This is an optimization exercise on Yosys and OpenROAD, whose aim is small area and a short achievable clock period, not a production implementation. At most, simulation tests tie the RTL to the original design; equivalence was not proved. The series may have gaps, and a smaller design here may also do less where the tests do not look. No functional check of the RTL was part of runs 3 to 9.

`design/flow/config.mk`:
```
export PLATFORM = sky130hd
export DESIGN_NAME = mas_mul_vedic_32x32
export DESIGN_NICKNAME = mas_mul_vedic_32x32
export VERILOG_FILES = /design/flow/design.v
export SDC_FILE = /design/flow/constraint.sdc
export NUM_CORES = 4
export LEC_CHECK = 0
export ABC_AREA = 1
export CAP_MARGIN = 60
export CORE_MARGIN = 2
export CORE_UTILIZATION = 55
export CTS_CLUSTER_DIAMETER = 150
export CTS_CLUSTER_SIZE = 36
export SLEW_MARGIN = 60
export SYNTH_HIERARCHICAL = 1
```
`design/flow/constraint.sdc`:
```
create_clock -name core_clock -period 25.0 [get_ports {clk}]
set_input_delay 5.0000 -clock core_clock [delete_from_list [all_inputs] [get_ports {clk}]]
set_output_delay 5.0000 -clock core_clock [all_outputs]
set_load 0.01 [all_outputs]
```
`design/flow/design.v`:
```
module mas_ripple_carry_adder_4b (
  input  [3:0] in1,
  input  [3:0] in2,
  input        cin,
  output       cout,
  output [3:0] res
);
wire  [3:0] c  ;
wire  [3:0] tmp;
assign c[0]   = ( in1[0] & in2[0] ) | ( in1[0] ^ in2[0] ) & cin;
assign res[0] = ( in1[0] ^ in2[0] ) ^ cin;
assign c[1]   = ( in1[1] & in2[1] ) | ( in1[1] ^ in2[1] ) & c[0];
assign res[1] = ( in1[1] ^ in2[1] ) ^ c[0];
assign c[2]   = ( in1[2] & in2[2] ) | ( in1[2] ^ in2[2] ) & c[1];
assign res[2] = ( in1[2] ^ in2[2] ) ^ c[1];
assign cout   = ( in1[3] & in2[3] ) | ( in1[3] ^ in2[3] ) & c[2];
assign res[3] = ( in1[3] ^ in2[3] ) ^ c[2];
endmodule
module mas_ripple_carry_adder_8b (
  input  [7:0] in1,
  input  [7:0] in2,
  input        cin,
  output       cout,
  output [7:0] res
);
wire        c  ;
mas_ripple_carry_adder_4b 
rca0 
(
.in1(in1[3:0]), 
.in2(in2[3:0]), 
.cin(cin), 
.cout(c), 
.res(res[3:0])
);
mas_ripple_carry_adder_4b 
rca1 
(
.in1(in1[7:4]), 
.in2(in2[7:4]), 
.cin(c), 
.cout(cout), 
.res(res[7:4])
);
endmodule
module mas_ripple_carry_adder_16b (
  input  [15:0] in1,
  input  [15:0] in2,
  input        cin,
  output       cout,
  output [15:0] res
);
wire        c  ;
mas_ripple_carry_adder_8b 
rca0 
(
.in1(in1[7:0]), 
.in2(in2[7:0]), 
.cin(cin), 
.cout(c), 
.res(res[7:0])
);
mas_ripple_carry_adder_8b 
rca1 
(
.in1(in1[15:8]), 
.in2(in2[15:8]), 
.cin(c), 
.cout(cout), 
.res(res[15:8])
);
endmodule
module mas_ripple_carry_adder_32b (
  input  [31:0] in1,
  input  [31:0] in2,
  input        cin,
  output       cout,
  output [31:0] res
);
wire        c  ;
mas_ripple_carry_adder_16b 
rca0 
(
.in1(in1[15:0]), 
.in2(in2[15:0]), 
.cin(cin), 
.cout(c), 
.res(res[15:0])
);
mas_ripple_carry_adder_16b 
rca1 
(
.in1(in1[31:16]), 
.in2(in2[31:16]), 
.cin(c), 
.cout(cout), 
.res(res[31:16])
);
endmodule
module mas_mul_vedic_2x2 (
  input  [1:0] in1,
  input  [1:0] in2,
  output [3:0] res
);
assign res[0] =  in1[0] & in2[0];
assign res[1] = (in1[1] & in2[0]) ^ ( in1[0] & in2[1] );
assign res[2] = (in1[0] & in2[1]) & ( in1[1] & in2[0] ) ^ ( in1[1] & in2[1] );
assign res[3] = (in1[0] & in2[1]) & ( in1[1] & in2[0] ) & ( in1[1] & in2[1] );
endmodule
module mas_mul_vedic_4x4 (
  input  [3:0] in1,
  input  [3:0] in2,
  output [7:0] res
);
wire  [3:0] mulv_out0;
wire  [3:0] mulv_out1;
wire  [3:0] mulv_out2;
wire  [3:0] mulv_out3;
wire  [1:0] rca_cout ;
wire  [3:0] rca_out0 ;
wire  [3:0] rca_out1 ;
mas_mul_vedic_2x2 mulv_2b_0 (.in1(in1[1:0]),.in2(in2[1:0]),.res(mulv_out0));
mas_mul_vedic_2x2 mulv_2b_1 (.in1(in1[1:0]),.in2(in2[3:2]),.res(mulv_out1));
mas_mul_vedic_2x2 mulv_2b_2 (.in1(in1[3:2]),.in2(in2[1:0]),.res(mulv_out2));
mas_mul_vedic_2x2 mulv_2b_3 (.in1(in1[3:2]),.in2(in2[3:2]),.res(mulv_out3));
mas_ripple_carry_adder_4b 
add_4b_0 
(
.in1(mulv_out1),
.in2(mulv_out2),
.cin(1'b0),
.cout(rca_cout[0]),
.res(rca_out0)
);
mas_ripple_carry_adder_4b 
add_4b_1 
(
.in1({2'b0,mulv_out0[3:2]}),
.in2(rca_out0),
.cin(1'b0),
.cout(rca_cout[1]),
.res(rca_out1)
);
mas_ripple_carry_adder_4b 
add_4b_2 
(
.in1({1'b0,(rca_cout[0]|rca_cout[1]),rca_out1[3:2]}),
.in2(mulv_out3),
.cin(1'b0),
.cout(),
.res(res[7:4])
);
assign res[1:0] = mulv_out0[1:0];
assign res[3:2] = rca_out1[1:0] ;
endmodule
module mas_mul_vedic_8x8 (
  input  [7:0] in1,
  input  [7:0] in2,
  output [15:0] res
);
wire  [7:0] mulv_out0;
wire  [7:0] mulv_out1;
wire  [7:0] mulv_out2;
wire  [7:0] mulv_out3;
wire  [1:0] rca_cout ;
wire  [7:0] rca_out0 ;
wire  [7:0] rca_out1 ;
mas_mul_vedic_4x4 mulv_4b_0 (.in1(in1[3:0]),.in2(in2[3:0]),.res(mulv_out0));
mas_mul_vedic_4x4 mulv_4b_1 (.in1(in1[3:0]),.in2(in2[7:4]),.res(mulv_out1));
mas_mul_vedic_4x4 mulv_4b_2 (.in1(in1[7:4]),.in2(in2[3:0]),.res(mulv_out2));
mas_mul_vedic_4x4 mulv_4b_3 (.in1(in1[7:4]),.in2(in2[7:4]),.res(mulv_out3));
mas_ripple_carry_adder_8b 
add_8b_0 
(
.in1(mulv_out1),
.in2(mulv_out2),
.cin(1'b0),
.cout(rca_cout[0]),
.res(rca_out0)
);
mas_ripple_carry_adder_8b 
add_8b_1 
(
.in1({4'b0,mulv_out0[7:4]}),
.in2(rca_out0),
.cin(1'b0),
.cout(rca_cout[1]),
.res(rca_out1)
);
mas_ripple_carry_adder_8b 
add_8b_2 
(
.in1({3'b0,(rca_cout[0]|rca_cout[1]),rca_out1[7:4]}),
.in2(mulv_out3),
.cin(1'b0),
.cout(),
.res(res[15:8])
);
assign res[3:0] = mulv_out0[3:0];
assign res[7:4] = rca_out1[3:0] ;
endmodule
module mas_mul_vedic_16x16 (
  input  [15:0] in1,
  input  [15:0] in2,
  output [31:0] res
);
wire  [15:0] mulv_out0;
wire  [15:0] mulv_out1;
wire  [15:0] mulv_out2;
wire  [15:0] mulv_out3;
wire  [1:0] rca_cout ;
wire  [15:0] rca_out0 ;
wire  [15:0] rca_out1 ;
mas_mul_vedic_8x8 mulv_8b_0 (.in1(in1[7:0]),.in2(in2[7:0]),.res(mulv_out0));
mas_mul_vedic_8x8 mulv_8b_1 (.in1(in1[7:0]),.in2(in2[15:8]),.res(mulv_out1));
mas_mul_vedic_8x8 mulv_8b_2 (.in1(in1[15:8]),.in2(in2[7:0]),.res(mulv_out2));
mas_mul_vedic_8x8 mulv_8b_3 (.in1(in1[15:8]),.in2(in2[15:8]),.res(mulv_out3));
mas_ripple_carry_adder_16b 
add_16b_0 
(
.in1(mulv_out1),
.in2(mulv_out2),
.cin(1'b0),
.cout(rca_cout[0]),
.res(rca_out0)
);
mas_ripple_carry_adder_16b 
add_16b_1 
(
.in1({8'b0,mulv_out0[15:8]}),
.in2(rca_out0),
.cin(1'b0),
.cout(rca_cout[1]),
.res(rca_out1)
);
mas_ripple_carry_adder_16b 
add_16b_2 
(
.in1({7'b0,(rca_cout[0]|rca_cout[1]),rca_out1[15:8]}),
.in2(mulv_out3),
.cin(1'b0),
.cout(),
.res(res[31:16])
);
assign res[7:0] = mulv_out0[7:0];
assign res[15:8] = rca_out1[7:0] ;
endmodule
module mas_mul_vedic_32x32 (
  input               clk,
  input               rstn,
  input        [31:0] in1,
  input        [31:0] in2,
  output logic [63:0] res
);
wire  [63:0] p;
wire  [15:0] eone, etwo, eneg;
logic [15:0] bone, btwo, bneg;    
logic        nb31;                
logic [31:0] na;                  
always_ff @(posedge clk, negedge rstn) begin
  if (!rstn) res <= '0;
  else       res <= p;
end
always_ff @(posedge clk) begin
  na <= ~(in1 & {32{rstn}});
end
always_ff @(posedge clk) begin
  bone <= eone;
  btwo <= etwo;
  bneg <= eneg;
end
always_ff @(posedge clk) begin
  nb31 <= ~in2[31];
end
assign eone[0] = ~(in2[0] ^ 1'b0);
assign etwo[0] = ~((in2[1] & ~in2[0] & ~1'b0) | (~in2[1] & in2[0] & 1'b0));
assign eneg[0] = in2[1];
assign eone[1] = ~(in2[2] ^ in2[1]);
assign etwo[1] = ~((in2[3] & ~in2[2] & ~in2[1]) | (~in2[3] & in2[2] & in2[1]));
assign eneg[1] = in2[3];
assign eone[2] = ~(in2[4] ^ in2[3]);
assign etwo[2] = ~((in2[5] & ~in2[4] & ~in2[3]) | (~in2[5] & in2[4] & in2[3]));
assign eneg[2] = in2[5];
assign eone[3] = ~(in2[6] ^ in2[5]);
assign etwo[3] = ~((in2[7] & ~in2[6] & ~in2[5]) | (~in2[7] & in2[6] & in2[5]));
assign eneg[3] = in2[7];
assign eone[4] = ~(in2[8] ^ in2[7]);
assign etwo[4] = ~((in2[9] & ~in2[8] & ~in2[7]) | (~in2[9] & in2[8] & in2[7]));
assign eneg[4] = in2[9];
assign eone[5] = ~(in2[10] ^ in2[9]);
assign etwo[5] = ~((in2[11] & ~in2[10] & ~in2[9]) | (~in2[11] & in2[10] & in2[9]));
assign eneg[5] = in2[11];
assign eone[6] = ~(in2[12] ^ in2[11]);
assign etwo[6] = ~((in2[13] & ~in2[12] & ~in2[11]) | (~in2[13] & in2[12] & in2[11]));
assign eneg[6] = in2[13];
assign eone[7] = ~(in2[14] ^ in2[13]);
assign etwo[7] = ~((in2[15] & ~in2[14] & ~in2[13]) | (~in2[15] & in2[14] & in2[13]));
assign eneg[7] = in2[15];
assign eone[8] = ~(in2[16] ^ in2[15]);
assign etwo[8] = ~((in2[17] & ~in2[16] & ~in2[15]) | (~in2[17] & in2[16] & in2[15]));
assign eneg[8] = in2[17];
assign eone[9] = ~(in2[18] ^ in2[17]);
assign etwo[9] = ~((in2[19] & ~in2[18] & ~in2[17]) | (~in2[19] & in2[18] & in2[17]));
assign eneg[9] = in2[19];
assign eone[10] = ~(in2[20] ^ in2[19]);
assign etwo[10] = ~((in2[21] & ~in2[20] & ~in2[19]) | (~in2[21] & in2[20] & in2[19]));
assign eneg[10] = in2[21];
assign eone[11] = ~(in2[22] ^ in2[21]);
assign etwo[11] = ~((in2[23] & ~in2[22] & ~in2[21]) | (~in2[23] & in2[22] & in2[21]));
assign eneg[11] = in2[23];
assign eone[12] = ~(in2[24] ^ in2[23]);
assign etwo[12] = ~((in2[25] & ~in2[24] & ~in2[23]) | (~in2[25] & in2[24] & in2[23]));
assign eneg[12] = in2[25];
assign eone[13] = ~(in2[26] ^ in2[25]);
assign etwo[13] = ~((in2[27] & ~in2[26] & ~in2[25]) | (~in2[27] & in2[26] & in2[25]));
assign eneg[13] = in2[27];
assign eone[14] = ~(in2[28] ^ in2[27]);
assign etwo[14] = ~((in2[29] & ~in2[28] & ~in2[27]) | (~in2[29] & in2[28] & in2[27]));
assign eneg[14] = in2[29];
assign eone[15] = ~(in2[30] ^ in2[29]);
assign etwo[15] = ~((in2[31] & ~in2[30] & ~in2[29]) | (~in2[31] & in2[30] & in2[29]));
assign eneg[15] = in2[31];
wire one_0 = bone[0];
wire two_0 = btwo[0];
wire neg_0 = bneg[0];
wire pp_0_0 = (~((one_0 | na[0]) & (two_0 | 1'b1))) ^ neg_0;
wire pp_0_1 = (~((one_0 | na[1]) & (two_0 | na[0]))) ^ neg_0;
wire pp_0_2 = (~((one_0 | na[2]) & (two_0 | na[1]))) ^ neg_0;
wire pp_0_3 = (~((one_0 | na[3]) & (two_0 | na[2]))) ^ neg_0;
wire pp_0_4 = (~((one_0 | na[4]) & (two_0 | na[3]))) ^ neg_0;
wire pp_0_5 = (~((one_0 | na[5]) & (two_0 | na[4]))) ^ neg_0;
wire pp_0_6 = (~((one_0 | na[6]) & (two_0 | na[5]))) ^ neg_0;
wire pp_0_7 = (~((one_0 | na[7]) & (two_0 | na[6]))) ^ neg_0;
wire pp_0_8 = (~((one_0 | na[8]) & (two_0 | na[7]))) ^ neg_0;
wire pp_0_9 = (~((one_0 | na[9]) & (two_0 | na[8]))) ^ neg_0;
wire pp_0_10 = (~((one_0 | na[10]) & (two_0 | na[9]))) ^ neg_0;
wire pp_0_11 = (~((one_0 | na[11]) & (two_0 | na[10]))) ^ neg_0;
wire pp_0_12 = (~((one_0 | na[12]) & (two_0 | na[11]))) ^ neg_0;
wire pp_0_13 = (~((one_0 | na[13]) & (two_0 | na[12]))) ^ neg_0;
wire pp_0_14 = (~((one_0 | na[14]) & (two_0 | na[13]))) ^ neg_0;
wire pp_0_15 = (~((one_0 | na[15]) & (two_0 | na[14]))) ^ neg_0;
wire pp_0_16 = (~((one_0 | na[16]) & (two_0 | na[15]))) ^ neg_0;
wire pp_0_17 = (~((one_0 | na[17]) & (two_0 | na[16]))) ^ neg_0;
wire pp_0_18 = (~((one_0 | na[18]) & (two_0 | na[17]))) ^ neg_0;
wire pp_0_19 = (~((one_0 | na[19]) & (two_0 | na[18]))) ^ neg_0;
wire pp_0_20 = (~((one_0 | na[20]) & (two_0 | na[19]))) ^ neg_0;
wire pp_0_21 = (~((one_0 | na[21]) & (two_0 | na[20]))) ^ neg_0;
wire pp_0_22 = (~((one_0 | na[22]) & (two_0 | na[21]))) ^ neg_0;
wire pp_0_23 = (~((one_0 | na[23]) & (two_0 | na[22]))) ^ neg_0;
wire pp_0_24 = (~((one_0 | na[24]) & (two_0 | na[23]))) ^ neg_0;
wire pp_0_25 = (~((one_0 | na[25]) & (two_0 | na[24]))) ^ neg_0;
wire pp_0_26 = (~((one_0 | na[26]) & (two_0 | na[25]))) ^ neg_0;
wire pp_0_27 = (~((one_0 | na[27]) & (two_0 | na[26]))) ^ neg_0;
wire pp_0_28 = (~((one_0 | na[28]) & (two_0 | na[27]))) ^ neg_0;
wire pp_0_29 = (~((one_0 | na[29]) & (two_0 | na[28]))) ^ neg_0;
wire pp_0_30 = (~((one_0 | na[30]) & (two_0 | na[29]))) ^ neg_0;
wire pp_0_31 = (~((one_0 | na[31]) & (two_0 | na[30]))) ^ neg_0;
wire pp_0_32 = (~((one_0 | 1'b1) & (two_0 | na[31]))) ^ neg_0;
wire nneg_0 = ~neg_0;
wire one_1 = bone[1];
wire two_1 = btwo[1];
wire neg_1 = bneg[1];
wire pp_1_0 = (~((one_1 | na[0]) & (two_1 | 1'b1))) ^ neg_1;
wire pp_1_1 = (~((one_1 | na[1]) & (two_1 | na[0]))) ^ neg_1;
wire pp_1_2 = (~((one_1 | na[2]) & (two_1 | na[1]))) ^ neg_1;
wire pp_1_3 = (~((one_1 | na[3]) & (two_1 | na[2]))) ^ neg_1;
wire pp_1_4 = (~((one_1 | na[4]) & (two_1 | na[3]))) ^ neg_1;
wire pp_1_5 = (~((one_1 | na[5]) & (two_1 | na[4]))) ^ neg_1;
wire pp_1_6 = (~((one_1 | na[6]) & (two_1 | na[5]))) ^ neg_1;
wire pp_1_7 = (~((one_1 | na[7]) & (two_1 | na[6]))) ^ neg_1;
wire pp_1_8 = (~((one_1 | na[8]) & (two_1 | na[7]))) ^ neg_1;
wire pp_1_9 = (~((one_1 | na[9]) & (two_1 | na[8]))) ^ neg_1;
wire pp_1_10 = (~((one_1 | na[10]) & (two_1 | na[9]))) ^ neg_1;
wire pp_1_11 = (~((one_1 | na[11]) & (two_1 | na[10]))) ^ neg_1;
wire pp_1_12 = (~((one_1 | na[12]) & (two_1 | na[11]))) ^ neg_1;
wire pp_1_13 = (~((one_1 | na[13]) & (two_1 | na[12]))) ^ neg_1;
wire pp_1_14 = (~((one_1 | na[14]) & (two_1 | na[13]))) ^ neg_1;
wire pp_1_15 = (~((one_1 | na[15]) & (two_1 | na[14]))) ^ neg_1;
wire pp_1_16 = (~((one_1 | na[16]) & (two_1 | na[15]))) ^ neg_1;
wire pp_1_17 = (~((one_1 | na[17]) & (two_1 | na[16]))) ^ neg_1;
wire pp_1_18 = (~((one_1 | na[18]) & (two_1 | na[17]))) ^ neg_1;
wire pp_1_19 = (~((one_1 | na[19]) & (two_1 | na[18]))) ^ neg_1;
wire pp_1_20 = (~((one_1 | na[20]) & (two_1 | na[19]))) ^ neg_1;
wire pp_1_21 = (~((one_1 | na[21]) & (two_1 | na[20]))) ^ neg_1;
wire pp_1_22 = (~((one_1 | na[22]) & (two_1 | na[21]))) ^ neg_1;
wire pp_1_23 = (~((one_1 | na[23]) & (two_1 | na[22]))) ^ neg_1;
wire pp_1_24 = (~((one_1 | na[24]) & (two_1 | na[23]))) ^ neg_1;
wire pp_1_25 = (~((one_1 | na[25]) & (two_1 | na[24]))) ^ neg_1;
wire pp_1_26 = (~((one_1 | na[26]) & (two_1 | na[25]))) ^ neg_1;
wire pp_1_27 = (~((one_1 | na[27]) & (two_1 | na[26]))) ^ neg_1;
wire pp_1_28 = (~((one_1 | na[28]) & (two_1 | na[27]))) ^ neg_1;
wire pp_1_29 = (~((one_1 | na[29]) & (two_1 | na[28]))) ^ neg_1;
wire pp_1_30 = (~((one_1 | na[30]) & (two_1 | na[29]))) ^ neg_1;
wire pp_1_31 = (~((one_1 | na[31]) & (two_1 | na[30]))) ^ neg_1;
wire pp_1_32 = (~((one_1 | 1'b1) & (two_1 | na[31]))) ^ neg_1;
wire nneg_1 = ~neg_1;
wire one_2 = bone[2];
wire two_2 = btwo[2];
wire neg_2 = bneg[2];
wire pp_2_0 = (~((one_2 | na[0]) & (two_2 | 1'b1))) ^ neg_2;
wire pp_2_1 = (~((one_2 | na[1]) & (two_2 | na[0]))) ^ neg_2;
wire pp_2_2 = (~((one_2 | na[2]) & (two_2 | na[1]))) ^ neg_2;
wire pp_2_3 = (~((one_2 | na[3]) & (two_2 | na[2]))) ^ neg_2;
wire pp_2_4 = (~((one_2 | na[4]) & (two_2 | na[3]))) ^ neg_2;
wire pp_2_5 = (~((one_2 | na[5]) & (two_2 | na[4]))) ^ neg_2;
wire pp_2_6 = (~((one_2 | na[6]) & (two_2 | na[5]))) ^ neg_2;
wire pp_2_7 = (~((one_2 | na[7]) & (two_2 | na[6]))) ^ neg_2;
wire pp_2_8 = (~((one_2 | na[8]) & (two_2 | na[7]))) ^ neg_2;
wire pp_2_9 = (~((one_2 | na[9]) & (two_2 | na[8]))) ^ neg_2;
wire pp_2_10 = (~((one_2 | na[10]) & (two_2 | na[9]))) ^ neg_2;
wire pp_2_11 = (~((one_2 | na[11]) & (two_2 | na[10]))) ^ neg_2;
wire pp_2_12 = (~((one_2 | na[12]) & (two_2 | na[11]))) ^ neg_2;
wire pp_2_13 = (~((one_2 | na[13]) & (two_2 | na[12]))) ^ neg_2;
wire pp_2_14 = (~((one_2 | na[14]) & (two_2 | na[13]))) ^ neg_2;
wire pp_2_15 = (~((one_2 | na[15]) & (two_2 | na[14]))) ^ neg_2;
wire pp_2_16 = (~((one_2 | na[16]) & (two_2 | na[15]))) ^ neg_2;
wire pp_2_17 = (~((one_2 | na[17]) & (two_2 | na[16]))) ^ neg_2;
wire pp_2_18 = (~((one_2 | na[18]) & (two_2 | na[17]))) ^ neg_2;
wire pp_2_19 = (~((one_2 | na[19]) & (two_2 | na[18]))) ^ neg_2;
wire pp_2_20 = (~((one_2 | na[20]) & (two_2 | na[19]))) ^ neg_2;
wire pp_2_21 = (~((one_2 | na[21]) & (two_2 | na[20]))) ^ neg_2;
wire pp_2_22 = (~((one_2 | na[22]) & (two_2 | na[21]))) ^ neg_2;
wire pp_2_23 = (~((one_2 | na[23]) & (two_2 | na[22]))) ^ neg_2;
wire pp_2_24 = (~((one_2 | na[24]) & (two_2 | na[23]))) ^ neg_2;
wire pp_2_25 = (~((one_2 | na[25]) & (two_2 | na[24]))) ^ neg_2;
wire pp_2_26 = (~((one_2 | na[26]) & (two_2 | na[25]))) ^ neg_2;
wire pp_2_27 = (~((one_2 | na[27]) & (two_2 | na[26]))) ^ neg_2;
wire pp_2_28 = (~((one_2 | na[28]) & (two_2 | na[27]))) ^ neg_2;
wire pp_2_29 = (~((one_2 | na[29]) & (two_2 | na[28]))) ^ neg_2;
wire pp_2_30 = (~((one_2 | na[30]) & (two_2 | na[29]))) ^ neg_2;
wire pp_2_31 = (~((one_2 | na[31]) & (two_2 | na[30]))) ^ neg_2;
wire pp_2_32 = (~((one_2 | 1'b1) & (two_2 | na[31]))) ^ neg_2;
wire nneg_2 = ~neg_2;
wire one_3 = bone[3];
wire two_3 = btwo[3];
wire neg_3 = bneg[3];
wire pp_3_0 = (~((one_3 | na[0]) & (two_3 | 1'b1))) ^ neg_3;
wire pp_3_1 = (~((one_3 | na[1]) & (two_3 | na[0]))) ^ neg_3;
wire pp_3_2 = (~((one_3 | na[2]) & (two_3 | na[1]))) ^ neg_3;
wire pp_3_3 = (~((one_3 | na[3]) & (two_3 | na[2]))) ^ neg_3;
wire pp_3_4 = (~((one_3 | na[4]) & (two_3 | na[3]))) ^ neg_3;
wire pp_3_5 = (~((one_3 | na[5]) & (two_3 | na[4]))) ^ neg_3;
wire pp_3_6 = (~((one_3 | na[6]) & (two_3 | na[5]))) ^ neg_3;
wire pp_3_7 = (~((one_3 | na[7]) & (two_3 | na[6]))) ^ neg_3;
wire pp_3_8 = (~((one_3 | na[8]) & (two_3 | na[7]))) ^ neg_3;
wire pp_3_9 = (~((one_3 | na[9]) & (two_3 | na[8]))) ^ neg_3;
wire pp_3_10 = (~((one_3 | na[10]) & (two_3 | na[9]))) ^ neg_3;
wire pp_3_11 = (~((one_3 | na[11]) & (two_3 | na[10]))) ^ neg_3;
wire pp_3_12 = (~((one_3 | na[12]) & (two_3 | na[11]))) ^ neg_3;
wire pp_3_13 = (~((one_3 | na[13]) & (two_3 | na[12]))) ^ neg_3;
wire pp_3_14 = (~((one_3 | na[14]) & (two_3 | na[13]))) ^ neg_3;
wire pp_3_15 = (~((one_3 | na[15]) & (two_3 | na[14]))) ^ neg_3;
wire pp_3_16 = (~((one_3 | na[16]) & (two_3 | na[15]))) ^ neg_3;
wire pp_3_17 = (~((one_3 | na[17]) & (two_3 | na[16]))) ^ neg_3;
wire pp_3_18 = (~((one_3 | na[18]) & (two_3 | na[17]))) ^ neg_3;
wire pp_3_19 = (~((one_3 | na[19]) & (two_3 | na[18]))) ^ neg_3;
wire pp_3_20 = (~((one_3 | na[20]) & (two_3 | na[19]))) ^ neg_3;
wire pp_3_21 = (~((one_3 | na[21]) & (two_3 | na[20]))) ^ neg_3;
wire pp_3_22 = (~((one_3 | na[22]) & (two_3 | na[21]))) ^ neg_3;
wire pp_3_23 = (~((one_3 | na[23]) & (two_3 | na[22]))) ^ neg_3;
wire pp_3_24 = (~((one_3 | na[24]) & (two_3 | na[23]))) ^ neg_3;
wire pp_3_25 = (~((one_3 | na[25]) & (two_3 | na[24]))) ^ neg_3;
wire pp_3_26 = (~((one_3 | na[26]) & (two_3 | na[25]))) ^ neg_3;
wire pp_3_27 = (~((one_3 | na[27]) & (two_3 | na[26]))) ^ neg_3;
wire pp_3_28 = (~((one_3 | na[28]) & (two_3 | na[27]))) ^ neg_3;
wire pp_3_29 = (~((one_3 | na[29]) & (two_3 | na[28]))) ^ neg_3;
wire pp_3_30 = (~((one_3 | na[30]) & (two_3 | na[29]))) ^ neg_3;
wire pp_3_31 = (~((one_3 | na[31]) & (two_3 | na[30]))) ^ neg_3;
wire pp_3_32 = (~((one_3 | 1'b1) & (two_3 | na[31]))) ^ neg_3;
wire nneg_3 = ~neg_3;
wire one_4 = bone[4];
wire two_4 = btwo[4];
wire neg_4 = bneg[4];
wire pp_4_0 = (~((one_4 | na[0]) & (two_4 | 1'b1))) ^ neg_4;
wire pp_4_1 = (~((one_4 | na[1]) & (two_4 | na[0]))) ^ neg_4;
wire pp_4_2 = (~((one_4 | na[2]) & (two_4 | na[1]))) ^ neg_4;
wire pp_4_3 = (~((one_4 | na[3]) & (two_4 | na[2]))) ^ neg_4;
wire pp_4_4 = (~((one_4 | na[4]) & (two_4 | na[3]))) ^ neg_4;
wire pp_4_5 = (~((one_4 | na[5]) & (two_4 | na[4]))) ^ neg_4;
wire pp_4_6 = (~((one_4 | na[6]) & (two_4 | na[5]))) ^ neg_4;
wire pp_4_7 = (~((one_4 | na[7]) & (two_4 | na[6]))) ^ neg_4;
wire pp_4_8 = (~((one_4 | na[8]) & (two_4 | na[7]))) ^ neg_4;
wire pp_4_9 = (~((one_4 | na[9]) & (two_4 | na[8]))) ^ neg_4;
wire pp_4_10 = (~((one_4 | na[10]) & (two_4 | na[9]))) ^ neg_4;
wire pp_4_11 = (~((one_4 | na[11]) & (two_4 | na[10]))) ^ neg_4;
wire pp_4_12 = (~((one_4 | na[12]) & (two_4 | na[11]))) ^ neg_4;
wire pp_4_13 = (~((one_4 | na[13]) & (two_4 | na[12]))) ^ neg_4;
wire pp_4_14 = (~((one_4 | na[14]) & (two_4 | na[13]))) ^ neg_4;
wire pp_4_15 = (~((one_4 | na[15]) & (two_4 | na[14]))) ^ neg_4;
wire pp_4_16 = (~((one_4 | na[16]) & (two_4 | na[15]))) ^ neg_4;
wire pp_4_17 = (~((one_4 | na[17]) & (two_4 | na[16]))) ^ neg_4;
wire pp_4_18 = (~((one_4 | na[18]) & (two_4 | na[17]))) ^ neg_4;
wire pp_4_19 = (~((one_4 | na[19]) & (two_4 | na[18]))) ^ neg_4;
wire pp_4_20 = (~((one_4 | na[20]) & (two_4 | na[19]))) ^ neg_4;
wire pp_4_21 = (~((one_4 | na[21]) & (two_4 | na[20]))) ^ neg_4;
wire pp_4_22 = (~((one_4 | na[22]) & (two_4 | na[21]))) ^ neg_4;
wire pp_4_23 = (~((one_4 | na[23]) & (two_4 | na[22]))) ^ neg_4;
wire pp_4_24 = (~((one_4 | na[24]) & (two_4 | na[23]))) ^ neg_4;
wire pp_4_25 = (~((one_4 | na[25]) & (two_4 | na[24]))) ^ neg_4;
wire pp_4_26 = (~((one_4 | na[26]) & (two_4 | na[25]))) ^ neg_4;
wire pp_4_27 = (~((one_4 | na[27]) & (two_4 | na[26]))) ^ neg_4;
wire pp_4_28 = (~((one_4 | na[28]) & (two_4 | na[27]))) ^ neg_4;
wire pp_4_29 = (~((one_4 | na[29]) & (two_4 | na[28]))) ^ neg_4;
wire pp_4_30 = (~((one_4 | na[30]) & (two_4 | na[29]))) ^ neg_4;
wire pp_4_31 = (~((one_4 | na[31]) & (two_4 | na[30]))) ^ neg_4;
wire pp_4_32 = (~((one_4 | 1'b1) & (two_4 | na[31]))) ^ neg_4;
wire nneg_4 = ~neg_4;
wire one_5 = bone[5];
wire two_5 = btwo[5];
wire neg_5 = bneg[5];
wire pp_5_0 = (~((one_5 | na[0]) & (two_5 | 1'b1))) ^ neg_5;
wire pp_5_1 = (~((one_5 | na[1]) & (two_5 | na[0]))) ^ neg_5;
wire pp_5_2 = (~((one_5 | na[2]) & (two_5 | na[1]))) ^ neg_5;
wire pp_5_3 = (~((one_5 | na[3]) & (two_5 | na[2]))) ^ neg_5;
wire pp_5_4 = (~((one_5 | na[4]) & (two_5 | na[3]))) ^ neg_5;
wire pp_5_5 = (~((one_5 | na[5]) & (two_5 | na[4]))) ^ neg_5;
wire pp_5_6 = (~((one_5 | na[6]) & (two_5 | na[5]))) ^ neg_5;
wire pp_5_7 = (~((one_5 | na[7]) & (two_5 | na[6]))) ^ neg_5;
wire pp_5_8 = (~((one_5 | na[8]) & (two_5 | na[7]))) ^ neg_5;
wire pp_5_9 = (~((one_5 | na[9]) & (two_5 | na[8]))) ^ neg_5;
wire pp_5_10 = (~((one_5 | na[10]) & (two_5 | na[9]))) ^ neg_5;
wire pp_5_11 = (~((one_5 | na[11]) & (two_5 | na[10]))) ^ neg_5;
wire pp_5_12 = (~((one_5 | na[12]) & (two_5 | na[11]))) ^ neg_5;
wire pp_5_13 = (~((one_5 | na[13]) & (two_5 | na[12]))) ^ neg_5;
wire pp_5_14 = (~((one_5 | na[14]) & (two_5 | na[13]))) ^ neg_5;
wire pp_5_15 = (~((one_5 | na[15]) & (two_5 | na[14]))) ^ neg_5;
wire pp_5_16 = (~((one_5 | na[16]) & (two_5 | na[15]))) ^ neg_5;
wire pp_5_17 = (~((one_5 | na[17]) & (two_5 | na[16]))) ^ neg_5;
wire pp_5_18 = (~((one_5 | na[18]) & (two_5 | na[17]))) ^ neg_5;
wire pp_5_19 = (~((one_5 | na[19]) & (two_5 | na[18]))) ^ neg_5;
wire pp_5_20 = (~((one_5 | na[20]) & (two_5 | na[19]))) ^ neg_5;
wire pp_5_21 = (~((one_5 | na[21]) & (two_5 | na[20]))) ^ neg_5;
wire pp_5_22 = (~((one_5 | na[22]) & (two_5 | na[21]))) ^ neg_5;
wire pp_5_23 = (~((one_5 | na[23]) & (two_5 | na[22]))) ^ neg_5;
wire pp_5_24 = (~((one_5 | na[24]) & (two_5 | na[23]))) ^ neg_5;
wire pp_5_25 = (~((one_5 | na[25]) & (two_5 | na[24]))) ^ neg_5;
wire pp_5_26 = (~((one_5 | na[26]) & (two_5 | na[25]))) ^ neg_5;
wire pp_5_27 = (~((one_5 | na[27]) & (two_5 | na[26]))) ^ neg_5;
wire pp_5_28 = (~((one_5 | na[28]) & (two_5 | na[27]))) ^ neg_5;
wire pp_5_29 = (~((one_5 | na[29]) & (two_5 | na[28]))) ^ neg_5;
wire pp_5_30 = (~((one_5 | na[30]) & (two_5 | na[29]))) ^ neg_5;
wire pp_5_31 = (~((one_5 | na[31]) & (two_5 | na[30]))) ^ neg_5;
wire pp_5_32 = (~((one_5 | 1'b1) & (two_5 | na[31]))) ^ neg_5;
wire nneg_5 = ~neg_5;
wire one_6 = bone[6];
wire two_6 = btwo[6];
wire neg_6 = bneg[6];
wire pp_6_0 = (~((one_6 | na[0]) & (two_6 | 1'b1))) ^ neg_6;
wire pp_6_1 = (~((one_6 | na[1]) & (two_6 | na[0]))) ^ neg_6;
wire pp_6_2 = (~((one_6 | na[2]) & (two_6 | na[1]))) ^ neg_6;
wire pp_6_3 = (~((one_6 | na[3]) & (two_6 | na[2]))) ^ neg_6;
wire pp_6_4 = (~((one_6 | na[4]) & (two_6 | na[3]))) ^ neg_6;
wire pp_6_5 = (~((one_6 | na[5]) & (two_6 | na[4]))) ^ neg_6;
wire pp_6_6 = (~((one_6 | na[6]) & (two_6 | na[5]))) ^ neg_6;
wire pp_6_7 = (~((one_6 | na[7]) & (two_6 | na[6]))) ^ neg_6;
wire pp_6_8 = (~((one_6 | na[8]) & (two_6 | na[7]))) ^ neg_6;
wire pp_6_9 = (~((one_6 | na[9]) & (two_6 | na[8]))) ^ neg_6;
wire pp_6_10 = (~((one_6 | na[10]) & (two_6 | na[9]))) ^ neg_6;
wire pp_6_11 = (~((one_6 | na[11]) & (two_6 | na[10]))) ^ neg_6;
wire pp_6_12 = (~((one_6 | na[12]) & (two_6 | na[11]))) ^ neg_6;
wire pp_6_13 = (~((one_6 | na[13]) & (two_6 | na[12]))) ^ neg_6;
wire pp_6_14 = (~((one_6 | na[14]) & (two_6 | na[13]))) ^ neg_6;
wire pp_6_15 = (~((one_6 | na[15]) & (two_6 | na[14]))) ^ neg_6;
wire pp_6_16 = (~((one_6 | na[16]) & (two_6 | na[15]))) ^ neg_6;
wire pp_6_17 = (~((one_6 | na[17]) & (two_6 | na[16]))) ^ neg_6;
wire pp_6_18 = (~((one_6 | na[18]) & (two_6 | na[17]))) ^ neg_6;
wire pp_6_19 = (~((one_6 | na[19]) & (two_6 | na[18]))) ^ neg_6;
wire pp_6_20 = (~((one_6 | na[20]) & (two_6 | na[19]))) ^ neg_6;
wire pp_6_21 = (~((one_6 | na[21]) & (two_6 | na[20]))) ^ neg_6;
wire pp_6_22 = (~((one_6 | na[22]) & (two_6 | na[21]))) ^ neg_6;
wire pp_6_23 = (~((one_6 | na[23]) & (two_6 | na[22]))) ^ neg_6;
wire pp_6_24 = (~((one_6 | na[24]) & (two_6 | na[23]))) ^ neg_6;
wire pp_6_25 = (~((one_6 | na[25]) & (two_6 | na[24]))) ^ neg_6;
wire pp_6_26 = (~((one_6 | na[26]) & (two_6 | na[25]))) ^ neg_6;
wire pp_6_27 = (~((one_6 | na[27]) & (two_6 | na[26]))) ^ neg_6;
wire pp_6_28 = (~((one_6 | na[28]) & (two_6 | na[27]))) ^ neg_6;
wire pp_6_29 = (~((one_6 | na[29]) & (two_6 | na[28]))) ^ neg_6;
wire pp_6_30 = (~((one_6 | na[30]) & (two_6 | na[29]))) ^ neg_6;
wire pp_6_31 = (~((one_6 | na[31]) & (two_6 | na[30]))) ^ neg_6;
wire pp_6_32 = (~((one_6 | 1'b1) & (two_6 | na[31]))) ^ neg_6;
wire nneg_6 = ~neg_6;
wire one_7 = bone[7];
wire two_7 = btwo[7];
wire neg_7 = bneg[7];
wire pp_7_0 = (~((one_7 | na[0]) & (two_7 | 1'b1))) ^ neg_7;
wire pp_7_1 = (~((one_7 | na[1]) & (two_7 | na[0]))) ^ neg_7;
wire pp_7_2 = (~((one_7 | na[2]) & (two_7 | na[1]))) ^ neg_7;
wire pp_7_3 = (~((one_7 | na[3]) & (two_7 | na[2]))) ^ neg_7;
wire pp_7_4 = (~((one_7 | na[4]) & (two_7 | na[3]))) ^ neg_7;
wire pp_7_5 = (~((one_7 | na[5]) & (two_7 | na[4]))) ^ neg_7;
wire pp_7_6 = (~((one_7 | na[6]) & (two_7 | na[5]))) ^ neg_7;
wire pp_7_7 = (~((one_7 | na[7]) & (two_7 | na[6]))) ^ neg_7;
wire pp_7_8 = (~((one_7 | na[8]) & (two_7 | na[7]))) ^ neg_7;
wire pp_7_9 = (~((one_7 | na[9]) & (two_7 | na[8]))) ^ neg_7;
wire pp_7_10 = (~((one_7 | na[10]) & (two_7 | na[9]))) ^ neg_7;
wire pp_7_11 = (~((one_7 | na[11]) & (two_7 | na[10]))) ^ neg_7;
wire pp_7_12 = (~((one_7 | na[12]) & (two_7 | na[11]))) ^ neg_7;
wire pp_7_13 = (~((one_7 | na[13]) & (two_7 | na[12]))) ^ neg_7;
wire pp_7_14 = (~((one_7 | na[14]) & (two_7 | na[13]))) ^ neg_7;
wire pp_7_15 = (~((one_7 | na[15]) & (two_7 | na[14]))) ^ neg_7;
wire pp_7_16 = (~((one_7 | na[16]) & (two_7 | na[15]))) ^ neg_7;
wire pp_7_17 = (~((one_7 | na[17]) & (two_7 | na[16]))) ^ neg_7;
wire pp_7_18 = (~((one_7 | na[18]) & (two_7 | na[17]))) ^ neg_7;
wire pp_7_19 = (~((one_7 | na[19]) & (two_7 | na[18]))) ^ neg_7;
wire pp_7_20 = (~((one_7 | na[20]) & (two_7 | na[19]))) ^ neg_7;
wire pp_7_21 = (~((one_7 | na[21]) & (two_7 | na[20]))) ^ neg_7;
wire pp_7_22 = (~((one_7 | na[22]) & (two_7 | na[21]))) ^ neg_7;
wire pp_7_23 = (~((one_7 | na[23]) & (two_7 | na[22]))) ^ neg_7;
wire pp_7_24 = (~((one_7 | na[24]) & (two_7 | na[23]))) ^ neg_7;
wire pp_7_25 = (~((one_7 | na[25]) & (two_7 | na[24]))) ^ neg_7;
wire pp_7_26 = (~((one_7 | na[26]) & (two_7 | na[25]))) ^ neg_7;
wire pp_7_27 = (~((one_7 | na[27]) & (two_7 | na[26]))) ^ neg_7;
wire pp_7_28 = (~((one_7 | na[28]) & (two_7 | na[27]))) ^ neg_7;
wire pp_7_29 = (~((one_7 | na[29]) & (two_7 | na[28]))) ^ neg_7;
wire pp_7_30 = (~((one_7 | na[30]) & (two_7 | na[29]))) ^ neg_7;
wire pp_7_31 = (~((one_7 | na[31]) & (two_7 | na[30]))) ^ neg_7;
wire pp_7_32 = (~((one_7 | 1'b1) & (two_7 | na[31]))) ^ neg_7;
wire nneg_7 = ~neg_7;
wire one_8 = bone[8];
wire two_8 = btwo[8];
wire neg_8 = bneg[8];
wire pp_8_0 = (~((one_8 | na[0]) & (two_8 | 1'b1))) ^ neg_8;
wire pp_8_1 = (~((one_8 | na[1]) & (two_8 | na[0]))) ^ neg_8;
wire pp_8_2 = (~((one_8 | na[2]) & (two_8 | na[1]))) ^ neg_8;
wire pp_8_3 = (~((one_8 | na[3]) & (two_8 | na[2]))) ^ neg_8;
wire pp_8_4 = (~((one_8 | na[4]) & (two_8 | na[3]))) ^ neg_8;
wire pp_8_5 = (~((one_8 | na[5]) & (two_8 | na[4]))) ^ neg_8;
wire pp_8_6 = (~((one_8 | na[6]) & (two_8 | na[5]))) ^ neg_8;
wire pp_8_7 = (~((one_8 | na[7]) & (two_8 | na[6]))) ^ neg_8;
wire pp_8_8 = (~((one_8 | na[8]) & (two_8 | na[7]))) ^ neg_8;
wire pp_8_9 = (~((one_8 | na[9]) & (two_8 | na[8]))) ^ neg_8;
wire pp_8_10 = (~((one_8 | na[10]) & (two_8 | na[9]))) ^ neg_8;
wire pp_8_11 = (~((one_8 | na[11]) & (two_8 | na[10]))) ^ neg_8;
wire pp_8_12 = (~((one_8 | na[12]) & (two_8 | na[11]))) ^ neg_8;
wire pp_8_13 = (~((one_8 | na[13]) & (two_8 | na[12]))) ^ neg_8;
wire pp_8_14 = (~((one_8 | na[14]) & (two_8 | na[13]))) ^ neg_8;
wire pp_8_15 = (~((one_8 | na[15]) & (two_8 | na[14]))) ^ neg_8;
wire pp_8_16 = (~((one_8 | na[16]) & (two_8 | na[15]))) ^ neg_8;
wire pp_8_17 = (~((one_8 | na[17]) & (two_8 | na[16]))) ^ neg_8;
wire pp_8_18 = (~((one_8 | na[18]) & (two_8 | na[17]))) ^ neg_8;
wire pp_8_19 = (~((one_8 | na[19]) & (two_8 | na[18]))) ^ neg_8;
wire pp_8_20 = (~((one_8 | na[20]) & (two_8 | na[19]))) ^ neg_8;
wire pp_8_21 = (~((one_8 | na[21]) & (two_8 | na[20]))) ^ neg_8;
wire pp_8_22 = (~((one_8 | na[22]) & (two_8 | na[21]))) ^ neg_8;
wire pp_8_23 = (~((one_8 | na[23]) & (two_8 | na[22]))) ^ neg_8;
wire pp_8_24 = (~((one_8 | na[24]) & (two_8 | na[23]))) ^ neg_8;
wire pp_8_25 = (~((one_8 | na[25]) & (two_8 | na[24]))) ^ neg_8;
wire pp_8_26 = (~((one_8 | na[26]) & (two_8 | na[25]))) ^ neg_8;
wire pp_8_27 = (~((one_8 | na[27]) & (two_8 | na[26]))) ^ neg_8;
wire pp_8_28 = (~((one_8 | na[28]) & (two_8 | na[27]))) ^ neg_8;
wire pp_8_29 = (~((one_8 | na[29]) & (two_8 | na[28]))) ^ neg_8;
wire pp_8_30 = (~((one_8 | na[30]) & (two_8 | na[29]))) ^ neg_8;
wire pp_8_31 = (~((one_8 | na[31]) & (two_8 | na[30]))) ^ neg_8;
wire pp_8_32 = (~((one_8 | 1'b1) & (two_8 | na[31]))) ^ neg_8;
wire nneg_8 = ~neg_8;
wire one_9 = bone[9];
wire two_9 = btwo[9];
wire neg_9 = bneg[9];
wire pp_9_0 = (~((one_9 | na[0]) & (two_9 | 1'b1))) ^ neg_9;
wire pp_9_1 = (~((one_9 | na[1]) & (two_9 | na[0]))) ^ neg_9;
wire pp_9_2 = (~((one_9 | na[2]) & (two_9 | na[1]))) ^ neg_9;
wire pp_9_3 = (~((one_9 | na[3]) & (two_9 | na[2]))) ^ neg_9;
wire pp_9_4 = (~((one_9 | na[4]) & (two_9 | na[3]))) ^ neg_9;
wire pp_9_5 = (~((one_9 | na[5]) & (two_9 | na[4]))) ^ neg_9;
wire pp_9_6 = (~((one_9 | na[6]) & (two_9 | na[5]))) ^ neg_9;
wire pp_9_7 = (~((one_9 | na[7]) & (two_9 | na[6]))) ^ neg_9;
wire pp_9_8 = (~((one_9 | na[8]) & (two_9 | na[7]))) ^ neg_9;
wire pp_9_9 = (~((one_9 | na[9]) & (two_9 | na[8]))) ^ neg_9;
wire pp_9_10 = (~((one_9 | na[10]) & (two_9 | na[9]))) ^ neg_9;
wire pp_9_11 = (~((one_9 | na[11]) & (two_9 | na[10]))) ^ neg_9;
wire pp_9_12 = (~((one_9 | na[12]) & (two_9 | na[11]))) ^ neg_9;
wire pp_9_13 = (~((one_9 | na[13]) & (two_9 | na[12]))) ^ neg_9;
wire pp_9_14 = (~((one_9 | na[14]) & (two_9 | na[13]))) ^ neg_9;
wire pp_9_15 = (~((one_9 | na[15]) & (two_9 | na[14]))) ^ neg_9;
wire pp_9_16 = (~((one_9 | na[16]) & (two_9 | na[15]))) ^ neg_9;
wire pp_9_17 = (~((one_9 | na[17]) & (two_9 | na[16]))) ^ neg_9;
wire pp_9_18 = (~((one_9 | na[18]) & (two_9 | na[17]))) ^ neg_9;
wire pp_9_19 = (~((one_9 | na[19]) & (two_9 | na[18]))) ^ neg_9;
wire pp_9_20 = (~((one_9 | na[20]) & (two_9 | na[19]))) ^ neg_9;
wire pp_9_21 = (~((one_9 | na[21]) & (two_9 | na[20]))) ^ neg_9;
wire pp_9_22 = (~((one_9 | na[22]) & (two_9 | na[21]))) ^ neg_9;
wire pp_9_23 = (~((one_9 | na[23]) & (two_9 | na[22]))) ^ neg_9;
wire pp_9_24 = (~((one_9 | na[24]) & (two_9 | na[23]))) ^ neg_9;
wire pp_9_25 = (~((one_9 | na[25]) & (two_9 | na[24]))) ^ neg_9;
wire pp_9_26 = (~((one_9 | na[26]) & (two_9 | na[25]))) ^ neg_9;
wire pp_9_27 = (~((one_9 | na[27]) & (two_9 | na[26]))) ^ neg_9;
wire pp_9_28 = (~((one_9 | na[28]) & (two_9 | na[27]))) ^ neg_9;
wire pp_9_29 = (~((one_9 | na[29]) & (two_9 | na[28]))) ^ neg_9;
wire pp_9_30 = (~((one_9 | na[30]) & (two_9 | na[29]))) ^ neg_9;
wire pp_9_31 = (~((one_9 | na[31]) & (two_9 | na[30]))) ^ neg_9;
wire pp_9_32 = (~((one_9 | 1'b1) & (two_9 | na[31]))) ^ neg_9;
wire nneg_9 = ~neg_9;
wire one_10 = bone[10];
wire two_10 = btwo[10];
wire neg_10 = bneg[10];
wire pp_10_0 = (~((one_10 | na[0]) & (two_10 | 1'b1))) ^ neg_10;
wire pp_10_1 = (~((one_10 | na[1]) & (two_10 | na[0]))) ^ neg_10;
wire pp_10_2 = (~((one_10 | na[2]) & (two_10 | na[1]))) ^ neg_10;
wire pp_10_3 = (~((one_10 | na[3]) & (two_10 | na[2]))) ^ neg_10;
wire pp_10_4 = (~((one_10 | na[4]) & (two_10 | na[3]))) ^ neg_10;
wire pp_10_5 = (~((one_10 | na[5]) & (two_10 | na[4]))) ^ neg_10;
wire pp_10_6 = (~((one_10 | na[6]) & (two_10 | na[5]))) ^ neg_10;
wire pp_10_7 = (~((one_10 | na[7]) & (two_10 | na[6]))) ^ neg_10;
wire pp_10_8 = (~((one_10 | na[8]) & (two_10 | na[7]))) ^ neg_10;
wire pp_10_9 = (~((one_10 | na[9]) & (two_10 | na[8]))) ^ neg_10;
wire pp_10_10 = (~((one_10 | na[10]) & (two_10 | na[9]))) ^ neg_10;
wire pp_10_11 = (~((one_10 | na[11]) & (two_10 | na[10]))) ^ neg_10;
wire pp_10_12 = (~((one_10 | na[12]) & (two_10 | na[11]))) ^ neg_10;
wire pp_10_13 = (~((one_10 | na[13]) & (two_10 | na[12]))) ^ neg_10;
wire pp_10_14 = (~((one_10 | na[14]) & (two_10 | na[13]))) ^ neg_10;
wire pp_10_15 = (~((one_10 | na[15]) & (two_10 | na[14]))) ^ neg_10;
wire pp_10_16 = (~((one_10 | na[16]) & (two_10 | na[15]))) ^ neg_10;
wire pp_10_17 = (~((one_10 | na[17]) & (two_10 | na[16]))) ^ neg_10;
wire pp_10_18 = (~((one_10 | na[18]) & (two_10 | na[17]))) ^ neg_10;
wire pp_10_19 = (~((one_10 | na[19]) & (two_10 | na[18]))) ^ neg_10;
wire pp_10_20 = (~((one_10 | na[20]) & (two_10 | na[19]))) ^ neg_10;
wire pp_10_21 = (~((one_10 | na[21]) & (two_10 | na[20]))) ^ neg_10;
wire pp_10_22 = (~((one_10 | na[22]) & (two_10 | na[21]))) ^ neg_10;
wire pp_10_23 = (~((one_10 | na[23]) & (two_10 | na[22]))) ^ neg_10;
wire pp_10_24 = (~((one_10 | na[24]) & (two_10 | na[23]))) ^ neg_10;
wire pp_10_25 = (~((one_10 | na[25]) & (two_10 | na[24]))) ^ neg_10;
wire pp_10_26 = (~((one_10 | na[26]) & (two_10 | na[25]))) ^ neg_10;
wire pp_10_27 = (~((one_10 | na[27]) & (two_10 | na[26]))) ^ neg_10;
wire pp_10_28 = (~((one_10 | na[28]) & (two_10 | na[27]))) ^ neg_10;
wire pp_10_29 = (~((one_10 | na[29]) & (two_10 | na[28]))) ^ neg_10;
wire pp_10_30 = (~((one_10 | na[30]) & (two_10 | na[29]))) ^ neg_10;
wire pp_10_31 = (~((one_10 | na[31]) & (two_10 | na[30]))) ^ neg_10;
wire pp_10_32 = (~((one_10 | 1'b1) & (two_10 | na[31]))) ^ neg_10;
wire nneg_10 = ~neg_10;
wire one_11 = bone[11];
wire two_11 = btwo[11];
wire neg_11 = bneg[11];
wire pp_11_0 = (~((one_11 | na[0]) & (two_11 | 1'b1))) ^ neg_11;
wire pp_11_1 = (~((one_11 | na[1]) & (two_11 | na[0]))) ^ neg_11;
wire pp_11_2 = (~((one_11 | na[2]) & (two_11 | na[1]))) ^ neg_11;
wire pp_11_3 = (~((one_11 | na[3]) & (two_11 | na[2]))) ^ neg_11;
wire pp_11_4 = (~((one_11 | na[4]) & (two_11 | na[3]))) ^ neg_11;
wire pp_11_5 = (~((one_11 | na[5]) & (two_11 | na[4]))) ^ neg_11;
wire pp_11_6 = (~((one_11 | na[6]) & (two_11 | na[5]))) ^ neg_11;
wire pp_11_7 = (~((one_11 | na[7]) & (two_11 | na[6]))) ^ neg_11;
wire pp_11_8 = (~((one_11 | na[8]) & (two_11 | na[7]))) ^ neg_11;
wire pp_11_9 = (~((one_11 | na[9]) & (two_11 | na[8]))) ^ neg_11;
wire pp_11_10 = (~((one_11 | na[10]) & (two_11 | na[9]))) ^ neg_11;
wire pp_11_11 = (~((one_11 | na[11]) & (two_11 | na[10]))) ^ neg_11;
wire pp_11_12 = (~((one_11 | na[12]) & (two_11 | na[11]))) ^ neg_11;
wire pp_11_13 = (~((one_11 | na[13]) & (two_11 | na[12]))) ^ neg_11;
wire pp_11_14 = (~((one_11 | na[14]) & (two_11 | na[13]))) ^ neg_11;
wire pp_11_15 = (~((one_11 | na[15]) & (two_11 | na[14]))) ^ neg_11;
wire pp_11_16 = (~((one_11 | na[16]) & (two_11 | na[15]))) ^ neg_11;
wire pp_11_17 = (~((one_11 | na[17]) & (two_11 | na[16]))) ^ neg_11;
wire pp_11_18 = (~((one_11 | na[18]) & (two_11 | na[17]))) ^ neg_11;
wire pp_11_19 = (~((one_11 | na[19]) & (two_11 | na[18]))) ^ neg_11;
wire pp_11_20 = (~((one_11 | na[20]) & (two_11 | na[19]))) ^ neg_11;
wire pp_11_21 = (~((one_11 | na[21]) & (two_11 | na[20]))) ^ neg_11;
wire pp_11_22 = (~((one_11 | na[22]) & (two_11 | na[21]))) ^ neg_11;
wire pp_11_23 = (~((one_11 | na[23]) & (two_11 | na[22]))) ^ neg_11;
wire pp_11_24 = (~((one_11 | na[24]) & (two_11 | na[23]))) ^ neg_11;
wire pp_11_25 = (~((one_11 | na[25]) & (two_11 | na[24]))) ^ neg_11;
wire pp_11_26 = (~((one_11 | na[26]) & (two_11 | na[25]))) ^ neg_11;
wire pp_11_27 = (~((one_11 | na[27]) & (two_11 | na[26]))) ^ neg_11;
wire pp_11_28 = (~((one_11 | na[28]) & (two_11 | na[27]))) ^ neg_11;
wire pp_11_29 = (~((one_11 | na[29]) & (two_11 | na[28]))) ^ neg_11;
wire pp_11_30 = (~((one_11 | na[30]) & (two_11 | na[29]))) ^ neg_11;
wire pp_11_31 = (~((one_11 | na[31]) & (two_11 | na[30]))) ^ neg_11;
wire pp_11_32 = (~((one_11 | 1'b1) & (two_11 | na[31]))) ^ neg_11;
wire nneg_11 = ~neg_11;
wire one_12 = bone[12];
wire two_12 = btwo[12];
wire neg_12 = bneg[12];
wire pp_12_0 = (~((one_12 | na[0]) & (two_12 | 1'b1))) ^ neg_12;
wire pp_12_1 = (~((one_12 | na[1]) & (two_12 | na[0]))) ^ neg_12;
wire pp_12_2 = (~((one_12 | na[2]) & (two_12 | na[1]))) ^ neg_12;
wire pp_12_3 = (~((one_12 | na[3]) & (two_12 | na[2]))) ^ neg_12;
wire pp_12_4 = (~((one_12 | na[4]) & (two_12 | na[3]))) ^ neg_12;
wire pp_12_5 = (~((one_12 | na[5]) & (two_12 | na[4]))) ^ neg_12;
wire pp_12_6 = (~((one_12 | na[6]) & (two_12 | na[5]))) ^ neg_12;
wire pp_12_7 = (~((one_12 | na[7]) & (two_12 | na[6]))) ^ neg_12;
wire pp_12_8 = (~((one_12 | na[8]) & (two_12 | na[7]))) ^ neg_12;
wire pp_12_9 = (~((one_12 | na[9]) & (two_12 | na[8]))) ^ neg_12;
wire pp_12_10 = (~((one_12 | na[10]) & (two_12 | na[9]))) ^ neg_12;
wire pp_12_11 = (~((one_12 | na[11]) & (two_12 | na[10]))) ^ neg_12;
wire pp_12_12 = (~((one_12 | na[12]) & (two_12 | na[11]))) ^ neg_12;
wire pp_12_13 = (~((one_12 | na[13]) & (two_12 | na[12]))) ^ neg_12;
wire pp_12_14 = (~((one_12 | na[14]) & (two_12 | na[13]))) ^ neg_12;
wire pp_12_15 = (~((one_12 | na[15]) & (two_12 | na[14]))) ^ neg_12;
wire pp_12_16 = (~((one_12 | na[16]) & (two_12 | na[15]))) ^ neg_12;
wire pp_12_17 = (~((one_12 | na[17]) & (two_12 | na[16]))) ^ neg_12;
wire pp_12_18 = (~((one_12 | na[18]) & (two_12 | na[17]))) ^ neg_12;
wire pp_12_19 = (~((one_12 | na[19]) & (two_12 | na[18]))) ^ neg_12;
wire pp_12_20 = (~((one_12 | na[20]) & (two_12 | na[19]))) ^ neg_12;
wire pp_12_21 = (~((one_12 | na[21]) & (two_12 | na[20]))) ^ neg_12;
wire pp_12_22 = (~((one_12 | na[22]) & (two_12 | na[21]))) ^ neg_12;
wire pp_12_23 = (~((one_12 | na[23]) & (two_12 | na[22]))) ^ neg_12;
wire pp_12_24 = (~((one_12 | na[24]) & (two_12 | na[23]))) ^ neg_12;
wire pp_12_25 = (~((one_12 | na[25]) & (two_12 | na[24]))) ^ neg_12;
wire pp_12_26 = (~((one_12 | na[26]) & (two_12 | na[25]))) ^ neg_12;
wire pp_12_27 = (~((one_12 | na[27]) & (two_12 | na[26]))) ^ neg_12;
wire pp_12_28 = (~((one_12 | na[28]) & (two_12 | na[27]))) ^ neg_12;
wire pp_12_29 = (~((one_12 | na[29]) & (two_12 | na[28]))) ^ neg_12;
wire pp_12_30 = (~((one_12 | na[30]) & (two_12 | na[29]))) ^ neg_12;
wire pp_12_31 = (~((one_12 | na[31]) & (two_12 | na[30]))) ^ neg_12;
wire pp_12_32 = (~((one_12 | 1'b1) & (two_12 | na[31]))) ^ neg_12;
wire nneg_12 = ~neg_12;
wire one_13 = bone[13];
wire two_13 = btwo[13];
wire neg_13 = bneg[13];
wire pp_13_0 = (~((one_13 | na[0]) & (two_13 | 1'b1))) ^ neg_13;
wire pp_13_1 = (~((one_13 | na[1]) & (two_13 | na[0]))) ^ neg_13;
wire pp_13_2 = (~((one_13 | na[2]) & (two_13 | na[1]))) ^ neg_13;
wire pp_13_3 = (~((one_13 | na[3]) & (two_13 | na[2]))) ^ neg_13;
wire pp_13_4 = (~((one_13 | na[4]) & (two_13 | na[3]))) ^ neg_13;
wire pp_13_5 = (~((one_13 | na[5]) & (two_13 | na[4]))) ^ neg_13;
wire pp_13_6 = (~((one_13 | na[6]) & (two_13 | na[5]))) ^ neg_13;
wire pp_13_7 = (~((one_13 | na[7]) & (two_13 | na[6]))) ^ neg_13;
wire pp_13_8 = (~((one_13 | na[8]) & (two_13 | na[7]))) ^ neg_13;
wire pp_13_9 = (~((one_13 | na[9]) & (two_13 | na[8]))) ^ neg_13;
wire pp_13_10 = (~((one_13 | na[10]) & (two_13 | na[9]))) ^ neg_13;
wire pp_13_11 = (~((one_13 | na[11]) & (two_13 | na[10]))) ^ neg_13;
wire pp_13_12 = (~((one_13 | na[12]) & (two_13 | na[11]))) ^ neg_13;
wire pp_13_13 = (~((one_13 | na[13]) & (two_13 | na[12]))) ^ neg_13;
wire pp_13_14 = (~((one_13 | na[14]) & (two_13 | na[13]))) ^ neg_13;
wire pp_13_15 = (~((one_13 | na[15]) & (two_13 | na[14]))) ^ neg_13;
wire pp_13_16 = (~((one_13 | na[16]) & (two_13 | na[15]))) ^ neg_13;
wire pp_13_17 = (~((one_13 | na[17]) & (two_13 | na[16]))) ^ neg_13;
wire pp_13_18 = (~((one_13 | na[18]) & (two_13 | na[17]))) ^ neg_13;
wire pp_13_19 = (~((one_13 | na[19]) & (two_13 | na[18]))) ^ neg_13;
wire pp_13_20 = (~((one_13 | na[20]) & (two_13 | na[19]))) ^ neg_13;
wire pp_13_21 = (~((one_13 | na[21]) & (two_13 | na[20]))) ^ neg_13;
wire pp_13_22 = (~((one_13 | na[22]) & (two_13 | na[21]))) ^ neg_13;
wire pp_13_23 = (~((one_13 | na[23]) & (two_13 | na[22]))) ^ neg_13;
wire pp_13_24 = (~((one_13 | na[24]) & (two_13 | na[23]))) ^ neg_13;
wire pp_13_25 = (~((one_13 | na[25]) & (two_13 | na[24]))) ^ neg_13;
wire pp_13_26 = (~((one_13 | na[26]) & (two_13 | na[25]))) ^ neg_13;
wire pp_13_27 = (~((one_13 | na[27]) & (two_13 | na[26]))) ^ neg_13;
wire pp_13_28 = (~((one_13 | na[28]) & (two_13 | na[27]))) ^ neg_13;
wire pp_13_29 = (~((one_13 | na[29]) & (two_13 | na[28]))) ^ neg_13;
wire pp_13_30 = (~((one_13 | na[30]) & (two_13 | na[29]))) ^ neg_13;
wire pp_13_31 = (~((one_13 | na[31]) & (two_13 | na[30]))) ^ neg_13;
wire pp_13_32 = (~((one_13 | 1'b1) & (two_13 | na[31]))) ^ neg_13;
wire nneg_13 = ~neg_13;
wire one_14 = bone[14];
wire two_14 = btwo[14];
wire neg_14 = bneg[14];
wire pp_14_0 = (~((one_14 | na[0]) & (two_14 | 1'b1))) ^ neg_14;
wire pp_14_1 = (~((one_14 | na[1]) & (two_14 | na[0]))) ^ neg_14;
wire pp_14_2 = (~((one_14 | na[2]) & (two_14 | na[1]))) ^ neg_14;
wire pp_14_3 = (~((one_14 | na[3]) & (two_14 | na[2]))) ^ neg_14;
wire pp_14_4 = (~((one_14 | na[4]) & (two_14 | na[3]))) ^ neg_14;
wire pp_14_5 = (~((one_14 | na[5]) & (two_14 | na[4]))) ^ neg_14;
wire pp_14_6 = (~((one_14 | na[6]) & (two_14 | na[5]))) ^ neg_14;
wire pp_14_7 = (~((one_14 | na[7]) & (two_14 | na[6]))) ^ neg_14;
wire pp_14_8 = (~((one_14 | na[8]) & (two_14 | na[7]))) ^ neg_14;
wire pp_14_9 = (~((one_14 | na[9]) & (two_14 | na[8]))) ^ neg_14;
wire pp_14_10 = (~((one_14 | na[10]) & (two_14 | na[9]))) ^ neg_14;
wire pp_14_11 = (~((one_14 | na[11]) & (two_14 | na[10]))) ^ neg_14;
wire pp_14_12 = (~((one_14 | na[12]) & (two_14 | na[11]))) ^ neg_14;
wire pp_14_13 = (~((one_14 | na[13]) & (two_14 | na[12]))) ^ neg_14;
wire pp_14_14 = (~((one_14 | na[14]) & (two_14 | na[13]))) ^ neg_14;
wire pp_14_15 = (~((one_14 | na[15]) & (two_14 | na[14]))) ^ neg_14;
wire pp_14_16 = (~((one_14 | na[16]) & (two_14 | na[15]))) ^ neg_14;
wire pp_14_17 = (~((one_14 | na[17]) & (two_14 | na[16]))) ^ neg_14;
wire pp_14_18 = (~((one_14 | na[18]) & (two_14 | na[17]))) ^ neg_14;
wire pp_14_19 = (~((one_14 | na[19]) & (two_14 | na[18]))) ^ neg_14;
wire pp_14_20 = (~((one_14 | na[20]) & (two_14 | na[19]))) ^ neg_14;
wire pp_14_21 = (~((one_14 | na[21]) & (two_14 | na[20]))) ^ neg_14;
wire pp_14_22 = (~((one_14 | na[22]) & (two_14 | na[21]))) ^ neg_14;
wire pp_14_23 = (~((one_14 | na[23]) & (two_14 | na[22]))) ^ neg_14;
wire pp_14_24 = (~((one_14 | na[24]) & (two_14 | na[23]))) ^ neg_14;
wire pp_14_25 = (~((one_14 | na[25]) & (two_14 | na[24]))) ^ neg_14;
wire pp_14_26 = (~((one_14 | na[26]) & (two_14 | na[25]))) ^ neg_14;
wire pp_14_27 = (~((one_14 | na[27]) & (two_14 | na[26]))) ^ neg_14;
wire pp_14_28 = (~((one_14 | na[28]) & (two_14 | na[27]))) ^ neg_14;
wire pp_14_29 = (~((one_14 | na[29]) & (two_14 | na[28]))) ^ neg_14;
wire pp_14_30 = (~((one_14 | na[30]) & (two_14 | na[29]))) ^ neg_14;
wire pp_14_31 = (~((one_14 | na[31]) & (two_14 | na[30]))) ^ neg_14;
wire pp_14_32 = (~((one_14 | 1'b1) & (two_14 | na[31]))) ^ neg_14;
wire nneg_14 = ~neg_14;
wire one_15 = bone[15];
wire two_15 = btwo[15];
wire neg_15 = bneg[15];
wire pp_15_0 = (~((one_15 | na[0]) & (two_15 | 1'b1))) ^ neg_15;
wire pp_15_1 = (~((one_15 | na[1]) & (two_15 | na[0]))) ^ neg_15;
wire pp_15_2 = (~((one_15 | na[2]) & (two_15 | na[1]))) ^ neg_15;
wire pp_15_3 = (~((one_15 | na[3]) & (two_15 | na[2]))) ^ neg_15;
wire pp_15_4 = (~((one_15 | na[4]) & (two_15 | na[3]))) ^ neg_15;
wire pp_15_5 = (~((one_15 | na[5]) & (two_15 | na[4]))) ^ neg_15;
wire pp_15_6 = (~((one_15 | na[6]) & (two_15 | na[5]))) ^ neg_15;
wire pp_15_7 = (~((one_15 | na[7]) & (two_15 | na[6]))) ^ neg_15;
wire pp_15_8 = (~((one_15 | na[8]) & (two_15 | na[7]))) ^ neg_15;
wire pp_15_9 = (~((one_15 | na[9]) & (two_15 | na[8]))) ^ neg_15;
wire pp_15_10 = (~((one_15 | na[10]) & (two_15 | na[9]))) ^ neg_15;
wire pp_15_11 = (~((one_15 | na[11]) & (two_15 | na[10]))) ^ neg_15;
wire pp_15_12 = (~((one_15 | na[12]) & (two_15 | na[11]))) ^ neg_15;
wire pp_15_13 = (~((one_15 | na[13]) & (two_15 | na[12]))) ^ neg_15;
wire pp_15_14 = (~((one_15 | na[14]) & (two_15 | na[13]))) ^ neg_15;
wire pp_15_15 = (~((one_15 | na[15]) & (two_15 | na[14]))) ^ neg_15;
wire pp_15_16 = (~((one_15 | na[16]) & (two_15 | na[15]))) ^ neg_15;
wire pp_15_17 = (~((one_15 | na[17]) & (two_15 | na[16]))) ^ neg_15;
wire pp_15_18 = (~((one_15 | na[18]) & (two_15 | na[17]))) ^ neg_15;
wire pp_15_19 = (~((one_15 | na[19]) & (two_15 | na[18]))) ^ neg_15;
wire pp_15_20 = (~((one_15 | na[20]) & (two_15 | na[19]))) ^ neg_15;
wire pp_15_21 = (~((one_15 | na[21]) & (two_15 | na[20]))) ^ neg_15;
wire pp_15_22 = (~((one_15 | na[22]) & (two_15 | na[21]))) ^ neg_15;
wire pp_15_23 = (~((one_15 | na[23]) & (two_15 | na[22]))) ^ neg_15;
wire pp_15_24 = (~((one_15 | na[24]) & (two_15 | na[23]))) ^ neg_15;
wire pp_15_25 = (~((one_15 | na[25]) & (two_15 | na[24]))) ^ neg_15;
wire pp_15_26 = (~((one_15 | na[26]) & (two_15 | na[25]))) ^ neg_15;
wire pp_15_27 = (~((one_15 | na[27]) & (two_15 | na[26]))) ^ neg_15;
wire pp_15_28 = (~((one_15 | na[28]) & (two_15 | na[27]))) ^ neg_15;
wire pp_15_29 = (~((one_15 | na[29]) & (two_15 | na[28]))) ^ neg_15;
wire pp_15_30 = (~((one_15 | na[30]) & (two_15 | na[29]))) ^ neg_15;
wire pp_15_31 = (~((one_15 | na[31]) & (two_15 | na[30]))) ^ neg_15;
wire pp_15_32 = (~((one_15 | 1'b1) & (two_15 | na[31]))) ^ neg_15;
wire nneg_15 = ~neg_15;
wire pp_16_0 = ~(na[0] | nb31);
wire pp_16_1 = ~(na[1] | nb31);
wire pp_16_2 = ~(na[2] | nb31);
wire pp_16_3 = ~(na[3] | nb31);
wire pp_16_4 = ~(na[4] | nb31);
wire pp_16_5 = ~(na[5] | nb31);
wire pp_16_6 = ~(na[6] | nb31);
wire pp_16_7 = ~(na[7] | nb31);
wire pp_16_8 = ~(na[8] | nb31);
wire pp_16_9 = ~(na[9] | nb31);
wire pp_16_10 = ~(na[10] | nb31);
wire pp_16_11 = ~(na[11] | nb31);
wire pp_16_12 = ~(na[12] | nb31);
wire pp_16_13 = ~(na[13] | nb31);
wire pp_16_14 = ~(na[14] | nb31);
wire pp_16_15 = ~(na[15] | nb31);
wire pp_16_16 = ~(na[16] | nb31);
wire pp_16_17 = ~(na[17] | nb31);
wire pp_16_18 = ~(na[18] | nb31);
wire pp_16_19 = ~(na[19] | nb31);
wire pp_16_20 = ~(na[20] | nb31);
wire pp_16_21 = ~(na[21] | nb31);
wire pp_16_22 = ~(na[22] | nb31);
wire pp_16_23 = ~(na[23] | nb31);
wire pp_16_24 = ~(na[24] | nb31);
wire pp_16_25 = ~(na[25] | nb31);
wire pp_16_26 = ~(na[26] | nb31);
wire pp_16_27 = ~(na[27] | nb31);
wire pp_16_28 = ~(na[28] | nb31);
wire pp_16_29 = ~(na[29] | nb31);
wire pp_16_30 = ~(na[30] | nb31);
wire pp_16_31 = ~(na[31] | nb31);
wire s1, c2;
mas_mul_ha u_s1 (.a(neg_12), .b(pp_0_24), .s(s1), .co(c2));
wire s3, c4;
mas_mul_ha u_s3 (.a(pp_0_25), .b(pp_1_23), .s(s3), .co(c4));
wire s5, c6;
mas_mul_fa u_s5 (.a(neg_13), .b(pp_0_26), .c(pp_1_24), .s(s5), .co(c6));
wire s7, c8;
mas_mul_ha u_s7 (.a(pp_2_22), .b(pp_3_20), .s(s7), .co(c8));
wire s9, c10;
mas_mul_fa u_s9 (.a(pp_0_27), .b(pp_1_25), .c(pp_2_23), .s(s9), .co(c10));
wire s11, c12;
mas_mul_ha u_s11 (.a(pp_3_21), .b(pp_4_19), .s(s11), .co(c12));
wire s13, c14;
mas_mul_fa u_s13 (.a(neg_14), .b(pp_0_28), .c(pp_1_26), .s(s13), .co(c14));
wire s15, c16;
mas_mul_fa u_s15 (.a(pp_2_24), .b(pp_3_22), .c(pp_4_20), .s(s15), .co(c16));
wire s17, c18;
mas_mul_ha u_s17 (.a(pp_5_18), .b(pp_6_16), .s(s17), .co(c18));
wire s19, c20;
mas_mul_fa u_s19 (.a(pp_0_29), .b(pp_1_27), .c(pp_2_25), .s(s19), .co(c20));
wire s21, c22;
mas_mul_fa u_s21 (.a(pp_3_23), .b(pp_4_21), .c(pp_5_19), .s(s21), .co(c22));
wire s23, c24;
mas_mul_ha u_s23 (.a(pp_6_17), .b(pp_7_15), .s(s23), .co(c24));
wire s25, c26;
mas_mul_fa u_s25 (.a(neg_15), .b(pp_0_30), .c(pp_1_28), .s(s25), .co(c26));
wire s27, c28;
mas_mul_fa u_s27 (.a(pp_2_26), .b(pp_3_24), .c(pp_4_22), .s(s27), .co(c28));
wire s29, c30;
mas_mul_fa u_s29 (.a(pp_5_20), .b(pp_6_18), .c(pp_7_16), .s(s29), .co(c30));
wire s31, c32;
mas_mul_ha u_s31 (.a(pp_8_14), .b(pp_9_12), .s(s31), .co(c32));
wire s33, c34;
mas_mul_fa u_s33 (.a(pp_0_31), .b(pp_1_29), .c(pp_2_27), .s(s33), .co(c34));
wire s35, c36;
mas_mul_fa u_s35 (.a(pp_3_25), .b(pp_4_23), .c(pp_5_21), .s(s35), .co(c36));
wire s37, c38;
mas_mul_fa u_s37 (.a(pp_6_19), .b(pp_7_17), .c(pp_8_15), .s(s37), .co(c38));
wire s39, c40;
mas_mul_ha u_s39 (.a(pp_9_13), .b(pp_10_11), .s(s39), .co(c40));
wire s41, c42;
mas_mul_fa u_s41 (.a(pp_16_0), .b(pp_0_32), .c(pp_1_30), .s(s41), .co(c42));
wire s43, c44;
mas_mul_fa u_s43 (.a(pp_2_28), .b(pp_3_26), .c(pp_4_24), .s(s43), .co(c44));
wire s45, c46;
mas_mul_fa u_s45 (.a(pp_5_22), .b(pp_6_20), .c(pp_7_18), .s(s45), .co(c46));
wire s47, c48;
mas_mul_fa u_s47 (.a(pp_8_16), .b(pp_9_14), .c(pp_10_12), .s(s47), .co(c48));
wire s49, c50;
mas_mul_fa u_s49 (.a(nneg_0), .b(pp_16_1), .c(1'b1), .s(s49), .co(c50));
wire s51, c52;
mas_mul_fa u_s51 (.a(pp_1_31), .b(pp_2_29), .c(pp_3_27), .s(s51), .co(c52));
wire s53, c54;
mas_mul_fa u_s53 (.a(pp_4_25), .b(pp_5_23), .c(pp_6_21), .s(s53), .co(c54));
wire s55, c56;
mas_mul_fa u_s55 (.a(pp_7_19), .b(pp_8_17), .c(pp_9_15), .s(s55), .co(c56));
wire s57, c58;
mas_mul_ha u_s57 (.a(pp_10_13), .b(pp_11_11), .s(s57), .co(c58));
wire s59, c60;
mas_mul_fa u_s59 (.a(pp_16_2), .b(pp_1_32), .c(1'b1), .s(s59), .co(c60));
wire s61, c62;
mas_mul_fa u_s61 (.a(pp_2_30), .b(pp_3_28), .c(pp_4_26), .s(s61), .co(c62));
wire s63, c64;
mas_mul_fa u_s63 (.a(pp_5_24), .b(pp_6_22), .c(pp_7_20), .s(s63), .co(c64));
wire s65, c66;
mas_mul_fa u_s65 (.a(pp_8_18), .b(pp_9_16), .c(pp_10_14), .s(s65), .co(c66));
wire s67, c68;
mas_mul_ha u_s67 (.a(pp_11_12), .b(pp_12_10), .s(s67), .co(c68));
wire s69, c70;
mas_mul_fa u_s69 (.a(nneg_1), .b(pp_16_3), .c(pp_2_31), .s(s69), .co(c70));
wire s71, c72;
mas_mul_fa u_s71 (.a(pp_3_29), .b(pp_4_27), .c(pp_5_25), .s(s71), .co(c72));
wire s73, c74;
mas_mul_fa u_s73 (.a(pp_6_23), .b(pp_7_21), .c(pp_8_19), .s(s73), .co(c74));
wire s75, c76;
mas_mul_fa u_s75 (.a(pp_9_17), .b(pp_10_15), .c(pp_11_13), .s(s75), .co(c76));
wire s77, c78;
mas_mul_fa u_s77 (.a(pp_16_4), .b(pp_2_32), .c(1'b1), .s(s77), .co(c78));
wire s79, c80;
mas_mul_fa u_s79 (.a(pp_3_30), .b(pp_4_28), .c(pp_5_26), .s(s79), .co(c80));
wire s81, c82;
mas_mul_fa u_s81 (.a(pp_6_24), .b(pp_7_22), .c(pp_8_20), .s(s81), .co(c82));
wire s83, c84;
mas_mul_ha u_s83 (.a(pp_9_18), .b(pp_10_16), .s(s83), .co(c84));
wire s85, c86;
mas_mul_fa u_s85 (.a(nneg_2), .b(pp_16_5), .c(pp_3_31), .s(s85), .co(c86));
wire s87, c88;
mas_mul_fa u_s87 (.a(pp_4_29), .b(pp_5_27), .c(pp_6_25), .s(s87), .co(c88));
wire s89, c90;
mas_mul_fa u_s89 (.a(pp_7_23), .b(pp_8_21), .c(pp_9_19), .s(s89), .co(c90));
wire s91, c92;
mas_mul_fa u_s91 (.a(pp_16_6), .b(pp_3_32), .c(1'b1), .s(s91), .co(c92));
wire s93, c94;
mas_mul_fa u_s93 (.a(pp_4_30), .b(pp_5_28), .c(pp_6_26), .s(s93), .co(c94));
wire s95, c96;
mas_mul_ha u_s95 (.a(pp_7_24), .b(pp_8_22), .s(s95), .co(c96));
wire s97, c98;
mas_mul_fa u_s97 (.a(nneg_3), .b(pp_16_7), .c(pp_4_31), .s(s97), .co(c98));
wire s99, c100;
mas_mul_fa u_s99 (.a(pp_5_29), .b(pp_6_27), .c(pp_7_25), .s(s99), .co(c100));
wire s101, c102;
mas_mul_fa u_s101 (.a(pp_16_8), .b(pp_4_32), .c(1'b1), .s(s101), .co(c102));
wire s103, c104;
mas_mul_ha u_s103 (.a(pp_5_30), .b(pp_6_28), .s(s103), .co(c104));
wire s105, c106;
mas_mul_fa u_s105 (.a(nneg_4), .b(pp_16_9), .c(pp_5_31), .s(s105), .co(c106));
wire s107 = ~pp_16_10;
wire s108, c109;
mas_mul_ha u_s108 (.a(neg_8), .b(pp_0_16), .s(s108), .co(c109));
wire s110, c111;
mas_mul_ha u_s110 (.a(pp_0_17), .b(pp_1_15), .s(s110), .co(c111));
wire s112, c113;
mas_mul_fa u_s112 (.a(neg_9), .b(pp_0_18), .c(pp_1_16), .s(s112), .co(c113));
wire s114, c115;
mas_mul_ha u_s114 (.a(pp_2_14), .b(pp_3_12), .s(s114), .co(c115));
wire s116, c117;
mas_mul_fa u_s116 (.a(pp_0_19), .b(pp_1_17), .c(pp_2_15), .s(s116), .co(c117));
wire s118, c119;
mas_mul_ha u_s118 (.a(pp_3_13), .b(pp_4_11), .s(s118), .co(c119));
wire s120, c121;
mas_mul_fa u_s120 (.a(neg_10), .b(pp_0_20), .c(pp_1_18), .s(s120), .co(c121));
wire s122, c123;
mas_mul_fa u_s122 (.a(pp_2_16), .b(pp_3_14), .c(pp_4_12), .s(s122), .co(c123));
wire s124, c125;
mas_mul_ha u_s124 (.a(pp_5_10), .b(pp_6_8), .s(s124), .co(c125));
wire s126, c127;
mas_mul_fa u_s126 (.a(pp_0_21), .b(pp_1_19), .c(pp_2_17), .s(s126), .co(c127));
wire s128, c129;
mas_mul_fa u_s128 (.a(pp_3_15), .b(pp_4_13), .c(pp_5_11), .s(s128), .co(c129));
wire s130, c131;
mas_mul_ha u_s130 (.a(pp_6_9), .b(pp_7_7), .s(s130), .co(c131));
wire s132, c133;
mas_mul_fa u_s132 (.a(neg_11), .b(pp_0_22), .c(pp_1_20), .s(s132), .co(c133));
wire s134, c135;
mas_mul_fa u_s134 (.a(pp_2_18), .b(pp_3_16), .c(pp_4_14), .s(s134), .co(c135));
wire s136, c137;
mas_mul_fa u_s136 (.a(pp_5_12), .b(pp_6_10), .c(pp_7_8), .s(s136), .co(c137));
wire s138, c139;
mas_mul_ha u_s138 (.a(pp_8_6), .b(pp_9_4), .s(s138), .co(c139));
wire s140, c141;
mas_mul_fa u_s140 (.a(pp_0_23), .b(pp_1_21), .c(pp_2_19), .s(s140), .co(c141));
wire s142, c143;
mas_mul_fa u_s142 (.a(pp_3_17), .b(pp_4_15), .c(pp_5_13), .s(s142), .co(c143));
wire s144, c145;
mas_mul_fa u_s144 (.a(pp_6_11), .b(pp_7_9), .c(pp_8_7), .s(s144), .co(c145));
wire s146, c147;
mas_mul_ha u_s146 (.a(pp_9_5), .b(pp_10_3), .s(s146), .co(c147));
wire s148, c149;
mas_mul_fa u_s148 (.a(pp_1_22), .b(pp_2_20), .c(pp_3_18), .s(s148), .co(c149));
wire s150, c151;
mas_mul_fa u_s150 (.a(pp_4_16), .b(pp_5_14), .c(pp_6_12), .s(s150), .co(c151));
wire s152, c153;
mas_mul_fa u_s152 (.a(pp_7_10), .b(pp_8_8), .c(pp_9_6), .s(s152), .co(c153));
wire s154, c155;
mas_mul_fa u_s154 (.a(pp_10_4), .b(pp_11_2), .c(pp_12_0), .s(s154), .co(c155));
wire s156, c157;
mas_mul_fa u_s156 (.a(pp_2_21), .b(pp_3_19), .c(pp_4_17), .s(s156), .co(c157));
wire s158, c159;
mas_mul_fa u_s158 (.a(pp_5_15), .b(pp_6_13), .c(pp_7_11), .s(s158), .co(c159));
wire s160, c161;
mas_mul_fa u_s160 (.a(pp_8_9), .b(pp_9_7), .c(pp_10_5), .s(s160), .co(c161));
wire s162, c163;
mas_mul_fa u_s162 (.a(pp_11_3), .b(pp_12_1), .c(c2), .s(s162), .co(c163));
wire s164, c165;
mas_mul_fa u_s164 (.a(pp_4_18), .b(pp_5_16), .c(pp_6_14), .s(s164), .co(c165));
wire s166, c167;
mas_mul_fa u_s166 (.a(pp_7_12), .b(pp_8_10), .c(pp_9_8), .s(s166), .co(c167));
wire s168, c169;
mas_mul_fa u_s168 (.a(pp_10_6), .b(pp_11_4), .c(pp_12_2), .s(s168), .co(c169));
wire s170, c171;
mas_mul_fa u_s170 (.a(pp_13_0), .b(c4), .c(s7), .s(s170), .co(c171));
wire s172, c173;
mas_mul_fa u_s172 (.a(pp_5_17), .b(pp_6_15), .c(pp_7_13), .s(s172), .co(c173));
wire s174, c175;
mas_mul_fa u_s174 (.a(pp_8_11), .b(pp_9_9), .c(pp_10_7), .s(s174), .co(c175));
wire s176, c177;
mas_mul_fa u_s176 (.a(pp_11_5), .b(pp_12_3), .c(pp_13_1), .s(s176), .co(c177));
wire s178, c179;
mas_mul_fa u_s178 (.a(c8), .b(s11), .c(c6), .s(s178), .co(c179));
wire s180, c181;
mas_mul_fa u_s180 (.a(pp_7_14), .b(pp_8_12), .c(pp_9_10), .s(s180), .co(c181));
wire s182, c183;
mas_mul_fa u_s182 (.a(pp_10_8), .b(pp_11_6), .c(pp_12_4), .s(s182), .co(c183));
wire s184, c185;
mas_mul_fa u_s184 (.a(pp_13_2), .b(pp_14_0), .c(c12), .s(s184), .co(c185));
wire s186, c187;
mas_mul_fa u_s186 (.a(s17), .b(c10), .c(s13), .s(s186), .co(c187));
wire s188, c189;
mas_mul_fa u_s188 (.a(pp_8_13), .b(pp_9_11), .c(pp_10_9), .s(s188), .co(c189));
wire s190, c191;
mas_mul_fa u_s190 (.a(pp_11_7), .b(pp_12_5), .c(pp_13_3), .s(s190), .co(c191));
wire s192, c193;
mas_mul_fa u_s192 (.a(pp_14_1), .b(c18), .c(s23), .s(s192), .co(c193));
wire s194, c195;
mas_mul_fa u_s194 (.a(c14), .b(c16), .c(s19), .s(s194), .co(c195));
wire s196, c197;
mas_mul_fa u_s196 (.a(pp_10_10), .b(pp_11_8), .c(pp_12_6), .s(s196), .co(c197));
wire s198, c199;
mas_mul_fa u_s198 (.a(pp_13_4), .b(pp_14_2), .c(pp_15_0), .s(s198), .co(c199));
wire s200, c201;
mas_mul_fa u_s200 (.a(c24), .b(s31), .c(c20), .s(s200), .co(c201));
wire s202, c203;
mas_mul_fa u_s202 (.a(c22), .b(s25), .c(s27), .s(s202), .co(c203));
wire s204, c205;
mas_mul_fa u_s204 (.a(pp_11_9), .b(pp_12_7), .c(pp_13_5), .s(s204), .co(c205));
wire s206, c207;
mas_mul_fa u_s206 (.a(pp_14_3), .b(pp_15_1), .c(c32), .s(s206), .co(c207));
wire s208, c209;
mas_mul_fa u_s208 (.a(s39), .b(c26), .c(c28), .s(s208), .co(c209));
wire s210, c211;
mas_mul_fa u_s210 (.a(c30), .b(s33), .c(s35), .s(s210), .co(c211));
wire s212, c213;
mas_mul_fa u_s212 (.a(pp_11_10), .b(pp_12_8), .c(pp_13_6), .s(s212), .co(c213));
wire s214, c215;
mas_mul_fa u_s214 (.a(pp_14_4), .b(pp_15_2), .c(c40), .s(s214), .co(c215));
wire s216, c217;
mas_mul_fa u_s216 (.a(c34), .b(c36), .c(c38), .s(s216), .co(c217));
wire s218, c219;
mas_mul_fa u_s218 (.a(s41), .b(s43), .c(s45), .s(s218), .co(c219));
wire s220, c221;
mas_mul_fa u_s220 (.a(s49), .b(pp_12_9), .c(pp_13_7), .s(s220), .co(c221));
wire s222, c223;
mas_mul_fa u_s222 (.a(pp_14_5), .b(pp_15_3), .c(s57), .s(s222), .co(c223));
wire s224, c225;
mas_mul_fa u_s224 (.a(c42), .b(c44), .c(c46), .s(s224), .co(c225));
wire s226, c227;
mas_mul_fa u_s226 (.a(c48), .b(s51), .c(s53), .s(s226), .co(c227));
wire s228, c229;
mas_mul_fa u_s228 (.a(c50), .b(pp_13_8), .c(pp_14_6), .s(s228), .co(c229));
wire s230, c231;
mas_mul_fa u_s230 (.a(pp_15_4), .b(c58), .c(s59), .s(s230), .co(c231));
wire s232, c233;
mas_mul_fa u_s232 (.a(s67), .b(c52), .c(c54), .s(s232), .co(c233));
wire s234, c235;
mas_mul_fa u_s234 (.a(c56), .b(s61), .c(s63), .s(s234), .co(c235));
wire s236, c237;
mas_mul_fa u_s236 (.a(pp_12_11), .b(pp_13_9), .c(pp_14_7), .s(s236), .co(c237));
wire s238, c239;
mas_mul_fa u_s238 (.a(pp_15_5), .b(c60), .c(c68), .s(s238), .co(c239));
wire s240, c241;
mas_mul_fa u_s240 (.a(s69), .b(c62), .c(c64), .s(s240), .co(c241));
wire s242, c243;
mas_mul_fa u_s242 (.a(c66), .b(s71), .c(s73), .s(s242), .co(c243));
wire s244, c245;
mas_mul_fa u_s244 (.a(pp_11_14), .b(pp_12_12), .c(pp_13_10), .s(s244), .co(c245));
wire s246, c247;
mas_mul_fa u_s246 (.a(pp_14_8), .b(pp_15_6), .c(c70), .s(s246), .co(c247));
wire s248, c249;
mas_mul_fa u_s248 (.a(s77), .b(s83), .c(c72), .s(s248), .co(c249));
wire s250, c251;
mas_mul_fa u_s250 (.a(c74), .b(c76), .c(s79), .s(s250), .co(c251));
wire s252, c253;
mas_mul_fa u_s252 (.a(pp_10_17), .b(pp_11_15), .c(pp_12_13), .s(s252), .co(c253));
wire s254, c255;
mas_mul_fa u_s254 (.a(pp_13_11), .b(pp_14_9), .c(pp_15_7), .s(s254), .co(c255));
wire s256, c257;
mas_mul_fa u_s256 (.a(c78), .b(c84), .c(s85), .s(s256), .co(c257));
wire s258, c259;
mas_mul_fa u_s258 (.a(c80), .b(c82), .c(s87), .s(s258), .co(c259));
wire s260, c261;
mas_mul_fa u_s260 (.a(pp_9_20), .b(pp_10_18), .c(pp_11_16), .s(s260), .co(c261));
wire s262, c263;
mas_mul_fa u_s262 (.a(pp_12_14), .b(pp_13_12), .c(pp_14_10), .s(s262), .co(c263));
wire s264, c265;
mas_mul_fa u_s264 (.a(pp_15_8), .b(c86), .c(s91), .s(s264), .co(c265));
wire s266, c267;
mas_mul_fa u_s266 (.a(s95), .b(c88), .c(c90), .s(s266), .co(c267));
wire s268, c269;
mas_mul_fa u_s268 (.a(pp_8_23), .b(pp_9_21), .c(pp_10_19), .s(s268), .co(c269));
wire s270, c271;
mas_mul_fa u_s270 (.a(pp_11_17), .b(pp_12_15), .c(pp_13_13), .s(s270), .co(c271));
wire s272, c273;
mas_mul_fa u_s272 (.a(pp_14_11), .b(pp_15_9), .c(c92), .s(s272), .co(c273));
wire s274, c275;
mas_mul_fa u_s274 (.a(c96), .b(s97), .c(c94), .s(s274), .co(c275));
wire s276, c277;
mas_mul_fa u_s276 (.a(pp_7_26), .b(pp_8_24), .c(pp_9_22), .s(s276), .co(c277));
wire s278, c279;
mas_mul_fa u_s278 (.a(pp_10_20), .b(pp_11_18), .c(pp_12_16), .s(s278), .co(c279));
wire s280, c281;
mas_mul_fa u_s280 (.a(pp_13_14), .b(pp_14_12), .c(pp_15_10), .s(s280), .co(c281));
wire s282, c283;
mas_mul_fa u_s282 (.a(c98), .b(s101), .c(s103), .s(s282), .co(c283));
wire s284, c285;
mas_mul_fa u_s284 (.a(pp_6_29), .b(pp_7_27), .c(pp_8_25), .s(s284), .co(c285));
wire s286, c287;
mas_mul_fa u_s286 (.a(pp_9_23), .b(pp_10_21), .c(pp_11_19), .s(s286), .co(c287));
wire s288, c289;
mas_mul_fa u_s288 (.a(pp_12_17), .b(pp_13_15), .c(pp_14_13), .s(s288), .co(c289));
wire s290, c291;
mas_mul_fa u_s290 (.a(pp_15_11), .b(c102), .c(c104), .s(s290), .co(c291));
wire s292, c293;
mas_mul_fa u_s292 (.a(s107), .b(pp_5_32), .c(pp_6_30), .s(s292), .co(c293));
wire s294, c295;
mas_mul_fa u_s294 (.a(pp_7_28), .b(pp_8_26), .c(pp_9_24), .s(s294), .co(c295));
wire s296, c297;
mas_mul_fa u_s296 (.a(pp_10_22), .b(pp_11_20), .c(pp_12_18), .s(s296), .co(c297));
wire s298, c299;
mas_mul_fa u_s298 (.a(pp_13_16), .b(pp_14_14), .c(pp_15_12), .s(s298), .co(c299));
wire s300, c301;
mas_mul_fa u_s300 (.a(nneg_5), .b(pp_16_10), .c(pp_16_11), .s(s300), .co(c301));
wire s302, c303;
mas_mul_fa u_s302 (.a(pp_6_31), .b(pp_7_29), .c(pp_8_27), .s(s302), .co(c303));
wire s304, c305;
mas_mul_fa u_s304 (.a(pp_9_25), .b(pp_10_23), .c(pp_11_21), .s(s304), .co(c305));
wire s306, c307;
mas_mul_fa u_s306 (.a(pp_12_19), .b(pp_13_17), .c(pp_14_15), .s(s306), .co(c307));
wire s308, c309;
mas_mul_fa u_s308 (.a(pp_16_12), .b(pp_6_32), .c(1'b1), .s(s308), .co(c309));
wire s310, c311;
mas_mul_fa u_s310 (.a(pp_7_30), .b(pp_8_28), .c(pp_9_26), .s(s310), .co(c311));
wire s312, c313;
mas_mul_fa u_s312 (.a(pp_10_24), .b(pp_11_22), .c(pp_12_20), .s(s312), .co(c313));
wire s314, c315;
mas_mul_ha u_s314 (.a(pp_13_18), .b(pp_14_16), .s(s314), .co(c315));
wire s316, c317;
mas_mul_fa u_s316 (.a(nneg_6), .b(pp_16_13), .c(pp_7_31), .s(s316), .co(c317));
wire s318, c319;
mas_mul_fa u_s318 (.a(pp_8_29), .b(pp_9_27), .c(pp_10_25), .s(s318), .co(c319));
wire s320, c321;
mas_mul_fa u_s320 (.a(pp_11_23), .b(pp_12_21), .c(pp_13_19), .s(s320), .co(c321));
wire s322, c323;
mas_mul_fa u_s322 (.a(pp_16_14), .b(pp_7_32), .c(1'b1), .s(s322), .co(c323));
wire s324, c325;
mas_mul_fa u_s324 (.a(pp_8_30), .b(pp_9_28), .c(pp_10_26), .s(s324), .co(c325));
wire s326, c327;
mas_mul_ha u_s326 (.a(pp_11_24), .b(pp_12_22), .s(s326), .co(c327));
wire s328, c329;
mas_mul_fa u_s328 (.a(nneg_7), .b(pp_16_15), .c(pp_8_31), .s(s328), .co(c329));
wire s330, c331;
mas_mul_fa u_s330 (.a(pp_9_29), .b(pp_10_27), .c(pp_11_25), .s(s330), .co(c331));
wire s332, c333;
mas_mul_fa u_s332 (.a(pp_16_16), .b(pp_8_32), .c(1'b1), .s(s332), .co(c333));
wire s334, c335;
mas_mul_ha u_s334 (.a(pp_9_30), .b(pp_10_28), .s(s334), .co(c335));
wire s336, c337;
mas_mul_fa u_s336 (.a(nneg_8), .b(pp_16_17), .c(pp_9_31), .s(s336), .co(c337));
wire s338 = ~pp_16_18;
wire s339, c340;
mas_mul_ha u_s339 (.a(neg_5), .b(pp_0_10), .s(s339), .co(c340));
wire s341, c342;
mas_mul_ha u_s341 (.a(pp_0_11), .b(pp_1_9), .s(s341), .co(c342));
wire s343, c344;
mas_mul_fa u_s343 (.a(neg_6), .b(pp_0_12), .c(pp_1_10), .s(s343), .co(c344));
wire s345, c346;
mas_mul_ha u_s345 (.a(pp_2_8), .b(pp_3_6), .s(s345), .co(c346));
wire s347, c348;
mas_mul_fa u_s347 (.a(pp_0_13), .b(pp_1_11), .c(pp_2_9), .s(s347), .co(c348));
wire s349, c350;
mas_mul_ha u_s349 (.a(pp_3_7), .b(pp_4_5), .s(s349), .co(c350));
wire s351, c352;
mas_mul_fa u_s351 (.a(neg_7), .b(pp_0_14), .c(pp_1_12), .s(s351), .co(c352));
wire s353, c354;
mas_mul_fa u_s353 (.a(pp_2_10), .b(pp_3_8), .c(pp_4_6), .s(s353), .co(c354));
wire s355, c356;
mas_mul_ha u_s355 (.a(pp_5_4), .b(pp_6_2), .s(s355), .co(c356));
wire s357, c358;
mas_mul_fa u_s357 (.a(pp_0_15), .b(pp_1_13), .c(pp_2_11), .s(s357), .co(c358));
wire s359, c360;
mas_mul_fa u_s359 (.a(pp_3_9), .b(pp_4_7), .c(pp_5_5), .s(s359), .co(c360));
wire s361, c362;
mas_mul_ha u_s361 (.a(pp_6_3), .b(pp_7_1), .s(s361), .co(c362));
wire s363, c364;
mas_mul_fa u_s363 (.a(pp_1_14), .b(pp_2_12), .c(pp_3_10), .s(s363), .co(c364));
wire s365, c366;
mas_mul_fa u_s365 (.a(pp_4_8), .b(pp_5_6), .c(pp_6_4), .s(s365), .co(c366));
wire s367, c368;
mas_mul_fa u_s367 (.a(pp_7_2), .b(pp_8_0), .c(s108), .s(s367), .co(c368));
wire s369, c370;
mas_mul_fa u_s369 (.a(pp_2_13), .b(pp_3_11), .c(pp_4_9), .s(s369), .co(c370));
wire s371, c372;
mas_mul_fa u_s371 (.a(pp_5_7), .b(pp_6_5), .c(pp_7_3), .s(s371), .co(c372));
wire s373, c374;
mas_mul_fa u_s373 (.a(pp_8_1), .b(c109), .c(s110), .s(s373), .co(c374));
wire s375, c376;
mas_mul_fa u_s375 (.a(pp_4_10), .b(pp_5_8), .c(pp_6_6), .s(s375), .co(c376));
wire s377, c378;
mas_mul_fa u_s377 (.a(pp_7_4), .b(pp_8_2), .c(pp_9_0), .s(s377), .co(c378));
wire s379, c380;
mas_mul_fa u_s379 (.a(c111), .b(s114), .c(s112), .s(s379), .co(c380));
wire s381, c382;
mas_mul_fa u_s381 (.a(pp_5_9), .b(pp_6_7), .c(pp_7_5), .s(s381), .co(c382));
wire s383, c384;
mas_mul_fa u_s383 (.a(pp_8_3), .b(pp_9_1), .c(c115), .s(s383), .co(c384));
wire s385, c386;
mas_mul_fa u_s385 (.a(s118), .b(c113), .c(s116), .s(s385), .co(c386));
wire s387, c388;
mas_mul_fa u_s387 (.a(pp_7_6), .b(pp_8_4), .c(pp_9_2), .s(s387), .co(c388));
wire s389, c390;
mas_mul_fa u_s389 (.a(pp_10_0), .b(c119), .c(s124), .s(s389), .co(c390));
wire s391, c392;
mas_mul_fa u_s391 (.a(c117), .b(s120), .c(s122), .s(s391), .co(c392));
wire s393, c394;
mas_mul_fa u_s393 (.a(pp_8_5), .b(pp_9_3), .c(pp_10_1), .s(s393), .co(c394));
wire s395, c396;
mas_mul_fa u_s395 (.a(c125), .b(s130), .c(c121), .s(s395), .co(c396));
wire s397, c398;
mas_mul_fa u_s397 (.a(c123), .b(s126), .c(s128), .s(s397), .co(c398));
wire s399, c400;
mas_mul_fa u_s399 (.a(pp_10_2), .b(pp_11_0), .c(c131), .s(s399), .co(c400));
wire s401, c402;
mas_mul_fa u_s401 (.a(s138), .b(c127), .c(c129), .s(s401), .co(c402));
wire s403, c404;
mas_mul_fa u_s403 (.a(s132), .b(s134), .c(s136), .s(s403), .co(c404));
wire s405, c406;
mas_mul_fa u_s405 (.a(pp_11_1), .b(c139), .c(s146), .s(s405), .co(c406));
wire s407, c408;
mas_mul_fa u_s407 (.a(c133), .b(c135), .c(c137), .s(s407), .co(c408));
wire s409, c410;
mas_mul_fa u_s409 (.a(s140), .b(s142), .c(s144), .s(s409), .co(c410));
wire s411, c412;
mas_mul_fa u_s411 (.a(c147), .b(s1), .c(c141), .s(s411), .co(c412));
wire s413, c414;
mas_mul_fa u_s413 (.a(c143), .b(c145), .c(s148), .s(s413), .co(c414));
wire s415, c416;
mas_mul_fa u_s415 (.a(s150), .b(s152), .c(s154), .s(s415), .co(c416));
wire s417, c418;
mas_mul_fa u_s417 (.a(s3), .b(c149), .c(c151), .s(s417), .co(c418));
wire s419, c420;
mas_mul_fa u_s419 (.a(c153), .b(c155), .c(s156), .s(s419), .co(c420));
wire s421, c422;
mas_mul_fa u_s421 (.a(s158), .b(s160), .c(s162), .s(s421), .co(c422));
wire s423, c424;
mas_mul_fa u_s423 (.a(c157), .b(c159), .c(c161), .s(s423), .co(c424));
wire s425, c426;
mas_mul_fa u_s425 (.a(s164), .b(s166), .c(s168), .s(s425), .co(c426));
wire s427, c428;
mas_mul_fa u_s427 (.a(s5), .b(c163), .c(s170), .s(s427), .co(c428));
wire s429, c430;
mas_mul_fa u_s429 (.a(c165), .b(c167), .c(c169), .s(s429), .co(c430));
wire s431, c432;
mas_mul_fa u_s431 (.a(s172), .b(s174), .c(s176), .s(s431), .co(c432));
wire s433, c434;
mas_mul_fa u_s433 (.a(s9), .b(c171), .c(s178), .s(s433), .co(c434));
wire s435, c436;
mas_mul_fa u_s435 (.a(c173), .b(c175), .c(c177), .s(s435), .co(c436));
wire s437, c438;
mas_mul_fa u_s437 (.a(s180), .b(s182), .c(s15), .s(s437), .co(c438));
wire s439, c440;
mas_mul_fa u_s439 (.a(s184), .b(c179), .c(s186), .s(s439), .co(c440));
wire s441, c442;
mas_mul_fa u_s441 (.a(c181), .b(c183), .c(s188), .s(s441), .co(c442));
wire s443, c444;
mas_mul_fa u_s443 (.a(s190), .b(s21), .c(c185), .s(s443), .co(c444));
wire s445, c446;
mas_mul_fa u_s445 (.a(s192), .b(c187), .c(s194), .s(s445), .co(c446));
wire s447, c448;
mas_mul_fa u_s447 (.a(c189), .b(c191), .c(s196), .s(s447), .co(c448));
wire s449, c450;
mas_mul_fa u_s449 (.a(s198), .b(s29), .c(c193), .s(s449), .co(c450));
wire s451, c452;
mas_mul_fa u_s451 (.a(s200), .b(c195), .c(s202), .s(s451), .co(c452));
wire s453, c454;
mas_mul_fa u_s453 (.a(c197), .b(c199), .c(s204), .s(s453), .co(c454));
wire s455, c456;
mas_mul_fa u_s455 (.a(s37), .b(s206), .c(c201), .s(s455), .co(c456));
wire s457, c458;
mas_mul_fa u_s457 (.a(c203), .b(s208), .c(s210), .s(s457), .co(c458));
wire s459, c460;
mas_mul_fa u_s459 (.a(c205), .b(s212), .c(s47), .s(s459), .co(c460));
wire s461, c462;
mas_mul_fa u_s461 (.a(c207), .b(s214), .c(c209), .s(s461), .co(c462));
wire s463, c464;
mas_mul_fa u_s463 (.a(c211), .b(s216), .c(s218), .s(s463), .co(c464));
wire s465, c466;
mas_mul_fa u_s465 (.a(c213), .b(s220), .c(s55), .s(s465), .co(c466));
wire s467, c468;
mas_mul_fa u_s467 (.a(c215), .b(s222), .c(c217), .s(s467), .co(c468));
wire s469, c470;
mas_mul_fa u_s469 (.a(c219), .b(s224), .c(s226), .s(s469), .co(c470));
wire s471, c472;
mas_mul_fa u_s471 (.a(c221), .b(s228), .c(s65), .s(s471), .co(c472));
wire s473, c474;
mas_mul_fa u_s473 (.a(c223), .b(s230), .c(c225), .s(s473), .co(c474));
wire s475, c476;
mas_mul_fa u_s475 (.a(c227), .b(s232), .c(s234), .s(s475), .co(c476));
wire s477, c478;
mas_mul_fa u_s477 (.a(c229), .b(s236), .c(s75), .s(s477), .co(c478));
wire s479, c480;
mas_mul_fa u_s479 (.a(c231), .b(s238), .c(c233), .s(s479), .co(c480));
wire s481, c482;
mas_mul_fa u_s481 (.a(c235), .b(s240), .c(s242), .s(s481), .co(c482));
wire s483, c484;
mas_mul_fa u_s483 (.a(c237), .b(s244), .c(s81), .s(s483), .co(c484));
wire s485, c486;
mas_mul_fa u_s485 (.a(s246), .b(c239), .c(s248), .s(s485), .co(c486));
wire s487, c488;
mas_mul_fa u_s487 (.a(c241), .b(c243), .c(s250), .s(s487), .co(c488));
wire s489, c490;
mas_mul_fa u_s489 (.a(c245), .b(s252), .c(s254), .s(s489), .co(c490));
wire s491, c492;
mas_mul_fa u_s491 (.a(s89), .b(c247), .c(c249), .s(s491), .co(c492));
wire s493, c494;
mas_mul_fa u_s493 (.a(s256), .b(c251), .c(s258), .s(s493), .co(c494));
wire s495, c496;
mas_mul_fa u_s495 (.a(c253), .b(c255), .c(s260), .s(s495), .co(c496));
wire s497, c498;
mas_mul_fa u_s497 (.a(s262), .b(s93), .c(c257), .s(s497), .co(c498));
wire s499, c500;
mas_mul_fa u_s499 (.a(s264), .b(c259), .c(s266), .s(s499), .co(c500));
wire s501, c502;
mas_mul_fa u_s501 (.a(c261), .b(c263), .c(s268), .s(s501), .co(c502));
wire s503, c504;
mas_mul_fa u_s503 (.a(s270), .b(s99), .c(s272), .s(s503), .co(c504));
wire s505, c506;
mas_mul_fa u_s505 (.a(c265), .b(s274), .c(c267), .s(s505), .co(c506));
wire s507, c508;
mas_mul_fa u_s507 (.a(c269), .b(c271), .c(c100), .s(s507), .co(c508));
wire s509, c510;
mas_mul_fa u_s509 (.a(s276), .b(s278), .c(s280), .s(s509), .co(c510));
wire s511, c512;
mas_mul_fa u_s511 (.a(c273), .b(c275), .c(s282), .s(s511), .co(c512));
wire s513, c514;
mas_mul_fa u_s513 (.a(s105), .b(c277), .c(c279), .s(s513), .co(c514));
wire s515, c516;
mas_mul_fa u_s515 (.a(c281), .b(s284), .c(s286), .s(s515), .co(c516));
wire s517, c518;
mas_mul_fa u_s517 (.a(s288), .b(c283), .c(s290), .s(s517), .co(c518));
wire s519, c520;
mas_mul_fa u_s519 (.a(c106), .b(c285), .c(c287), .s(s519), .co(c520));
wire s521, c522;
mas_mul_fa u_s521 (.a(c289), .b(s292), .c(s294), .s(s521), .co(c522));
wire s523, c524;
mas_mul_fa u_s523 (.a(s296), .b(s298), .c(c291), .s(s523), .co(c524));
wire s525, c526;
mas_mul_fa u_s525 (.a(pp_15_13), .b(s300), .c(c293), .s(s525), .co(c526));
wire s527, c528;
mas_mul_fa u_s527 (.a(c295), .b(c297), .c(c299), .s(s527), .co(c528));
wire s529, c530;
mas_mul_fa u_s529 (.a(s302), .b(s304), .c(s306), .s(s529), .co(c530));
wire s531, c532;
mas_mul_fa u_s531 (.a(c301), .b(pp_15_14), .c(s308), .s(s531), .co(c532));
wire s533, c534;
mas_mul_fa u_s533 (.a(s314), .b(c303), .c(c305), .s(s533), .co(c534));
wire s535, c536;
mas_mul_fa u_s535 (.a(c307), .b(s310), .c(s312), .s(s535), .co(c536));
wire s537, c538;
mas_mul_fa u_s537 (.a(pp_14_17), .b(pp_15_15), .c(c309), .s(s537), .co(c538));
wire s539, c540;
mas_mul_fa u_s539 (.a(c315), .b(s316), .c(c311), .s(s539), .co(c540));
wire s541, c542;
mas_mul_fa u_s541 (.a(c313), .b(s318), .c(s320), .s(s541), .co(c542));
wire s543, c544;
mas_mul_fa u_s543 (.a(pp_13_20), .b(pp_14_18), .c(pp_15_16), .s(s543), .co(c544));
wire s545, c546;
mas_mul_fa u_s545 (.a(c317), .b(s322), .c(s326), .s(s545), .co(c546));
wire s547, c548;
mas_mul_fa u_s547 (.a(c319), .b(c321), .c(s324), .s(s547), .co(c548));
wire s549, c550;
mas_mul_fa u_s549 (.a(pp_12_23), .b(pp_13_21), .c(pp_14_19), .s(s549), .co(c550));
wire s551, c552;
mas_mul_fa u_s551 (.a(pp_15_17), .b(c323), .c(c327), .s(s551), .co(c552));
wire s553, c554;
mas_mul_fa u_s553 (.a(s328), .b(c325), .c(s330), .s(s553), .co(c554));
wire s555, c556;
mas_mul_fa u_s555 (.a(pp_11_26), .b(pp_12_24), .c(pp_13_22), .s(s555), .co(c556));
wire s557, c558;
mas_mul_fa u_s557 (.a(pp_14_20), .b(pp_15_18), .c(c329), .s(s557), .co(c558));
wire s559, c560;
mas_mul_fa u_s559 (.a(s332), .b(s334), .c(c331), .s(s559), .co(c560));
wire s561, c562;
mas_mul_fa u_s561 (.a(pp_10_29), .b(pp_11_27), .c(pp_12_25), .s(s561), .co(c562));
wire s563, c564;
mas_mul_fa u_s563 (.a(pp_13_23), .b(pp_14_21), .c(pp_15_19), .s(s563), .co(c564));
wire s565, c566;
mas_mul_fa u_s565 (.a(c333), .b(c335), .c(s336), .s(s565), .co(c566));
wire s567, c568;
mas_mul_fa u_s567 (.a(s338), .b(pp_9_32), .c(pp_10_30), .s(s567), .co(c568));
wire s569, c570;
mas_mul_fa u_s569 (.a(pp_11_28), .b(pp_12_26), .c(pp_13_24), .s(s569), .co(c570));
wire s571, c572;
mas_mul_fa u_s571 (.a(pp_14_22), .b(pp_15_20), .c(c337), .s(s571), .co(c572));
wire s573, c574;
mas_mul_fa u_s573 (.a(nneg_9), .b(pp_16_18), .c(pp_16_19), .s(s573), .co(c574));
wire s575, c576;
mas_mul_fa u_s575 (.a(pp_10_31), .b(pp_11_29), .c(pp_12_27), .s(s575), .co(c576));
wire s577, c578;
mas_mul_fa u_s577 (.a(pp_13_25), .b(pp_14_23), .c(pp_15_21), .s(s577), .co(c578));
wire s579, c580;
mas_mul_fa u_s579 (.a(pp_16_20), .b(pp_10_32), .c(1'b1), .s(s579), .co(c580));
wire s581, c582;
mas_mul_fa u_s581 (.a(pp_11_30), .b(pp_12_28), .c(pp_13_26), .s(s581), .co(c582));
wire s583, c584;
mas_mul_ha u_s583 (.a(pp_14_24), .b(pp_15_22), .s(s583), .co(c584));
wire s585, c586;
mas_mul_fa u_s585 (.a(nneg_10), .b(pp_16_21), .c(pp_11_31), .s(s585), .co(c586));
wire s587, c588;
mas_mul_fa u_s587 (.a(pp_12_29), .b(pp_13_27), .c(pp_14_25), .s(s587), .co(c588));
wire s589, c590;
mas_mul_fa u_s589 (.a(pp_16_22), .b(pp_11_32), .c(1'b1), .s(s589), .co(c590));
wire s591, c592;
mas_mul_ha u_s591 (.a(pp_12_30), .b(pp_13_28), .s(s591), .co(c592));
wire s593, c594;
mas_mul_fa u_s593 (.a(nneg_11), .b(pp_16_23), .c(pp_12_31), .s(s593), .co(c594));
wire s595 = ~pp_16_24;
wire s596, c597;
mas_mul_ha u_s596 (.a(neg_3), .b(pp_0_6), .s(s596), .co(c597));
wire s598, c599;
mas_mul_ha u_s598 (.a(pp_0_7), .b(pp_1_5), .s(s598), .co(c599));
wire s600, c601;
mas_mul_fa u_s600 (.a(neg_4), .b(pp_0_8), .c(pp_1_6), .s(s600), .co(c601));
wire s602, c603;
mas_mul_ha u_s602 (.a(pp_2_4), .b(pp_3_2), .s(s602), .co(c603));
wire s604, c605;
mas_mul_fa u_s604 (.a(pp_0_9), .b(pp_1_7), .c(pp_2_5), .s(s604), .co(c605));
wire s606, c607;
mas_mul_ha u_s606 (.a(pp_3_3), .b(pp_4_1), .s(s606), .co(c607));
wire s608, c609;
mas_mul_fa u_s608 (.a(pp_1_8), .b(pp_2_6), .c(pp_3_4), .s(s608), .co(c609));
wire s610, c611;
mas_mul_fa u_s610 (.a(pp_4_2), .b(pp_5_0), .c(s339), .s(s610), .co(c611));
wire s612, c613;
mas_mul_fa u_s612 (.a(pp_2_7), .b(pp_3_5), .c(pp_4_3), .s(s612), .co(c613));
wire s614, c615;
mas_mul_fa u_s614 (.a(pp_5_1), .b(c340), .c(s341), .s(s614), .co(c615));
wire s616, c617;
mas_mul_fa u_s616 (.a(pp_4_4), .b(pp_5_2), .c(pp_6_0), .s(s616), .co(c617));
wire s618, c619;
mas_mul_fa u_s618 (.a(c342), .b(s345), .c(s343), .s(s618), .co(c619));
wire s620, c621;
mas_mul_fa u_s620 (.a(pp_5_3), .b(pp_6_1), .c(c346), .s(s620), .co(c621));
wire s622, c623;
mas_mul_fa u_s622 (.a(s349), .b(c344), .c(s347), .s(s622), .co(c623));
wire s624, c625;
mas_mul_fa u_s624 (.a(pp_7_0), .b(c350), .c(s355), .s(s624), .co(c625));
wire s626, c627;
mas_mul_fa u_s626 (.a(c348), .b(s351), .c(s353), .s(s626), .co(c627));
wire s628, c629;
mas_mul_fa u_s628 (.a(c356), .b(s361), .c(c352), .s(s628), .co(c629));
wire s630, c631;
mas_mul_fa u_s630 (.a(c354), .b(s357), .c(s359), .s(s630), .co(c631));
wire s632, c633;
mas_mul_fa u_s632 (.a(c362), .b(c358), .c(c360), .s(s632), .co(c633));
wire s634, c635;
mas_mul_fa u_s634 (.a(s363), .b(s365), .c(s367), .s(s634), .co(c635));
wire s636, c637;
mas_mul_fa u_s636 (.a(c364), .b(c366), .c(s369), .s(s636), .co(c637));
wire s638, c639;
mas_mul_fa u_s638 (.a(s371), .b(c368), .c(s373), .s(s638), .co(c639));
wire s640, c641;
mas_mul_fa u_s640 (.a(c370), .b(c372), .c(s375), .s(s640), .co(c641));
wire s642, c643;
mas_mul_fa u_s642 (.a(s377), .b(c374), .c(s379), .s(s642), .co(c643));
wire s644, c645;
mas_mul_fa u_s644 (.a(c376), .b(c378), .c(s381), .s(s644), .co(c645));
wire s646, c647;
mas_mul_fa u_s646 (.a(s383), .b(c380), .c(s385), .s(s646), .co(c647));
wire s648, c649;
mas_mul_fa u_s648 (.a(c382), .b(s387), .c(c384), .s(s648), .co(c649));
wire s650, c651;
mas_mul_fa u_s650 (.a(s389), .b(c386), .c(s391), .s(s650), .co(c651));
wire s652, c653;
mas_mul_fa u_s652 (.a(c388), .b(s393), .c(c390), .s(s652), .co(c653));
wire s654, c655;
mas_mul_fa u_s654 (.a(s395), .b(c392), .c(s397), .s(s654), .co(c655));
wire s656, c657;
mas_mul_fa u_s656 (.a(c394), .b(s399), .c(c396), .s(s656), .co(c657));
wire s658, c659;
mas_mul_fa u_s658 (.a(c398), .b(s401), .c(s403), .s(s658), .co(c659));
wire s660, c661;
mas_mul_fa u_s660 (.a(c400), .b(s405), .c(c402), .s(s660), .co(c661));
wire s662, c663;
mas_mul_fa u_s662 (.a(c404), .b(s407), .c(s409), .s(s662), .co(c663));
wire s664, c665;
mas_mul_fa u_s664 (.a(c406), .b(s411), .c(c408), .s(s664), .co(c665));
wire s666, c667;
mas_mul_fa u_s666 (.a(c410), .b(s413), .c(s415), .s(s666), .co(c667));
wire s668, c669;
mas_mul_fa u_s668 (.a(c412), .b(c414), .c(c416), .s(s668), .co(c669));
wire s670, c671;
mas_mul_fa u_s670 (.a(s417), .b(s419), .c(s421), .s(s670), .co(c671));
wire s672, c673;
mas_mul_fa u_s672 (.a(c418), .b(c420), .c(s423), .s(s672), .co(c673));
wire s674, c675;
mas_mul_fa u_s674 (.a(c422), .b(s425), .c(s427), .s(s674), .co(c675));
wire s676, c677;
mas_mul_fa u_s676 (.a(c424), .b(c426), .c(s429), .s(s676), .co(c677));
wire s678, c679;
mas_mul_fa u_s678 (.a(s431), .b(c428), .c(s433), .s(s678), .co(c679));
wire s680, c681;
mas_mul_fa u_s680 (.a(c430), .b(c432), .c(s435), .s(s680), .co(c681));
wire s682, c683;
mas_mul_fa u_s682 (.a(s437), .b(c434), .c(s439), .s(s682), .co(c683));
wire s684, c685;
mas_mul_fa u_s684 (.a(c436), .b(c438), .c(s441), .s(s684), .co(c685));
wire s686, c687;
mas_mul_fa u_s686 (.a(s443), .b(c440), .c(s445), .s(s686), .co(c687));
wire s688, c689;
mas_mul_fa u_s688 (.a(c442), .b(c444), .c(s447), .s(s688), .co(c689));
wire s690, c691;
mas_mul_fa u_s690 (.a(s449), .b(c446), .c(s451), .s(s690), .co(c691));
wire s692, c693;
mas_mul_fa u_s692 (.a(c448), .b(s453), .c(c450), .s(s692), .co(c693));
wire s694, c695;
mas_mul_fa u_s694 (.a(s455), .b(c452), .c(s457), .s(s694), .co(c695));
wire s696, c697;
mas_mul_fa u_s696 (.a(c454), .b(s459), .c(c456), .s(s696), .co(c697));
wire s698, c699;
mas_mul_fa u_s698 (.a(s461), .b(c458), .c(s463), .s(s698), .co(c699));
wire s700, c701;
mas_mul_fa u_s700 (.a(c460), .b(s465), .c(c462), .s(s700), .co(c701));
wire s702, c703;
mas_mul_fa u_s702 (.a(s467), .b(c464), .c(s469), .s(s702), .co(c703));
wire s704, c705;
mas_mul_fa u_s704 (.a(c466), .b(s471), .c(c468), .s(s704), .co(c705));
wire s706, c707;
mas_mul_fa u_s706 (.a(s473), .b(c470), .c(s475), .s(s706), .co(c707));
wire s708, c709;
mas_mul_fa u_s708 (.a(c472), .b(s477), .c(c474), .s(s708), .co(c709));
wire s710, c711;
mas_mul_fa u_s710 (.a(s479), .b(c476), .c(s481), .s(s710), .co(c711));
wire s712, c713;
mas_mul_fa u_s712 (.a(c478), .b(s483), .c(c480), .s(s712), .co(c713));
wire s714, c715;
mas_mul_fa u_s714 (.a(s485), .b(c482), .c(s487), .s(s714), .co(c715));
wire s716, c717;
mas_mul_fa u_s716 (.a(c484), .b(s489), .c(s491), .s(s716), .co(c717));
wire s718, c719;
mas_mul_fa u_s718 (.a(c486), .b(c488), .c(s493), .s(s718), .co(c719));
wire s720, c721;
mas_mul_fa u_s720 (.a(c490), .b(s495), .c(c492), .s(s720), .co(c721));
wire s722, c723;
mas_mul_fa u_s722 (.a(s497), .b(c494), .c(s499), .s(s722), .co(c723));
wire s724, c725;
mas_mul_fa u_s724 (.a(c496), .b(s501), .c(s503), .s(s724), .co(c725));
wire s726, c727;
mas_mul_fa u_s726 (.a(c498), .b(c500), .c(s505), .s(s726), .co(c727));
wire s728, c729;
mas_mul_fa u_s728 (.a(c502), .b(s507), .c(c504), .s(s728), .co(c729));
wire s730, c731;
mas_mul_fa u_s730 (.a(s509), .b(s511), .c(c506), .s(s730), .co(c731));
wire s732, c733;
mas_mul_fa u_s732 (.a(c508), .b(c510), .c(s513), .s(s732), .co(c733));
wire s734, c735;
mas_mul_fa u_s734 (.a(s515), .b(c512), .c(s517), .s(s734), .co(c735));
wire s736, c737;
mas_mul_fa u_s736 (.a(c514), .b(c516), .c(s519), .s(s736), .co(c737));
wire s738, c739;
mas_mul_fa u_s738 (.a(s521), .b(s523), .c(c518), .s(s738), .co(c739));
wire s740, c741;
mas_mul_fa u_s740 (.a(s525), .b(c520), .c(c522), .s(s740), .co(c741));
wire s742, c743;
mas_mul_fa u_s742 (.a(s527), .b(s529), .c(c524), .s(s742), .co(c743));
wire s744, c745;
mas_mul_fa u_s744 (.a(s531), .b(c526), .c(c528), .s(s744), .co(c745));
wire s746, c747;
mas_mul_fa u_s746 (.a(c530), .b(s533), .c(s535), .s(s746), .co(c747));
wire s748, c749;
mas_mul_fa u_s748 (.a(c532), .b(s537), .c(s539), .s(s748), .co(c749));
wire s750, c751;
mas_mul_fa u_s750 (.a(c534), .b(c536), .c(s541), .s(s750), .co(c751));
wire s752, c753;
mas_mul_fa u_s752 (.a(s543), .b(c538), .c(c540), .s(s752), .co(c753));
wire s754, c755;
mas_mul_fa u_s754 (.a(s545), .b(c542), .c(s547), .s(s754), .co(c755));
wire s756, c757;
mas_mul_fa u_s756 (.a(c544), .b(s549), .c(c546), .s(s756), .co(c757));
wire s758, c759;
mas_mul_fa u_s758 (.a(s551), .b(c548), .c(s553), .s(s758), .co(c759));
wire s760, c761;
mas_mul_fa u_s760 (.a(c550), .b(s555), .c(s557), .s(s760), .co(c761));
wire s762, c763;
mas_mul_fa u_s762 (.a(c552), .b(s559), .c(c554), .s(s762), .co(c763));
wire s764, c765;
mas_mul_fa u_s764 (.a(c556), .b(s561), .c(s563), .s(s764), .co(c765));
wire s766, c767;
mas_mul_fa u_s766 (.a(c558), .b(c560), .c(s565), .s(s766), .co(c767));
wire s768, c769;
mas_mul_fa u_s768 (.a(c562), .b(c564), .c(s567), .s(s768), .co(c769));
wire s770, c771;
mas_mul_fa u_s770 (.a(s569), .b(s571), .c(c566), .s(s770), .co(c771));
wire s772, c773;
mas_mul_fa u_s772 (.a(s573), .b(c568), .c(c570), .s(s772), .co(c773));
wire s774, c775;
mas_mul_fa u_s774 (.a(s575), .b(s577), .c(c572), .s(s774), .co(c775));
wire s776, c777;
mas_mul_fa u_s776 (.a(c574), .b(s579), .c(s583), .s(s776), .co(c777));
wire s778, c779;
mas_mul_fa u_s778 (.a(c576), .b(c578), .c(s581), .s(s778), .co(c779));
wire s780, c781;
mas_mul_fa u_s780 (.a(pp_15_23), .b(c580), .c(c584), .s(s780), .co(c781));
wire s782, c783;
mas_mul_fa u_s782 (.a(s585), .b(c582), .c(s587), .s(s782), .co(c783));
wire s784, c785;
mas_mul_fa u_s784 (.a(pp_14_26), .b(pp_15_24), .c(c586), .s(s784), .co(c785));
wire s786, c787;
mas_mul_fa u_s786 (.a(s589), .b(s591), .c(c588), .s(s786), .co(c787));
wire s788, c789;
mas_mul_fa u_s788 (.a(pp_13_29), .b(pp_14_27), .c(pp_15_25), .s(s788), .co(c789));
wire s790, c791;
mas_mul_fa u_s790 (.a(c590), .b(c592), .c(s593), .s(s790), .co(c791));
wire s792, c793;
mas_mul_fa u_s792 (.a(s595), .b(pp_12_32), .c(pp_13_30), .s(s792), .co(c793));
wire s794, c795;
mas_mul_fa u_s794 (.a(pp_14_28), .b(pp_15_26), .c(c594), .s(s794), .co(c795));
wire s796, c797;
mas_mul_fa u_s796 (.a(nneg_12), .b(pp_16_24), .c(pp_16_25), .s(s796), .co(c797));
wire s798, c799;
mas_mul_fa u_s798 (.a(pp_13_31), .b(pp_14_29), .c(pp_15_27), .s(s798), .co(c799));
wire s800, c801;
mas_mul_fa u_s800 (.a(pp_16_26), .b(pp_13_32), .c(1'b1), .s(s800), .co(c801));
wire s802, c803;
mas_mul_ha u_s802 (.a(pp_14_30), .b(pp_15_28), .s(s802), .co(c803));
wire s804, c805;
mas_mul_fa u_s804 (.a(nneg_13), .b(pp_16_27), .c(pp_14_31), .s(s804), .co(c805));
wire s806 = ~pp_16_28;
wire s807, c808;
mas_mul_ha u_s807 (.a(neg_2), .b(pp_0_4), .s(s807), .co(c808));
wire s809, c810;
mas_mul_ha u_s809 (.a(pp_0_5), .b(pp_1_3), .s(s809), .co(c810));
wire s811, c812;
mas_mul_fa u_s811 (.a(pp_1_4), .b(pp_2_2), .c(pp_3_0), .s(s811), .co(c812));
wire s813, c814;
mas_mul_fa u_s813 (.a(pp_2_3), .b(pp_3_1), .c(c597), .s(s813), .co(c814));
wire s815, c816;
mas_mul_fa u_s815 (.a(pp_4_0), .b(c599), .c(s602), .s(s815), .co(c816));
wire s817, c818;
mas_mul_fa u_s817 (.a(c603), .b(s606), .c(c601), .s(s817), .co(c818));
wire s819, c820;
mas_mul_fa u_s819 (.a(c607), .b(c605), .c(s608), .s(s819), .co(c820));
wire s821, c822;
mas_mul_fa u_s821 (.a(c609), .b(s612), .c(c611), .s(s821), .co(c822));
wire s823, c824;
mas_mul_fa u_s823 (.a(c613), .b(s616), .c(c615), .s(s823), .co(c824));
wire s825, c826;
mas_mul_fa u_s825 (.a(c617), .b(s620), .c(c619), .s(s825), .co(c826));
wire s827, c828;
mas_mul_fa u_s827 (.a(c621), .b(s624), .c(c623), .s(s827), .co(c828));
wire s829, c830;
mas_mul_fa u_s829 (.a(c625), .b(s628), .c(c627), .s(s829), .co(c830));
wire s831, c832;
mas_mul_fa u_s831 (.a(c629), .b(c631), .c(s632), .s(s831), .co(c832));
wire s833, c834;
mas_mul_fa u_s833 (.a(c633), .b(s636), .c(c635), .s(s833), .co(c834));
wire s835, c836;
mas_mul_fa u_s835 (.a(c637), .b(s640), .c(c639), .s(s835), .co(c836));
wire s837, c838;
mas_mul_fa u_s837 (.a(c641), .b(s644), .c(c643), .s(s837), .co(c838));
wire s839, c840;
mas_mul_fa u_s839 (.a(c645), .b(s648), .c(c647), .s(s839), .co(c840));
wire s841, c842;
mas_mul_fa u_s841 (.a(c649), .b(s652), .c(c651), .s(s841), .co(c842));
wire s843, c844;
mas_mul_fa u_s843 (.a(c653), .b(s656), .c(c655), .s(s843), .co(c844));
wire s845, c846;
mas_mul_fa u_s845 (.a(c657), .b(s660), .c(c659), .s(s845), .co(c846));
wire s847, c848;
mas_mul_fa u_s847 (.a(c661), .b(s664), .c(c663), .s(s847), .co(c848));
wire s849, c850;
mas_mul_fa u_s849 (.a(c665), .b(s668), .c(c667), .s(s849), .co(c850));
wire s851, c852;
mas_mul_fa u_s851 (.a(c669), .b(s672), .c(c671), .s(s851), .co(c852));
wire s853, c854;
mas_mul_fa u_s853 (.a(c673), .b(s676), .c(c675), .s(s853), .co(c854));
wire s855, c856;
mas_mul_fa u_s855 (.a(c677), .b(s680), .c(c679), .s(s855), .co(c856));
wire s857, c858;
mas_mul_fa u_s857 (.a(c681), .b(s684), .c(c683), .s(s857), .co(c858));
wire s859, c860;
mas_mul_fa u_s859 (.a(c685), .b(s688), .c(c687), .s(s859), .co(c860));
wire s861, c862;
mas_mul_fa u_s861 (.a(c689), .b(s692), .c(c691), .s(s861), .co(c862));
wire s863, c864;
mas_mul_fa u_s863 (.a(c693), .b(s696), .c(c695), .s(s863), .co(c864));
wire s865, c866;
mas_mul_fa u_s865 (.a(c697), .b(s700), .c(c699), .s(s865), .co(c866));
wire s867, c868;
mas_mul_fa u_s867 (.a(c701), .b(s704), .c(c703), .s(s867), .co(c868));
wire s869, c870;
mas_mul_fa u_s869 (.a(c705), .b(s708), .c(c707), .s(s869), .co(c870));
wire s871, c872;
mas_mul_fa u_s871 (.a(c709), .b(s712), .c(c711), .s(s871), .co(c872));
wire s873, c874;
mas_mul_fa u_s873 (.a(c713), .b(s716), .c(c715), .s(s873), .co(c874));
wire s875, c876;
mas_mul_fa u_s875 (.a(c717), .b(s720), .c(c719), .s(s875), .co(c876));
wire s877, c878;
mas_mul_fa u_s877 (.a(c721), .b(s724), .c(c723), .s(s877), .co(c878));
wire s879, c880;
mas_mul_fa u_s879 (.a(c725), .b(s728), .c(c727), .s(s879), .co(c880));
wire s881, c882;
mas_mul_fa u_s881 (.a(c729), .b(s732), .c(c731), .s(s881), .co(c882));
wire s883, c884;
mas_mul_fa u_s883 (.a(c733), .b(s736), .c(s738), .s(s883), .co(c884));
wire s885, c886;
mas_mul_fa u_s885 (.a(c737), .b(s740), .c(s742), .s(s885), .co(c886));
wire s887, c888;
mas_mul_fa u_s887 (.a(s744), .b(c741), .c(c743), .s(s887), .co(c888));
wire s889, c890;
mas_mul_fa u_s889 (.a(c745), .b(s748), .c(c747), .s(s889), .co(c890));
wire s891, c892;
mas_mul_fa u_s891 (.a(s752), .b(c749), .c(c751), .s(s891), .co(c892));
wire s893, c894;
mas_mul_fa u_s893 (.a(c753), .b(s756), .c(c755), .s(s893), .co(c894));
wire s895, c896;
mas_mul_fa u_s895 (.a(c757), .b(s760), .c(c759), .s(s895), .co(c896));
wire s897, c898;
mas_mul_fa u_s897 (.a(s764), .b(c761), .c(s766), .s(s897), .co(c898));
wire s899, c900;
mas_mul_fa u_s899 (.a(c765), .b(s768), .c(c767), .s(s899), .co(c900));
wire s901, c902;
mas_mul_fa u_s901 (.a(c769), .b(s772), .c(s774), .s(s901), .co(c902));
wire s903, c904;
mas_mul_fa u_s903 (.a(s776), .b(c773), .c(s778), .s(s903), .co(c904));
wire s905, c906;
mas_mul_fa u_s905 (.a(c777), .b(s780), .c(c779), .s(s905), .co(c906));
wire s907, c908;
mas_mul_fa u_s907 (.a(s784), .b(c781), .c(s786), .s(s907), .co(c908));
wire s909, c910;
mas_mul_fa u_s909 (.a(s788), .b(c785), .c(c787), .s(s909), .co(c910));
wire s911, c912;
mas_mul_fa u_s911 (.a(c789), .b(s792), .c(s794), .s(s911), .co(c912));
wire s913, c914;
mas_mul_fa u_s913 (.a(s796), .b(c793), .c(s798), .s(s913), .co(c914));
wire s915, c916;
mas_mul_fa u_s915 (.a(c797), .b(s800), .c(s802), .s(s915), .co(c916));
wire s917, c918;
mas_mul_fa u_s917 (.a(pp_15_29), .b(c801), .c(c803), .s(s917), .co(c918));
wire s919, c920;
mas_mul_fa u_s919 (.a(s806), .b(pp_14_32), .c(pp_15_30), .s(s919), .co(c920));
wire s921, c922;
mas_mul_fa u_s921 (.a(nneg_14), .b(pp_16_28), .c(pp_16_29), .s(s921), .co(c922));
wire s923 = ~pp_16_30;
wire s924, c925;
mas_mul_ha u_s924 (.a(neg_1), .b(pp_0_2), .s(s924), .co(c925));
wire s926, c927;
mas_mul_ha u_s926 (.a(pp_0_3), .b(pp_1_1), .s(s926), .co(c927));
wire s928, c929;
mas_mul_fa u_s928 (.a(pp_1_2), .b(pp_2_0), .c(s807), .s(s928), .co(c929));
wire s930, c931;
mas_mul_fa u_s930 (.a(pp_2_1), .b(c808), .c(s809), .s(s930), .co(c931));
wire s932, c933;
mas_mul_fa u_s932 (.a(c810), .b(s596), .c(s811), .s(s932), .co(c933));
wire s934, c935;
mas_mul_fa u_s934 (.a(s598), .b(c812), .c(s813), .s(s934), .co(c935));
wire s936, c937;
mas_mul_fa u_s936 (.a(s600), .b(c814), .c(s815), .s(s936), .co(c937));
wire s938, c939;
mas_mul_fa u_s938 (.a(s604), .b(c816), .c(s817), .s(s938), .co(c939));
wire s940, c941;
mas_mul_fa u_s940 (.a(s610), .b(c818), .c(s819), .s(s940), .co(c941));
wire s942, c943;
mas_mul_fa u_s942 (.a(s614), .b(c820), .c(s821), .s(s942), .co(c943));
wire s944, c945;
mas_mul_fa u_s944 (.a(s618), .b(c822), .c(s823), .s(s944), .co(c945));
wire s946, c947;
mas_mul_fa u_s946 (.a(s622), .b(c824), .c(s825), .s(s946), .co(c947));
wire s948, c949;
mas_mul_fa u_s948 (.a(s626), .b(c826), .c(s827), .s(s948), .co(c949));
wire s950, c951;
mas_mul_fa u_s950 (.a(s630), .b(c828), .c(s829), .s(s950), .co(c951));
wire s952, c953;
mas_mul_fa u_s952 (.a(s634), .b(c830), .c(s831), .s(s952), .co(c953));
wire s954, c955;
mas_mul_fa u_s954 (.a(s638), .b(c832), .c(s833), .s(s954), .co(c955));
wire s956, c957;
mas_mul_fa u_s956 (.a(s642), .b(c834), .c(s835), .s(s956), .co(c957));
wire s958, c959;
mas_mul_fa u_s958 (.a(s646), .b(c836), .c(s837), .s(s958), .co(c959));
wire s960, c961;
mas_mul_fa u_s960 (.a(s650), .b(c838), .c(s839), .s(s960), .co(c961));
wire s962, c963;
mas_mul_fa u_s962 (.a(s654), .b(c840), .c(s841), .s(s962), .co(c963));
wire s964, c965;
mas_mul_fa u_s964 (.a(s658), .b(c842), .c(s843), .s(s964), .co(c965));
wire s966, c967;
mas_mul_fa u_s966 (.a(s662), .b(c844), .c(s845), .s(s966), .co(c967));
wire s968, c969;
mas_mul_fa u_s968 (.a(s666), .b(c846), .c(s847), .s(s968), .co(c969));
wire s970, c971;
mas_mul_fa u_s970 (.a(s670), .b(c848), .c(s849), .s(s970), .co(c971));
wire s972, c973;
mas_mul_fa u_s972 (.a(s674), .b(c850), .c(s851), .s(s972), .co(c973));
wire s974, c975;
mas_mul_fa u_s974 (.a(s678), .b(c852), .c(s853), .s(s974), .co(c975));
wire s976, c977;
mas_mul_fa u_s976 (.a(s682), .b(c854), .c(s855), .s(s976), .co(c977));
wire s978, c979;
mas_mul_fa u_s978 (.a(s686), .b(c856), .c(s857), .s(s978), .co(c979));
wire s980, c981;
mas_mul_fa u_s980 (.a(s690), .b(c858), .c(s859), .s(s980), .co(c981));
wire s982, c983;
mas_mul_fa u_s982 (.a(s694), .b(c860), .c(s861), .s(s982), .co(c983));
wire s984, c985;
mas_mul_fa u_s984 (.a(s698), .b(c862), .c(s863), .s(s984), .co(c985));
wire s986, c987;
mas_mul_fa u_s986 (.a(s702), .b(c864), .c(s865), .s(s986), .co(c987));
wire s988, c989;
mas_mul_fa u_s988 (.a(s706), .b(c866), .c(s867), .s(s988), .co(c989));
wire s990, c991;
mas_mul_fa u_s990 (.a(s710), .b(c868), .c(s869), .s(s990), .co(c991));
wire s992, c993;
mas_mul_fa u_s992 (.a(s714), .b(c870), .c(s871), .s(s992), .co(c993));
wire s994, c995;
mas_mul_fa u_s994 (.a(s718), .b(c872), .c(s873), .s(s994), .co(c995));
wire s996, c997;
mas_mul_fa u_s996 (.a(s722), .b(c874), .c(s875), .s(s996), .co(c997));
wire s998, c999;
mas_mul_fa u_s998 (.a(s726), .b(c876), .c(s877), .s(s998), .co(c999));
wire s1000, c1001;
mas_mul_fa u_s1000 (.a(s730), .b(c878), .c(s879), .s(s1000), .co(c1001));
wire s1002, c1003;
mas_mul_fa u_s1002 (.a(s734), .b(c880), .c(s881), .s(s1002), .co(c1003));
wire s1004, c1005;
mas_mul_fa u_s1004 (.a(c735), .b(s883), .c(c882), .s(s1004), .co(c1005));
wire s1006, c1007;
mas_mul_fa u_s1006 (.a(c739), .b(s885), .c(c884), .s(s1006), .co(c1007));
wire s1008, c1009;
mas_mul_fa u_s1008 (.a(s746), .b(c886), .c(s887), .s(s1008), .co(c1009));
wire s1010, c1011;
mas_mul_fa u_s1010 (.a(s750), .b(c888), .c(s889), .s(s1010), .co(c1011));
wire s1012, c1013;
mas_mul_fa u_s1012 (.a(s754), .b(c890), .c(s891), .s(s1012), .co(c1013));
wire s1014, c1015;
mas_mul_fa u_s1014 (.a(s758), .b(c892), .c(s893), .s(s1014), .co(c1015));
wire s1016, c1017;
mas_mul_fa u_s1016 (.a(s762), .b(c894), .c(s895), .s(s1016), .co(c1017));
wire s1018, c1019;
mas_mul_fa u_s1018 (.a(c763), .b(c896), .c(s897), .s(s1018), .co(c1019));
wire s1020, c1021;
mas_mul_fa u_s1020 (.a(s770), .b(c898), .c(s899), .s(s1020), .co(c1021));
wire s1022, c1023;
mas_mul_fa u_s1022 (.a(c771), .b(s901), .c(c900), .s(s1022), .co(c1023));
wire s1024, c1025;
mas_mul_fa u_s1024 (.a(c775), .b(s903), .c(c902), .s(s1024), .co(c1025));
wire s1026, c1027;
mas_mul_fa u_s1026 (.a(s782), .b(s905), .c(c904), .s(s1026), .co(c1027));
wire s1028, c1029;
mas_mul_fa u_s1028 (.a(c783), .b(c906), .c(s907), .s(s1028), .co(c1029));
wire s1030, c1031;
mas_mul_fa u_s1030 (.a(s790), .b(s909), .c(c908), .s(s1030), .co(c1031));
wire s1032, c1033;
mas_mul_fa u_s1032 (.a(c791), .b(c910), .c(s911), .s(s1032), .co(c1033));
wire s1034, c1035;
mas_mul_fa u_s1034 (.a(c795), .b(s913), .c(c912), .s(s1034), .co(c1035));
wire s1036, c1037;
mas_mul_fa u_s1036 (.a(c799), .b(s915), .c(c914), .s(s1036), .co(c1037));
wire s1038, c1039;
mas_mul_fa u_s1038 (.a(s804), .b(c916), .c(s917), .s(s1038), .co(c1039));
wire s1040, c1041;
mas_mul_fa u_s1040 (.a(c805), .b(s919), .c(c918), .s(s1040), .co(c1041));
wire s1042, c1043;
mas_mul_fa u_s1042 (.a(pp_15_31), .b(s921), .c(c920), .s(s1042), .co(c1043));
wire s1044, c1045;
mas_mul_fa u_s1044 (.a(s923), .b(c922), .c(pp_15_32), .s(s1044), .co(c1045));
wire s1046, c1047;
mas_mul_fa u_s1046 (.a(nneg_15), .b(pp_16_30), .c(pp_16_31), .s(s1046), .co(c1047));
wire [63:0] nx = {c1045, c1043, c1041, c1039, c1037, c1035, c1033, c1031, c1029, c1027, c1025, c1023, c1021, c1019, c1017, c1015, c1013, c1011, c1009, c1007, c1005, c1003, c1001, c999, c997, c995, c993, c991, c989, c987, c985, c983, c981, c979, c977, c975, c973, c971, c969, c967, c965, c963, c961, c959, c957, c955, c953, c951, c949, c947, c945, c943, c941, c939, c937, c935, c933, c931, c929, c927, c925, s924, pp_0_1, neg_0};
wire [63:0] ny = {s1046, s1044, s1042, s1040, s1038, s1036, s1034, s1032, s1030, s1028, s1026, s1024, s1022, s1020, s1018, s1016, s1014, s1012, s1010, s1008, s1006, s1004, s1002, s1000, s998, s996, s994, s992, s990, s988, s986, s984, s982, s980, s978, s976, s974, s972, s970, s968, s966, s964, s962, s960, s958, s956, s954, s952, s950, s948, s946, s944, s942, s940, s938, s936, s934, s932, s930, s928, s926, pp_1_0, 1'b0, pp_0_0};
wire [63:0] g0 = nx & ny;
wire [63:0] p0 = nx ^ ny;
wire sg1048 = g0[1] | (p0[1] & g0[0]);
wire sp1049 = p0[1] & p0[0];
wire sg1050 = g0[3] | (p0[3] & g0[2]);
wire sp1051 = p0[3] & p0[2];
wire sg1052 = g0[5] | (p0[5] & g0[4]);
wire sp1053 = p0[5] & p0[4];
wire sg1054 = g0[7] | (p0[7] & g0[6]);
wire sp1055 = p0[7] & p0[6];
wire sg1056 = g0[9] | (p0[9] & g0[8]);
wire sp1057 = p0[9] & p0[8];
wire sg1058 = g0[11] | (p0[11] & g0[10]);
wire sp1059 = p0[11] & p0[10];
wire sg1060 = g0[13] | (p0[13] & g0[12]);
wire sp1061 = p0[13] & p0[12];
wire sg1062 = g0[15] | (p0[15] & g0[14]);
wire sp1063 = p0[15] & p0[14];
wire sg1064 = g0[17] | (p0[17] & g0[16]);
wire sp1065 = p0[17] & p0[16];
wire sg1066 = g0[19] | (p0[19] & g0[18]);
wire sp1067 = p0[19] & p0[18];
wire sg1068 = g0[21] | (p0[21] & g0[20]);
wire sp1069 = p0[21] & p0[20];
wire sg1070 = g0[23] | (p0[23] & g0[22]);
wire sp1071 = p0[23] & p0[22];
wire sg1072 = g0[25] | (p0[25] & g0[24]);
wire sp1073 = p0[25] & p0[24];
wire sg1074 = g0[27] | (p0[27] & g0[26]);
wire sp1075 = p0[27] & p0[26];
wire sg1076 = g0[29] | (p0[29] & g0[28]);
wire sp1077 = p0[29] & p0[28];
wire sg1078 = g0[31] | (p0[31] & g0[30]);
wire sp1079 = p0[31] & p0[30];
wire sg1080 = g0[33] | (p0[33] & g0[32]);
wire sp1081 = p0[33] & p0[32];
wire sg1082 = g0[35] | (p0[35] & g0[34]);
wire sp1083 = p0[35] & p0[34];
wire sg1084 = g0[37] | (p0[37] & g0[36]);
wire sp1085 = p0[37] & p0[36];
wire sg1086 = g0[39] | (p0[39] & g0[38]);
wire sp1087 = p0[39] & p0[38];
wire sg1088 = g0[41] | (p0[41] & g0[40]);
wire sp1089 = p0[41] & p0[40];
wire sg1090 = g0[43] | (p0[43] & g0[42]);
wire sp1091 = p0[43] & p0[42];
wire sg1092 = g0[45] | (p0[45] & g0[44]);
wire sp1093 = p0[45] & p0[44];
wire sg1094 = g0[47] | (p0[47] & g0[46]);
wire sp1095 = p0[47] & p0[46];
wire sg1096 = g0[49] | (p0[49] & g0[48]);
wire sp1097 = p0[49] & p0[48];
wire sg1098 = g0[51] | (p0[51] & g0[50]);
wire sp1099 = p0[51] & p0[50];
wire sg1100 = g0[53] | (p0[53] & g0[52]);
wire sp1101 = p0[53] & p0[52];
wire sg1102 = g0[55] | (p0[55] & g0[54]);
wire sp1103 = p0[55] & p0[54];
wire sg1104 = g0[57] | (p0[57] & g0[56]);
wire sp1105 = p0[57] & p0[56];
wire sg1106 = g0[59] | (p0[59] & g0[58]);
wire sp1107 = p0[59] & p0[58];
wire sg1108 = g0[61] | (p0[61] & g0[60]);
wire sp1109 = p0[61] & p0[60];
wire sg1110 = g0[63] | (p0[63] & g0[62]);
wire sp1111 = p0[63] & p0[62];
wire sg1112 = g0[2] | (p0[2] & sg1048);
wire sp1113 = p0[2] & sp1049;
wire sg1114 = sg1050 | (sp1051 & sg1048);
wire sp1115 = sp1051 & sp1049;
wire sg1116 = g0[6] | (p0[6] & sg1052);
wire sp1117 = p0[6] & sp1053;
wire sg1118 = sg1054 | (sp1055 & sg1052);
wire sp1119 = sp1055 & sp1053;
wire sg1120 = g0[10] | (p0[10] & sg1056);
wire sp1121 = p0[10] & sp1057;
wire sg1122 = sg1058 | (sp1059 & sg1056);
wire sp1123 = sp1059 & sp1057;
wire sg1124 = g0[14] | (p0[14] & sg1060);
wire sp1125 = p0[14] & sp1061;
wire sg1126 = sg1062 | (sp1063 & sg1060);
wire sp1127 = sp1063 & sp1061;
wire sg1128 = g0[18] | (p0[18] & sg1064);
wire sp1129 = p0[18] & sp1065;
wire sg1130 = sg1066 | (sp1067 & sg1064);
wire sp1131 = sp1067 & sp1065;
wire sg1132 = g0[22] | (p0[22] & sg1068);
wire sp1133 = p0[22] & sp1069;
wire sg1134 = sg1070 | (sp1071 & sg1068);
wire sp1135 = sp1071 & sp1069;
wire sg1136 = g0[26] | (p0[26] & sg1072);
wire sp1137 = p0[26] & sp1073;
wire sg1138 = sg1074 | (sp1075 & sg1072);
wire sp1139 = sp1075 & sp1073;
wire sg1140 = g0[30] | (p0[30] & sg1076);
wire sp1141 = p0[30] & sp1077;
wire sg1142 = sg1078 | (sp1079 & sg1076);
wire sp1143 = sp1079 & sp1077;
wire sg1144 = g0[34] | (p0[34] & sg1080);
wire sp1145 = p0[34] & sp1081;
wire sg1146 = sg1082 | (sp1083 & sg1080);
wire sp1147 = sp1083 & sp1081;
wire sg1148 = g0[38] | (p0[38] & sg1084);
wire sp1149 = p0[38] & sp1085;
wire sg1150 = sg1086 | (sp1087 & sg1084);
wire sp1151 = sp1087 & sp1085;
wire sg1152 = g0[42] | (p0[42] & sg1088);
wire sp1153 = p0[42] & sp1089;
wire sg1154 = sg1090 | (sp1091 & sg1088);
wire sp1155 = sp1091 & sp1089;
wire sg1156 = g0[46] | (p0[46] & sg1092);
wire sp1157 = p0[46] & sp1093;
wire sg1158 = sg1094 | (sp1095 & sg1092);
wire sp1159 = sp1095 & sp1093;
wire sg1160 = g0[50] | (p0[50] & sg1096);
wire sp1161 = p0[50] & sp1097;
wire sg1162 = sg1098 | (sp1099 & sg1096);
wire sp1163 = sp1099 & sp1097;
wire sg1164 = g0[54] | (p0[54] & sg1100);
wire sp1165 = p0[54] & sp1101;
wire sg1166 = sg1102 | (sp1103 & sg1100);
wire sp1167 = sp1103 & sp1101;
wire sg1168 = g0[58] | (p0[58] & sg1104);
wire sp1169 = p0[58] & sp1105;
wire sg1170 = sg1106 | (sp1107 & sg1104);
wire sp1171 = sp1107 & sp1105;
wire sg1172 = g0[62] | (p0[62] & sg1108);
wire sp1173 = p0[62] & sp1109;
wire sg1174 = sg1110 | (sp1111 & sg1108);
wire sp1175 = sp1111 & sp1109;
wire sg1176 = g0[4] | (p0[4] & sg1114);
wire sp1177 = p0[4] & sp1115;
wire sg1178 = sg1052 | (sp1053 & sg1114);
wire sp1179 = sp1053 & sp1115;
wire sg1180 = sg1116 | (sp1117 & sg1114);
wire sp1181 = sp1117 & sp1115;
wire sg1182 = sg1118 | (sp1119 & sg1114);
wire sp1183 = sp1119 & sp1115;
wire sg1184 = g0[12] | (p0[12] & sg1122);
wire sp1185 = p0[12] & sp1123;
wire sg1186 = sg1060 | (sp1061 & sg1122);
wire sp1187 = sp1061 & sp1123;
wire sg1188 = sg1124 | (sp1125 & sg1122);
wire sp1189 = sp1125 & sp1123;
wire sg1190 = sg1126 | (sp1127 & sg1122);
wire sp1191 = sp1127 & sp1123;
wire sg1192 = g0[20] | (p0[20] & sg1130);
wire sp1193 = p0[20] & sp1131;
wire sg1194 = sg1068 | (sp1069 & sg1130);
wire sp1195 = sp1069 & sp1131;
wire sg1196 = sg1132 | (sp1133 & sg1130);
wire sp1197 = sp1133 & sp1131;
wire sg1198 = sg1134 | (sp1135 & sg1130);
wire sp1199 = sp1135 & sp1131;
wire sg1200 = g0[28] | (p0[28] & sg1138);
wire sp1201 = p0[28] & sp1139;
wire sg1202 = sg1076 | (sp1077 & sg1138);
wire sp1203 = sp1077 & sp1139;
wire sg1204 = sg1140 | (sp1141 & sg1138);
wire sp1205 = sp1141 & sp1139;
wire sg1206 = sg1142 | (sp1143 & sg1138);
wire sp1207 = sp1143 & sp1139;
wire sg1208 = g0[36] | (p0[36] & sg1146);
wire sp1209 = p0[36] & sp1147;
wire sg1210 = sg1084 | (sp1085 & sg1146);
wire sp1211 = sp1085 & sp1147;
wire sg1212 = sg1148 | (sp1149 & sg1146);
wire sp1213 = sp1149 & sp1147;
wire sg1214 = sg1150 | (sp1151 & sg1146);
wire sp1215 = sp1151 & sp1147;
wire sg1216 = g0[44] | (p0[44] & sg1154);
wire sp1217 = p0[44] & sp1155;
wire sg1218 = sg1092 | (sp1093 & sg1154);
wire sp1219 = sp1093 & sp1155;
wire sg1220 = sg1156 | (sp1157 & sg1154);
wire sp1221 = sp1157 & sp1155;
wire sg1222 = sg1158 | (sp1159 & sg1154);
wire sp1223 = sp1159 & sp1155;
wire sg1224 = g0[52] | (p0[52] & sg1162);
wire sp1225 = p0[52] & sp1163;
wire sg1226 = sg1100 | (sp1101 & sg1162);
wire sp1227 = sp1101 & sp1163;
wire sg1228 = sg1164 | (sp1165 & sg1162);
wire sp1229 = sp1165 & sp1163;
wire sg1230 = sg1166 | (sp1167 & sg1162);
wire sp1231 = sp1167 & sp1163;
wire sg1232 = g0[60] | (p0[60] & sg1170);
wire sp1233 = p0[60] & sp1171;
wire sg1234 = sg1108 | (sp1109 & sg1170);
wire sp1235 = sp1109 & sp1171;
wire sg1236 = sg1172 | (sp1173 & sg1170);
wire sp1237 = sp1173 & sp1171;
wire sg1238 = sg1174 | (sp1175 & sg1170);
wire sp1239 = sp1175 & sp1171;
wire sg1240 = g0[8] | (p0[8] & sg1182);
wire sp1241 = p0[8] & sp1183;
wire sg1242 = sg1056 | (sp1057 & sg1182);
wire sp1243 = sp1057 & sp1183;
wire sg1244 = sg1120 | (sp1121 & sg1182);
wire sp1245 = sp1121 & sp1183;
wire sg1246 = sg1122 | (sp1123 & sg1182);
wire sp1247 = sp1123 & sp1183;
wire sg1248 = sg1184 | (sp1185 & sg1182);
wire sp1249 = sp1185 & sp1183;
wire sg1250 = sg1186 | (sp1187 & sg1182);
wire sp1251 = sp1187 & sp1183;
wire sg1252 = sg1188 | (sp1189 & sg1182);
wire sp1253 = sp1189 & sp1183;
wire sg1254 = sg1190 | (sp1191 & sg1182);
wire sp1255 = sp1191 & sp1183;
wire sg1256 = g0[24] | (p0[24] & sg1198);
wire sp1257 = p0[24] & sp1199;
wire sg1258 = sg1072 | (sp1073 & sg1198);
wire sp1259 = sp1073 & sp1199;
wire sg1260 = sg1136 | (sp1137 & sg1198);
wire sp1261 = sp1137 & sp1199;
wire sg1262 = sg1138 | (sp1139 & sg1198);
wire sp1263 = sp1139 & sp1199;
wire sg1264 = sg1200 | (sp1201 & sg1198);
wire sp1265 = sp1201 & sp1199;
wire sg1266 = sg1202 | (sp1203 & sg1198);
wire sp1267 = sp1203 & sp1199;
wire sg1268 = sg1204 | (sp1205 & sg1198);
wire sp1269 = sp1205 & sp1199;
wire sg1270 = sg1206 | (sp1207 & sg1198);
wire sp1271 = sp1207 & sp1199;
wire sg1272 = g0[40] | (p0[40] & sg1214);
wire sp1273 = p0[40] & sp1215;
wire sg1274 = sg1088 | (sp1089 & sg1214);
wire sp1275 = sp1089 & sp1215;
wire sg1276 = sg1152 | (sp1153 & sg1214);
wire sp1277 = sp1153 & sp1215;
wire sg1278 = sg1154 | (sp1155 & sg1214);
wire sp1279 = sp1155 & sp1215;
wire sg1280 = sg1216 | (sp1217 & sg1214);
wire sp1281 = sp1217 & sp1215;
wire sg1282 = sg1218 | (sp1219 & sg1214);
wire sp1283 = sp1219 & sp1215;
wire sg1284 = sg1220 | (sp1221 & sg1214);
wire sp1285 = sp1221 & sp1215;
wire sg1286 = sg1222 | (sp1223 & sg1214);
wire sp1287 = sp1223 & sp1215;
wire sg1288 = g0[56] | (p0[56] & sg1230);
wire sp1289 = p0[56] & sp1231;
wire sg1290 = sg1104 | (sp1105 & sg1230);
wire sp1291 = sp1105 & sp1231;
wire sg1292 = sg1168 | (sp1169 & sg1230);
wire sp1293 = sp1169 & sp1231;
wire sg1294 = sg1170 | (sp1171 & sg1230);
wire sp1295 = sp1171 & sp1231;
wire sg1296 = sg1232 | (sp1233 & sg1230);
wire sp1297 = sp1233 & sp1231;
wire sg1298 = sg1234 | (sp1235 & sg1230);
wire sp1299 = sp1235 & sp1231;
wire sg1300 = sg1236 | (sp1237 & sg1230);
wire sp1301 = sp1237 & sp1231;
wire sg1302 = sg1238 | (sp1239 & sg1230);
wire sp1303 = sp1239 & sp1231;
wire sg1304 = g0[16] | (p0[16] & sg1254);
wire sp1305 = p0[16] & sp1255;
wire sg1306 = sg1064 | (sp1065 & sg1254);
wire sp1307 = sp1065 & sp1255;
wire sg1308 = sg1128 | (sp1129 & sg1254);
wire sp1309 = sp1129 & sp1255;
wire sg1310 = sg1130 | (sp1131 & sg1254);
wire sp1311 = sp1131 & sp1255;
wire sg1312 = sg1192 | (sp1193 & sg1254);
wire sp1313 = sp1193 & sp1255;
wire sg1314 = sg1194 | (sp1195 & sg1254);
wire sp1315 = sp1195 & sp1255;
wire sg1316 = sg1196 | (sp1197 & sg1254);
wire sp1317 = sp1197 & sp1255;
wire sg1318 = sg1198 | (sp1199 & sg1254);
wire sp1319 = sp1199 & sp1255;
wire sg1320 = sg1256 | (sp1257 & sg1254);
wire sp1321 = sp1257 & sp1255;
wire sg1322 = sg1258 | (sp1259 & sg1254);
wire sp1323 = sp1259 & sp1255;
wire sg1324 = sg1260 | (sp1261 & sg1254);
wire sp1325 = sp1261 & sp1255;
wire sg1326 = sg1262 | (sp1263 & sg1254);
wire sp1327 = sp1263 & sp1255;
wire sg1328 = sg1264 | (sp1265 & sg1254);
wire sp1329 = sp1265 & sp1255;
wire sg1330 = sg1266 | (sp1267 & sg1254);
wire sp1331 = sp1267 & sp1255;
wire sg1332 = sg1268 | (sp1269 & sg1254);
wire sp1333 = sp1269 & sp1255;
wire sg1334 = sg1270 | (sp1271 & sg1254);
wire sp1335 = sp1271 & sp1255;
wire sg1336 = g0[48] | (p0[48] & sg1286);
wire sp1337 = p0[48] & sp1287;
wire sg1338 = sg1096 | (sp1097 & sg1286);
wire sp1339 = sp1097 & sp1287;
wire sg1340 = sg1160 | (sp1161 & sg1286);
wire sp1341 = sp1161 & sp1287;
wire sg1342 = sg1162 | (sp1163 & sg1286);
wire sp1343 = sp1163 & sp1287;
wire sg1344 = sg1224 | (sp1225 & sg1286);
wire sp1345 = sp1225 & sp1287;
wire sg1346 = sg1226 | (sp1227 & sg1286);
wire sp1347 = sp1227 & sp1287;
wire sg1348 = sg1228 | (sp1229 & sg1286);
wire sp1349 = sp1229 & sp1287;
wire sg1350 = sg1230 | (sp1231 & sg1286);
wire sp1351 = sp1231 & sp1287;
wire sg1352 = sg1288 | (sp1289 & sg1286);
wire sp1353 = sp1289 & sp1287;
wire sg1354 = sg1290 | (sp1291 & sg1286);
wire sp1355 = sp1291 & sp1287;
wire sg1356 = sg1292 | (sp1293 & sg1286);
wire sp1357 = sp1293 & sp1287;
wire sg1358 = sg1294 | (sp1295 & sg1286);
wire sp1359 = sp1295 & sp1287;
wire sg1360 = sg1296 | (sp1297 & sg1286);
wire sp1361 = sp1297 & sp1287;
wire sg1362 = sg1298 | (sp1299 & sg1286);
wire sp1363 = sp1299 & sp1287;
wire sg1364 = sg1300 | (sp1301 & sg1286);
wire sp1365 = sp1301 & sp1287;
wire sg1366 = sg1302 | (sp1303 & sg1286);
wire sp1367 = sp1303 & sp1287;
wire sg1368 = g0[32] | (p0[32] & sg1334);
wire sp1369 = p0[32] & sp1335;
wire sg1370 = sg1080 | (sp1081 & sg1334);
wire sp1371 = sp1081 & sp1335;
wire sg1372 = sg1144 | (sp1145 & sg1334);
wire sp1373 = sp1145 & sp1335;
wire sg1374 = sg1146 | (sp1147 & sg1334);
wire sp1375 = sp1147 & sp1335;
wire sg1376 = sg1208 | (sp1209 & sg1334);
wire sp1377 = sp1209 & sp1335;
wire sg1378 = sg1210 | (sp1211 & sg1334);
wire sp1379 = sp1211 & sp1335;
wire sg1380 = sg1212 | (sp1213 & sg1334);
wire sp1381 = sp1213 & sp1335;
wire sg1382 = sg1214 | (sp1215 & sg1334);
wire sp1383 = sp1215 & sp1335;
wire sg1384 = sg1272 | (sp1273 & sg1334);
wire sp1385 = sp1273 & sp1335;
wire sg1386 = sg1274 | (sp1275 & sg1334);
wire sp1387 = sp1275 & sp1335;
wire sg1388 = sg1276 | (sp1277 & sg1334);
wire sp1389 = sp1277 & sp1335;
wire sg1390 = sg1278 | (sp1279 & sg1334);
wire sp1391 = sp1279 & sp1335;
wire sg1392 = sg1280 | (sp1281 & sg1334);
wire sp1393 = sp1281 & sp1335;
wire sg1394 = sg1282 | (sp1283 & sg1334);
wire sp1395 = sp1283 & sp1335;
wire sg1396 = sg1284 | (sp1285 & sg1334);
wire sp1397 = sp1285 & sp1335;
wire sg1398 = sg1286 | (sp1287 & sg1334);
wire sp1399 = sp1287 & sp1335;
wire sg1400 = sg1336 | (sp1337 & sg1334);
wire sp1401 = sp1337 & sp1335;
wire sg1402 = sg1338 | (sp1339 & sg1334);
wire sp1403 = sp1339 & sp1335;
wire sg1404 = sg1340 | (sp1341 & sg1334);
wire sp1405 = sp1341 & sp1335;
wire sg1406 = sg1342 | (sp1343 & sg1334);
wire sp1407 = sp1343 & sp1335;
wire sg1408 = sg1344 | (sp1345 & sg1334);
wire sp1409 = sp1345 & sp1335;
wire sg1410 = sg1346 | (sp1347 & sg1334);
wire sp1411 = sp1347 & sp1335;
wire sg1412 = sg1348 | (sp1349 & sg1334);
wire sp1413 = sp1349 & sp1335;
wire sg1414 = sg1350 | (sp1351 & sg1334);
wire sp1415 = sp1351 & sp1335;
wire sg1416 = sg1352 | (sp1353 & sg1334);
wire sp1417 = sp1353 & sp1335;
wire sg1418 = sg1354 | (sp1355 & sg1334);
wire sp1419 = sp1355 & sp1335;
wire sg1420 = sg1356 | (sp1357 & sg1334);
wire sp1421 = sp1357 & sp1335;
wire sg1422 = sg1358 | (sp1359 & sg1334);
wire sp1423 = sp1359 & sp1335;
wire sg1424 = sg1360 | (sp1361 & sg1334);
wire sp1425 = sp1361 & sp1335;
wire sg1426 = sg1362 | (sp1363 & sg1334);
wire sp1427 = sp1363 & sp1335;
wire sg1428 = sg1364 | (sp1365 & sg1334);
wire sp1429 = sp1365 & sp1335;
wire sg1430 = sg1366 | (sp1367 & sg1334);
wire sp1431 = sp1367 & sp1335;
wire [63:0] cc = {sg1428, sg1426, sg1424, sg1422, sg1420, sg1418, sg1416, sg1414, sg1412, sg1410, sg1408, sg1406, sg1404, sg1402, sg1400, sg1398, sg1396, sg1394, sg1392, sg1390, sg1388, sg1386, sg1384, sg1382, sg1380, sg1378, sg1376, sg1374, sg1372, sg1370, sg1368, sg1334, sg1332, sg1330, sg1328, sg1326, sg1324, sg1322, sg1320, sg1318, sg1316, sg1314, sg1312, sg1310, sg1308, sg1306, sg1304, sg1254, sg1252, sg1250, sg1248, sg1246, sg1244, sg1242, sg1240, sg1182, sg1180, sg1178, sg1176, sg1114, sg1112, sg1048, g0[0], 1'b0};
assign p = p0 ^ cc;
endmodule
module mas_mul_fa (input a, input b, input c, output s, output co);
assign s  = a ^ b ^ c;
assign co = (a & b) | (a & c) | (b & c);
endmodule
module mas_mul_ha (input a, input b, output s, output co);
assign s  = a ^ b;
assign co = a & b;
endmodule
module mas_mul_bsel (input one, input two, input neg, input x1, input x0, output pp);
assign pp = ((one & x1) | (two & x0)) ^ neg;
endmodule
module mas_mul_bseli (input one, input two, input neg, input x1, input x0, output pp);
assign pp = ~(((one & x1) | (two & x0)) ^ neg);
endmodule
```
`design/flow/flow/run.sh`:
```
#!/bin/bash
# The standard layout, with plain buffers (not delay cells) on the ports.
export BUFFER_PORTS_ARGS="-buffer_cell sky130_fd_sc_hd__buf_2"
bash standard.sh > standard.log 2>&1
```
`design/flow/standard.sh`:
```
#!/bin/bash
# synth_recipe.tcl (not shown) runs the flow's synth.tcl, then flattens the netlist and writes it again
# the make line also repeats each setting of config.mk as NAME=value (left out here)
make -C /OpenROAD-flow-scripts/flow DESIGN_CONFIG=/design/flow/config.mk WORK_HOME=/design/flow/orfs CLKGATE_MAP_FILE= SYNTH_SCRIPT=/design/flow/synth_recipe.tcl "${@:-finish}"
```
**Run 1: zoomed window**

Window x 92 to 132, y 47 to 87 µm. Cells in gray, sequential cells in the stronger gray; small squares are vias.
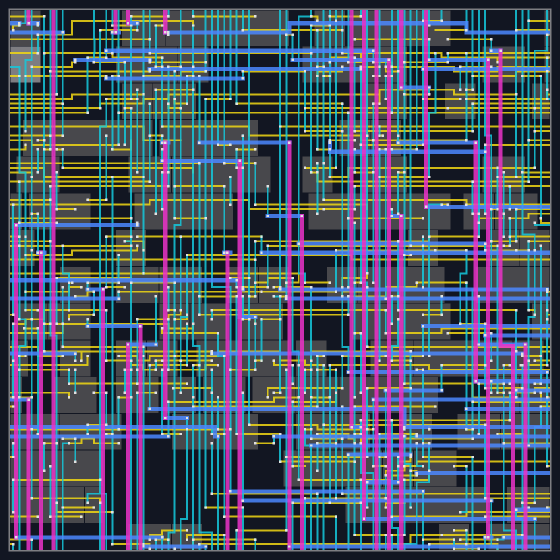
[blue] metal 3
[yellow] metal 1
[magenta] metal 4
[cyan] metal 2
cells with their middle in the window: 95
most frequent: o22ai_1 (38), xor2_1 (35), fa_1 (14)
sequential cells in the window: 0

**Run 1: signal routing as the flow saved it**

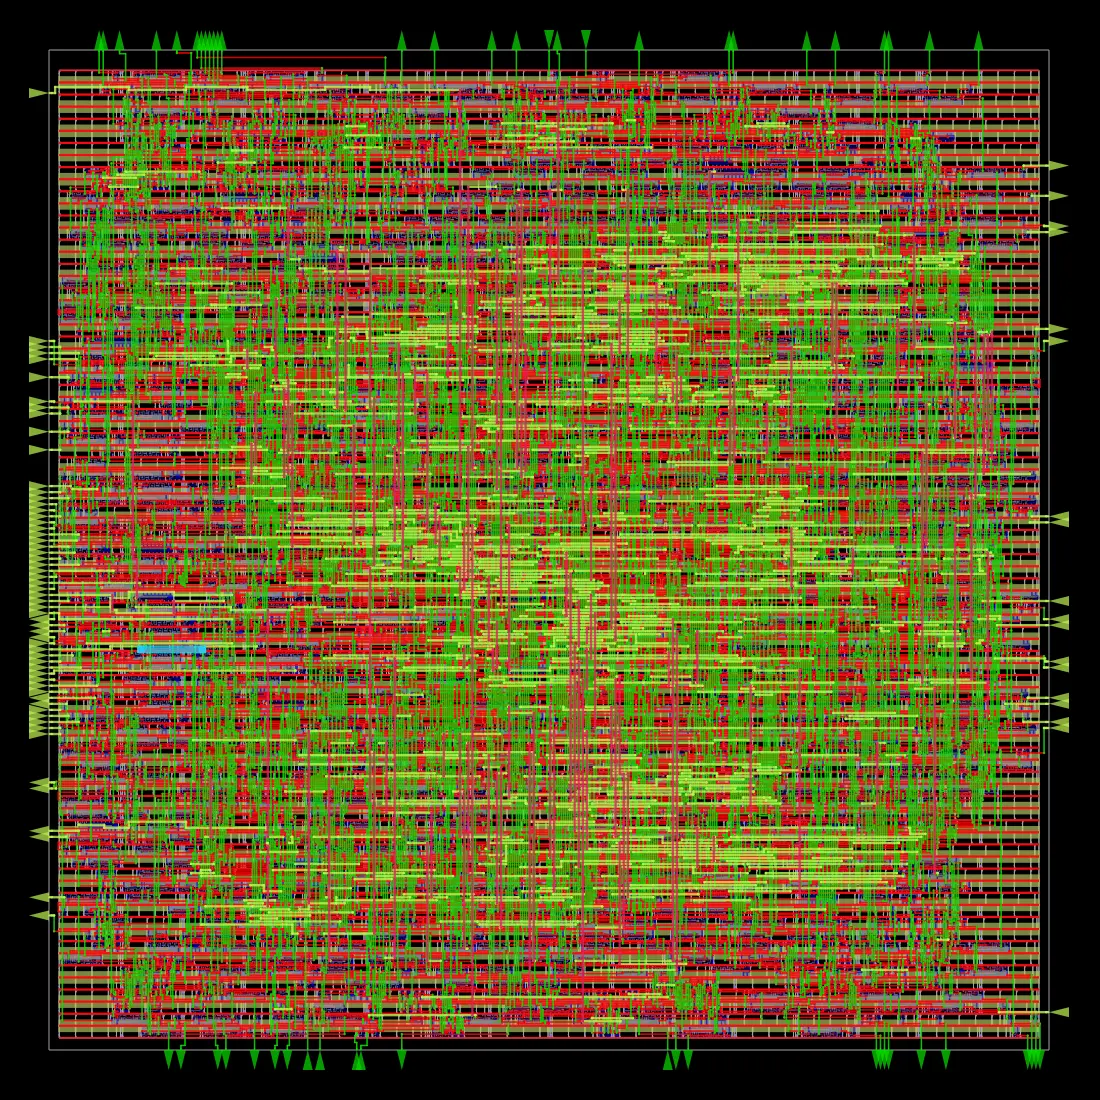
Vias: 22100
aggregate routed wire length: 86600 µm
DR top layer: met5
detailed-route wire length per cell: 25.3 µm

==> results.sh, run 1 <==
export IMPL_dieHeight_um=225
export IMPL_syn_avg_cell_area_um2=9.36
export IMPL_nets=3443
export IMPL_cp_arrival_ps=6420
export IMPL_hold_path_class="reg -> reg"
export IMPL_synth_top_area_frac=0.362
export IMPL_core_um2=47900
export IMPL_status="complete, no violations"
export IMPL_synth_top_area_cell="fa_1"
export IMPL_grt_ovfl_total=0
export IMPL_final_layout_size_suffix_gt1_frac=0.121
export IMPL_async_reset_ff_frac=0.441
export IMPL_htree_levels=4
export IMPL_met1_length_um=34200
export IMPL_gr_usage_met1=0.471
export IMPL_post_dp_hpwl_um=56600
export IMPL_crit_top_cell="fa_1"
export IMPL_synth_main_ff_cell="dfxtp_1"
export IMPL_synth_area_um2=26800
export IMPL_dr_wl_met2_um=39100
export IMPL_wl_met3_um=9490
export IMPL_clock_latency_ps=520
export IMPL_max_clock_path_buffers=2
export IMPL_synthDistinctLibCells=36
export IMPL_synth_edf_count=0
export IMPL_viasPerCell=6.46
export IMPL_grtUsageMet3=0.0956
export IMPL_worst_path_buf_inv=1
export IMPL_worstSetupStartpointType="register"
export IMPL_setup_tns_ps=0
export IMPL_maxSlewHeadroom=0.590
export IMPL_rsz0062_at_grt="no"
export IMPL_io_buffer_count=129
export IMPL_cts_tree="done"
export IMPL_post_cts_buffers=0
export IMPL_layout_common_cells="xor2_1, o22ai_1, fa_1, nand2_1, nor2_1"
export IMPL_cp_slowest_cell="fa_1"
export IMPL_post_route_min_period_ps=6060
export IMPL_synth_common_cells="xor2_1, o22ai_1, fa_1"
export IMPL_fmax_mhz=165
export IMPL_synth_seq_area_share=0.120
export IMPL_dieArea_um2=50600
export IMPL_grt_max_degree=47
export IMPL_cap_violations=0
export IMPL_path_cells="buf_4 > o22ai_1 > xor2_1 > fa_1 > fa_1 > fa_1 > fa_1 > fa_1 > fa_1 > ha_1 > nand2_1 > nor2_1 > nand2_1 > nor2_1 > nand2_2 > nand2_4 > fa_1"
export IMPL_route_detailed_drc=0
export IMPL_ios=130
export IMPL_grt_total_usage=0.351
export IMPL_finClkSkew_ps=25.0
**Run 1: routed metal, one color a layer**

(1.5 px per µm) Two of the layers only.
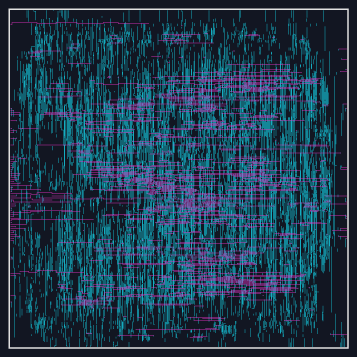
[magenta] metal 3 | wire length: 9490 µm
[cyan] metal 2 | wire length: 39.1 mm

[run 1: area by class of cell]
cell class | instances | share of cell area
Antenna cell | 3 | 0.000265
Multi-Input combinational cell | 2300 | 0.774
Tap cell | 615 | 0.0271
Timing Repair Buffer | 193 | 0.0421
Clock inverter | 13 | 0.00543
Inverter | 131 | 0.0173
Clock buffer | 19 | 0.0168
Sequential cell | 145 | 0.117
[run 1: modules after synthesis (local to each module, per instance)]
module               area (µm²)  cells  copies in the design  flops+latches
mas_mul_ha                 12.5      1                    41              0
mas_mul_fa                 20.0      1                   480              0
mas_mul_vedic_32x32       16700   2345                     1            145
[run 1: metrics by stage]
| stage | cells | util | instance area [µm²] |
|---|---|---|---|
| floorplan | 2876 | - | 26900 |
| global placement | 3384 | 0.576 | 27600 |
| detailed placement | 3384 | 0.578 | 27700 |
| CTS | 3416 | 0.591 | 28300 |
| global route | 3417 | 0.591 | 28400 |
| finish | 3419 | 0.591 | 28400 |
[run 1: cell families after synthesis]
| kind of cell | Yosys count | share of synthesized area |
|---|---|---|
| adder cells (fa/ha/maj) | 589 | 0.410 |
| AO/OA/AOI/OAI | 585 | 0.135 |
| buffers and inverters | 431 | 0.0640 |
| AND/OR/NAND/NOR | 550 | 0.0857 |
| other | 1 | 0.000140 |
| flip-flops | 145 | 0.120 |
| XOR/XNOR | 565 | 0.184 |
[run 1: worst paths after layout]
check	slack, ps	depth (start not counted)	start	to
max	18940	17	na[20]	res[32]
min	810	2	bneg[0]	res[0]
max reg2reg	18940	17	na[20]	res[32]
min reg2reg	810	2	bneg[0]	res[0]
max in group asynchronous	20000	2	rstn	res[55]
min in group asynchronous	4330	1	rstn	res[29]
[run 1: worst reg2reg max path, cell delays in order, from the launching register on]
cell     delay, ps
dfxtp_1        310
buf_4          430
o22ai_1        230
xor2_1         200
fa_1           460
fa_1           650
fa_1           480
fa_1           410
fa_1           510
fa_1           460
ha_1           340
nand2_1         90
nor2_1         140
nand2_1         60
nor2_1         120
nand2_2         90
nand2_4        390
fa_1           550
[run 1: flip-flops by register name, summed over array words and instances (netlist names)]
signal	flops
na	32
btwo	16
res	64
bneg	16
nb31	1
bone	16
## Run 2: what changed since run 1
==> design/flow/flow/run.sh (replaced) <==
#!/bin/bash
# The standard layout, with plain buffers (not delay cells) on the ports.
export BUFFER_PORTS_ARGS="-buffer_cell sky130_fd_sc_hd__buf_1"
bash standard.sh > standard.log 2>&1
--- a/design/flow/config.mk
+++ b/design/flow/config.mk
@@ -11,4 +11,2 @@
 export CORE_UTILIZATION = 55
-export CTS_CLUSTER_DIAMETER = 150
-export CTS_CLUSTER_SIZE = 36
 export SLEW_MARGIN = 60
**Run 2: clock nets**

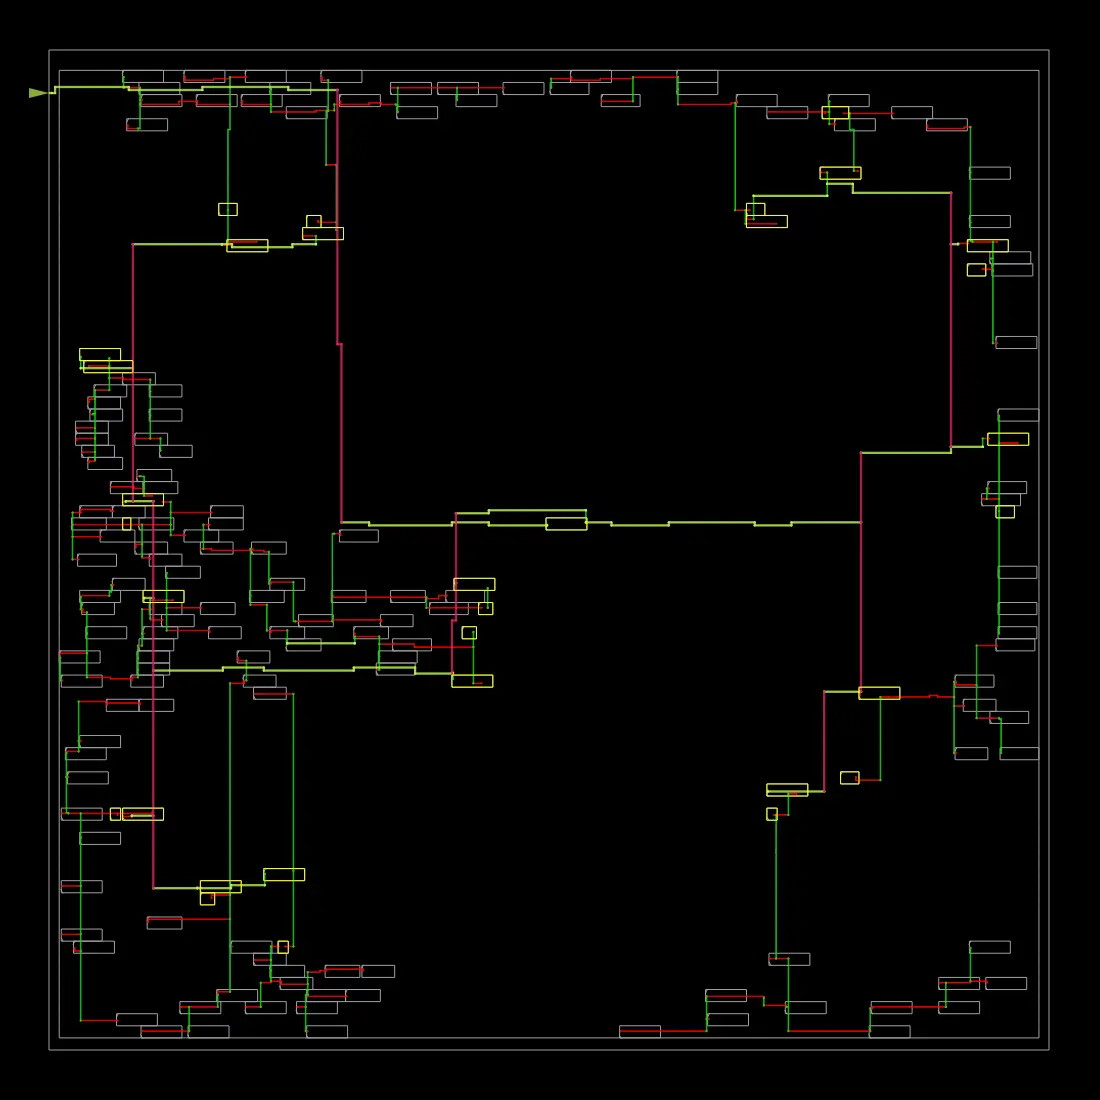
CLK BUF: 17
CTS buffer count: 17
CTS sink count: 145

**Run 2: sequential cells colored by netlist name**

(2 px per µm) Other sequential cells in the stronger gray, the rest of the logic in the fainter gray.
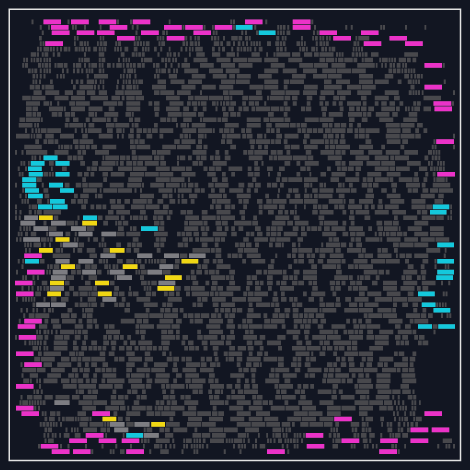
[yellow] `bone` | placed flops: 16 | where: left middle
[cyan] `na` | placed flops: 32
[magenta] `res` | placed flops: 64 | where: widely spread
not colored: 33
register area: 3330 µm²
Final Util: 0.588

==> run 2 against run 1 <==
Against the previous run:
- first-iteration DRC count down 3.0%
- die area unchanged
- worst hold slack improved by 5.9 ps
- wire length up 0.55%
- setup slack lost 42 ps
- critical path depth increased by 2
- core utilization fell by 0.36 points
- design area shrank 0.61%
- maximum frequency decreased by 0.69%
- synthesized area unchanged
- highest routed layer unchanged
==> results.sh, run 2 <==
export IMPL_regMostFlops="res"
export IMPL_setup_tns_ps=0
export IMPL_inverters=131
export IMPL_routed_wl_um=87000
export IMPL_seq_area_frac=0.118
export IMPL_finClkSkew_ps=15.4
export IMPL_final_layout_size_suffix_gt1_frac=0.0756
export IMPL_n_antenna_cell=2
export IMPL_worstSetupStartpointType="register"
export IMPL_synth_seq_area_share=0.120
export IMPL_nFlopsAndLatches=145
export IMPL_async_reset_ff_frac=0.441
export IMPL_clkCellAreaFrac=0.0208
export IMPL_grt_ovfl_total=0
export IMPL_post_cts_buffers=0
export IMPL_grt_total_usage=0.354
export IMPL_grt_max_degree=58
export IMPL_synth_top_area_cell="fa_1"
export IMPL_cp_slowest_cell="dfxtp_2"
export IMPL_reg_top3="res x64, na x32"
export IMPL_crit_top_cell="fa_1"
export IMPL_worstRegToRegCells=19
export IMPL_path_cells="buf_4 > o22ai_1 > xor2_1 > fa_1 > fa_1 > fa_1 > fa_1 > fa_1 > fa_1 > ha_1 > nand2_1 > nor2_2 > nand2_2 > nor3_2 > nand2_1 > nor2_1 > nand2_2 > nand3_1 > nand2_1"
export IMPL_vias=22400
export IMPL_nonClkBufAreaFrac=0.0379
export IMPL_ios=130
export IMPL_reg2reg_slack_ps=18900
export IMPL_core_um2=47900
export IMPL_max_clock_path_buffers=2
export IMPL_cp_arrival_ps=6480
export IMPL_maxSlewHeadroom=0.588
export IMPL_multi_input_area_share=0.778
export IMPL_cp_num_cells=19
export IMPL_clock_latency_ps=490
export IMPL_synthDistinctLibCells=36
export IMPL_layout_common_cells="xor2_1, o22ai_1, fa_1, nand2_1, nor2_1"
export IMPL_largest_reg_flops=64
export IMPL_cap_violations=0
export IMPL_top_area_cell_class="multi-input gates"
export IMPL_status="complete, no violations"
export IMPL_n_all_buffers=195
export IMPL_multi_input_cells=2300
export IMPL_synth_area_um2=26800
export IMPL_wl_per_cell_um=25.5
export IMPL_cp_endpoint="res[60]"
export IMPL_viasPerCell=6.54
export IMPL_syn_avg_cell_area_um2=9.36
export IMPL_fmax_mhz=164
export IMPL_cts_tree="done"
export IMPL_dieHeight_um=225
## run 2: cell families (layout without fill, tap and decap cells)
kind of cell | Yosys count | count (layout) | synth area share
other | 1 | 13 | 0.000140
AND/OR/NAND/NOR | 550 | 550 | 0.0857
XOR/XNOR | 565 | 565 | 0.184
buffers and inverters | 431 | 358 | 0.0640
adder cells (fa/ha/maj) | 589 | 589 | 0.410
flip-flops | 145 | 145 | 0.120
AO/OA/AOI/OAI | 585 | 585 | 0.135
## run 2: worst reg2reg max path: stages (launching register included)
cell and delay [ps]:
dfxtp_2 660, buf_4 410, o22ai_1 150, xor2_1 200, fa_1 430, fa_1 490
fa_1 520, fa_1 440, fa_1 520, fa_1 410, ha_1 350, nand2_1 100
nor2_2 210, nand2_2 210, nor3_2 300, nand2_1 220, nor2_1 160, nand2_2 70
nand3_1 70, nand2_1 60
## run 2: how the worst min path moves through the flow
stage            start     end  slack (ps)  cells after the start
6_report       bneg[0]  res[0]         810                      2
5_1_grt        bneg[0]  res[0]         830                      2
4_1_cts        bneg[0]  res[0]         910                      2
3_5_place_dp   bneg[0]  res[0]         890                      2
3_3_place_gp   bneg[0]  res[0]         890                      2
2_1_floorplan  bneg[0]  res[0]         540                      2
## run 2: metrics by stage
step | hold WS, ps | setup WS (ps) | cells | instance area [µm²]
finish | 812 | 18900 | 3420 | 28200
global route | 834 | 18740 | 3418 | 28200
CTS | 907 | 18900 | 3417 | 28200
detailed placement | 886 | 18750 | 3385 | 27600
global placement | 891 | 18530 | 3384 | 27400
floorplan | 543 | 19570 | 2876 | 26900
## run 2: layer usage
layer,GRT usage,routed length (µm),vias up
met3,0.0930,9540,311
met1,0.481,34900,11200
met5,0,26,-
met2,0.533,38800,1493
met4,0.160,3800,4
li1,-,-,9355
## run 2: Yosys stat by module, one instance, submodules excluded
module               flops+latches  cell area, µm²  cells  times used
mas_mul_vedic_32x32            145           16700   2345           1
mas_mul_fa                       0            20.0      1         480
mas_mul_ha                       0            12.5      1          41
**Run 2: zoomed window**

Window x 92 to 132, y 47 to 87 µm. Cells in gray, sequential cells in the stronger gray; small squares are vias.
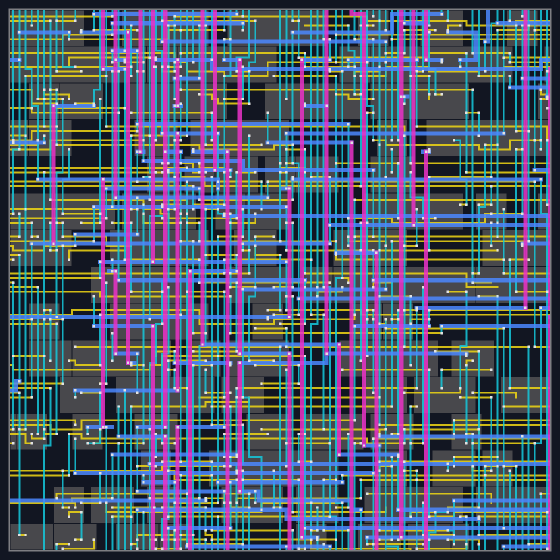

## Run 3: what changed since run 2
--- a/design/flow/design.v
+++ b/design/flow/design.v
@@ -259,5 +259,4 @@
 logic [31:0] na;                  
-always_ff @(posedge clk, negedge rstn) begin
-  if (!rstn) res <= '0;
-  else       res <= p;
+always_ff @(posedge clk) begin
+  res <= p & {64{rstn}};
 end
==> design/flow/flow/run.sh (replaced) <==
#!/bin/bash
# The standard layout, with plain buffers (not delay cells) on the ports.
export BUFFER_PORTS_ARGS="-buffer_cell sky130_fd_sc_hd__buf_2"
bash standard.sh > standard.log 2>&1
--- a/design/flow/config.mk
+++ b/design/flow/config.mk
@@ -10,3 +10,3 @@
 export CORE_MARGIN = 2
-export CORE_UTILIZATION = 55
+export CORE_UTILIZATION = 45
 export SLEW_MARGIN = 60
**Run 3: zoomed window**

Window x 104 to 144, y 54 to 94 µm. Cells in gray, sequential cells in the stronger gray; small squares are vias.
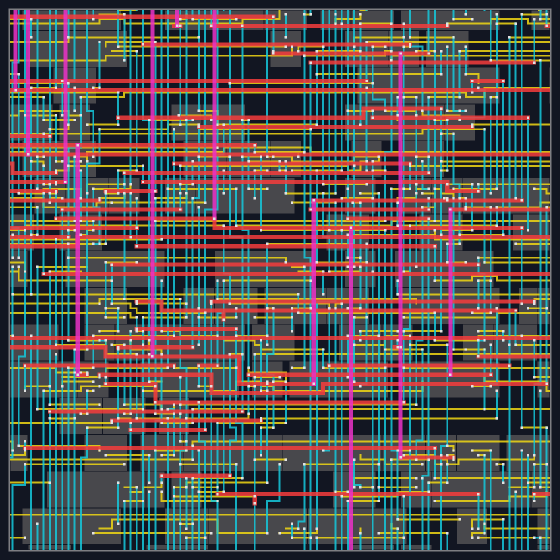
[magenta] metal 4
[yellow] metal 1
[red] metal 3
[cyan] metal 2
cells with their middle in the window: 89
sequential cells in the window: 0
most frequent: xor2_1 (31), o22ai_1 (30), fa_1 (24)

**Run 3: routed metal, one color a layer**

(1.5 px per µm) Two of the layers only.
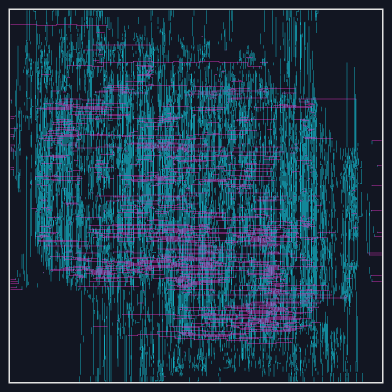
[cyan] metal 2 | wire length: 44.2 mm
[magenta] metal 3 | wire length: 9320 µm

==> run 3 against run 2 <==
Against the previous run:
- core utilization down 10 points
- die area is 22% higher
- clock skew barely moved
- first-iteration DRC count grew 3.0%
- design area increased by 1.0%
- non-clock buffer count increased by 1
- setup slack better by 12 ps
- via count is 1.5% higher
- maximum frequency grew 0.20%
- worst hold slack better by 34 ps
- critical endpoint is now res[33]
==> results.sh, run 3 <==
export IMPL_reg2reg_to="res[33]"
export IMPL_whs_ps=846
export IMPL_reg2reg_slack_ps=18910
export IMPL_clock_latency_ps=500
export IMPL_synth_top_area_cell="fa_1"
export IMPL_worstHoldStart="bneg[0]"
export IMPL_htree_levels=4
export IMPL_grtUsageMet3=0.0766
export IMPL_ios=130
export IMPL_path_cells="buf_4 > o22ai_1 > xor2_1 > fa_1 > fa_1 > fa_1 > fa_1 > fa_1 > fa_1 > ha_1 > nand2_1 > nor2_1 > nor2_1 > nand2_1 > a21oi_2 > nand2_8 > fa_1 > o21ai_0 > a21oi_1"
export IMPL_gr_usage_met1=0.360
export IMPL_max_clock_path_buffers=2
export IMPL_cp_slowest_cell="fa_1"
export IMPL_grt_total_usage=0.304
export IMPL_cp_arrival_ps=6470
export IMPL_timing_final_ws_setup_ps=18910
export IMPL_layout_common_cells="xor2_1, o22ai_1, fa_1, nand2_1, nor2_1"
export IMPL_synth_edf_count=0
export IMPL_hold_path_class="reg -> reg"
export IMPL_synth_common_cells="xor2_1, o22ai_1, fa_1"
export IMPL_viasPerCell=6.29
export IMPL_post_route_min_period_ps=6090
export IMPL_io_buffer_count=129
export IMPL_fmax_mhz=164
export IMPL_status="complete, no violations"
export IMPL_placedCellCount=3576
export IMPL_post_cts_buffers=0
export IMPL_grt_use_met2=0.501
export IMPL_setup_tns_ps=0
export IMPL_synth_top_area_frac=0.362
export IMPL_cts_tree="done"
export IMPL_dieArea_um2=61500
export IMPL_regArea_um2=3000
export IMPL_syn_avg_cell_area_um2=9.23
export IMPL_maxSlewHeadroom=0.570
export IMPL_async_reset_ff_frac=0
export IMPL_holdPathStages=3
export IMPL_worst_path_buf_inv=1
export IMPL_worstRegToRegCells=19
export IMPL_route_detailed_drc=0
export IMPL_cap_violations=0
export IMPL_grt_ovfl_total=0
export IMPL_dieHeight_um=248
export IMPL_place_worst_setup_slack_ps=18870
export IMPL_numClockSinks=145
export IMPL_busiest_layer="met2"
export IMPL_vias=22700
export IMPL_grt_max_degree=76
export IMPL_nets=3479
export IMPL_regMostFlops="res"
export IMPL_worstSetupStartpointType="register"
## run 3: cell count changes in the layout (fill, tap and decap cells not counted), moves of 47 or more
cell | previous run | this run
buf_1 | 128 | 0
buf_2 | 0 | 128
dfxtp_1 | 36 | 103
nand2_1 | 295 | 228
dfrtp_1 | 64 | 0
a21oi_1 | 61 | 108
## run 3: cell families after synthesis
kind of cell,after synthesis,share of synthesized area
fa+ha+maj,589,0.411
simple gates,535,0.0893
flops,145,0.108
compound gates,645,0.147
xor+xnor,548,0.179
other cells,1,0.000140
buf+inv,441,0.0658
## run 3: metal layers
layer	wire (µm)	up-vias
li1	-	9505
met1	33200	11300
met2	44200	1510
met3	9320	393
met4	5170	0
met5	0	-
## run 3: worst max-delay path by stage
stage | from | end | slack (ps)
finish | na[26] | res[33] | 18910
global route | na[26] | res[33] | 18680
CTS | res[45] | res[45] | 18870
detailed placement | rstn | res[30] | 18870
global placement | rstn | res[30] | 18290
floorplan | rstn | res[19] | 19150
## run 3: metrics by stage
stage	cell area (µm²)	util
floorplan	26800	-
global placement	27700	0.471
detailed placement	27900	0.473
CTS	28400	0.482
global route	28500	0.483
finish	28500	0.483
## run 3: worst reg2reg max path, cell delays in order (launching register included)
cell	delay (ps)
dfxtp_1	330
buf_4	450
o22ai_1	220
xor2_1	200
fa_1	510
fa_1	550
fa_1	460
fa_1	400
fa_1	500
fa_1	460
ha_1	320
nand2_1	150
nor2_1	70
nor2_1	90
nand2_1	70
a21oi_2	220
nand2_8	230
fa_1	510
o21ai_0	180
a21oi_1	60
## run 3: final cells by class
class / instances / share of cell area
clock inverters: 11 / 0.00281
multi-input cells: 2328 / 0.779
flip-flops and latches: 145 / 0.105
inverters: 136 / 0.0180
clock buffers: 21 / 0.0162
well taps: 773 / 0.0340
repair buffers: 196 / 0.0444
## run 3: per-module statistics from Yosys (local to each module, per instance)
module               times used  cells inside  area (µm²)  flip-flops and latches
mas_mul_vedic_32x32           1          2383       16700                     145
mas_mul_fa                  480             1        20.0                       0
mas_mul_ha                   41             1        12.5                       0
**Run 3: clock nets**

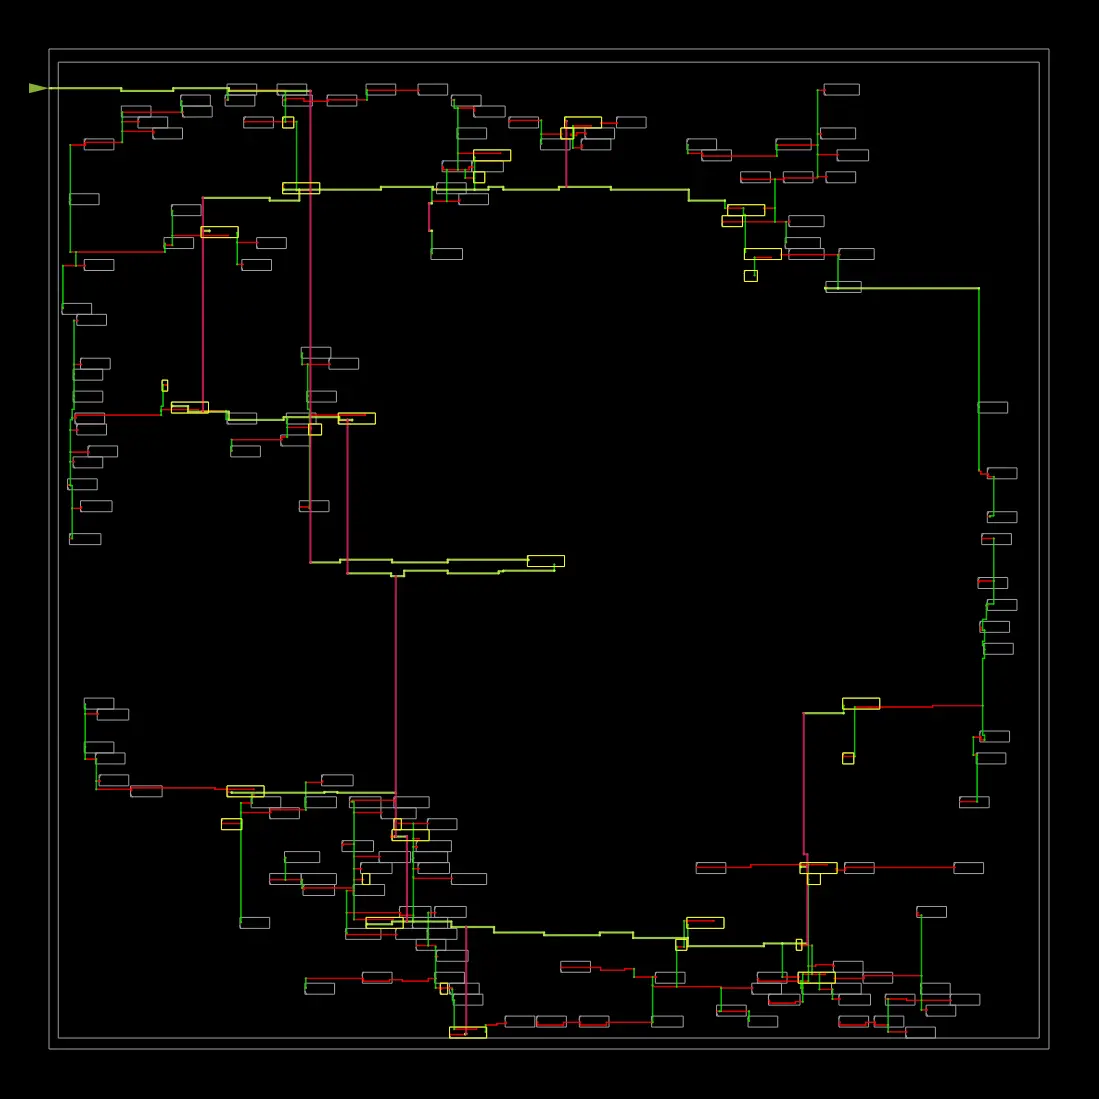

## Run 4: what changed since run 3
--- a/design/flow/design.v
+++ b/design/flow/design.v
@@ -259,4 +259,5 @@
 logic [31:0] na;                  
-always_ff @(posedge clk) begin
-  res <= p & {64{rstn}};
+always_ff @(posedge clk, negedge rstn) begin
+  if (!rstn) res <= '0;
+  else       res <= p;
 end
@@ -2380,4 +2381,8 @@
 wire sp1431 = sp1367 & sp1335;
-wire [63:0] cc = {sg1428, sg1426, sg1424, sg1422, sg1420, sg1418, sg1416, sg1414, sg1412, sg1410, sg1408, sg1406, sg1404, sg1402, sg1400, sg1398, sg1396, sg1394, sg1392, sg1390, sg1388, sg1386, sg1384, sg1382, sg1380, sg1378, sg1376, sg1374, sg1372, sg1370, sg1368, sg1334, sg1332, sg1330, sg1328, sg1326, sg1324, sg1322, sg1320, sg1318, sg1316, sg1314, sg1312, sg1310, sg1308, sg1306, sg1304, sg1254, sg1252, sg1250, sg1248, sg1246, sg1244, sg1242, sg1240, sg1182, sg1180, sg1178, sg1176, sg1114, sg1112, sg1048, g0[0], 1'b0};
-assign p = p0 ^ cc;
+wire sel33_0 = p0[33] ^ g0[32];
+wire sel33_1 = p0[33] ^ (g0[32] | p0[32]);
+wire sel33 = sg1334 ? sel33_1 : sel33_0;
+wire [63:0] cc = {sg1428, sg1426, sg1424, sg1422, sg1420, sg1418, sg1416, sg1414, sg1412, sg1410, sg1408, sg1406, sg1404, sg1402, sg1400, sg1398, sg1396, sg1394, sg1392, sg1390, sg1388, sg1386, sg1384, sg1382, sg1380, sg1378, sg1376, sg1374, sg1372, sg1370, 1'b0, sg1334, sg1332, sg1330, sg1328, sg1326, sg1324, sg1322, sg1320, sg1318, sg1316, sg1314, sg1312, sg1310, sg1308, sg1306, sg1304, sg1254, sg1252, sg1250, sg1248, sg1246, sg1244, sg1242, sg1240, sg1182, sg1180, sg1178, sg1176, sg1114, sg1112, sg1048, g0[0], 1'b0};
+wire [63:0] q = p0 ^ cc;
+assign p = {q[63:34], sel33, q[32:0]};
 endmodule
--- a/design/flow/config.mk
+++ b/design/flow/config.mk
@@ -10,3 +10,3 @@
 export CORE_MARGIN = 2
-export CORE_UTILIZATION = 45
+export CORE_UTILIZATION = 55
 export SLEW_MARGIN = 60
**Run 4: clock nets**

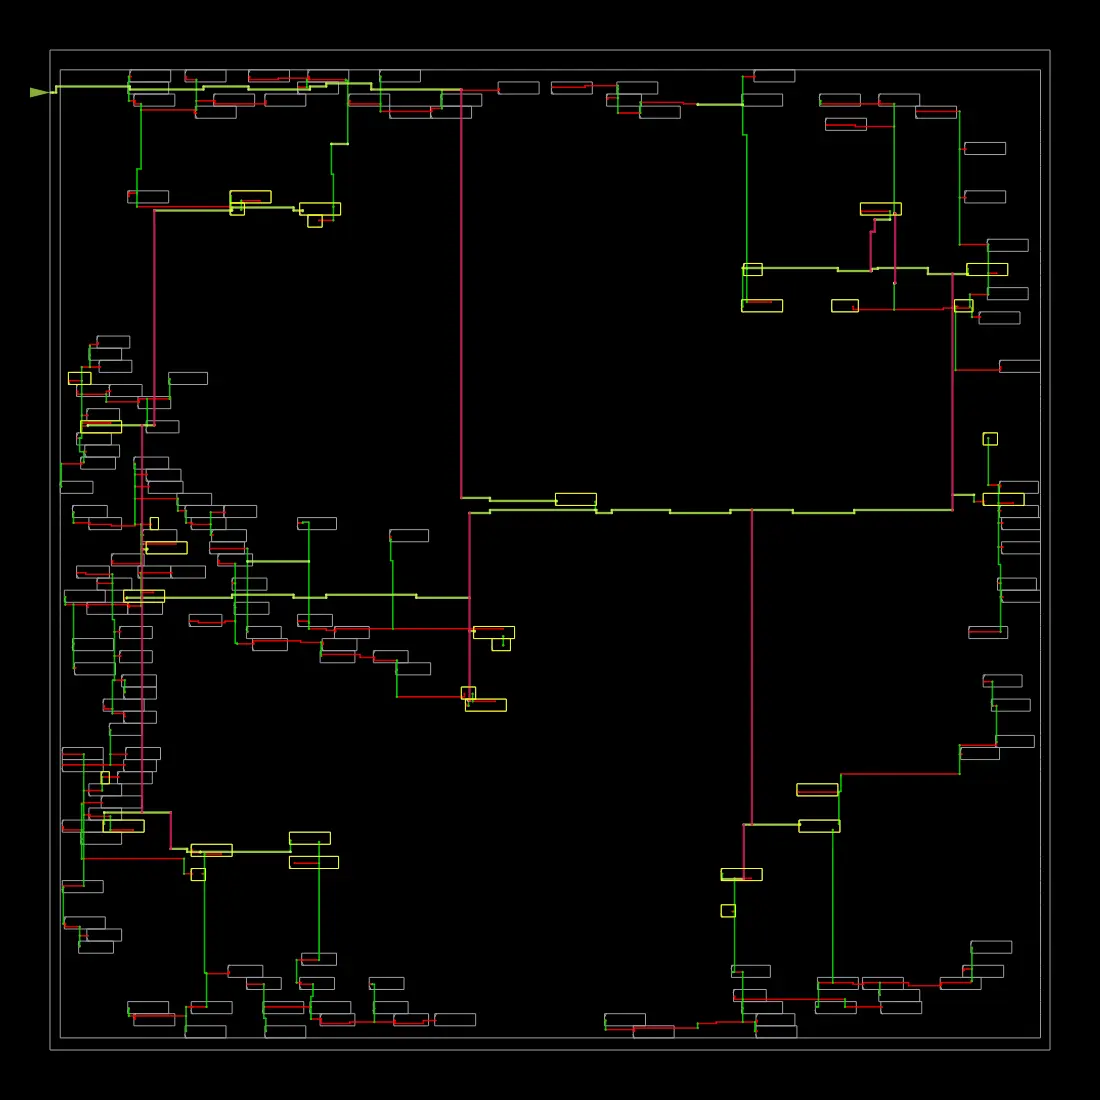
sequential cells: 145
worst skew pair latency: 500 ps
Final Skew: 14.5 ps
CLK BUF: 19

**Run 4: routed metal, one color a layer**

(1.5 px per µm) Two of the layers only.
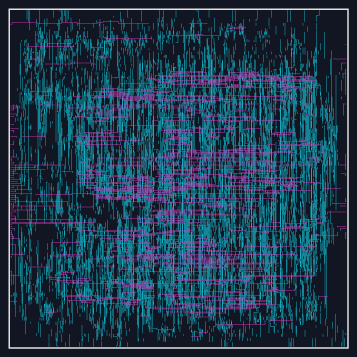
[magenta] metal 3 | wire length: 9880 µm
[cyan] metal 2 | wire length: 39.4 mm
aggregate routed wire length: 87800 µm
detailed-route wire length per cell: 25.6 µm

==> run 4 against run 3 <==
Against the previous run:
- core utilization is 11 points higher
- setup slack worse by 11 ps
- first-iteration DRC count up 8.0%
- die area is 18% lower
- maximum frequency down 0.17%
- count of clock-buffer cells in the layout decreased by 2
- largest cell class unchanged
==> results.sh, run 4 <==
export IMPL_htree_levels=4
export IMPL_io_buffer_count=129
export IMPL_post_route_min_period_ps=6100
export IMPL_path_cells="buf_4 > o22ai_1 > xor2_1 > fa_1 > fa_1 > fa_1 > fa_1 > fa_1 > fa_1 > ha_1 > nand2_1 > nor2_2 > nand2_2 > inv_1 > nand4_2 > nor3_1 > nand2_1 > nand3_1 > nand2_1"
export IMPL_nets=3458
export IMPL_route_detailed_drc=0
export IMPL_dieHeight_um=225
export IMPL_final_util=0.592
export IMPL_viasPerCell=6.56
export IMPL_syn_avg_cell_area_um2=9.32
export IMPL_worstRegToRegCells=19
export IMPL_numClockSinks=145
export IMPL_grt_total_usage=0.357
export IMPL_holdPathStages=2
export IMPL_ios=130
export IMPL_regArea_um2=3340
export IMPL_crit_top_cell="fa_1"
export IMPL_maxSlewHeadroom=0.595
export IMPL_final_layout_size_suffix_gt1_frac=0.116
export IMPL_status="complete, no violations"
export IMPL_synth_seq_area_share=0.120
export IMPL_grt_max_degree=50
export IMPL_synth_top_area_cell="fa_1"
export IMPL_final_area_um2=28400
run 4: cells by family (layout without fill, tap and decap cells):
group / after synthesis / in the layout / share of synthesized area
buffers and inverters: 438 / 367 / 0.0648
flip-flops: 145 / 145 / 0.120
adder cells (fa/ha/maj): 589 / 589 / 0.410
AND/OR/NAND/NOR: 554 / 554 / 0.0844
AO/OA/AOI/OAI: 585 / 585 / 0.135
XOR/XNOR: 565 / 565 / 0.185
other: 1 / 13 / 0.000140
run 4: layout make-up:
cell class                      count  share of cell area
Multi-Input combinational cell   2304               0.771
Sequential cell                   145               0.118
Timing Repair Buffer              196              0.0440
Tap cell                          615              0.0271
Inverter                          139              0.0184
Clock buffer                       19              0.0164
Clock inverter                     13             0.00503
Antenna cell                        2            0.000176
run 4: routing by layer:
metal  global-route usage  up-vias  routed length [µm]
met5                    0        -                  64
met4                0.156       10                3660
met3               0.0976      313                9880
met2                0.547     1537               39400
met1                0.477    11300               34900
li1                     -     9371                   -
run 4: how the worst max path moves through the flow:
stage,startpoint,end,depth (start not counted)
finish,btwo[9],res[50],19
global route,btwo[9],res[54],19
CTS,res[62],res[62],1
detailed placement,rstn,na[2],3
global placement,rstn,na[28],3
floorplan,rstn,na[0],2
run 4: per-module statistics from Yosys, one instance, submodules excluded:
module               copies in the design  flip-flops and latches  area (µm²)  cells inside
mas_mul_fa                            480                       0        20.0             1
mas_mul_ha                             41                       0        12.5             1
mas_mul_vedic_32x32                     1                     145       16700          2356
run 4: stage by stage:
stage / hold slack [ps]
after floorplan: 543
after global placement: 876
after detailed placement: 715
after CTS: 737
after global routing: 773
final: 733
run 4: worst register-to-register path: stages (launching register included):
cell and delay [ps]:
dfxtp_2 600, buf_4 390, o22ai_1 180, xor2_1 200, fa_1 440, fa_1 570, fa_1 450, fa_1 430
fa_1 510, fa_1 410, ha_1 350, nand2_1 100, nor2_2 230, nand2_2 200, inv_1 230, nand4_2 250
nor3_1 200, nand2_1 90, nand3_1 100, nand2_1 60
## Run 5: what changed since run 4
--- a/design/flow/design.v
+++ b/design/flow/design.v
@@ -260,7 +260,9 @@
 always_ff @(posedge clk, negedge rstn) begin
-  if (!rstn) res <= '0;
-  else       res <= p;
-end
-always_ff @(posedge clk) begin
-  na <= ~(in1 & {32{rstn}});
+  if (!rstn) begin
+    na  <= '1;
+    res <= '0;
+  end else begin
+    na  <= ~in1;
+    res <= p;
+  end
 end
@@ -1166,5 +1168,5 @@
 wire s220, c221;
-mas_mul_fa u_s220 (.a(s49), .b(pp_12_9), .c(pp_13_7), .s(s220), .co(c221));
+mas_mul_fa u_s220 (.a(pp_12_9), .b(pp_13_7), .c(pp_14_5), .s(s220), .co(c221));
 wire s222, c223;
-mas_mul_fa u_s222 (.a(pp_14_5), .b(pp_15_3), .c(s57), .s(s222), .co(c223));
+mas_mul_fa u_s222 (.a(pp_15_3), .b(s49), .c(s57), .s(s222), .co(c223));
 wire s224, c225;
@@ -1174,5 +1176,5 @@
 wire s228, c229;
-mas_mul_fa u_s228 (.a(c50), .b(pp_13_8), .c(pp_14_6), .s(s228), .co(c229));
+mas_mul_fa u_s228 (.a(pp_13_8), .b(pp_14_6), .c(pp_15_4), .s(s228), .co(c229));
 wire s230, c231;
-mas_mul_fa u_s230 (.a(pp_15_4), .b(c58), .c(s59), .s(s230), .co(c231));
+mas_mul_fa u_s230 (.a(c50), .b(c58), .c(s59), .s(s230), .co(c231));
 wire s232, c233;
@@ -1192,5 +1194,5 @@
 wire s246, c247;
-mas_mul_fa u_s246 (.a(pp_14_8), .b(pp_15_6), .c(c70), .s(s246), .co(c247));
+mas_mul_fa u_s246 (.a(pp_14_8), .b(pp_15_6), .c(s77), .s(s246), .co(c247));
 wire s248, c249;
-mas_mul_fa u_s248 (.a(s77), .b(s83), .c(c72), .s(s248), .co(c249));
+mas_mul_fa u_s248 (.a(s83), .b(c70), .c(c72), .s(s248), .co(c249));
 wire s250, c251;
@@ -1210,5 +1212,5 @@
 wire s264, c265;
-mas_mul_fa u_s264 (.a(pp_15_8), .b(c86), .c(s91), .s(s264), .co(c265));
+mas_mul_fa u_s264 (.a(pp_15_8), .b(s91), .c(s95), .s(s264), .co(c265));
 wire s266, c267;
-mas_mul_fa u_s266 (.a(s95), .b(c88), .c(c90), .s(s266), .co(c267));
+mas_mul_fa u_s266 (.a(c86), .b(c88), .c(c90), .s(s266), .co(c267));
 wire s268, c269;
@@ -1228,3 +1230,3 @@
 wire s282, c283;
-mas_mul_fa u_s282 (.a(c98), .b(s101), .c(s103), .s(s282), .co(c283));
+mas_mul_fa u_s282 (.a(s101), .b(s103), .c(c98), .s(s282), .co(c283));
 wire s284, c285;
@@ -1246,3 +1248,3 @@
 wire s300, c301;
-mas_mul_fa u_s300 (.a(nneg_5), .b(pp_16_10), .c(pp_16_11), .s(s300), .co(c301));
+mas_mul_fa u_s300 (.a(pp_16_10), .b(nneg_5), .c(pp_16_11), .s(s300), .co(c301));
 wire s302, c303;
@@ -1431,3 +1433,3 @@
 wire s485, c486;
-mas_mul_fa u_s485 (.a(s246), .b(c239), .c(s248), .s(s485), .co(c486));
+mas_mul_fa u_s485 (.a(c239), .b(s246), .c(s248), .s(s485), .co(c486));
 wire s487, c488;
@@ -1451,3 +1453,3 @@
 wire s505, c506;
-mas_mul_fa u_s505 (.a(c265), .b(s274), .c(c267), .s(s505), .co(c506));
+mas_mul_fa u_s505 (.a(c265), .b(c267), .c(s274), .s(s505), .co(c506));
 wire s507, c508;
@@ -1457,3 +1459,3 @@
 wire s511, c512;
-mas_mul_fa u_s511 (.a(c273), .b(c275), .c(s282), .s(s511), .co(c512));
+mas_mul_fa u_s511 (.a(c273), .b(s282), .c(c275), .s(s511), .co(c512));
 wire s513, c514;
@@ -1477,3 +1479,3 @@
 wire s531, c532;
-mas_mul_fa u_s531 (.a(c301), .b(pp_15_14), .c(s308), .s(s531), .co(c532));
+mas_mul_fa u_s531 (.a(pp_15_14), .b(c301), .c(s308), .s(s531), .co(c532));
 wire s533, c534;
@@ -1491,3 +1493,3 @@
 wire s545, c546;
-mas_mul_fa u_s545 (.a(c317), .b(s322), .c(s326), .s(s545), .co(c546));
+mas_mul_fa u_s545 (.a(s322), .b(s326), .c(c317), .s(s545), .co(c546));
 wire s547, c548;
@@ -1503,5 +1505,5 @@
 wire s557, c558;
-mas_mul_fa u_s557 (.a(pp_14_20), .b(pp_15_18), .c(c329), .s(s557), .co(c558));
+mas_mul_fa u_s557 (.a(pp_14_20), .b(pp_15_18), .c(s332), .s(s557), .co(c558));
 wire s559, c560;
-mas_mul_fa u_s559 (.a(s332), .b(s334), .c(c331), .s(s559), .co(c560));
+mas_mul_fa u_s559 (.a(s334), .b(c329), .c(c331), .s(s559), .co(c560));
 wire s561, c562;
@@ -1519,3 +1521,3 @@
 wire s573, c574;
-mas_mul_fa u_s573 (.a(nneg_9), .b(pp_16_18), .c(pp_16_19), .s(s573), .co(c574));
+mas_mul_fa u_s573 (.a(pp_16_18), .b(nneg_9), .c(pp_16_19), .s(s573), .co(c574));
 wire s575, c576;
@@ -1680,3 +1682,3 @@
 wire s734, c735;
-mas_mul_fa u_s734 (.a(s515), .b(c512), .c(s517), .s(s734), .co(c735));
+mas_mul_fa u_s734 (.a(s515), .b(s517), .c(c512), .s(s734), .co(c735));
 wire s736, c737;
@@ -1694,9 +1696,9 @@
 wire s748, c749;
-mas_mul_fa u_s748 (.a(c532), .b(s537), .c(s539), .s(s748), .co(c749));
+mas_mul_fa u_s748 (.a(s537), .b(c532), .c(c534), .s(s748), .co(c749));
 wire s750, c751;
-mas_mul_fa u_s750 (.a(c534), .b(c536), .c(s541), .s(s750), .co(c751));
+mas_mul_fa u_s750 (.a(s539), .b(c536), .c(s541), .s(s750), .co(c751));
 wire s752, c753;
-mas_mul_fa u_s752 (.a(s543), .b(c538), .c(c540), .s(s752), .co(c753));
+mas_mul_fa u_s752 (.a(s543), .b(c538), .c(s545), .s(s752), .co(c753));
 wire s754, c755;
-mas_mul_fa u_s754 (.a(s545), .b(c542), .c(s547), .s(s754), .co(c755));
+mas_mul_fa u_s754 (.a(c540), .b(c542), .c(s547), .s(s754), .co(c755));
 wire s756, c757;
@@ -1706,5 +1708,5 @@
 wire s760, c761;
-mas_mul_fa u_s760 (.a(c550), .b(s555), .c(s557), .s(s760), .co(c761));
+mas_mul_fa u_s760 (.a(c550), .b(s555), .c(c552), .s(s760), .co(c761));
 wire s762, c763;
-mas_mul_fa u_s762 (.a(c552), .b(s559), .c(c554), .s(s762), .co(c763));
+mas_mul_fa u_s762 (.a(s557), .b(s559), .c(c554), .s(s762), .co(c763));
 wire s764, c765;
@@ -1716,3 +1718,3 @@
 wire s770, c771;
-mas_mul_fa u_s770 (.a(s569), .b(s571), .c(c566), .s(s770), .co(c771));
+mas_mul_fa u_s770 (.a(s569), .b(c566), .c(s571), .s(s770), .co(c771));
 wire s772, c773;
@@ -1730,5 +1732,5 @@
 wire s784, c785;
-mas_mul_fa u_s784 (.a(pp_14_26), .b(pp_15_24), .c(c586), .s(s784), .co(c785));
+mas_mul_fa u_s784 (.a(pp_14_26), .b(pp_15_24), .c(s589), .s(s784), .co(c785));
 wire s786, c787;
-mas_mul_fa u_s786 (.a(s589), .b(s591), .c(c588), .s(s786), .co(c787));
+mas_mul_fa u_s786 (.a(s591), .b(c586), .c(c588), .s(s786), .co(c787));
 wire s788, c789;
@@ -1742,3 +1744,3 @@
 wire s796, c797;
-mas_mul_fa u_s796 (.a(nneg_12), .b(pp_16_24), .c(pp_16_25), .s(s796), .co(c797));
+mas_mul_fa u_s796 (.a(pp_16_24), .b(nneg_12), .c(pp_16_25), .s(s796), .co(c797));
 wire s798, c799;
@@ -1795,5 +1797,5 @@
 wire s849, c850;
-mas_mul_fa u_s849 (.a(c665), .b(s668), .c(c667), .s(s849), .co(c850));
+mas_mul_fa u_s849 (.a(c665), .b(c667), .c(s668), .s(s849), .co(c850));
 wire s851, c852;
-mas_mul_fa u_s851 (.a(c669), .b(s672), .c(c671), .s(s851), .co(c852));
+mas_mul_fa u_s851 (.a(c669), .b(c671), .c(s672), .s(s851), .co(c852));
 wire s853, c854;
@@ -1819,7 +1821,7 @@
 wire s873, c874;
-mas_mul_fa u_s873 (.a(c713), .b(s716), .c(c715), .s(s873), .co(c874));
+mas_mul_fa u_s873 (.a(s716), .b(c713), .c(c715), .s(s873), .co(c874));
 wire s875, c876;
-mas_mul_fa u_s875 (.a(c717), .b(s720), .c(c719), .s(s875), .co(c876));
+mas_mul_fa u_s875 (.a(c717), .b(s720), .c(s722), .s(s875), .co(c876));
 wire s877, c878;
-mas_mul_fa u_s877 (.a(c721), .b(s724), .c(c723), .s(s877), .co(c878));
+mas_mul_fa u_s877 (.a(s724), .b(c721), .c(c723), .s(s877), .co(c878));
 wire s879, c880;
@@ -1827,3 +1829,3 @@
 wire s881, c882;
-mas_mul_fa u_s881 (.a(c729), .b(s732), .c(c731), .s(s881), .co(c882));
+mas_mul_fa u_s881 (.a(c729), .b(s732), .c(s734), .s(s881), .co(c882));
 wire s883, c884;
@@ -1839,3 +1841,3 @@
 wire s893, c894;
-mas_mul_fa u_s893 (.a(c753), .b(s756), .c(c755), .s(s893), .co(c894));
+mas_mul_fa u_s893 (.a(s756), .b(c753), .c(c755), .s(s893), .co(c894));
 wire s895, c896;
@@ -1853,3 +1855,3 @@
 wire s907, c908;
-mas_mul_fa u_s907 (.a(s784), .b(c781), .c(s786), .s(s907), .co(c908));
+mas_mul_fa u_s907 (.a(c781), .b(s784), .c(s786), .s(s907), .co(c908));
 wire s909, c910;
@@ -1857,3 +1859,3 @@
 wire s911, c912;
-mas_mul_fa u_s911 (.a(c789), .b(s792), .c(s794), .s(s911), .co(c912));
+mas_mul_fa u_s911 (.a(c789), .b(s792), .c(c791), .s(s911), .co(c912));
 wire s913, c914;
@@ -1867,3 +1869,3 @@
 wire s921, c922;
-mas_mul_fa u_s921 (.a(nneg_14), .b(pp_16_28), .c(pp_16_29), .s(s921), .co(c922));
+mas_mul_fa u_s921 (.a(pp_16_28), .b(nneg_14), .c(pp_16_29), .s(s921), .co(c922));
 wire s923 = ~pp_16_30;
@@ -1942,3 +1944,3 @@
 wire s996, c997;
-mas_mul_fa u_s996 (.a(s722), .b(c874), .c(s875), .s(s996), .co(c997));
+mas_mul_fa u_s996 (.a(c719), .b(c874), .c(s875), .s(s996), .co(c997));
 wire s998, c999;
@@ -1948,3 +1950,3 @@
 wire s1002, c1003;
-mas_mul_fa u_s1002 (.a(s734), .b(c880), .c(s881), .s(s1002), .co(c1003));
+mas_mul_fa u_s1002 (.a(c731), .b(s881), .c(c880), .s(s1002), .co(c1003));
 wire s1004, c1005;
@@ -1954,3 +1956,3 @@
 wire s1008, c1009;
-mas_mul_fa u_s1008 (.a(s746), .b(c886), .c(s887), .s(s1008), .co(c1009));
+mas_mul_fa u_s1008 (.a(s746), .b(s887), .c(c886), .s(s1008), .co(c1009));
 wire s1010, c1011;
@@ -1962,5 +1964,5 @@
 wire s1016, c1017;
-mas_mul_fa u_s1016 (.a(s762), .b(c894), .c(s895), .s(s1016), .co(c1017));
+mas_mul_fa u_s1016 (.a(s762), .b(s895), .c(c894), .s(s1016), .co(c1017));
 wire s1018, c1019;
-mas_mul_fa u_s1018 (.a(c763), .b(c896), .c(s897), .s(s1018), .co(c1019));
+mas_mul_fa u_s1018 (.a(c763), .b(s897), .c(c896), .s(s1018), .co(c1019));
 wire s1020, c1021;
@@ -1978,3 +1980,3 @@
 wire s1032, c1033;
-mas_mul_fa u_s1032 (.a(c791), .b(c910), .c(s911), .s(s1032), .co(c1033));
+mas_mul_fa u_s1032 (.a(s794), .b(c910), .c(s911), .s(s1032), .co(c1033));
 wire s1034, c1035;
@@ -1990,5 +1992,5 @@
 wire s1044, c1045;
-mas_mul_fa u_s1044 (.a(s923), .b(c922), .c(pp_15_32), .s(s1044), .co(c1045));
+mas_mul_fa u_s1044 (.a(s923), .b(pp_15_32), .c(c922), .s(s1044), .co(c1045));
 wire s1046, c1047;
-mas_mul_fa u_s1046 (.a(nneg_15), .b(pp_16_30), .c(pp_16_31), .s(s1046), .co(c1047));
+mas_mul_fa u_s1046 (.a(pp_16_30), .b(nneg_15), .c(pp_16_31), .s(s1046), .co(c1047));
 wire [63:0] nx = {c1045, c1043, c1041, c1039, c1037, c1035, c1033, c1031, c1029, c1027, c1025, c1023, c1021, c1019, c1017, c1015, c1013, c1011, c1009, c1007, c1005, c1003, c1001, c999, c997, c995, c993, c991, c989, c987, c985, c983, c981, c979, c977, c975, c973, c971, c969, c967, c965, c963, c961, c959, c957, c955, c953, c951, c949, c947, c945, c943, c941, c939, c937, c935, c933, c931, c929, c927, c925, s924, pp_0_1, neg_0};
@@ -2381,8 +2383,4 @@
 wire sp1431 = sp1367 & sp1335;
-wire sel33_0 = p0[33] ^ g0[32];
-wire sel33_1 = p0[33] ^ (g0[32] | p0[32]);
-wire sel33 = sg1334 ? sel33_1 : sel33_0;
-wire [63:0] cc = {sg1428, sg1426, sg1424, sg1422, sg1420, sg1418, sg1416, sg1414, sg1412, sg1410, sg1408, sg1406, sg1404, sg1402, sg1400, sg1398, sg1396, sg1394, sg1392, sg1390, sg1388, sg1386, sg1384, sg1382, sg1380, sg1378, sg1376, sg1374, sg1372, sg1370, 1'b0, sg1334, sg1332, sg1330, sg1328, sg1326, sg1324, sg1322, sg1320, sg1318, sg1316, sg1314, sg1312, sg1310, sg1308, sg1306, sg1304, sg1254, sg1252, sg1250, sg1248, sg1246, sg1244, sg1242, sg1240, sg1182, sg1180, sg1178, sg1176, sg1114, sg1112, sg1048, g0[0], 1'b0};
-wire [63:0] q = p0 ^ cc;
-assign p = {q[63:34], sel33, q[32:0]};
+wire [63:0] cc = {sg1428, sg1426, sg1424, sg1422, sg1420, sg1418, sg1416, sg1414, sg1412, sg1410, sg1408, sg1406, sg1404, sg1402, sg1400, sg1398, sg1396, sg1394, sg1392, sg1390, sg1388, sg1386, sg1384, sg1382, sg1380, sg1378, sg1376, sg1374, sg1372, sg1370, sg1368, sg1334, sg1332, sg1330, sg1328, sg1326, sg1324, sg1322, sg1320, sg1318, sg1316, sg1314, sg1312, sg1310, sg1308, sg1306, sg1304, sg1254, sg1252, sg1250, sg1248, sg1246, sg1244, sg1242, sg1240, sg1182, sg1180, sg1178, sg1176, sg1114, sg1112, sg1048, g0[0], 1'b0};
+assign p = p0 ^ cc;
 endmodule
**Run 5: signal routing as the flow saved it**

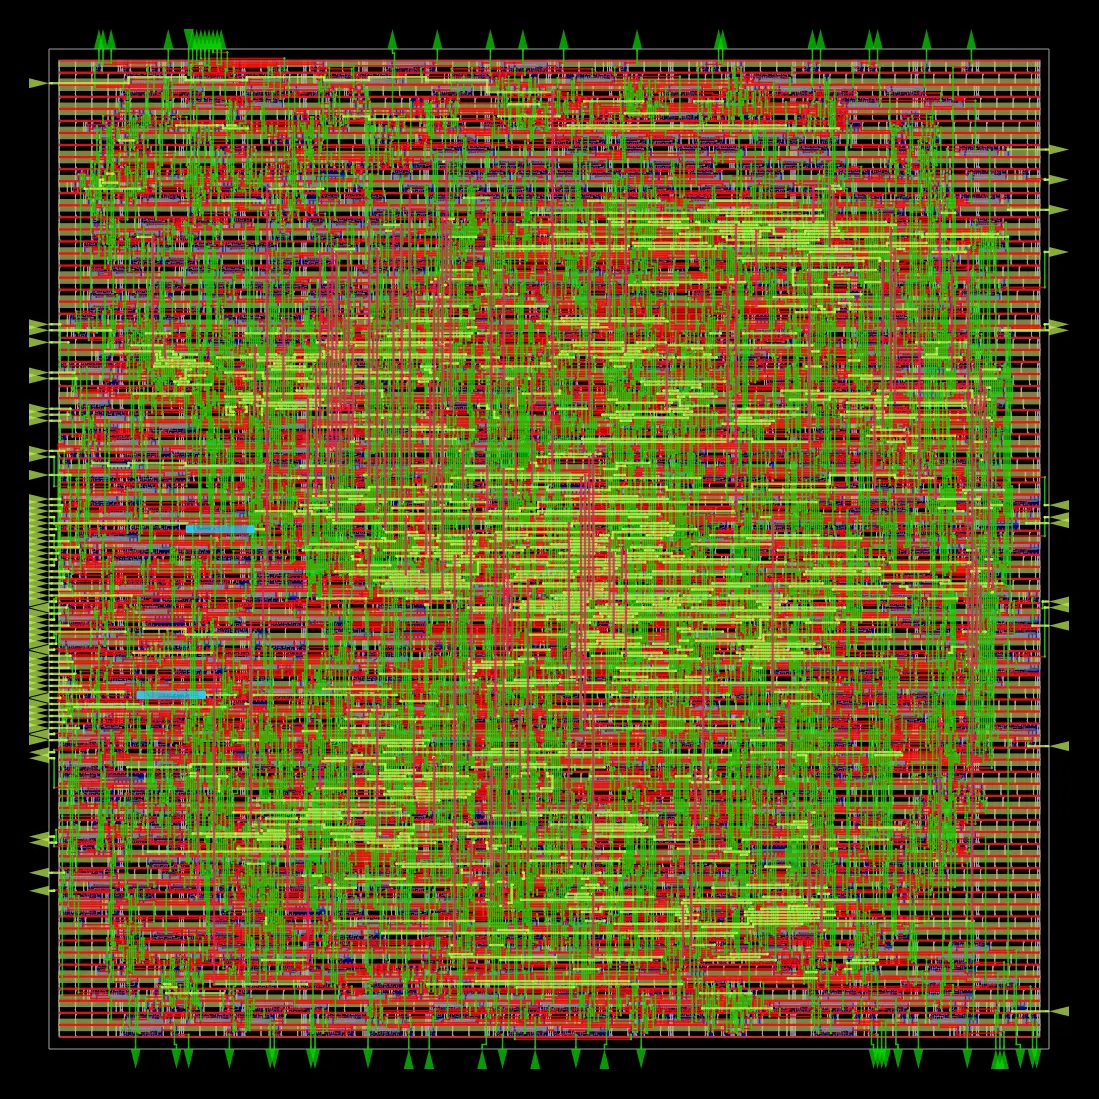
metal2 WL: 39100 µm
GRT Util Overall: 0.356
Metal-1 WL: 35800 µm
aggregate routed wire length: 87300 µm
Vias: 21900

**Run 5: routed metal, one color a layer**

(1.5 px per µm) Two of the layers only.
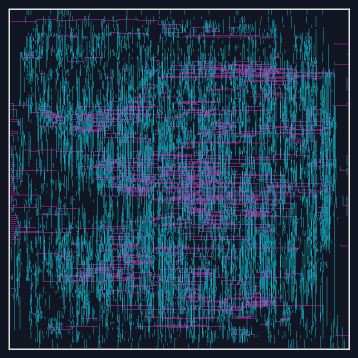
[magenta] metal 3 | wire length: 8900 µm
[cyan] metal 2 | wire length: 39.1 mm
detailed-route wire length per cell: 25.3 µm

==> run 5 against run 4 <==
Against the previous run:
- sequential cell count stayed put
- largest cell class unchanged
- synthesized cell count shrank 0.49%
- critical endpoint is now res[32]
- setup slack got worse by 26 ps
- first-iteration DRC count is 8.1% lower
- global-route usage shrank 0.13 points
- wire length down 0.57%
==> results.sh, run 5 <==
export IMPL_postPlaceCellArea_um2=27900
export IMPL_htree_levels=4
export IMPL_post_cts_buffers=0
export IMPL_synth_common_cells="xor2_1, o22ai_1, fa_1"
export IMPL_clock_latency_ps=510
export IMPL_status="complete, no violations"
export IMPL_largest_reg_flops=64
export IMPL_setup_tns_ps=0
export IMPL_syn_avg_cell_area_um2=9.44
export IMPL_grt_ovfl_total=0
export IMPL_maxSlewHeadroom=0.586
export IMPL_grt_max_degree=57
export IMPL_cap_violations=0
export IMPL_cp_arrival_ps=6490
export IMPL_dieHeight_um=226
export IMPL_synth_main_ff_cell="dfrtp_1"
export IMPL_io_buffer_count=129
export IMPL_cts_buffers=17
export IMPL_layout_common_cells="xor2_1, o22ai_1, fa_1, nand2_1, inv_1"
export IMPL_cts_tree="done"
export IMPL_regMostFlops="res"
export IMPL_worstSetupStartpointType="register"
export IMPL_final_layout_size_suffix_gt1_frac=0.123
export IMPL_synth_top_area_cell="fa_1"
export IMPL_whs_ps=781
export IMPL_post_dp_hpwl_um=58500
[run 5: metal layers]
metal  global-route usage  part of all wire  routed length [µm]
met4                0.151             0.041                3560
met2                0.547              0.45               39100
met1                0.481              0.41               35800
met5                    0           0.00031                  27
met3               0.0891              0.10                8900
[run 5: worst paths after layout]
check	from	endpoint	slack, ps	cells past startpoint
setup / recovery	na[24]	res[32]	18880	16
hold / removal	bneg[0]	res[0]	780	2
setup reg to reg	na[24]	res[32]	18880	16
hold reg to reg	bneg[0]	res[0]	780	2
max in group asynchronous	rstn	na[18]	19680	2
min in group asynchronous	rstn	res[30]	4390	1
[run 5: cells by family after synthesis]
kind of cell               Yosys count  synth area share
buffers and inverters              460            0.0675
other                                1          0.000139
AOI/OAI and AO/OA                  585             0.134
adders and majority gates          589             0.407
and+or+nand+nor                    518            0.0806
DFF                                145             0.127
xor gates and xnor gates           565             0.183
[run 5: per-module statistics from Yosys, one instance, submodules excluded]
module	cells inside	flip-flops and latches	area (µm²)	times used
mas_mul_fa	1	0	20.0	480
mas_mul_vedic_32x32	2342	145	16900	1
mas_mul_ha	1	0	12.5	41
[run 5: area by class of cell]
class | count | area, µm²
tap | 664 | 831
fill | 4205 | 20200
timing repair buffer | 177 | 1090
inverter | 163 | 612
multi-input combinational | 2268 | 21800
sequential | 145 | 3590
clock inverter | 14 | 191
clock buffer | 18 | 429
[run 5: metrics by stage]
stage	setup slack, ps
floorplan	19450
global placement	18660
detailed placement	18960
CTS	18930
global route	18680
finish	18880
[run 5: critical path, cell delays in order, from the launching register on]
cell     delay [ps]
dfstp_4         870
o22ai_1         170
xor2_1          210
fa_1            490
fa_1            620
fa_1            470
fa_1            410
fa_1            520
fa_1            410
ha_1            360
nand2_1         100
nor2_1          140
nand2_1          60
nor2_1          120
nand2_2          80
nand2_4         380
fa_1            510
## Run 6: what changed since run 5
--- a/design/flow/design.v
+++ b/design/flow/design.v
@@ -260,9 +260,7 @@
 always_ff @(posedge clk, negedge rstn) begin
-  if (!rstn) begin
-    na  <= '1;
-    res <= '0;
-  end else begin
-    na  <= ~in1;
-    res <= p;
-  end
+  if (!rstn) res <= '0;
+  else       res <= p;
+end
+always_ff @(posedge clk) begin
+  na <= ~(in1 & {32{rstn}});
 end
**Run 6: sequential cells colored by netlist name**

(2 px per µm) Other sequential cells in the stronger gray, the rest of the logic in the fainter gray.
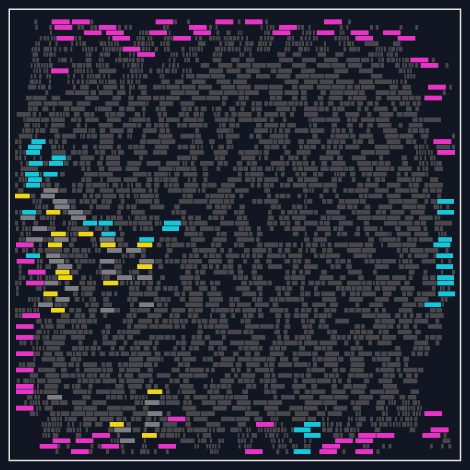
[yellow] `bone` | placed flops: 16
[cyan] `na` | placed flops: 32
[magenta] `res` | placed flops: 64 | where: widely spread
not colored: 33
fraction of area in registers: 0.118
register area: 3330 µm²
Final Util: 0.591

**Run 6: routed metal, one color a layer**

(1.5 px per µm) Two of the layers only.
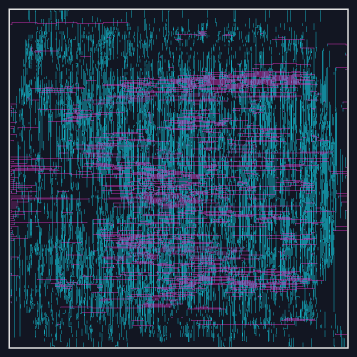
[magenta] metal 3 | wire length: 10200 µm
[cyan] metal 2 | wire length: 39.5 mm
Vias: 22600
aggregate routed wire length: 88200 µm
detailed-route wire length per cell: 25.8 µm
GRT Util Overall: 0.358

==> run 6 against run 5 <==
Against the previous run:
- cell count shrank 0.84%
- still clean on timing, DRC and antenna
- worst hold slack better by 20 ps
- clock skew is 8.4 ps higher
- global-route usage rose by 0.26 points
- die area down 0.68%
- sequential cell count did not move
- sequential share of layout area is 0.83 points lower
- wire length rose by 0.96%
- count of clock-buffer cells in the layout did not move
- critical path type unchanged
==> results.sh, run 6 <==
export IMPL_status="complete, no violations"
export IMPL_async_reset_ff_frac=0.441
export IMPL_dr_wl_met2_um=39500
export IMPL_maxSlewHeadroom=0.589
export IMPL_final_layout_size_suffix_gt1_frac=0.123
export IMPL_met1_length_um=34500
export IMPL_numClockSinks=145
export IMPL_grt_max_degree=52
export IMPL_postPlaceCellArea_um2=27700
export IMPL_final_area_um2=28300
export IMPL_synth_seq_area_share=0.120
export IMPL_synth_main_ff_cell="dfxtp_1"
export IMPL_viasPerCell=6.60
export IMPL_hold_path_class="reg -> reg"
export IMPL_fmax_mhz=163
export IMPL_nets=3444
export IMPL_htree_levels=4
export IMPL_core_um2=47900
export IMPL_post_route_min_period_ps=6140
export IMPL_grt_use_met2=0.546
export IMPL_whs_endpoint="res[0]"
export IMPL_cts_buffers=17
export IMPL_synth_top_area_cell="fa_1"
export IMPL_grt_ovfl_total=0
export IMPL_setup_tns_ps=0
export IMPL_ios=130
export IMPL_layout_common_cells="xor2_1, o22ai_1, fa_1, nand2_1, nor2_1"
export IMPL_r2r_start="bneg[7]"
export IMPL_rsz0062_at_grt="no"
export IMPL_synth_edf_count=0
export IMPL_holdPathStages=2
export IMPL_post_dp_hpwl_um=55800
export IMPL_dieArea_um2=50600
export IMPL_largest_reg_flops=64
export IMPL_dieHeight_um=225
export IMPL_top_layer="met5"
export IMPL_regMostFlops="res"
export IMPL_cap_violations=0
export IMPL_max_clock_path_buffers=2
export IMPL_worstHoldStart="bneg[0]"
export IMPL_syn_avg_cell_area_um2=9.36
[run 6: cell types whose count changed in the layout (fill, tap and decap cells not counted), moves of 4 or more]
cell | previous run | this run
buf_4 | 32 | 48
dfstp_4 | 31 | 0
dfxtp_1 | 14 | 29
dfxtp_2 | 31 | 35
dfxtp_4 | 4 | 17
inv_1 | 157 | 125
nand2_1 | 264 | 295
[run 6: kinds of logic (layout without fill, tap and decap cells)]
kind of cell	Yosys count	after routing	synth area share
AO/OA/AOI/OAI	585	585	0.135
XOR/XNOR	565	565	0.184
adder cells (fa/ha/maj)	589	589	0.410
buffers and inverters	431	357	0.0640
flip-flops	145	145	0.120
other	1	14	0.000140
AND/OR/NAND/NOR	550	550	0.0857
[run 6: through the flow]
stage / instances / hold slack [ps] / util
finish: 3420 / 802 / 0.591
floorplan: 2876 / 543 / -
CTS: 3417 / 901 / 0.591
detailed placement: 3385 / 887 / 0.578
global placement: 3385 / 892 / 0.576
global route: 3417 / 822 / 0.591
[run 6: critical path, stage by stage (launching register included)]
cell and delay, ps:
dfxtp_2 610, buf_4 510, xor2_1 240, fa_1 470, fa_1 540, fa_1 470, fa_1 430, fa_1 510
fa_1 440, ha_1 350, nand2_1 110, nor2_2 210, nand2_2 200, inv_1 170, nand2_1 230, nor4_1 230
nand2_1 110, nand3_1 110, nand2_1 60
[run 6: area by class of cell]
| cell class | count | area, µm² |
|---|---|---|
| well taps | 615 | 769 |
| flip-flops and latches | 145 | 3330 |
| clock buffers | 18 | 429 |
| inverters | 131 | 492 |
| fillers | 4165 | 19600 |
| multi-input cells | 2300 | 21900 |
| clock inverters | 14 | 163 |
| repair buffers | 194 | 1200 |
| diodes | 3 | 7.51 |
[run 6: worst max-delay path by stage]
stage	startpoint	endpoint	cells after the start
after floorplan	rstn	na[0]	2
after global placement	rstn	na[24]	3
after detailed placement	rstn	na[14]	3
after CTS	res[16]	res[16]	1
after global routing	na[22]	res[32]	17
final	bneg[7]	res[62]	18
## Run 7: large edit since run 6, in outline
design/flow/design.v: 2398 -> 2490 lines; modules unchanged: 12
  mas_mul_vedic_32x32: edited, 2137 -> 2225 lines
  mas_mul_hai: new, 4 lines
==> module mas_mul_hai as of run 7 <==
module mas_mul_hai (input a, input b, output s, output co);
assign s  = ~(a ^ b);
assign co = a | b;
endmodule
==> design/flow/run.sh (new file) <==
#!/bin/bash
# synth_recipe.tcl (not shown) runs the flow's synth.tcl, then flattens the netlist and writes it again
# the make line also repeats each setting of config.mk as NAME=value (left out here)
make -C /OpenROAD-flow-scripts/flow DESIGN_CONFIG=/design/flow/config.mk WORK_HOME=/design/flow/orfs CLKGATE_MAP_FILE= SYNTH_SCRIPT=/design/flow/synth_recipe.tcl finish
--- a/design/flow/config.mk
+++ b/design/flow/config.mk
@@ -6,8 +6,7 @@
 export NUM_CORES = 4
 export LEC_CHECK = 0
-export ABC_AREA = 1
-export CAP_MARGIN = 60
+export CAP_MARGIN = 20
 export CORE_MARGIN = 2
-export CORE_UTILIZATION = 55
-export SLEW_MARGIN = 60
+export CORE_UTILIZATION = 40
+export SLEW_MARGIN = 20
 export SYNTH_HIERARCHICAL = 1
removed: design/flow/flow/run.sh
removed: design/flow/standard.sh
==> run 7 against run 6 <==
Against the previous run:
- highest routed layer unchanged
- clock skew decreased by 3.5 ps
- still clean on timing, DRC and antenna
- sequential cell count decreased by 17
- maximum frequency decreased by 23%
- worst hold slack improved by 310 ps
==> results.sh, run 7 <==
export IMPL_clock_latency_ps=500
export IMPL_postPlaceCellArea_um2=32700
export IMPL_post_route_min_period_ps=7940
export IMPL_fmax_mhz=126
export IMPL_crit_family="adder cells"
export IMPL_final_util=0.465
export IMPL_cts_buffers=17
export IMPL_syn_avg_cell_area_um2=11.8
export IMPL_synth_top_area_cell="fa_1"
export IMPL_status="complete, no violations"
export IMPL_grt_max_degree=62
export IMPL_vias=23000
export IMPL_htree_levels=4
export IMPL_cts_tree="done"
export IMPL_n_antenna_cell=0
export IMPL_grt_use_met2=0.479
export IMPL_fillers=6581
export IMPL_worstRegToRegCells=22
export IMPL_placedCellCount=3624
export IMPL_grtUsageMet3=0.0619
export IMPL_core_um2=71700
export IMPL_dieArea_um2=74900
export IMPL_crit_top_cell="fa_1"
export IMPL_layout_common_cells="xnor2_1, a22oi_2, fa_1, clkdlybuf4s50_1, ha_1"
export IMPL_route_detailed_drc=0
export IMPL_reg_top3="res x64, a x32, b x32"
export IMPL_viasPerCell=6.28
export IMPL_grt_ovfl_total=0
export IMPL_synth_main_ff_cell="dfrtp_1"
export IMPL_top_layer="met5"
export IMPL_setup_tns_ps=0
export IMPL_synth_top_area_frac=0.323
export IMPL_max_clock_path_buffers=2
export IMPL_async_reset_ff_frac=0.750
export IMPL_regMostFlops="res"
export IMPL_worst_path_buf_inv=3
export IMPL_final_layout_size_suffix_gt1_frac=0.274
export IMPL_hold_path_class="reg -> reg"
==> run 7: area by class of cell <==
cell class / count / area [µm²] / area share
Clock buffer: 20 / 457 / 0.0137
Clock inverter: 12 / 181 / 0.00544
Sequential cell: 128 / 3100 / 0.0930
Inverter: 86 / 323 / 0.00967
Tap cell: 950 / 1190 / 0.0356
Multi-Input combinational cell: 2248 / 26200 / 0.785
Timing Repair Buffer: 212 / 1920 / 0.0577
==> run 7: final timing paths <==
check | startpoint | endpoint | slack [ps]
setup / recovery | b[21] | res[60] | 17060
max in group asynchronous | rstn | res[55] | 19210
hold reg to reg | b[1] | res[0] | 1110
hold / removal | b[1] | res[0] | 1110
min in group asynchronous | rstn | a[5] | 4530
setup reg to reg | b[21] | res[60] | 17060
==> run 7: kinds of logic after synthesis <==
| group | after synthesis | share of synthesized area |
|---|---|---|
| AOI/OAI and AO/OA | 779 | 0.283 |
| xor gates and xnor gates | 600 | 0.181 |
| adders and majority gates | 584 | 0.372 |
| buffers and inverters | 114 | 0.0150 |
| DFF | 128 | 0.105 |
| muxes | 1 | 0.000344 |
| other | 1 | 0.000129 |
| and+or+nand+nor | 252 | 0.0443 |
==> run 7: tightest hold or removal path, cell delays in order (launching register included) <==
cell and delay, ps:
dfxtp_2 310, buf_4 330, ha_1 410
==> run 7: metrics by stage <==
| stage | setup slack [ps] | hold slack (ps) |
|---|---|---|
| after floorplan | 15040 | 1310 |
| after global placement | 17170 | 1090 |
| after detailed placement | 17180 | 1080 |
| after CTS | 17140 | 1110 |
| after global routing | 16700 | 1130 |
| final | 17060 | 1110 |
==> run 7: modules after synthesis, one instance, submodules excluded <==
module / flip-flops and latches / copies in the design / cells / area [µm²]
mas_mul_ha: 0 / 41 / 1 / 12.5
mas_mul_vedic_32x32: 128 / 1 / 838 / 7660
mas_mul_bsel: 0 / 528 / 2 / 21.3
mas_mul_fa: 0 / 469 / 1 / 20.0
mas_mul_hai: 0 / 11 / 5 / 27.5
**Run 7: clock nets**

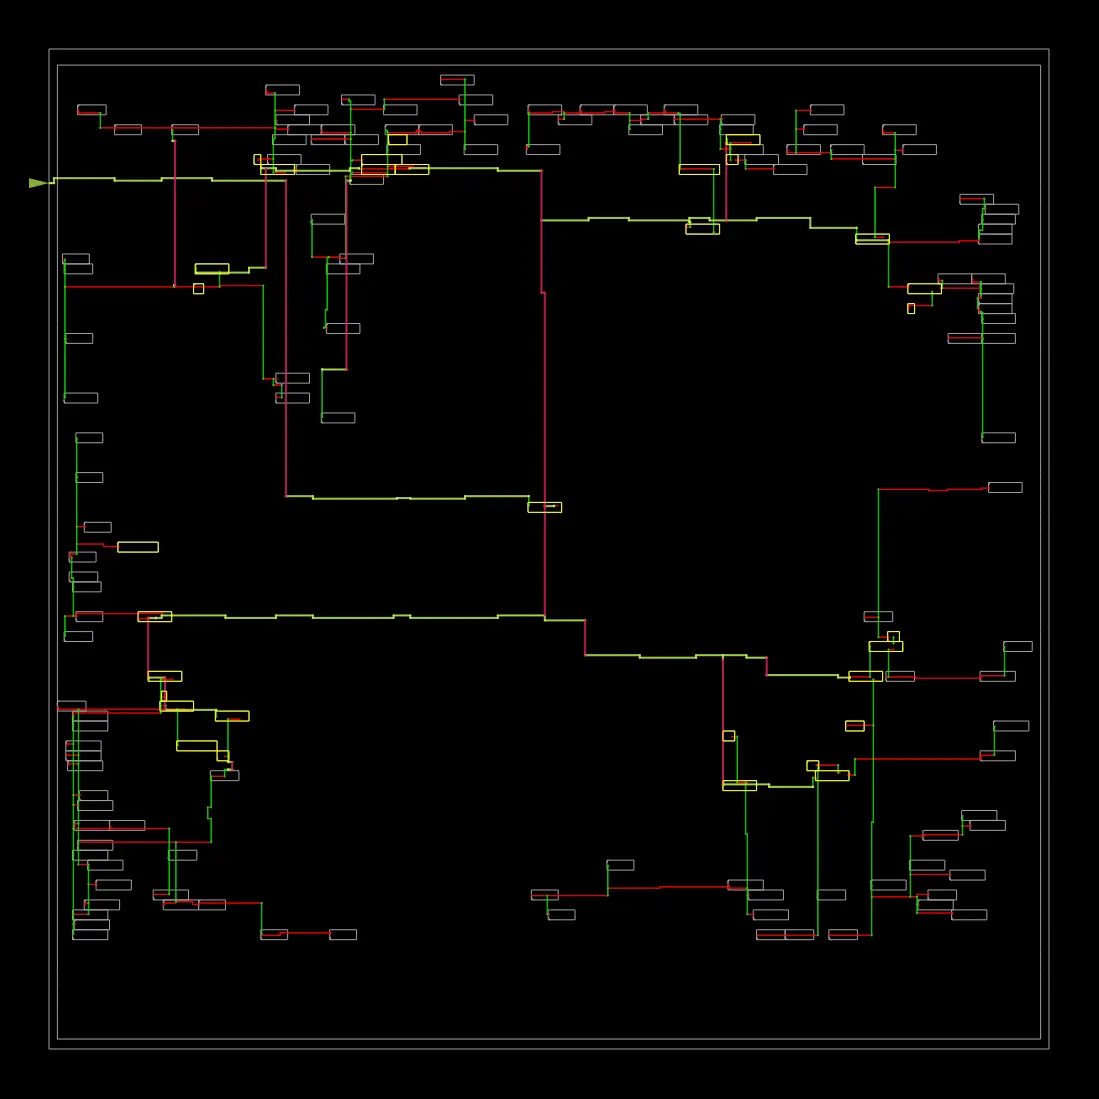
CTS sink count: 128
CLK BUF: 20

**Run 7: sequential cells colored by netlist name**

(1.5 px per µm) Other sequential cells in the stronger gray, the rest of the logic in the fainter gray.
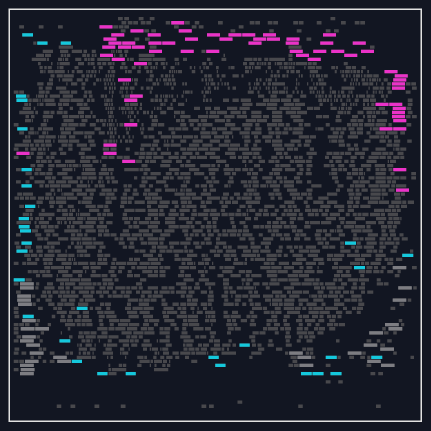
[magenta] `res` | placed flops: 64 | where: a horizontal strip, top
[cyan] `b` | placed flops: 32 | where: widely spread
not colored: 32

**Run 7: zoomed window**

Window x 117 to 157, y 62 to 102 µm. Cells in gray, sequential cells in the stronger gray; small squares are vias.
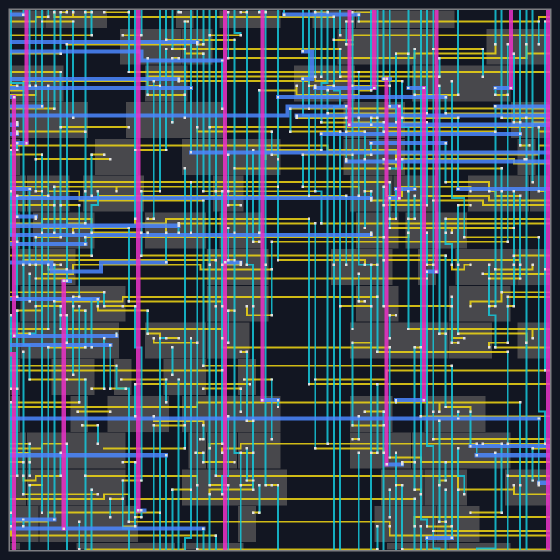

## Run 8: large edit since run 7, in outline
design/flow/design.v: 2490 -> 2542 lines; modules unchanged: 13
  mas_mul_vedic_32x32: edited, 2225 -> 2277 lines
--- a/design/flow/config.mk
+++ b/design/flow/config.mk
@@ -6,4 +6,5 @@
 export NUM_CORES = 4
 export LEC_CHECK = 0
+export ABC_AREA = 1
 export CAP_MARGIN = 20
 export CORE_MARGIN = 2
**Run 8: zoomed window**

Window x 130 to 170, y 70 to 110 µm. Cells in gray, sequential cells in the stronger gray; small squares are vias.
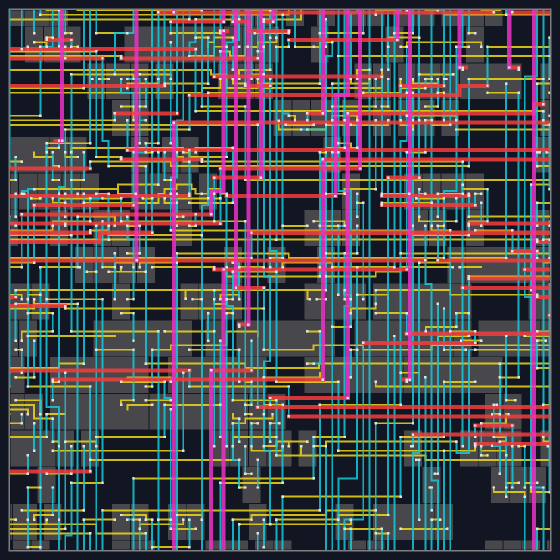
[yellow] metal 1
[cyan] metal 2
[magenta] metal 4
[red] metal 3
cells with their middle in the window: 134
most frequent: nand2_1 (84), inv_1 (21), nand3_1 (13)
sequential cells in the window: 0

==> run 8 against run 7 <==
Against the previous run:
- still clean
- first-iteration DRC count is 79% higher
- sequential share of layout area is 0.64 points lower
- worst hold slack better by 4.6 ps
- global-route usage is 1.9 points higher
- core utilization is 1.5 points lower
- cell count is 100% higher
- synthesized cell count is 140% higher
- critical path type is now reg -> out
==> results.sh, run 8 <==
export IMPL_status="complete, no violations"
export IMPL_post_dp_hpwl_um=91700
export IMPL_synth_top_area_cell="nand2_1"
export IMPL_reg2reg_to="res[45]"
export IMPL_r2r_start="bneg[1]"
export IMPL_whs_endpoint="res[63]"
export IMPL_route_detailed_drc=0
export IMPL_synth_main_ff_cell="dfrtp_1"
export IMPL_placedCellCount=7324
export IMPL_cap_violations=0
export IMPL_holdPathStages=5
export IMPL_setup_tns_ps=0
export IMPL_cpPeakStageDelay_ps=570
export IMPL_post_cts_buffers=0
export IMPL_io_buffer_count=129
export IMPL_regMostFlops="res"
export IMPL_synth_common_cells="nand2_1, inv_1, nand3_1"
export IMPL_largest_reg_flops=64
export IMPL_grt_ovfl_total=0
export IMPL_fillers=9087
export IMPL_htree_levels=4
export IMPL_crit_family="buffers and inverters"
export IMPL_maxSlewHeadroom=0.327
export IMPL_n_antenna_cell=0
export IMPL_fmax_mhz=153
export IMPL_viasPerCell=5.11
export IMPL_wl_per_cell_um=19.0
export IMPL_nets=6838
export IMPL_syn_avg_cell_area_um2=5.90
export IMPL_fin_cells=7356
export IMPL_routed_wl_um=139000
export IMPL_synth_top_area_frac=0.353
export IMPL_worstSetupStartpointType="register"
export IMPL_synth_area_um2=35000
export IMPL_hold_path_class="reg -> reg"
export IMPL_final_layout_size_suffix_gt1_frac=0.0298
export IMPL_async_reset_ff_frac=0.667
export IMPL_dieArea_um2=89900
**Run 8: clock nets**

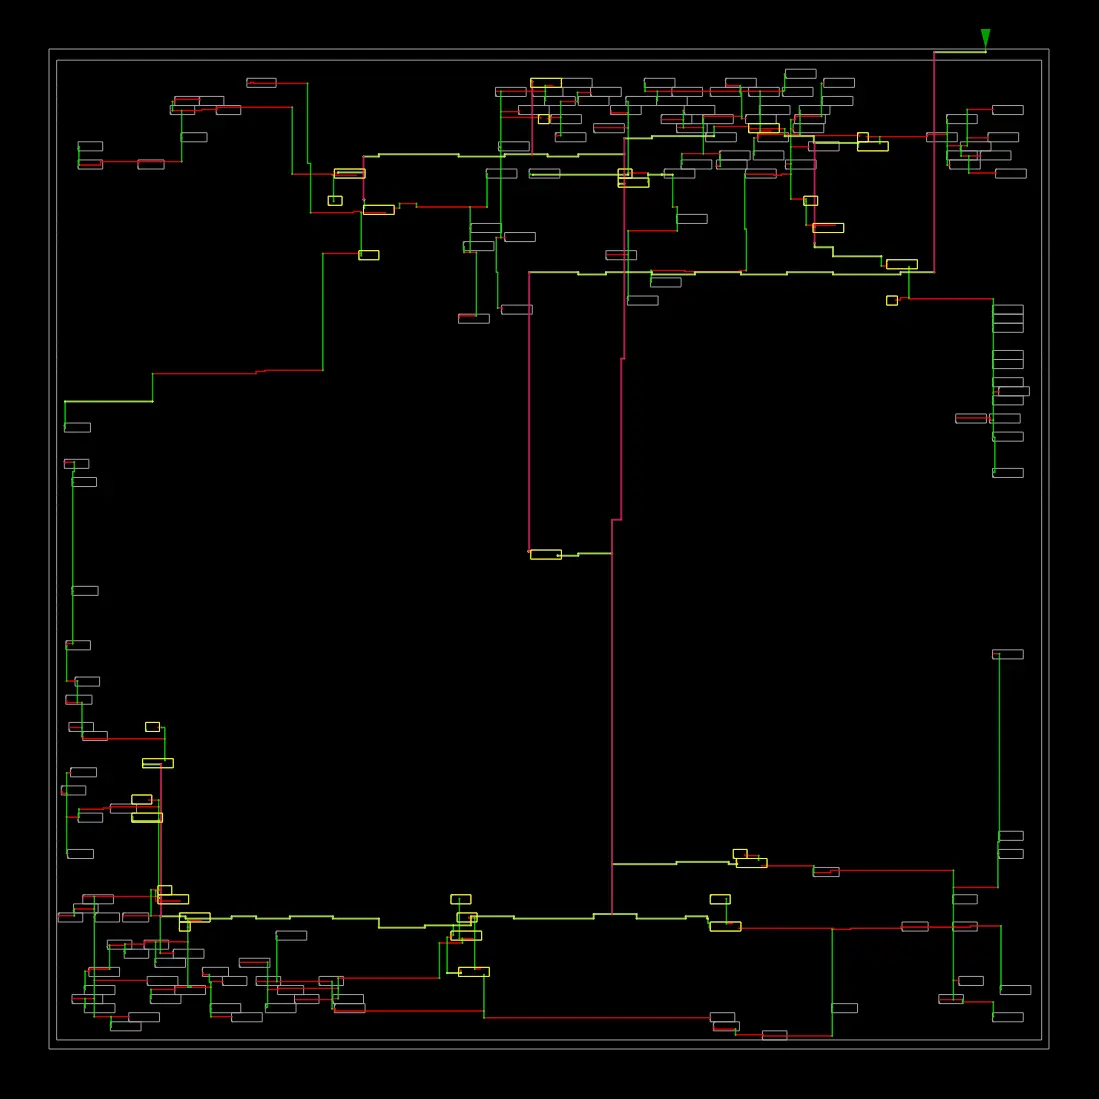
CLK BUF: 17
CTS sink count: 144
Final Skew: 28.7 ps
worst skew pair latency: 530 ps
sequential cells: 144

[run 8: per-module statistics from Yosys, one instance, submodules excluded]
module	cells	flops+latches	area (µm²)
mas_mul_hai	5	0	27.5
mas_mul_vedic_32x32	1551	144	9820
mas_mul_fa	1	0	20.0
mas_mul_ha	1	0	12.5
mas_mul_bseli	7	0	27.5
[run 8: per-stage QoR]
stage	hold slack, ps	area (µm²)	util
6_report	1120	39100	0.451
5_1_grt	1210	39100	0.451
4_1_cts	1130	39100	0.451
3_5_place_dp	1090	38500	0.443
3_3_place_gp	1060	38500	0.443
2_1_floorplan	1020	35100	-
[run 8: kinds of logic after synthesis]
family	synth area share
AOI/OAI and AO/OA	0.00736
and+or+nand+nor	0.462
DFF	0.0961
other	0.000107
adders and majority gates	0.309
muxes	0.00483
xor gates and xnor gates	0.00801
buffers and inverters	0.113
[run 8: final cells by class]
type                       count  area [µm²]  share of cell area
clock buffer                  17         425              0.0109
clock inverter                15         184             0.00471
inverter                    1044        3920               0.100
multi-input combinational   4770       27800               0.712
sequential                   144        3390              0.0866
tap                         1155        1450              0.0370
timing repair buffer         211        1900              0.0487
[run 8: worst max path at each step]
stage | startpoint | endpoint | slack [ps] | cells after the start
2_1_floorplan | bneg[15] | res[62] | 18950 | 22
3_3_place_gp | rstn | res[52] | 18630 | 2
3_5_place_dp | rstn | res[44] | 18590 | 2
4_1_cts | res[52] | res[52] | 18430 | 1
5_1_grt | res[52] | res[52] | 18450 | 1
6_report | res[52] | res[52] | 18480 | 1
[run 8: layer usage]
layer / vias to the layer above / share of wire / track usage
met5: - / 0 / 0
met4: 0 / 0.048 / 0.145
met3: 360 / 0.081 / 0.0439
met2: 1610 / 0.46 / 0.520
met1: 17400 / 0.42 / 0.408
li1: 18200 / - / -
**Run 8: routed metal, one color a layer**

(1 px per µm) Two of the layers only.
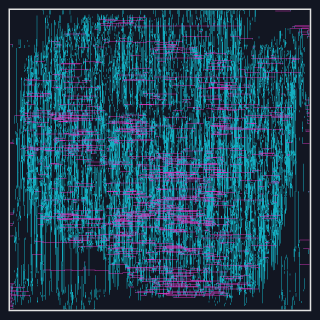

==> run 9: too many edits to list; what changed since run 8 <==
design/flow/design.v: 2542 -> 3158 lines; modules unchanged: 8
  mas_mul_vedic_32x32: edited, 2277 -> 2911 lines
  removed: mas_mul_fa, mas_mul_ha, mas_mul_bsel, mas_mul_bseli, mas_mul_hai
--- a/design/flow/config.mk
+++ b/design/flow/config.mk
@@ -6,8 +6,6 @@
 export NUM_CORES = 4
 export LEC_CHECK = 0
-export ABC_AREA = 1
 export CAP_MARGIN = 20
 export CORE_MARGIN = 2
 export CORE_UTILIZATION = 40
 export SLEW_MARGIN = 20
-export SYNTH_HIERARCHICAL = 1
**Run 9: routed metal, one color a layer**

(1 px per µm) Two of the layers only.
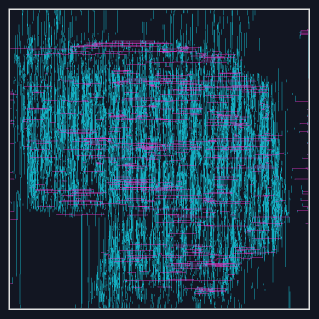
[magenta] metal 3 | wire length: 8070 µm
[cyan] metal 2 | wire length: 54.9 mm

**Run 9: clock nets**

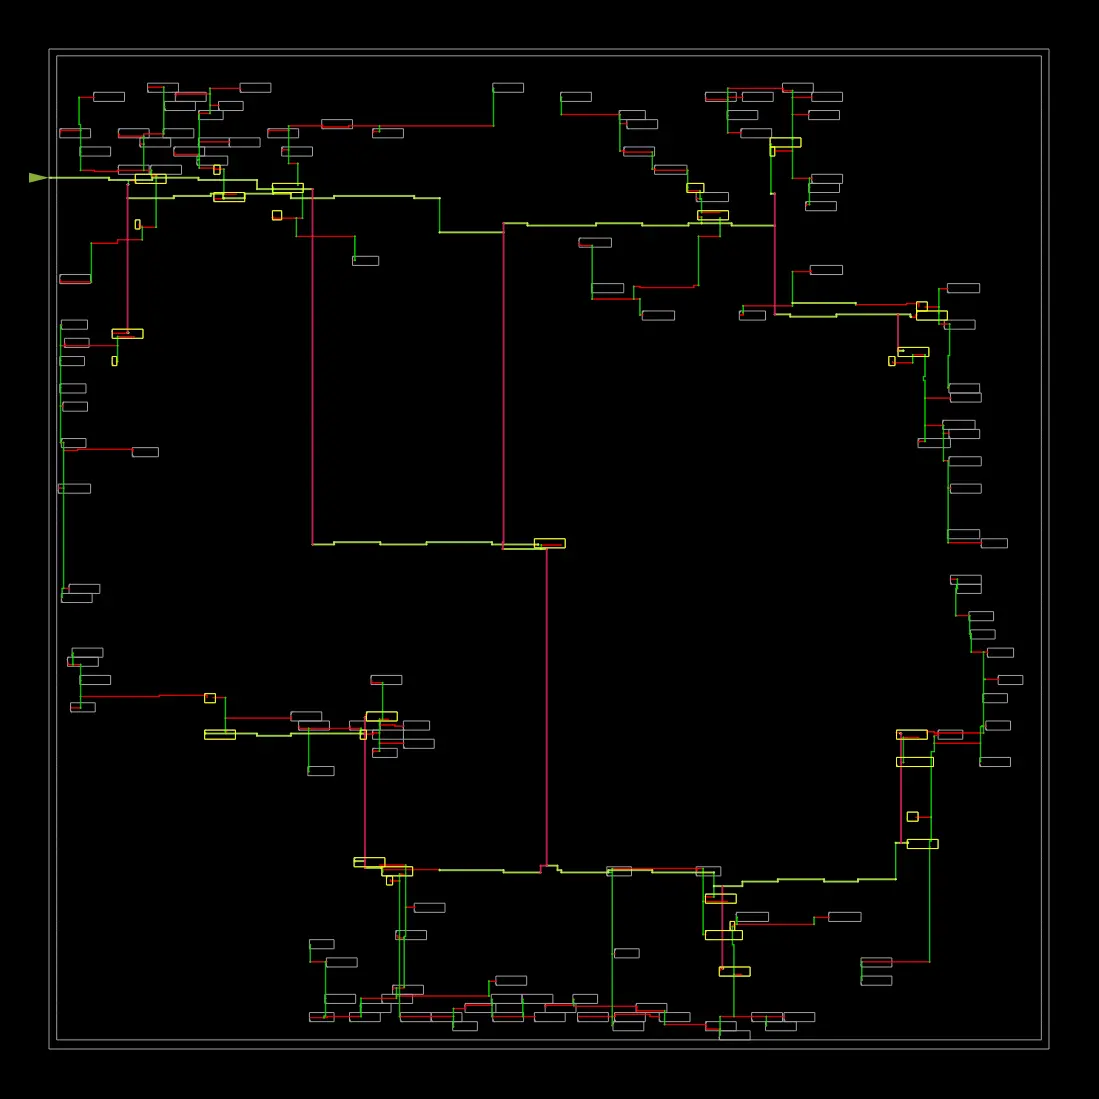
worst skew pair latency: 520 ps
CLK BUF: 22
CTS sink count: 128
sequential cells: 128

==> run 9 against run 8 <==
Against the previous run:
- critical path type is now reg -> reg
- clock skew decreased by 18 ps
- critical endpoint is now res[60]
- largest cell class unchanged
- global-route usage fell by 5.2 points
- first-iteration DRC count shrank 50%
==> results.sh, run 9 <==
export IMPL_synth_edf_count=0
export IMPL_worstSetupStartpointType="register"
export IMPL_synthAdderAreaFrac=0.553
export IMPL_finClkSkew_ps=10.7
export IMPL_synth_area_um2=34700
export IMPL_async_reset_ff_frac=0.750
export IMPL_route_detailed_drc=0
export IMPL_cts_tree="done"
export IMPL_cap_violations=0
export IMPL_post_cts_buffers=0
export IMPL_synth_seq_area_share=0.0877
export IMPL_routed_wl_um=111000
export IMPL_whs_ps=765
export IMPL_grt_max_degree=54
export IMPL_cts_buffers=17
export IMPL_final_util=0.436
export IMPL_nets=4676
export IMPL_grt_total_usage=0.263
export IMPL_timing_final_ws_setup_ps=17290
export IMPL_largest_reg_flops=64
export IMPL_ios=130
export IMPL_place_worst_setup_slack_ps=17370
export IMPL_vias=24700
export IMPL_dieArea_um2=89100
export IMPL_fmax_mhz=130
export IMPL_layout_common_cells="fa_1, inv_1, and2_1, nand2_1, clkdlybuf4s50_1"
export IMPL_synth_common_cells="fa_1, inv_1, and2_1"
export IMPL_rsz0062_at_grt="no"
export IMPL_status="complete, no violations"
export IMPL_yosys_area_share_simple=0.190
export IMPL_viasPerCell=5.16
export IMPL_fillers=8396
export IMPL_post_dp_hpwl_um=76400
export IMPL_synthDistinctLibCells=57
export IMPL_core_um2=86300
export IMPL_hold_path_class="reg -> reg"
run 9: path summary, 6_finish.rpt:
check,slack [ps],cells past startpoint,to,from
worst min-delay path,760,2,res[0],b[0]
min in group asynchronous,4580,1,a[26],rstn
worst max register to register,17290,24,res[60],a[28]
worst max-delay path,17290,24,res[60],a[28]
worst min register to register,760,2,res[0],b[0]
max in group asynchronous,19210,2,a[14],rstn
run 9: final cells by class:
| type | count | area (µm²) | area share |
|---|---|---|---|
| timing repair buffer | 181 | 1680 | 0.0446 |
| tap | 1155 | 1450 | 0.0384 |
| sequential | 128 | 3070 | 0.0816 |
| antenna | 4 | 10.0 | 0.000266 |
| clock inverter | 10 | 114 | 0.00302 |
| multi-input combinational | 2425 | 27700 | 0.734 |
| inverter | 864 | 3240 | 0.0861 |
| clock buffer | 22 | 454 | 0.0121 |
run 9: cells by family (layout without fill, tap and decap cells):
group	count (synthesis)	in the layout
compound gates	203	203
xor+xnor	58	58
fa+ha+maj	993	993
buf+inv	1064	1077
flops	128	128
mux	2	2
other cells	0	4
simple gates	1169	1169
run 9: layer usage:
| layer | share of wire | GRT usage | up-vias |
|---|---|---|---|
| met5 | 0 | 0 | - |
| met4 | 0.050 | 0.122 | 0 |
| met3 | 0.073 | 0.0472 | 269 |
| met2 | 0.49 | 0.446 | 1043 |
| met1 | 0.38 | 0.326 | 13100 |
| li1 | - | - | 10300 |
run 9: through the flow:
stage / cells / area [µm²]
after floorplan: 3617 / 34700
after global placement: 4753 / 37100
after detailed placement: 4753 / 37100
after CTS: 4785 / 37700
after global routing: 4785 / 37700
final: 4789 / 37700
run 9: critical path: stages (launching register included):
cell	delay, ps
dfrtp_1	360
buf_4	280
and2_1	250
fa_1	460
fa_1	550
inv_1	50
fa_1	420
fa_1	540
fa_1	560
inv_1	90
fa_1	420
inv_1	80
fa_1	440
fa_1	500
ha_1	390
nand2_1	190
nor2_1	80
and2_1	190
a31oi_1	160
o21ai_0	210
a311oi_1	650
o21ba_2	210
o311ai_1	150
a41oi_2	240
xor2_1	160

==> layout pictures side by side <==
Signal wires on met1.
(a)
(1.5 px per µm) Supply wires on this layer in gray.
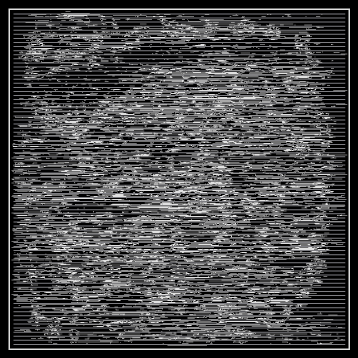
(b)
(1.5 px per µm) Supply wires on this layer in gray.
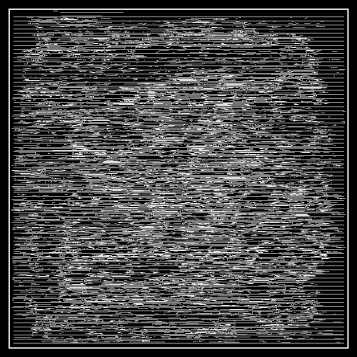
(c)
(1.5 px per µm) Supply wires on this layer in gray.
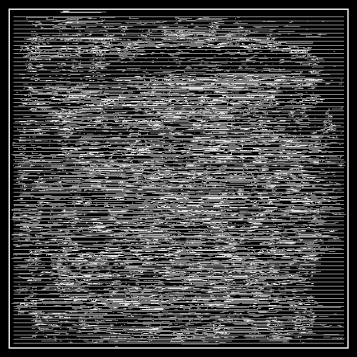
(d)
(1.5 px per µm) Supply wires on this layer in gray.
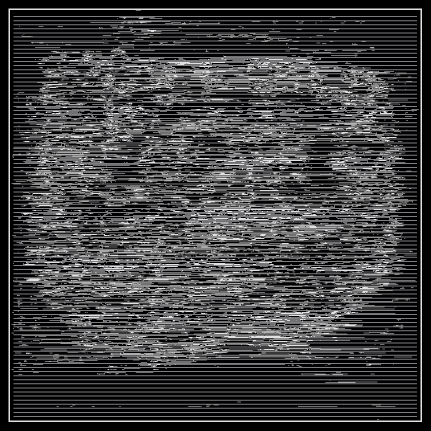
(e)
(1.5 px per µm) Supply wires on this layer in gray.
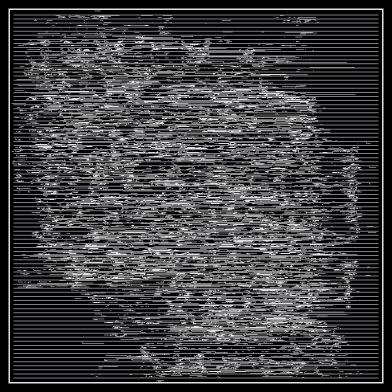
(f)
(1 px per µm) Supply wires on this layer in gray.
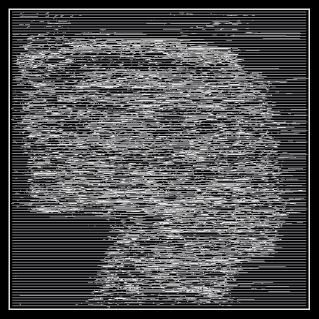
| from | picture |
|---|---|
| run 2 | (c) |
| run 9 | (f) |
| run 5 | (a) |
| run 7 | (d) |
| run 3 | (e) |
| run 1 | (b) |

==> static timing again, ports no longer ideal <==
The results above use ideal ports. As a check the final layouts listed here were re-extracted and re-timed, cells and wires unchanged.
Step 1: set_driving_cell puts a clkbuf_16 on clk and a buf_2 on each other input, an assumption about the parent block.
Step 2 times the ports against the registers' clock, not the clock port: input delays grow and output delays shrink by t, the midpoint of the rising clock arrivals with the driver on.
Slacks: no drivers / after step 1 / after step 2; pairs: no drivers / after step 1.
| run | t (ns) | setup WS [ns] | latest minus earliest clock arrival (ns) | pins driven straight from the clock port |
|---|---|---|---|---|
| run 1 | 0.562 | 18.944 / 18.909 / 18.944 | 0.025 / 0.026 | 1 |
| run 2 | 0.544 | 18.902 / 18.860 / 18.790 | 0.017 / 0.017 | 1 |
| run 3 | 0.554 | 18.914 / 18.868 / 18.914 | 0.015 / 0.015 | 1 |
| run 4 | 0.554 | 18.903 / 18.903 / 18.903 | 0.016 / 0.015 | 1 |
| run 5 | 0.558 | 18.877 / 18.877 / 18.877 | 0.014 / 0.014 | 1 |
| run 6 | 0.561 | 18.863 / 18.863 / 18.858 | 0.022 / 0.022 | 1 |
| run 7 | 0.556 | 17.057 / 17.057 / 17.057 | 0.019 / 0.018 | 1 |
| run 8 | 0.589 | 18.478 / 18.406 / 18.700 | 0.029 / 0.029 | 1 |
| run 9 | 0.587 | 17.290 / 17.290 / 17.290 | 0.011 / 0.011 | 1 |
After both steps every run listed still meets setup and hold. For run 2, which loses most, drivers alone change the setup slack by -0.042 ns; drivers and shift together by -0.112 ns. Setup slack includes reset recovery checks.
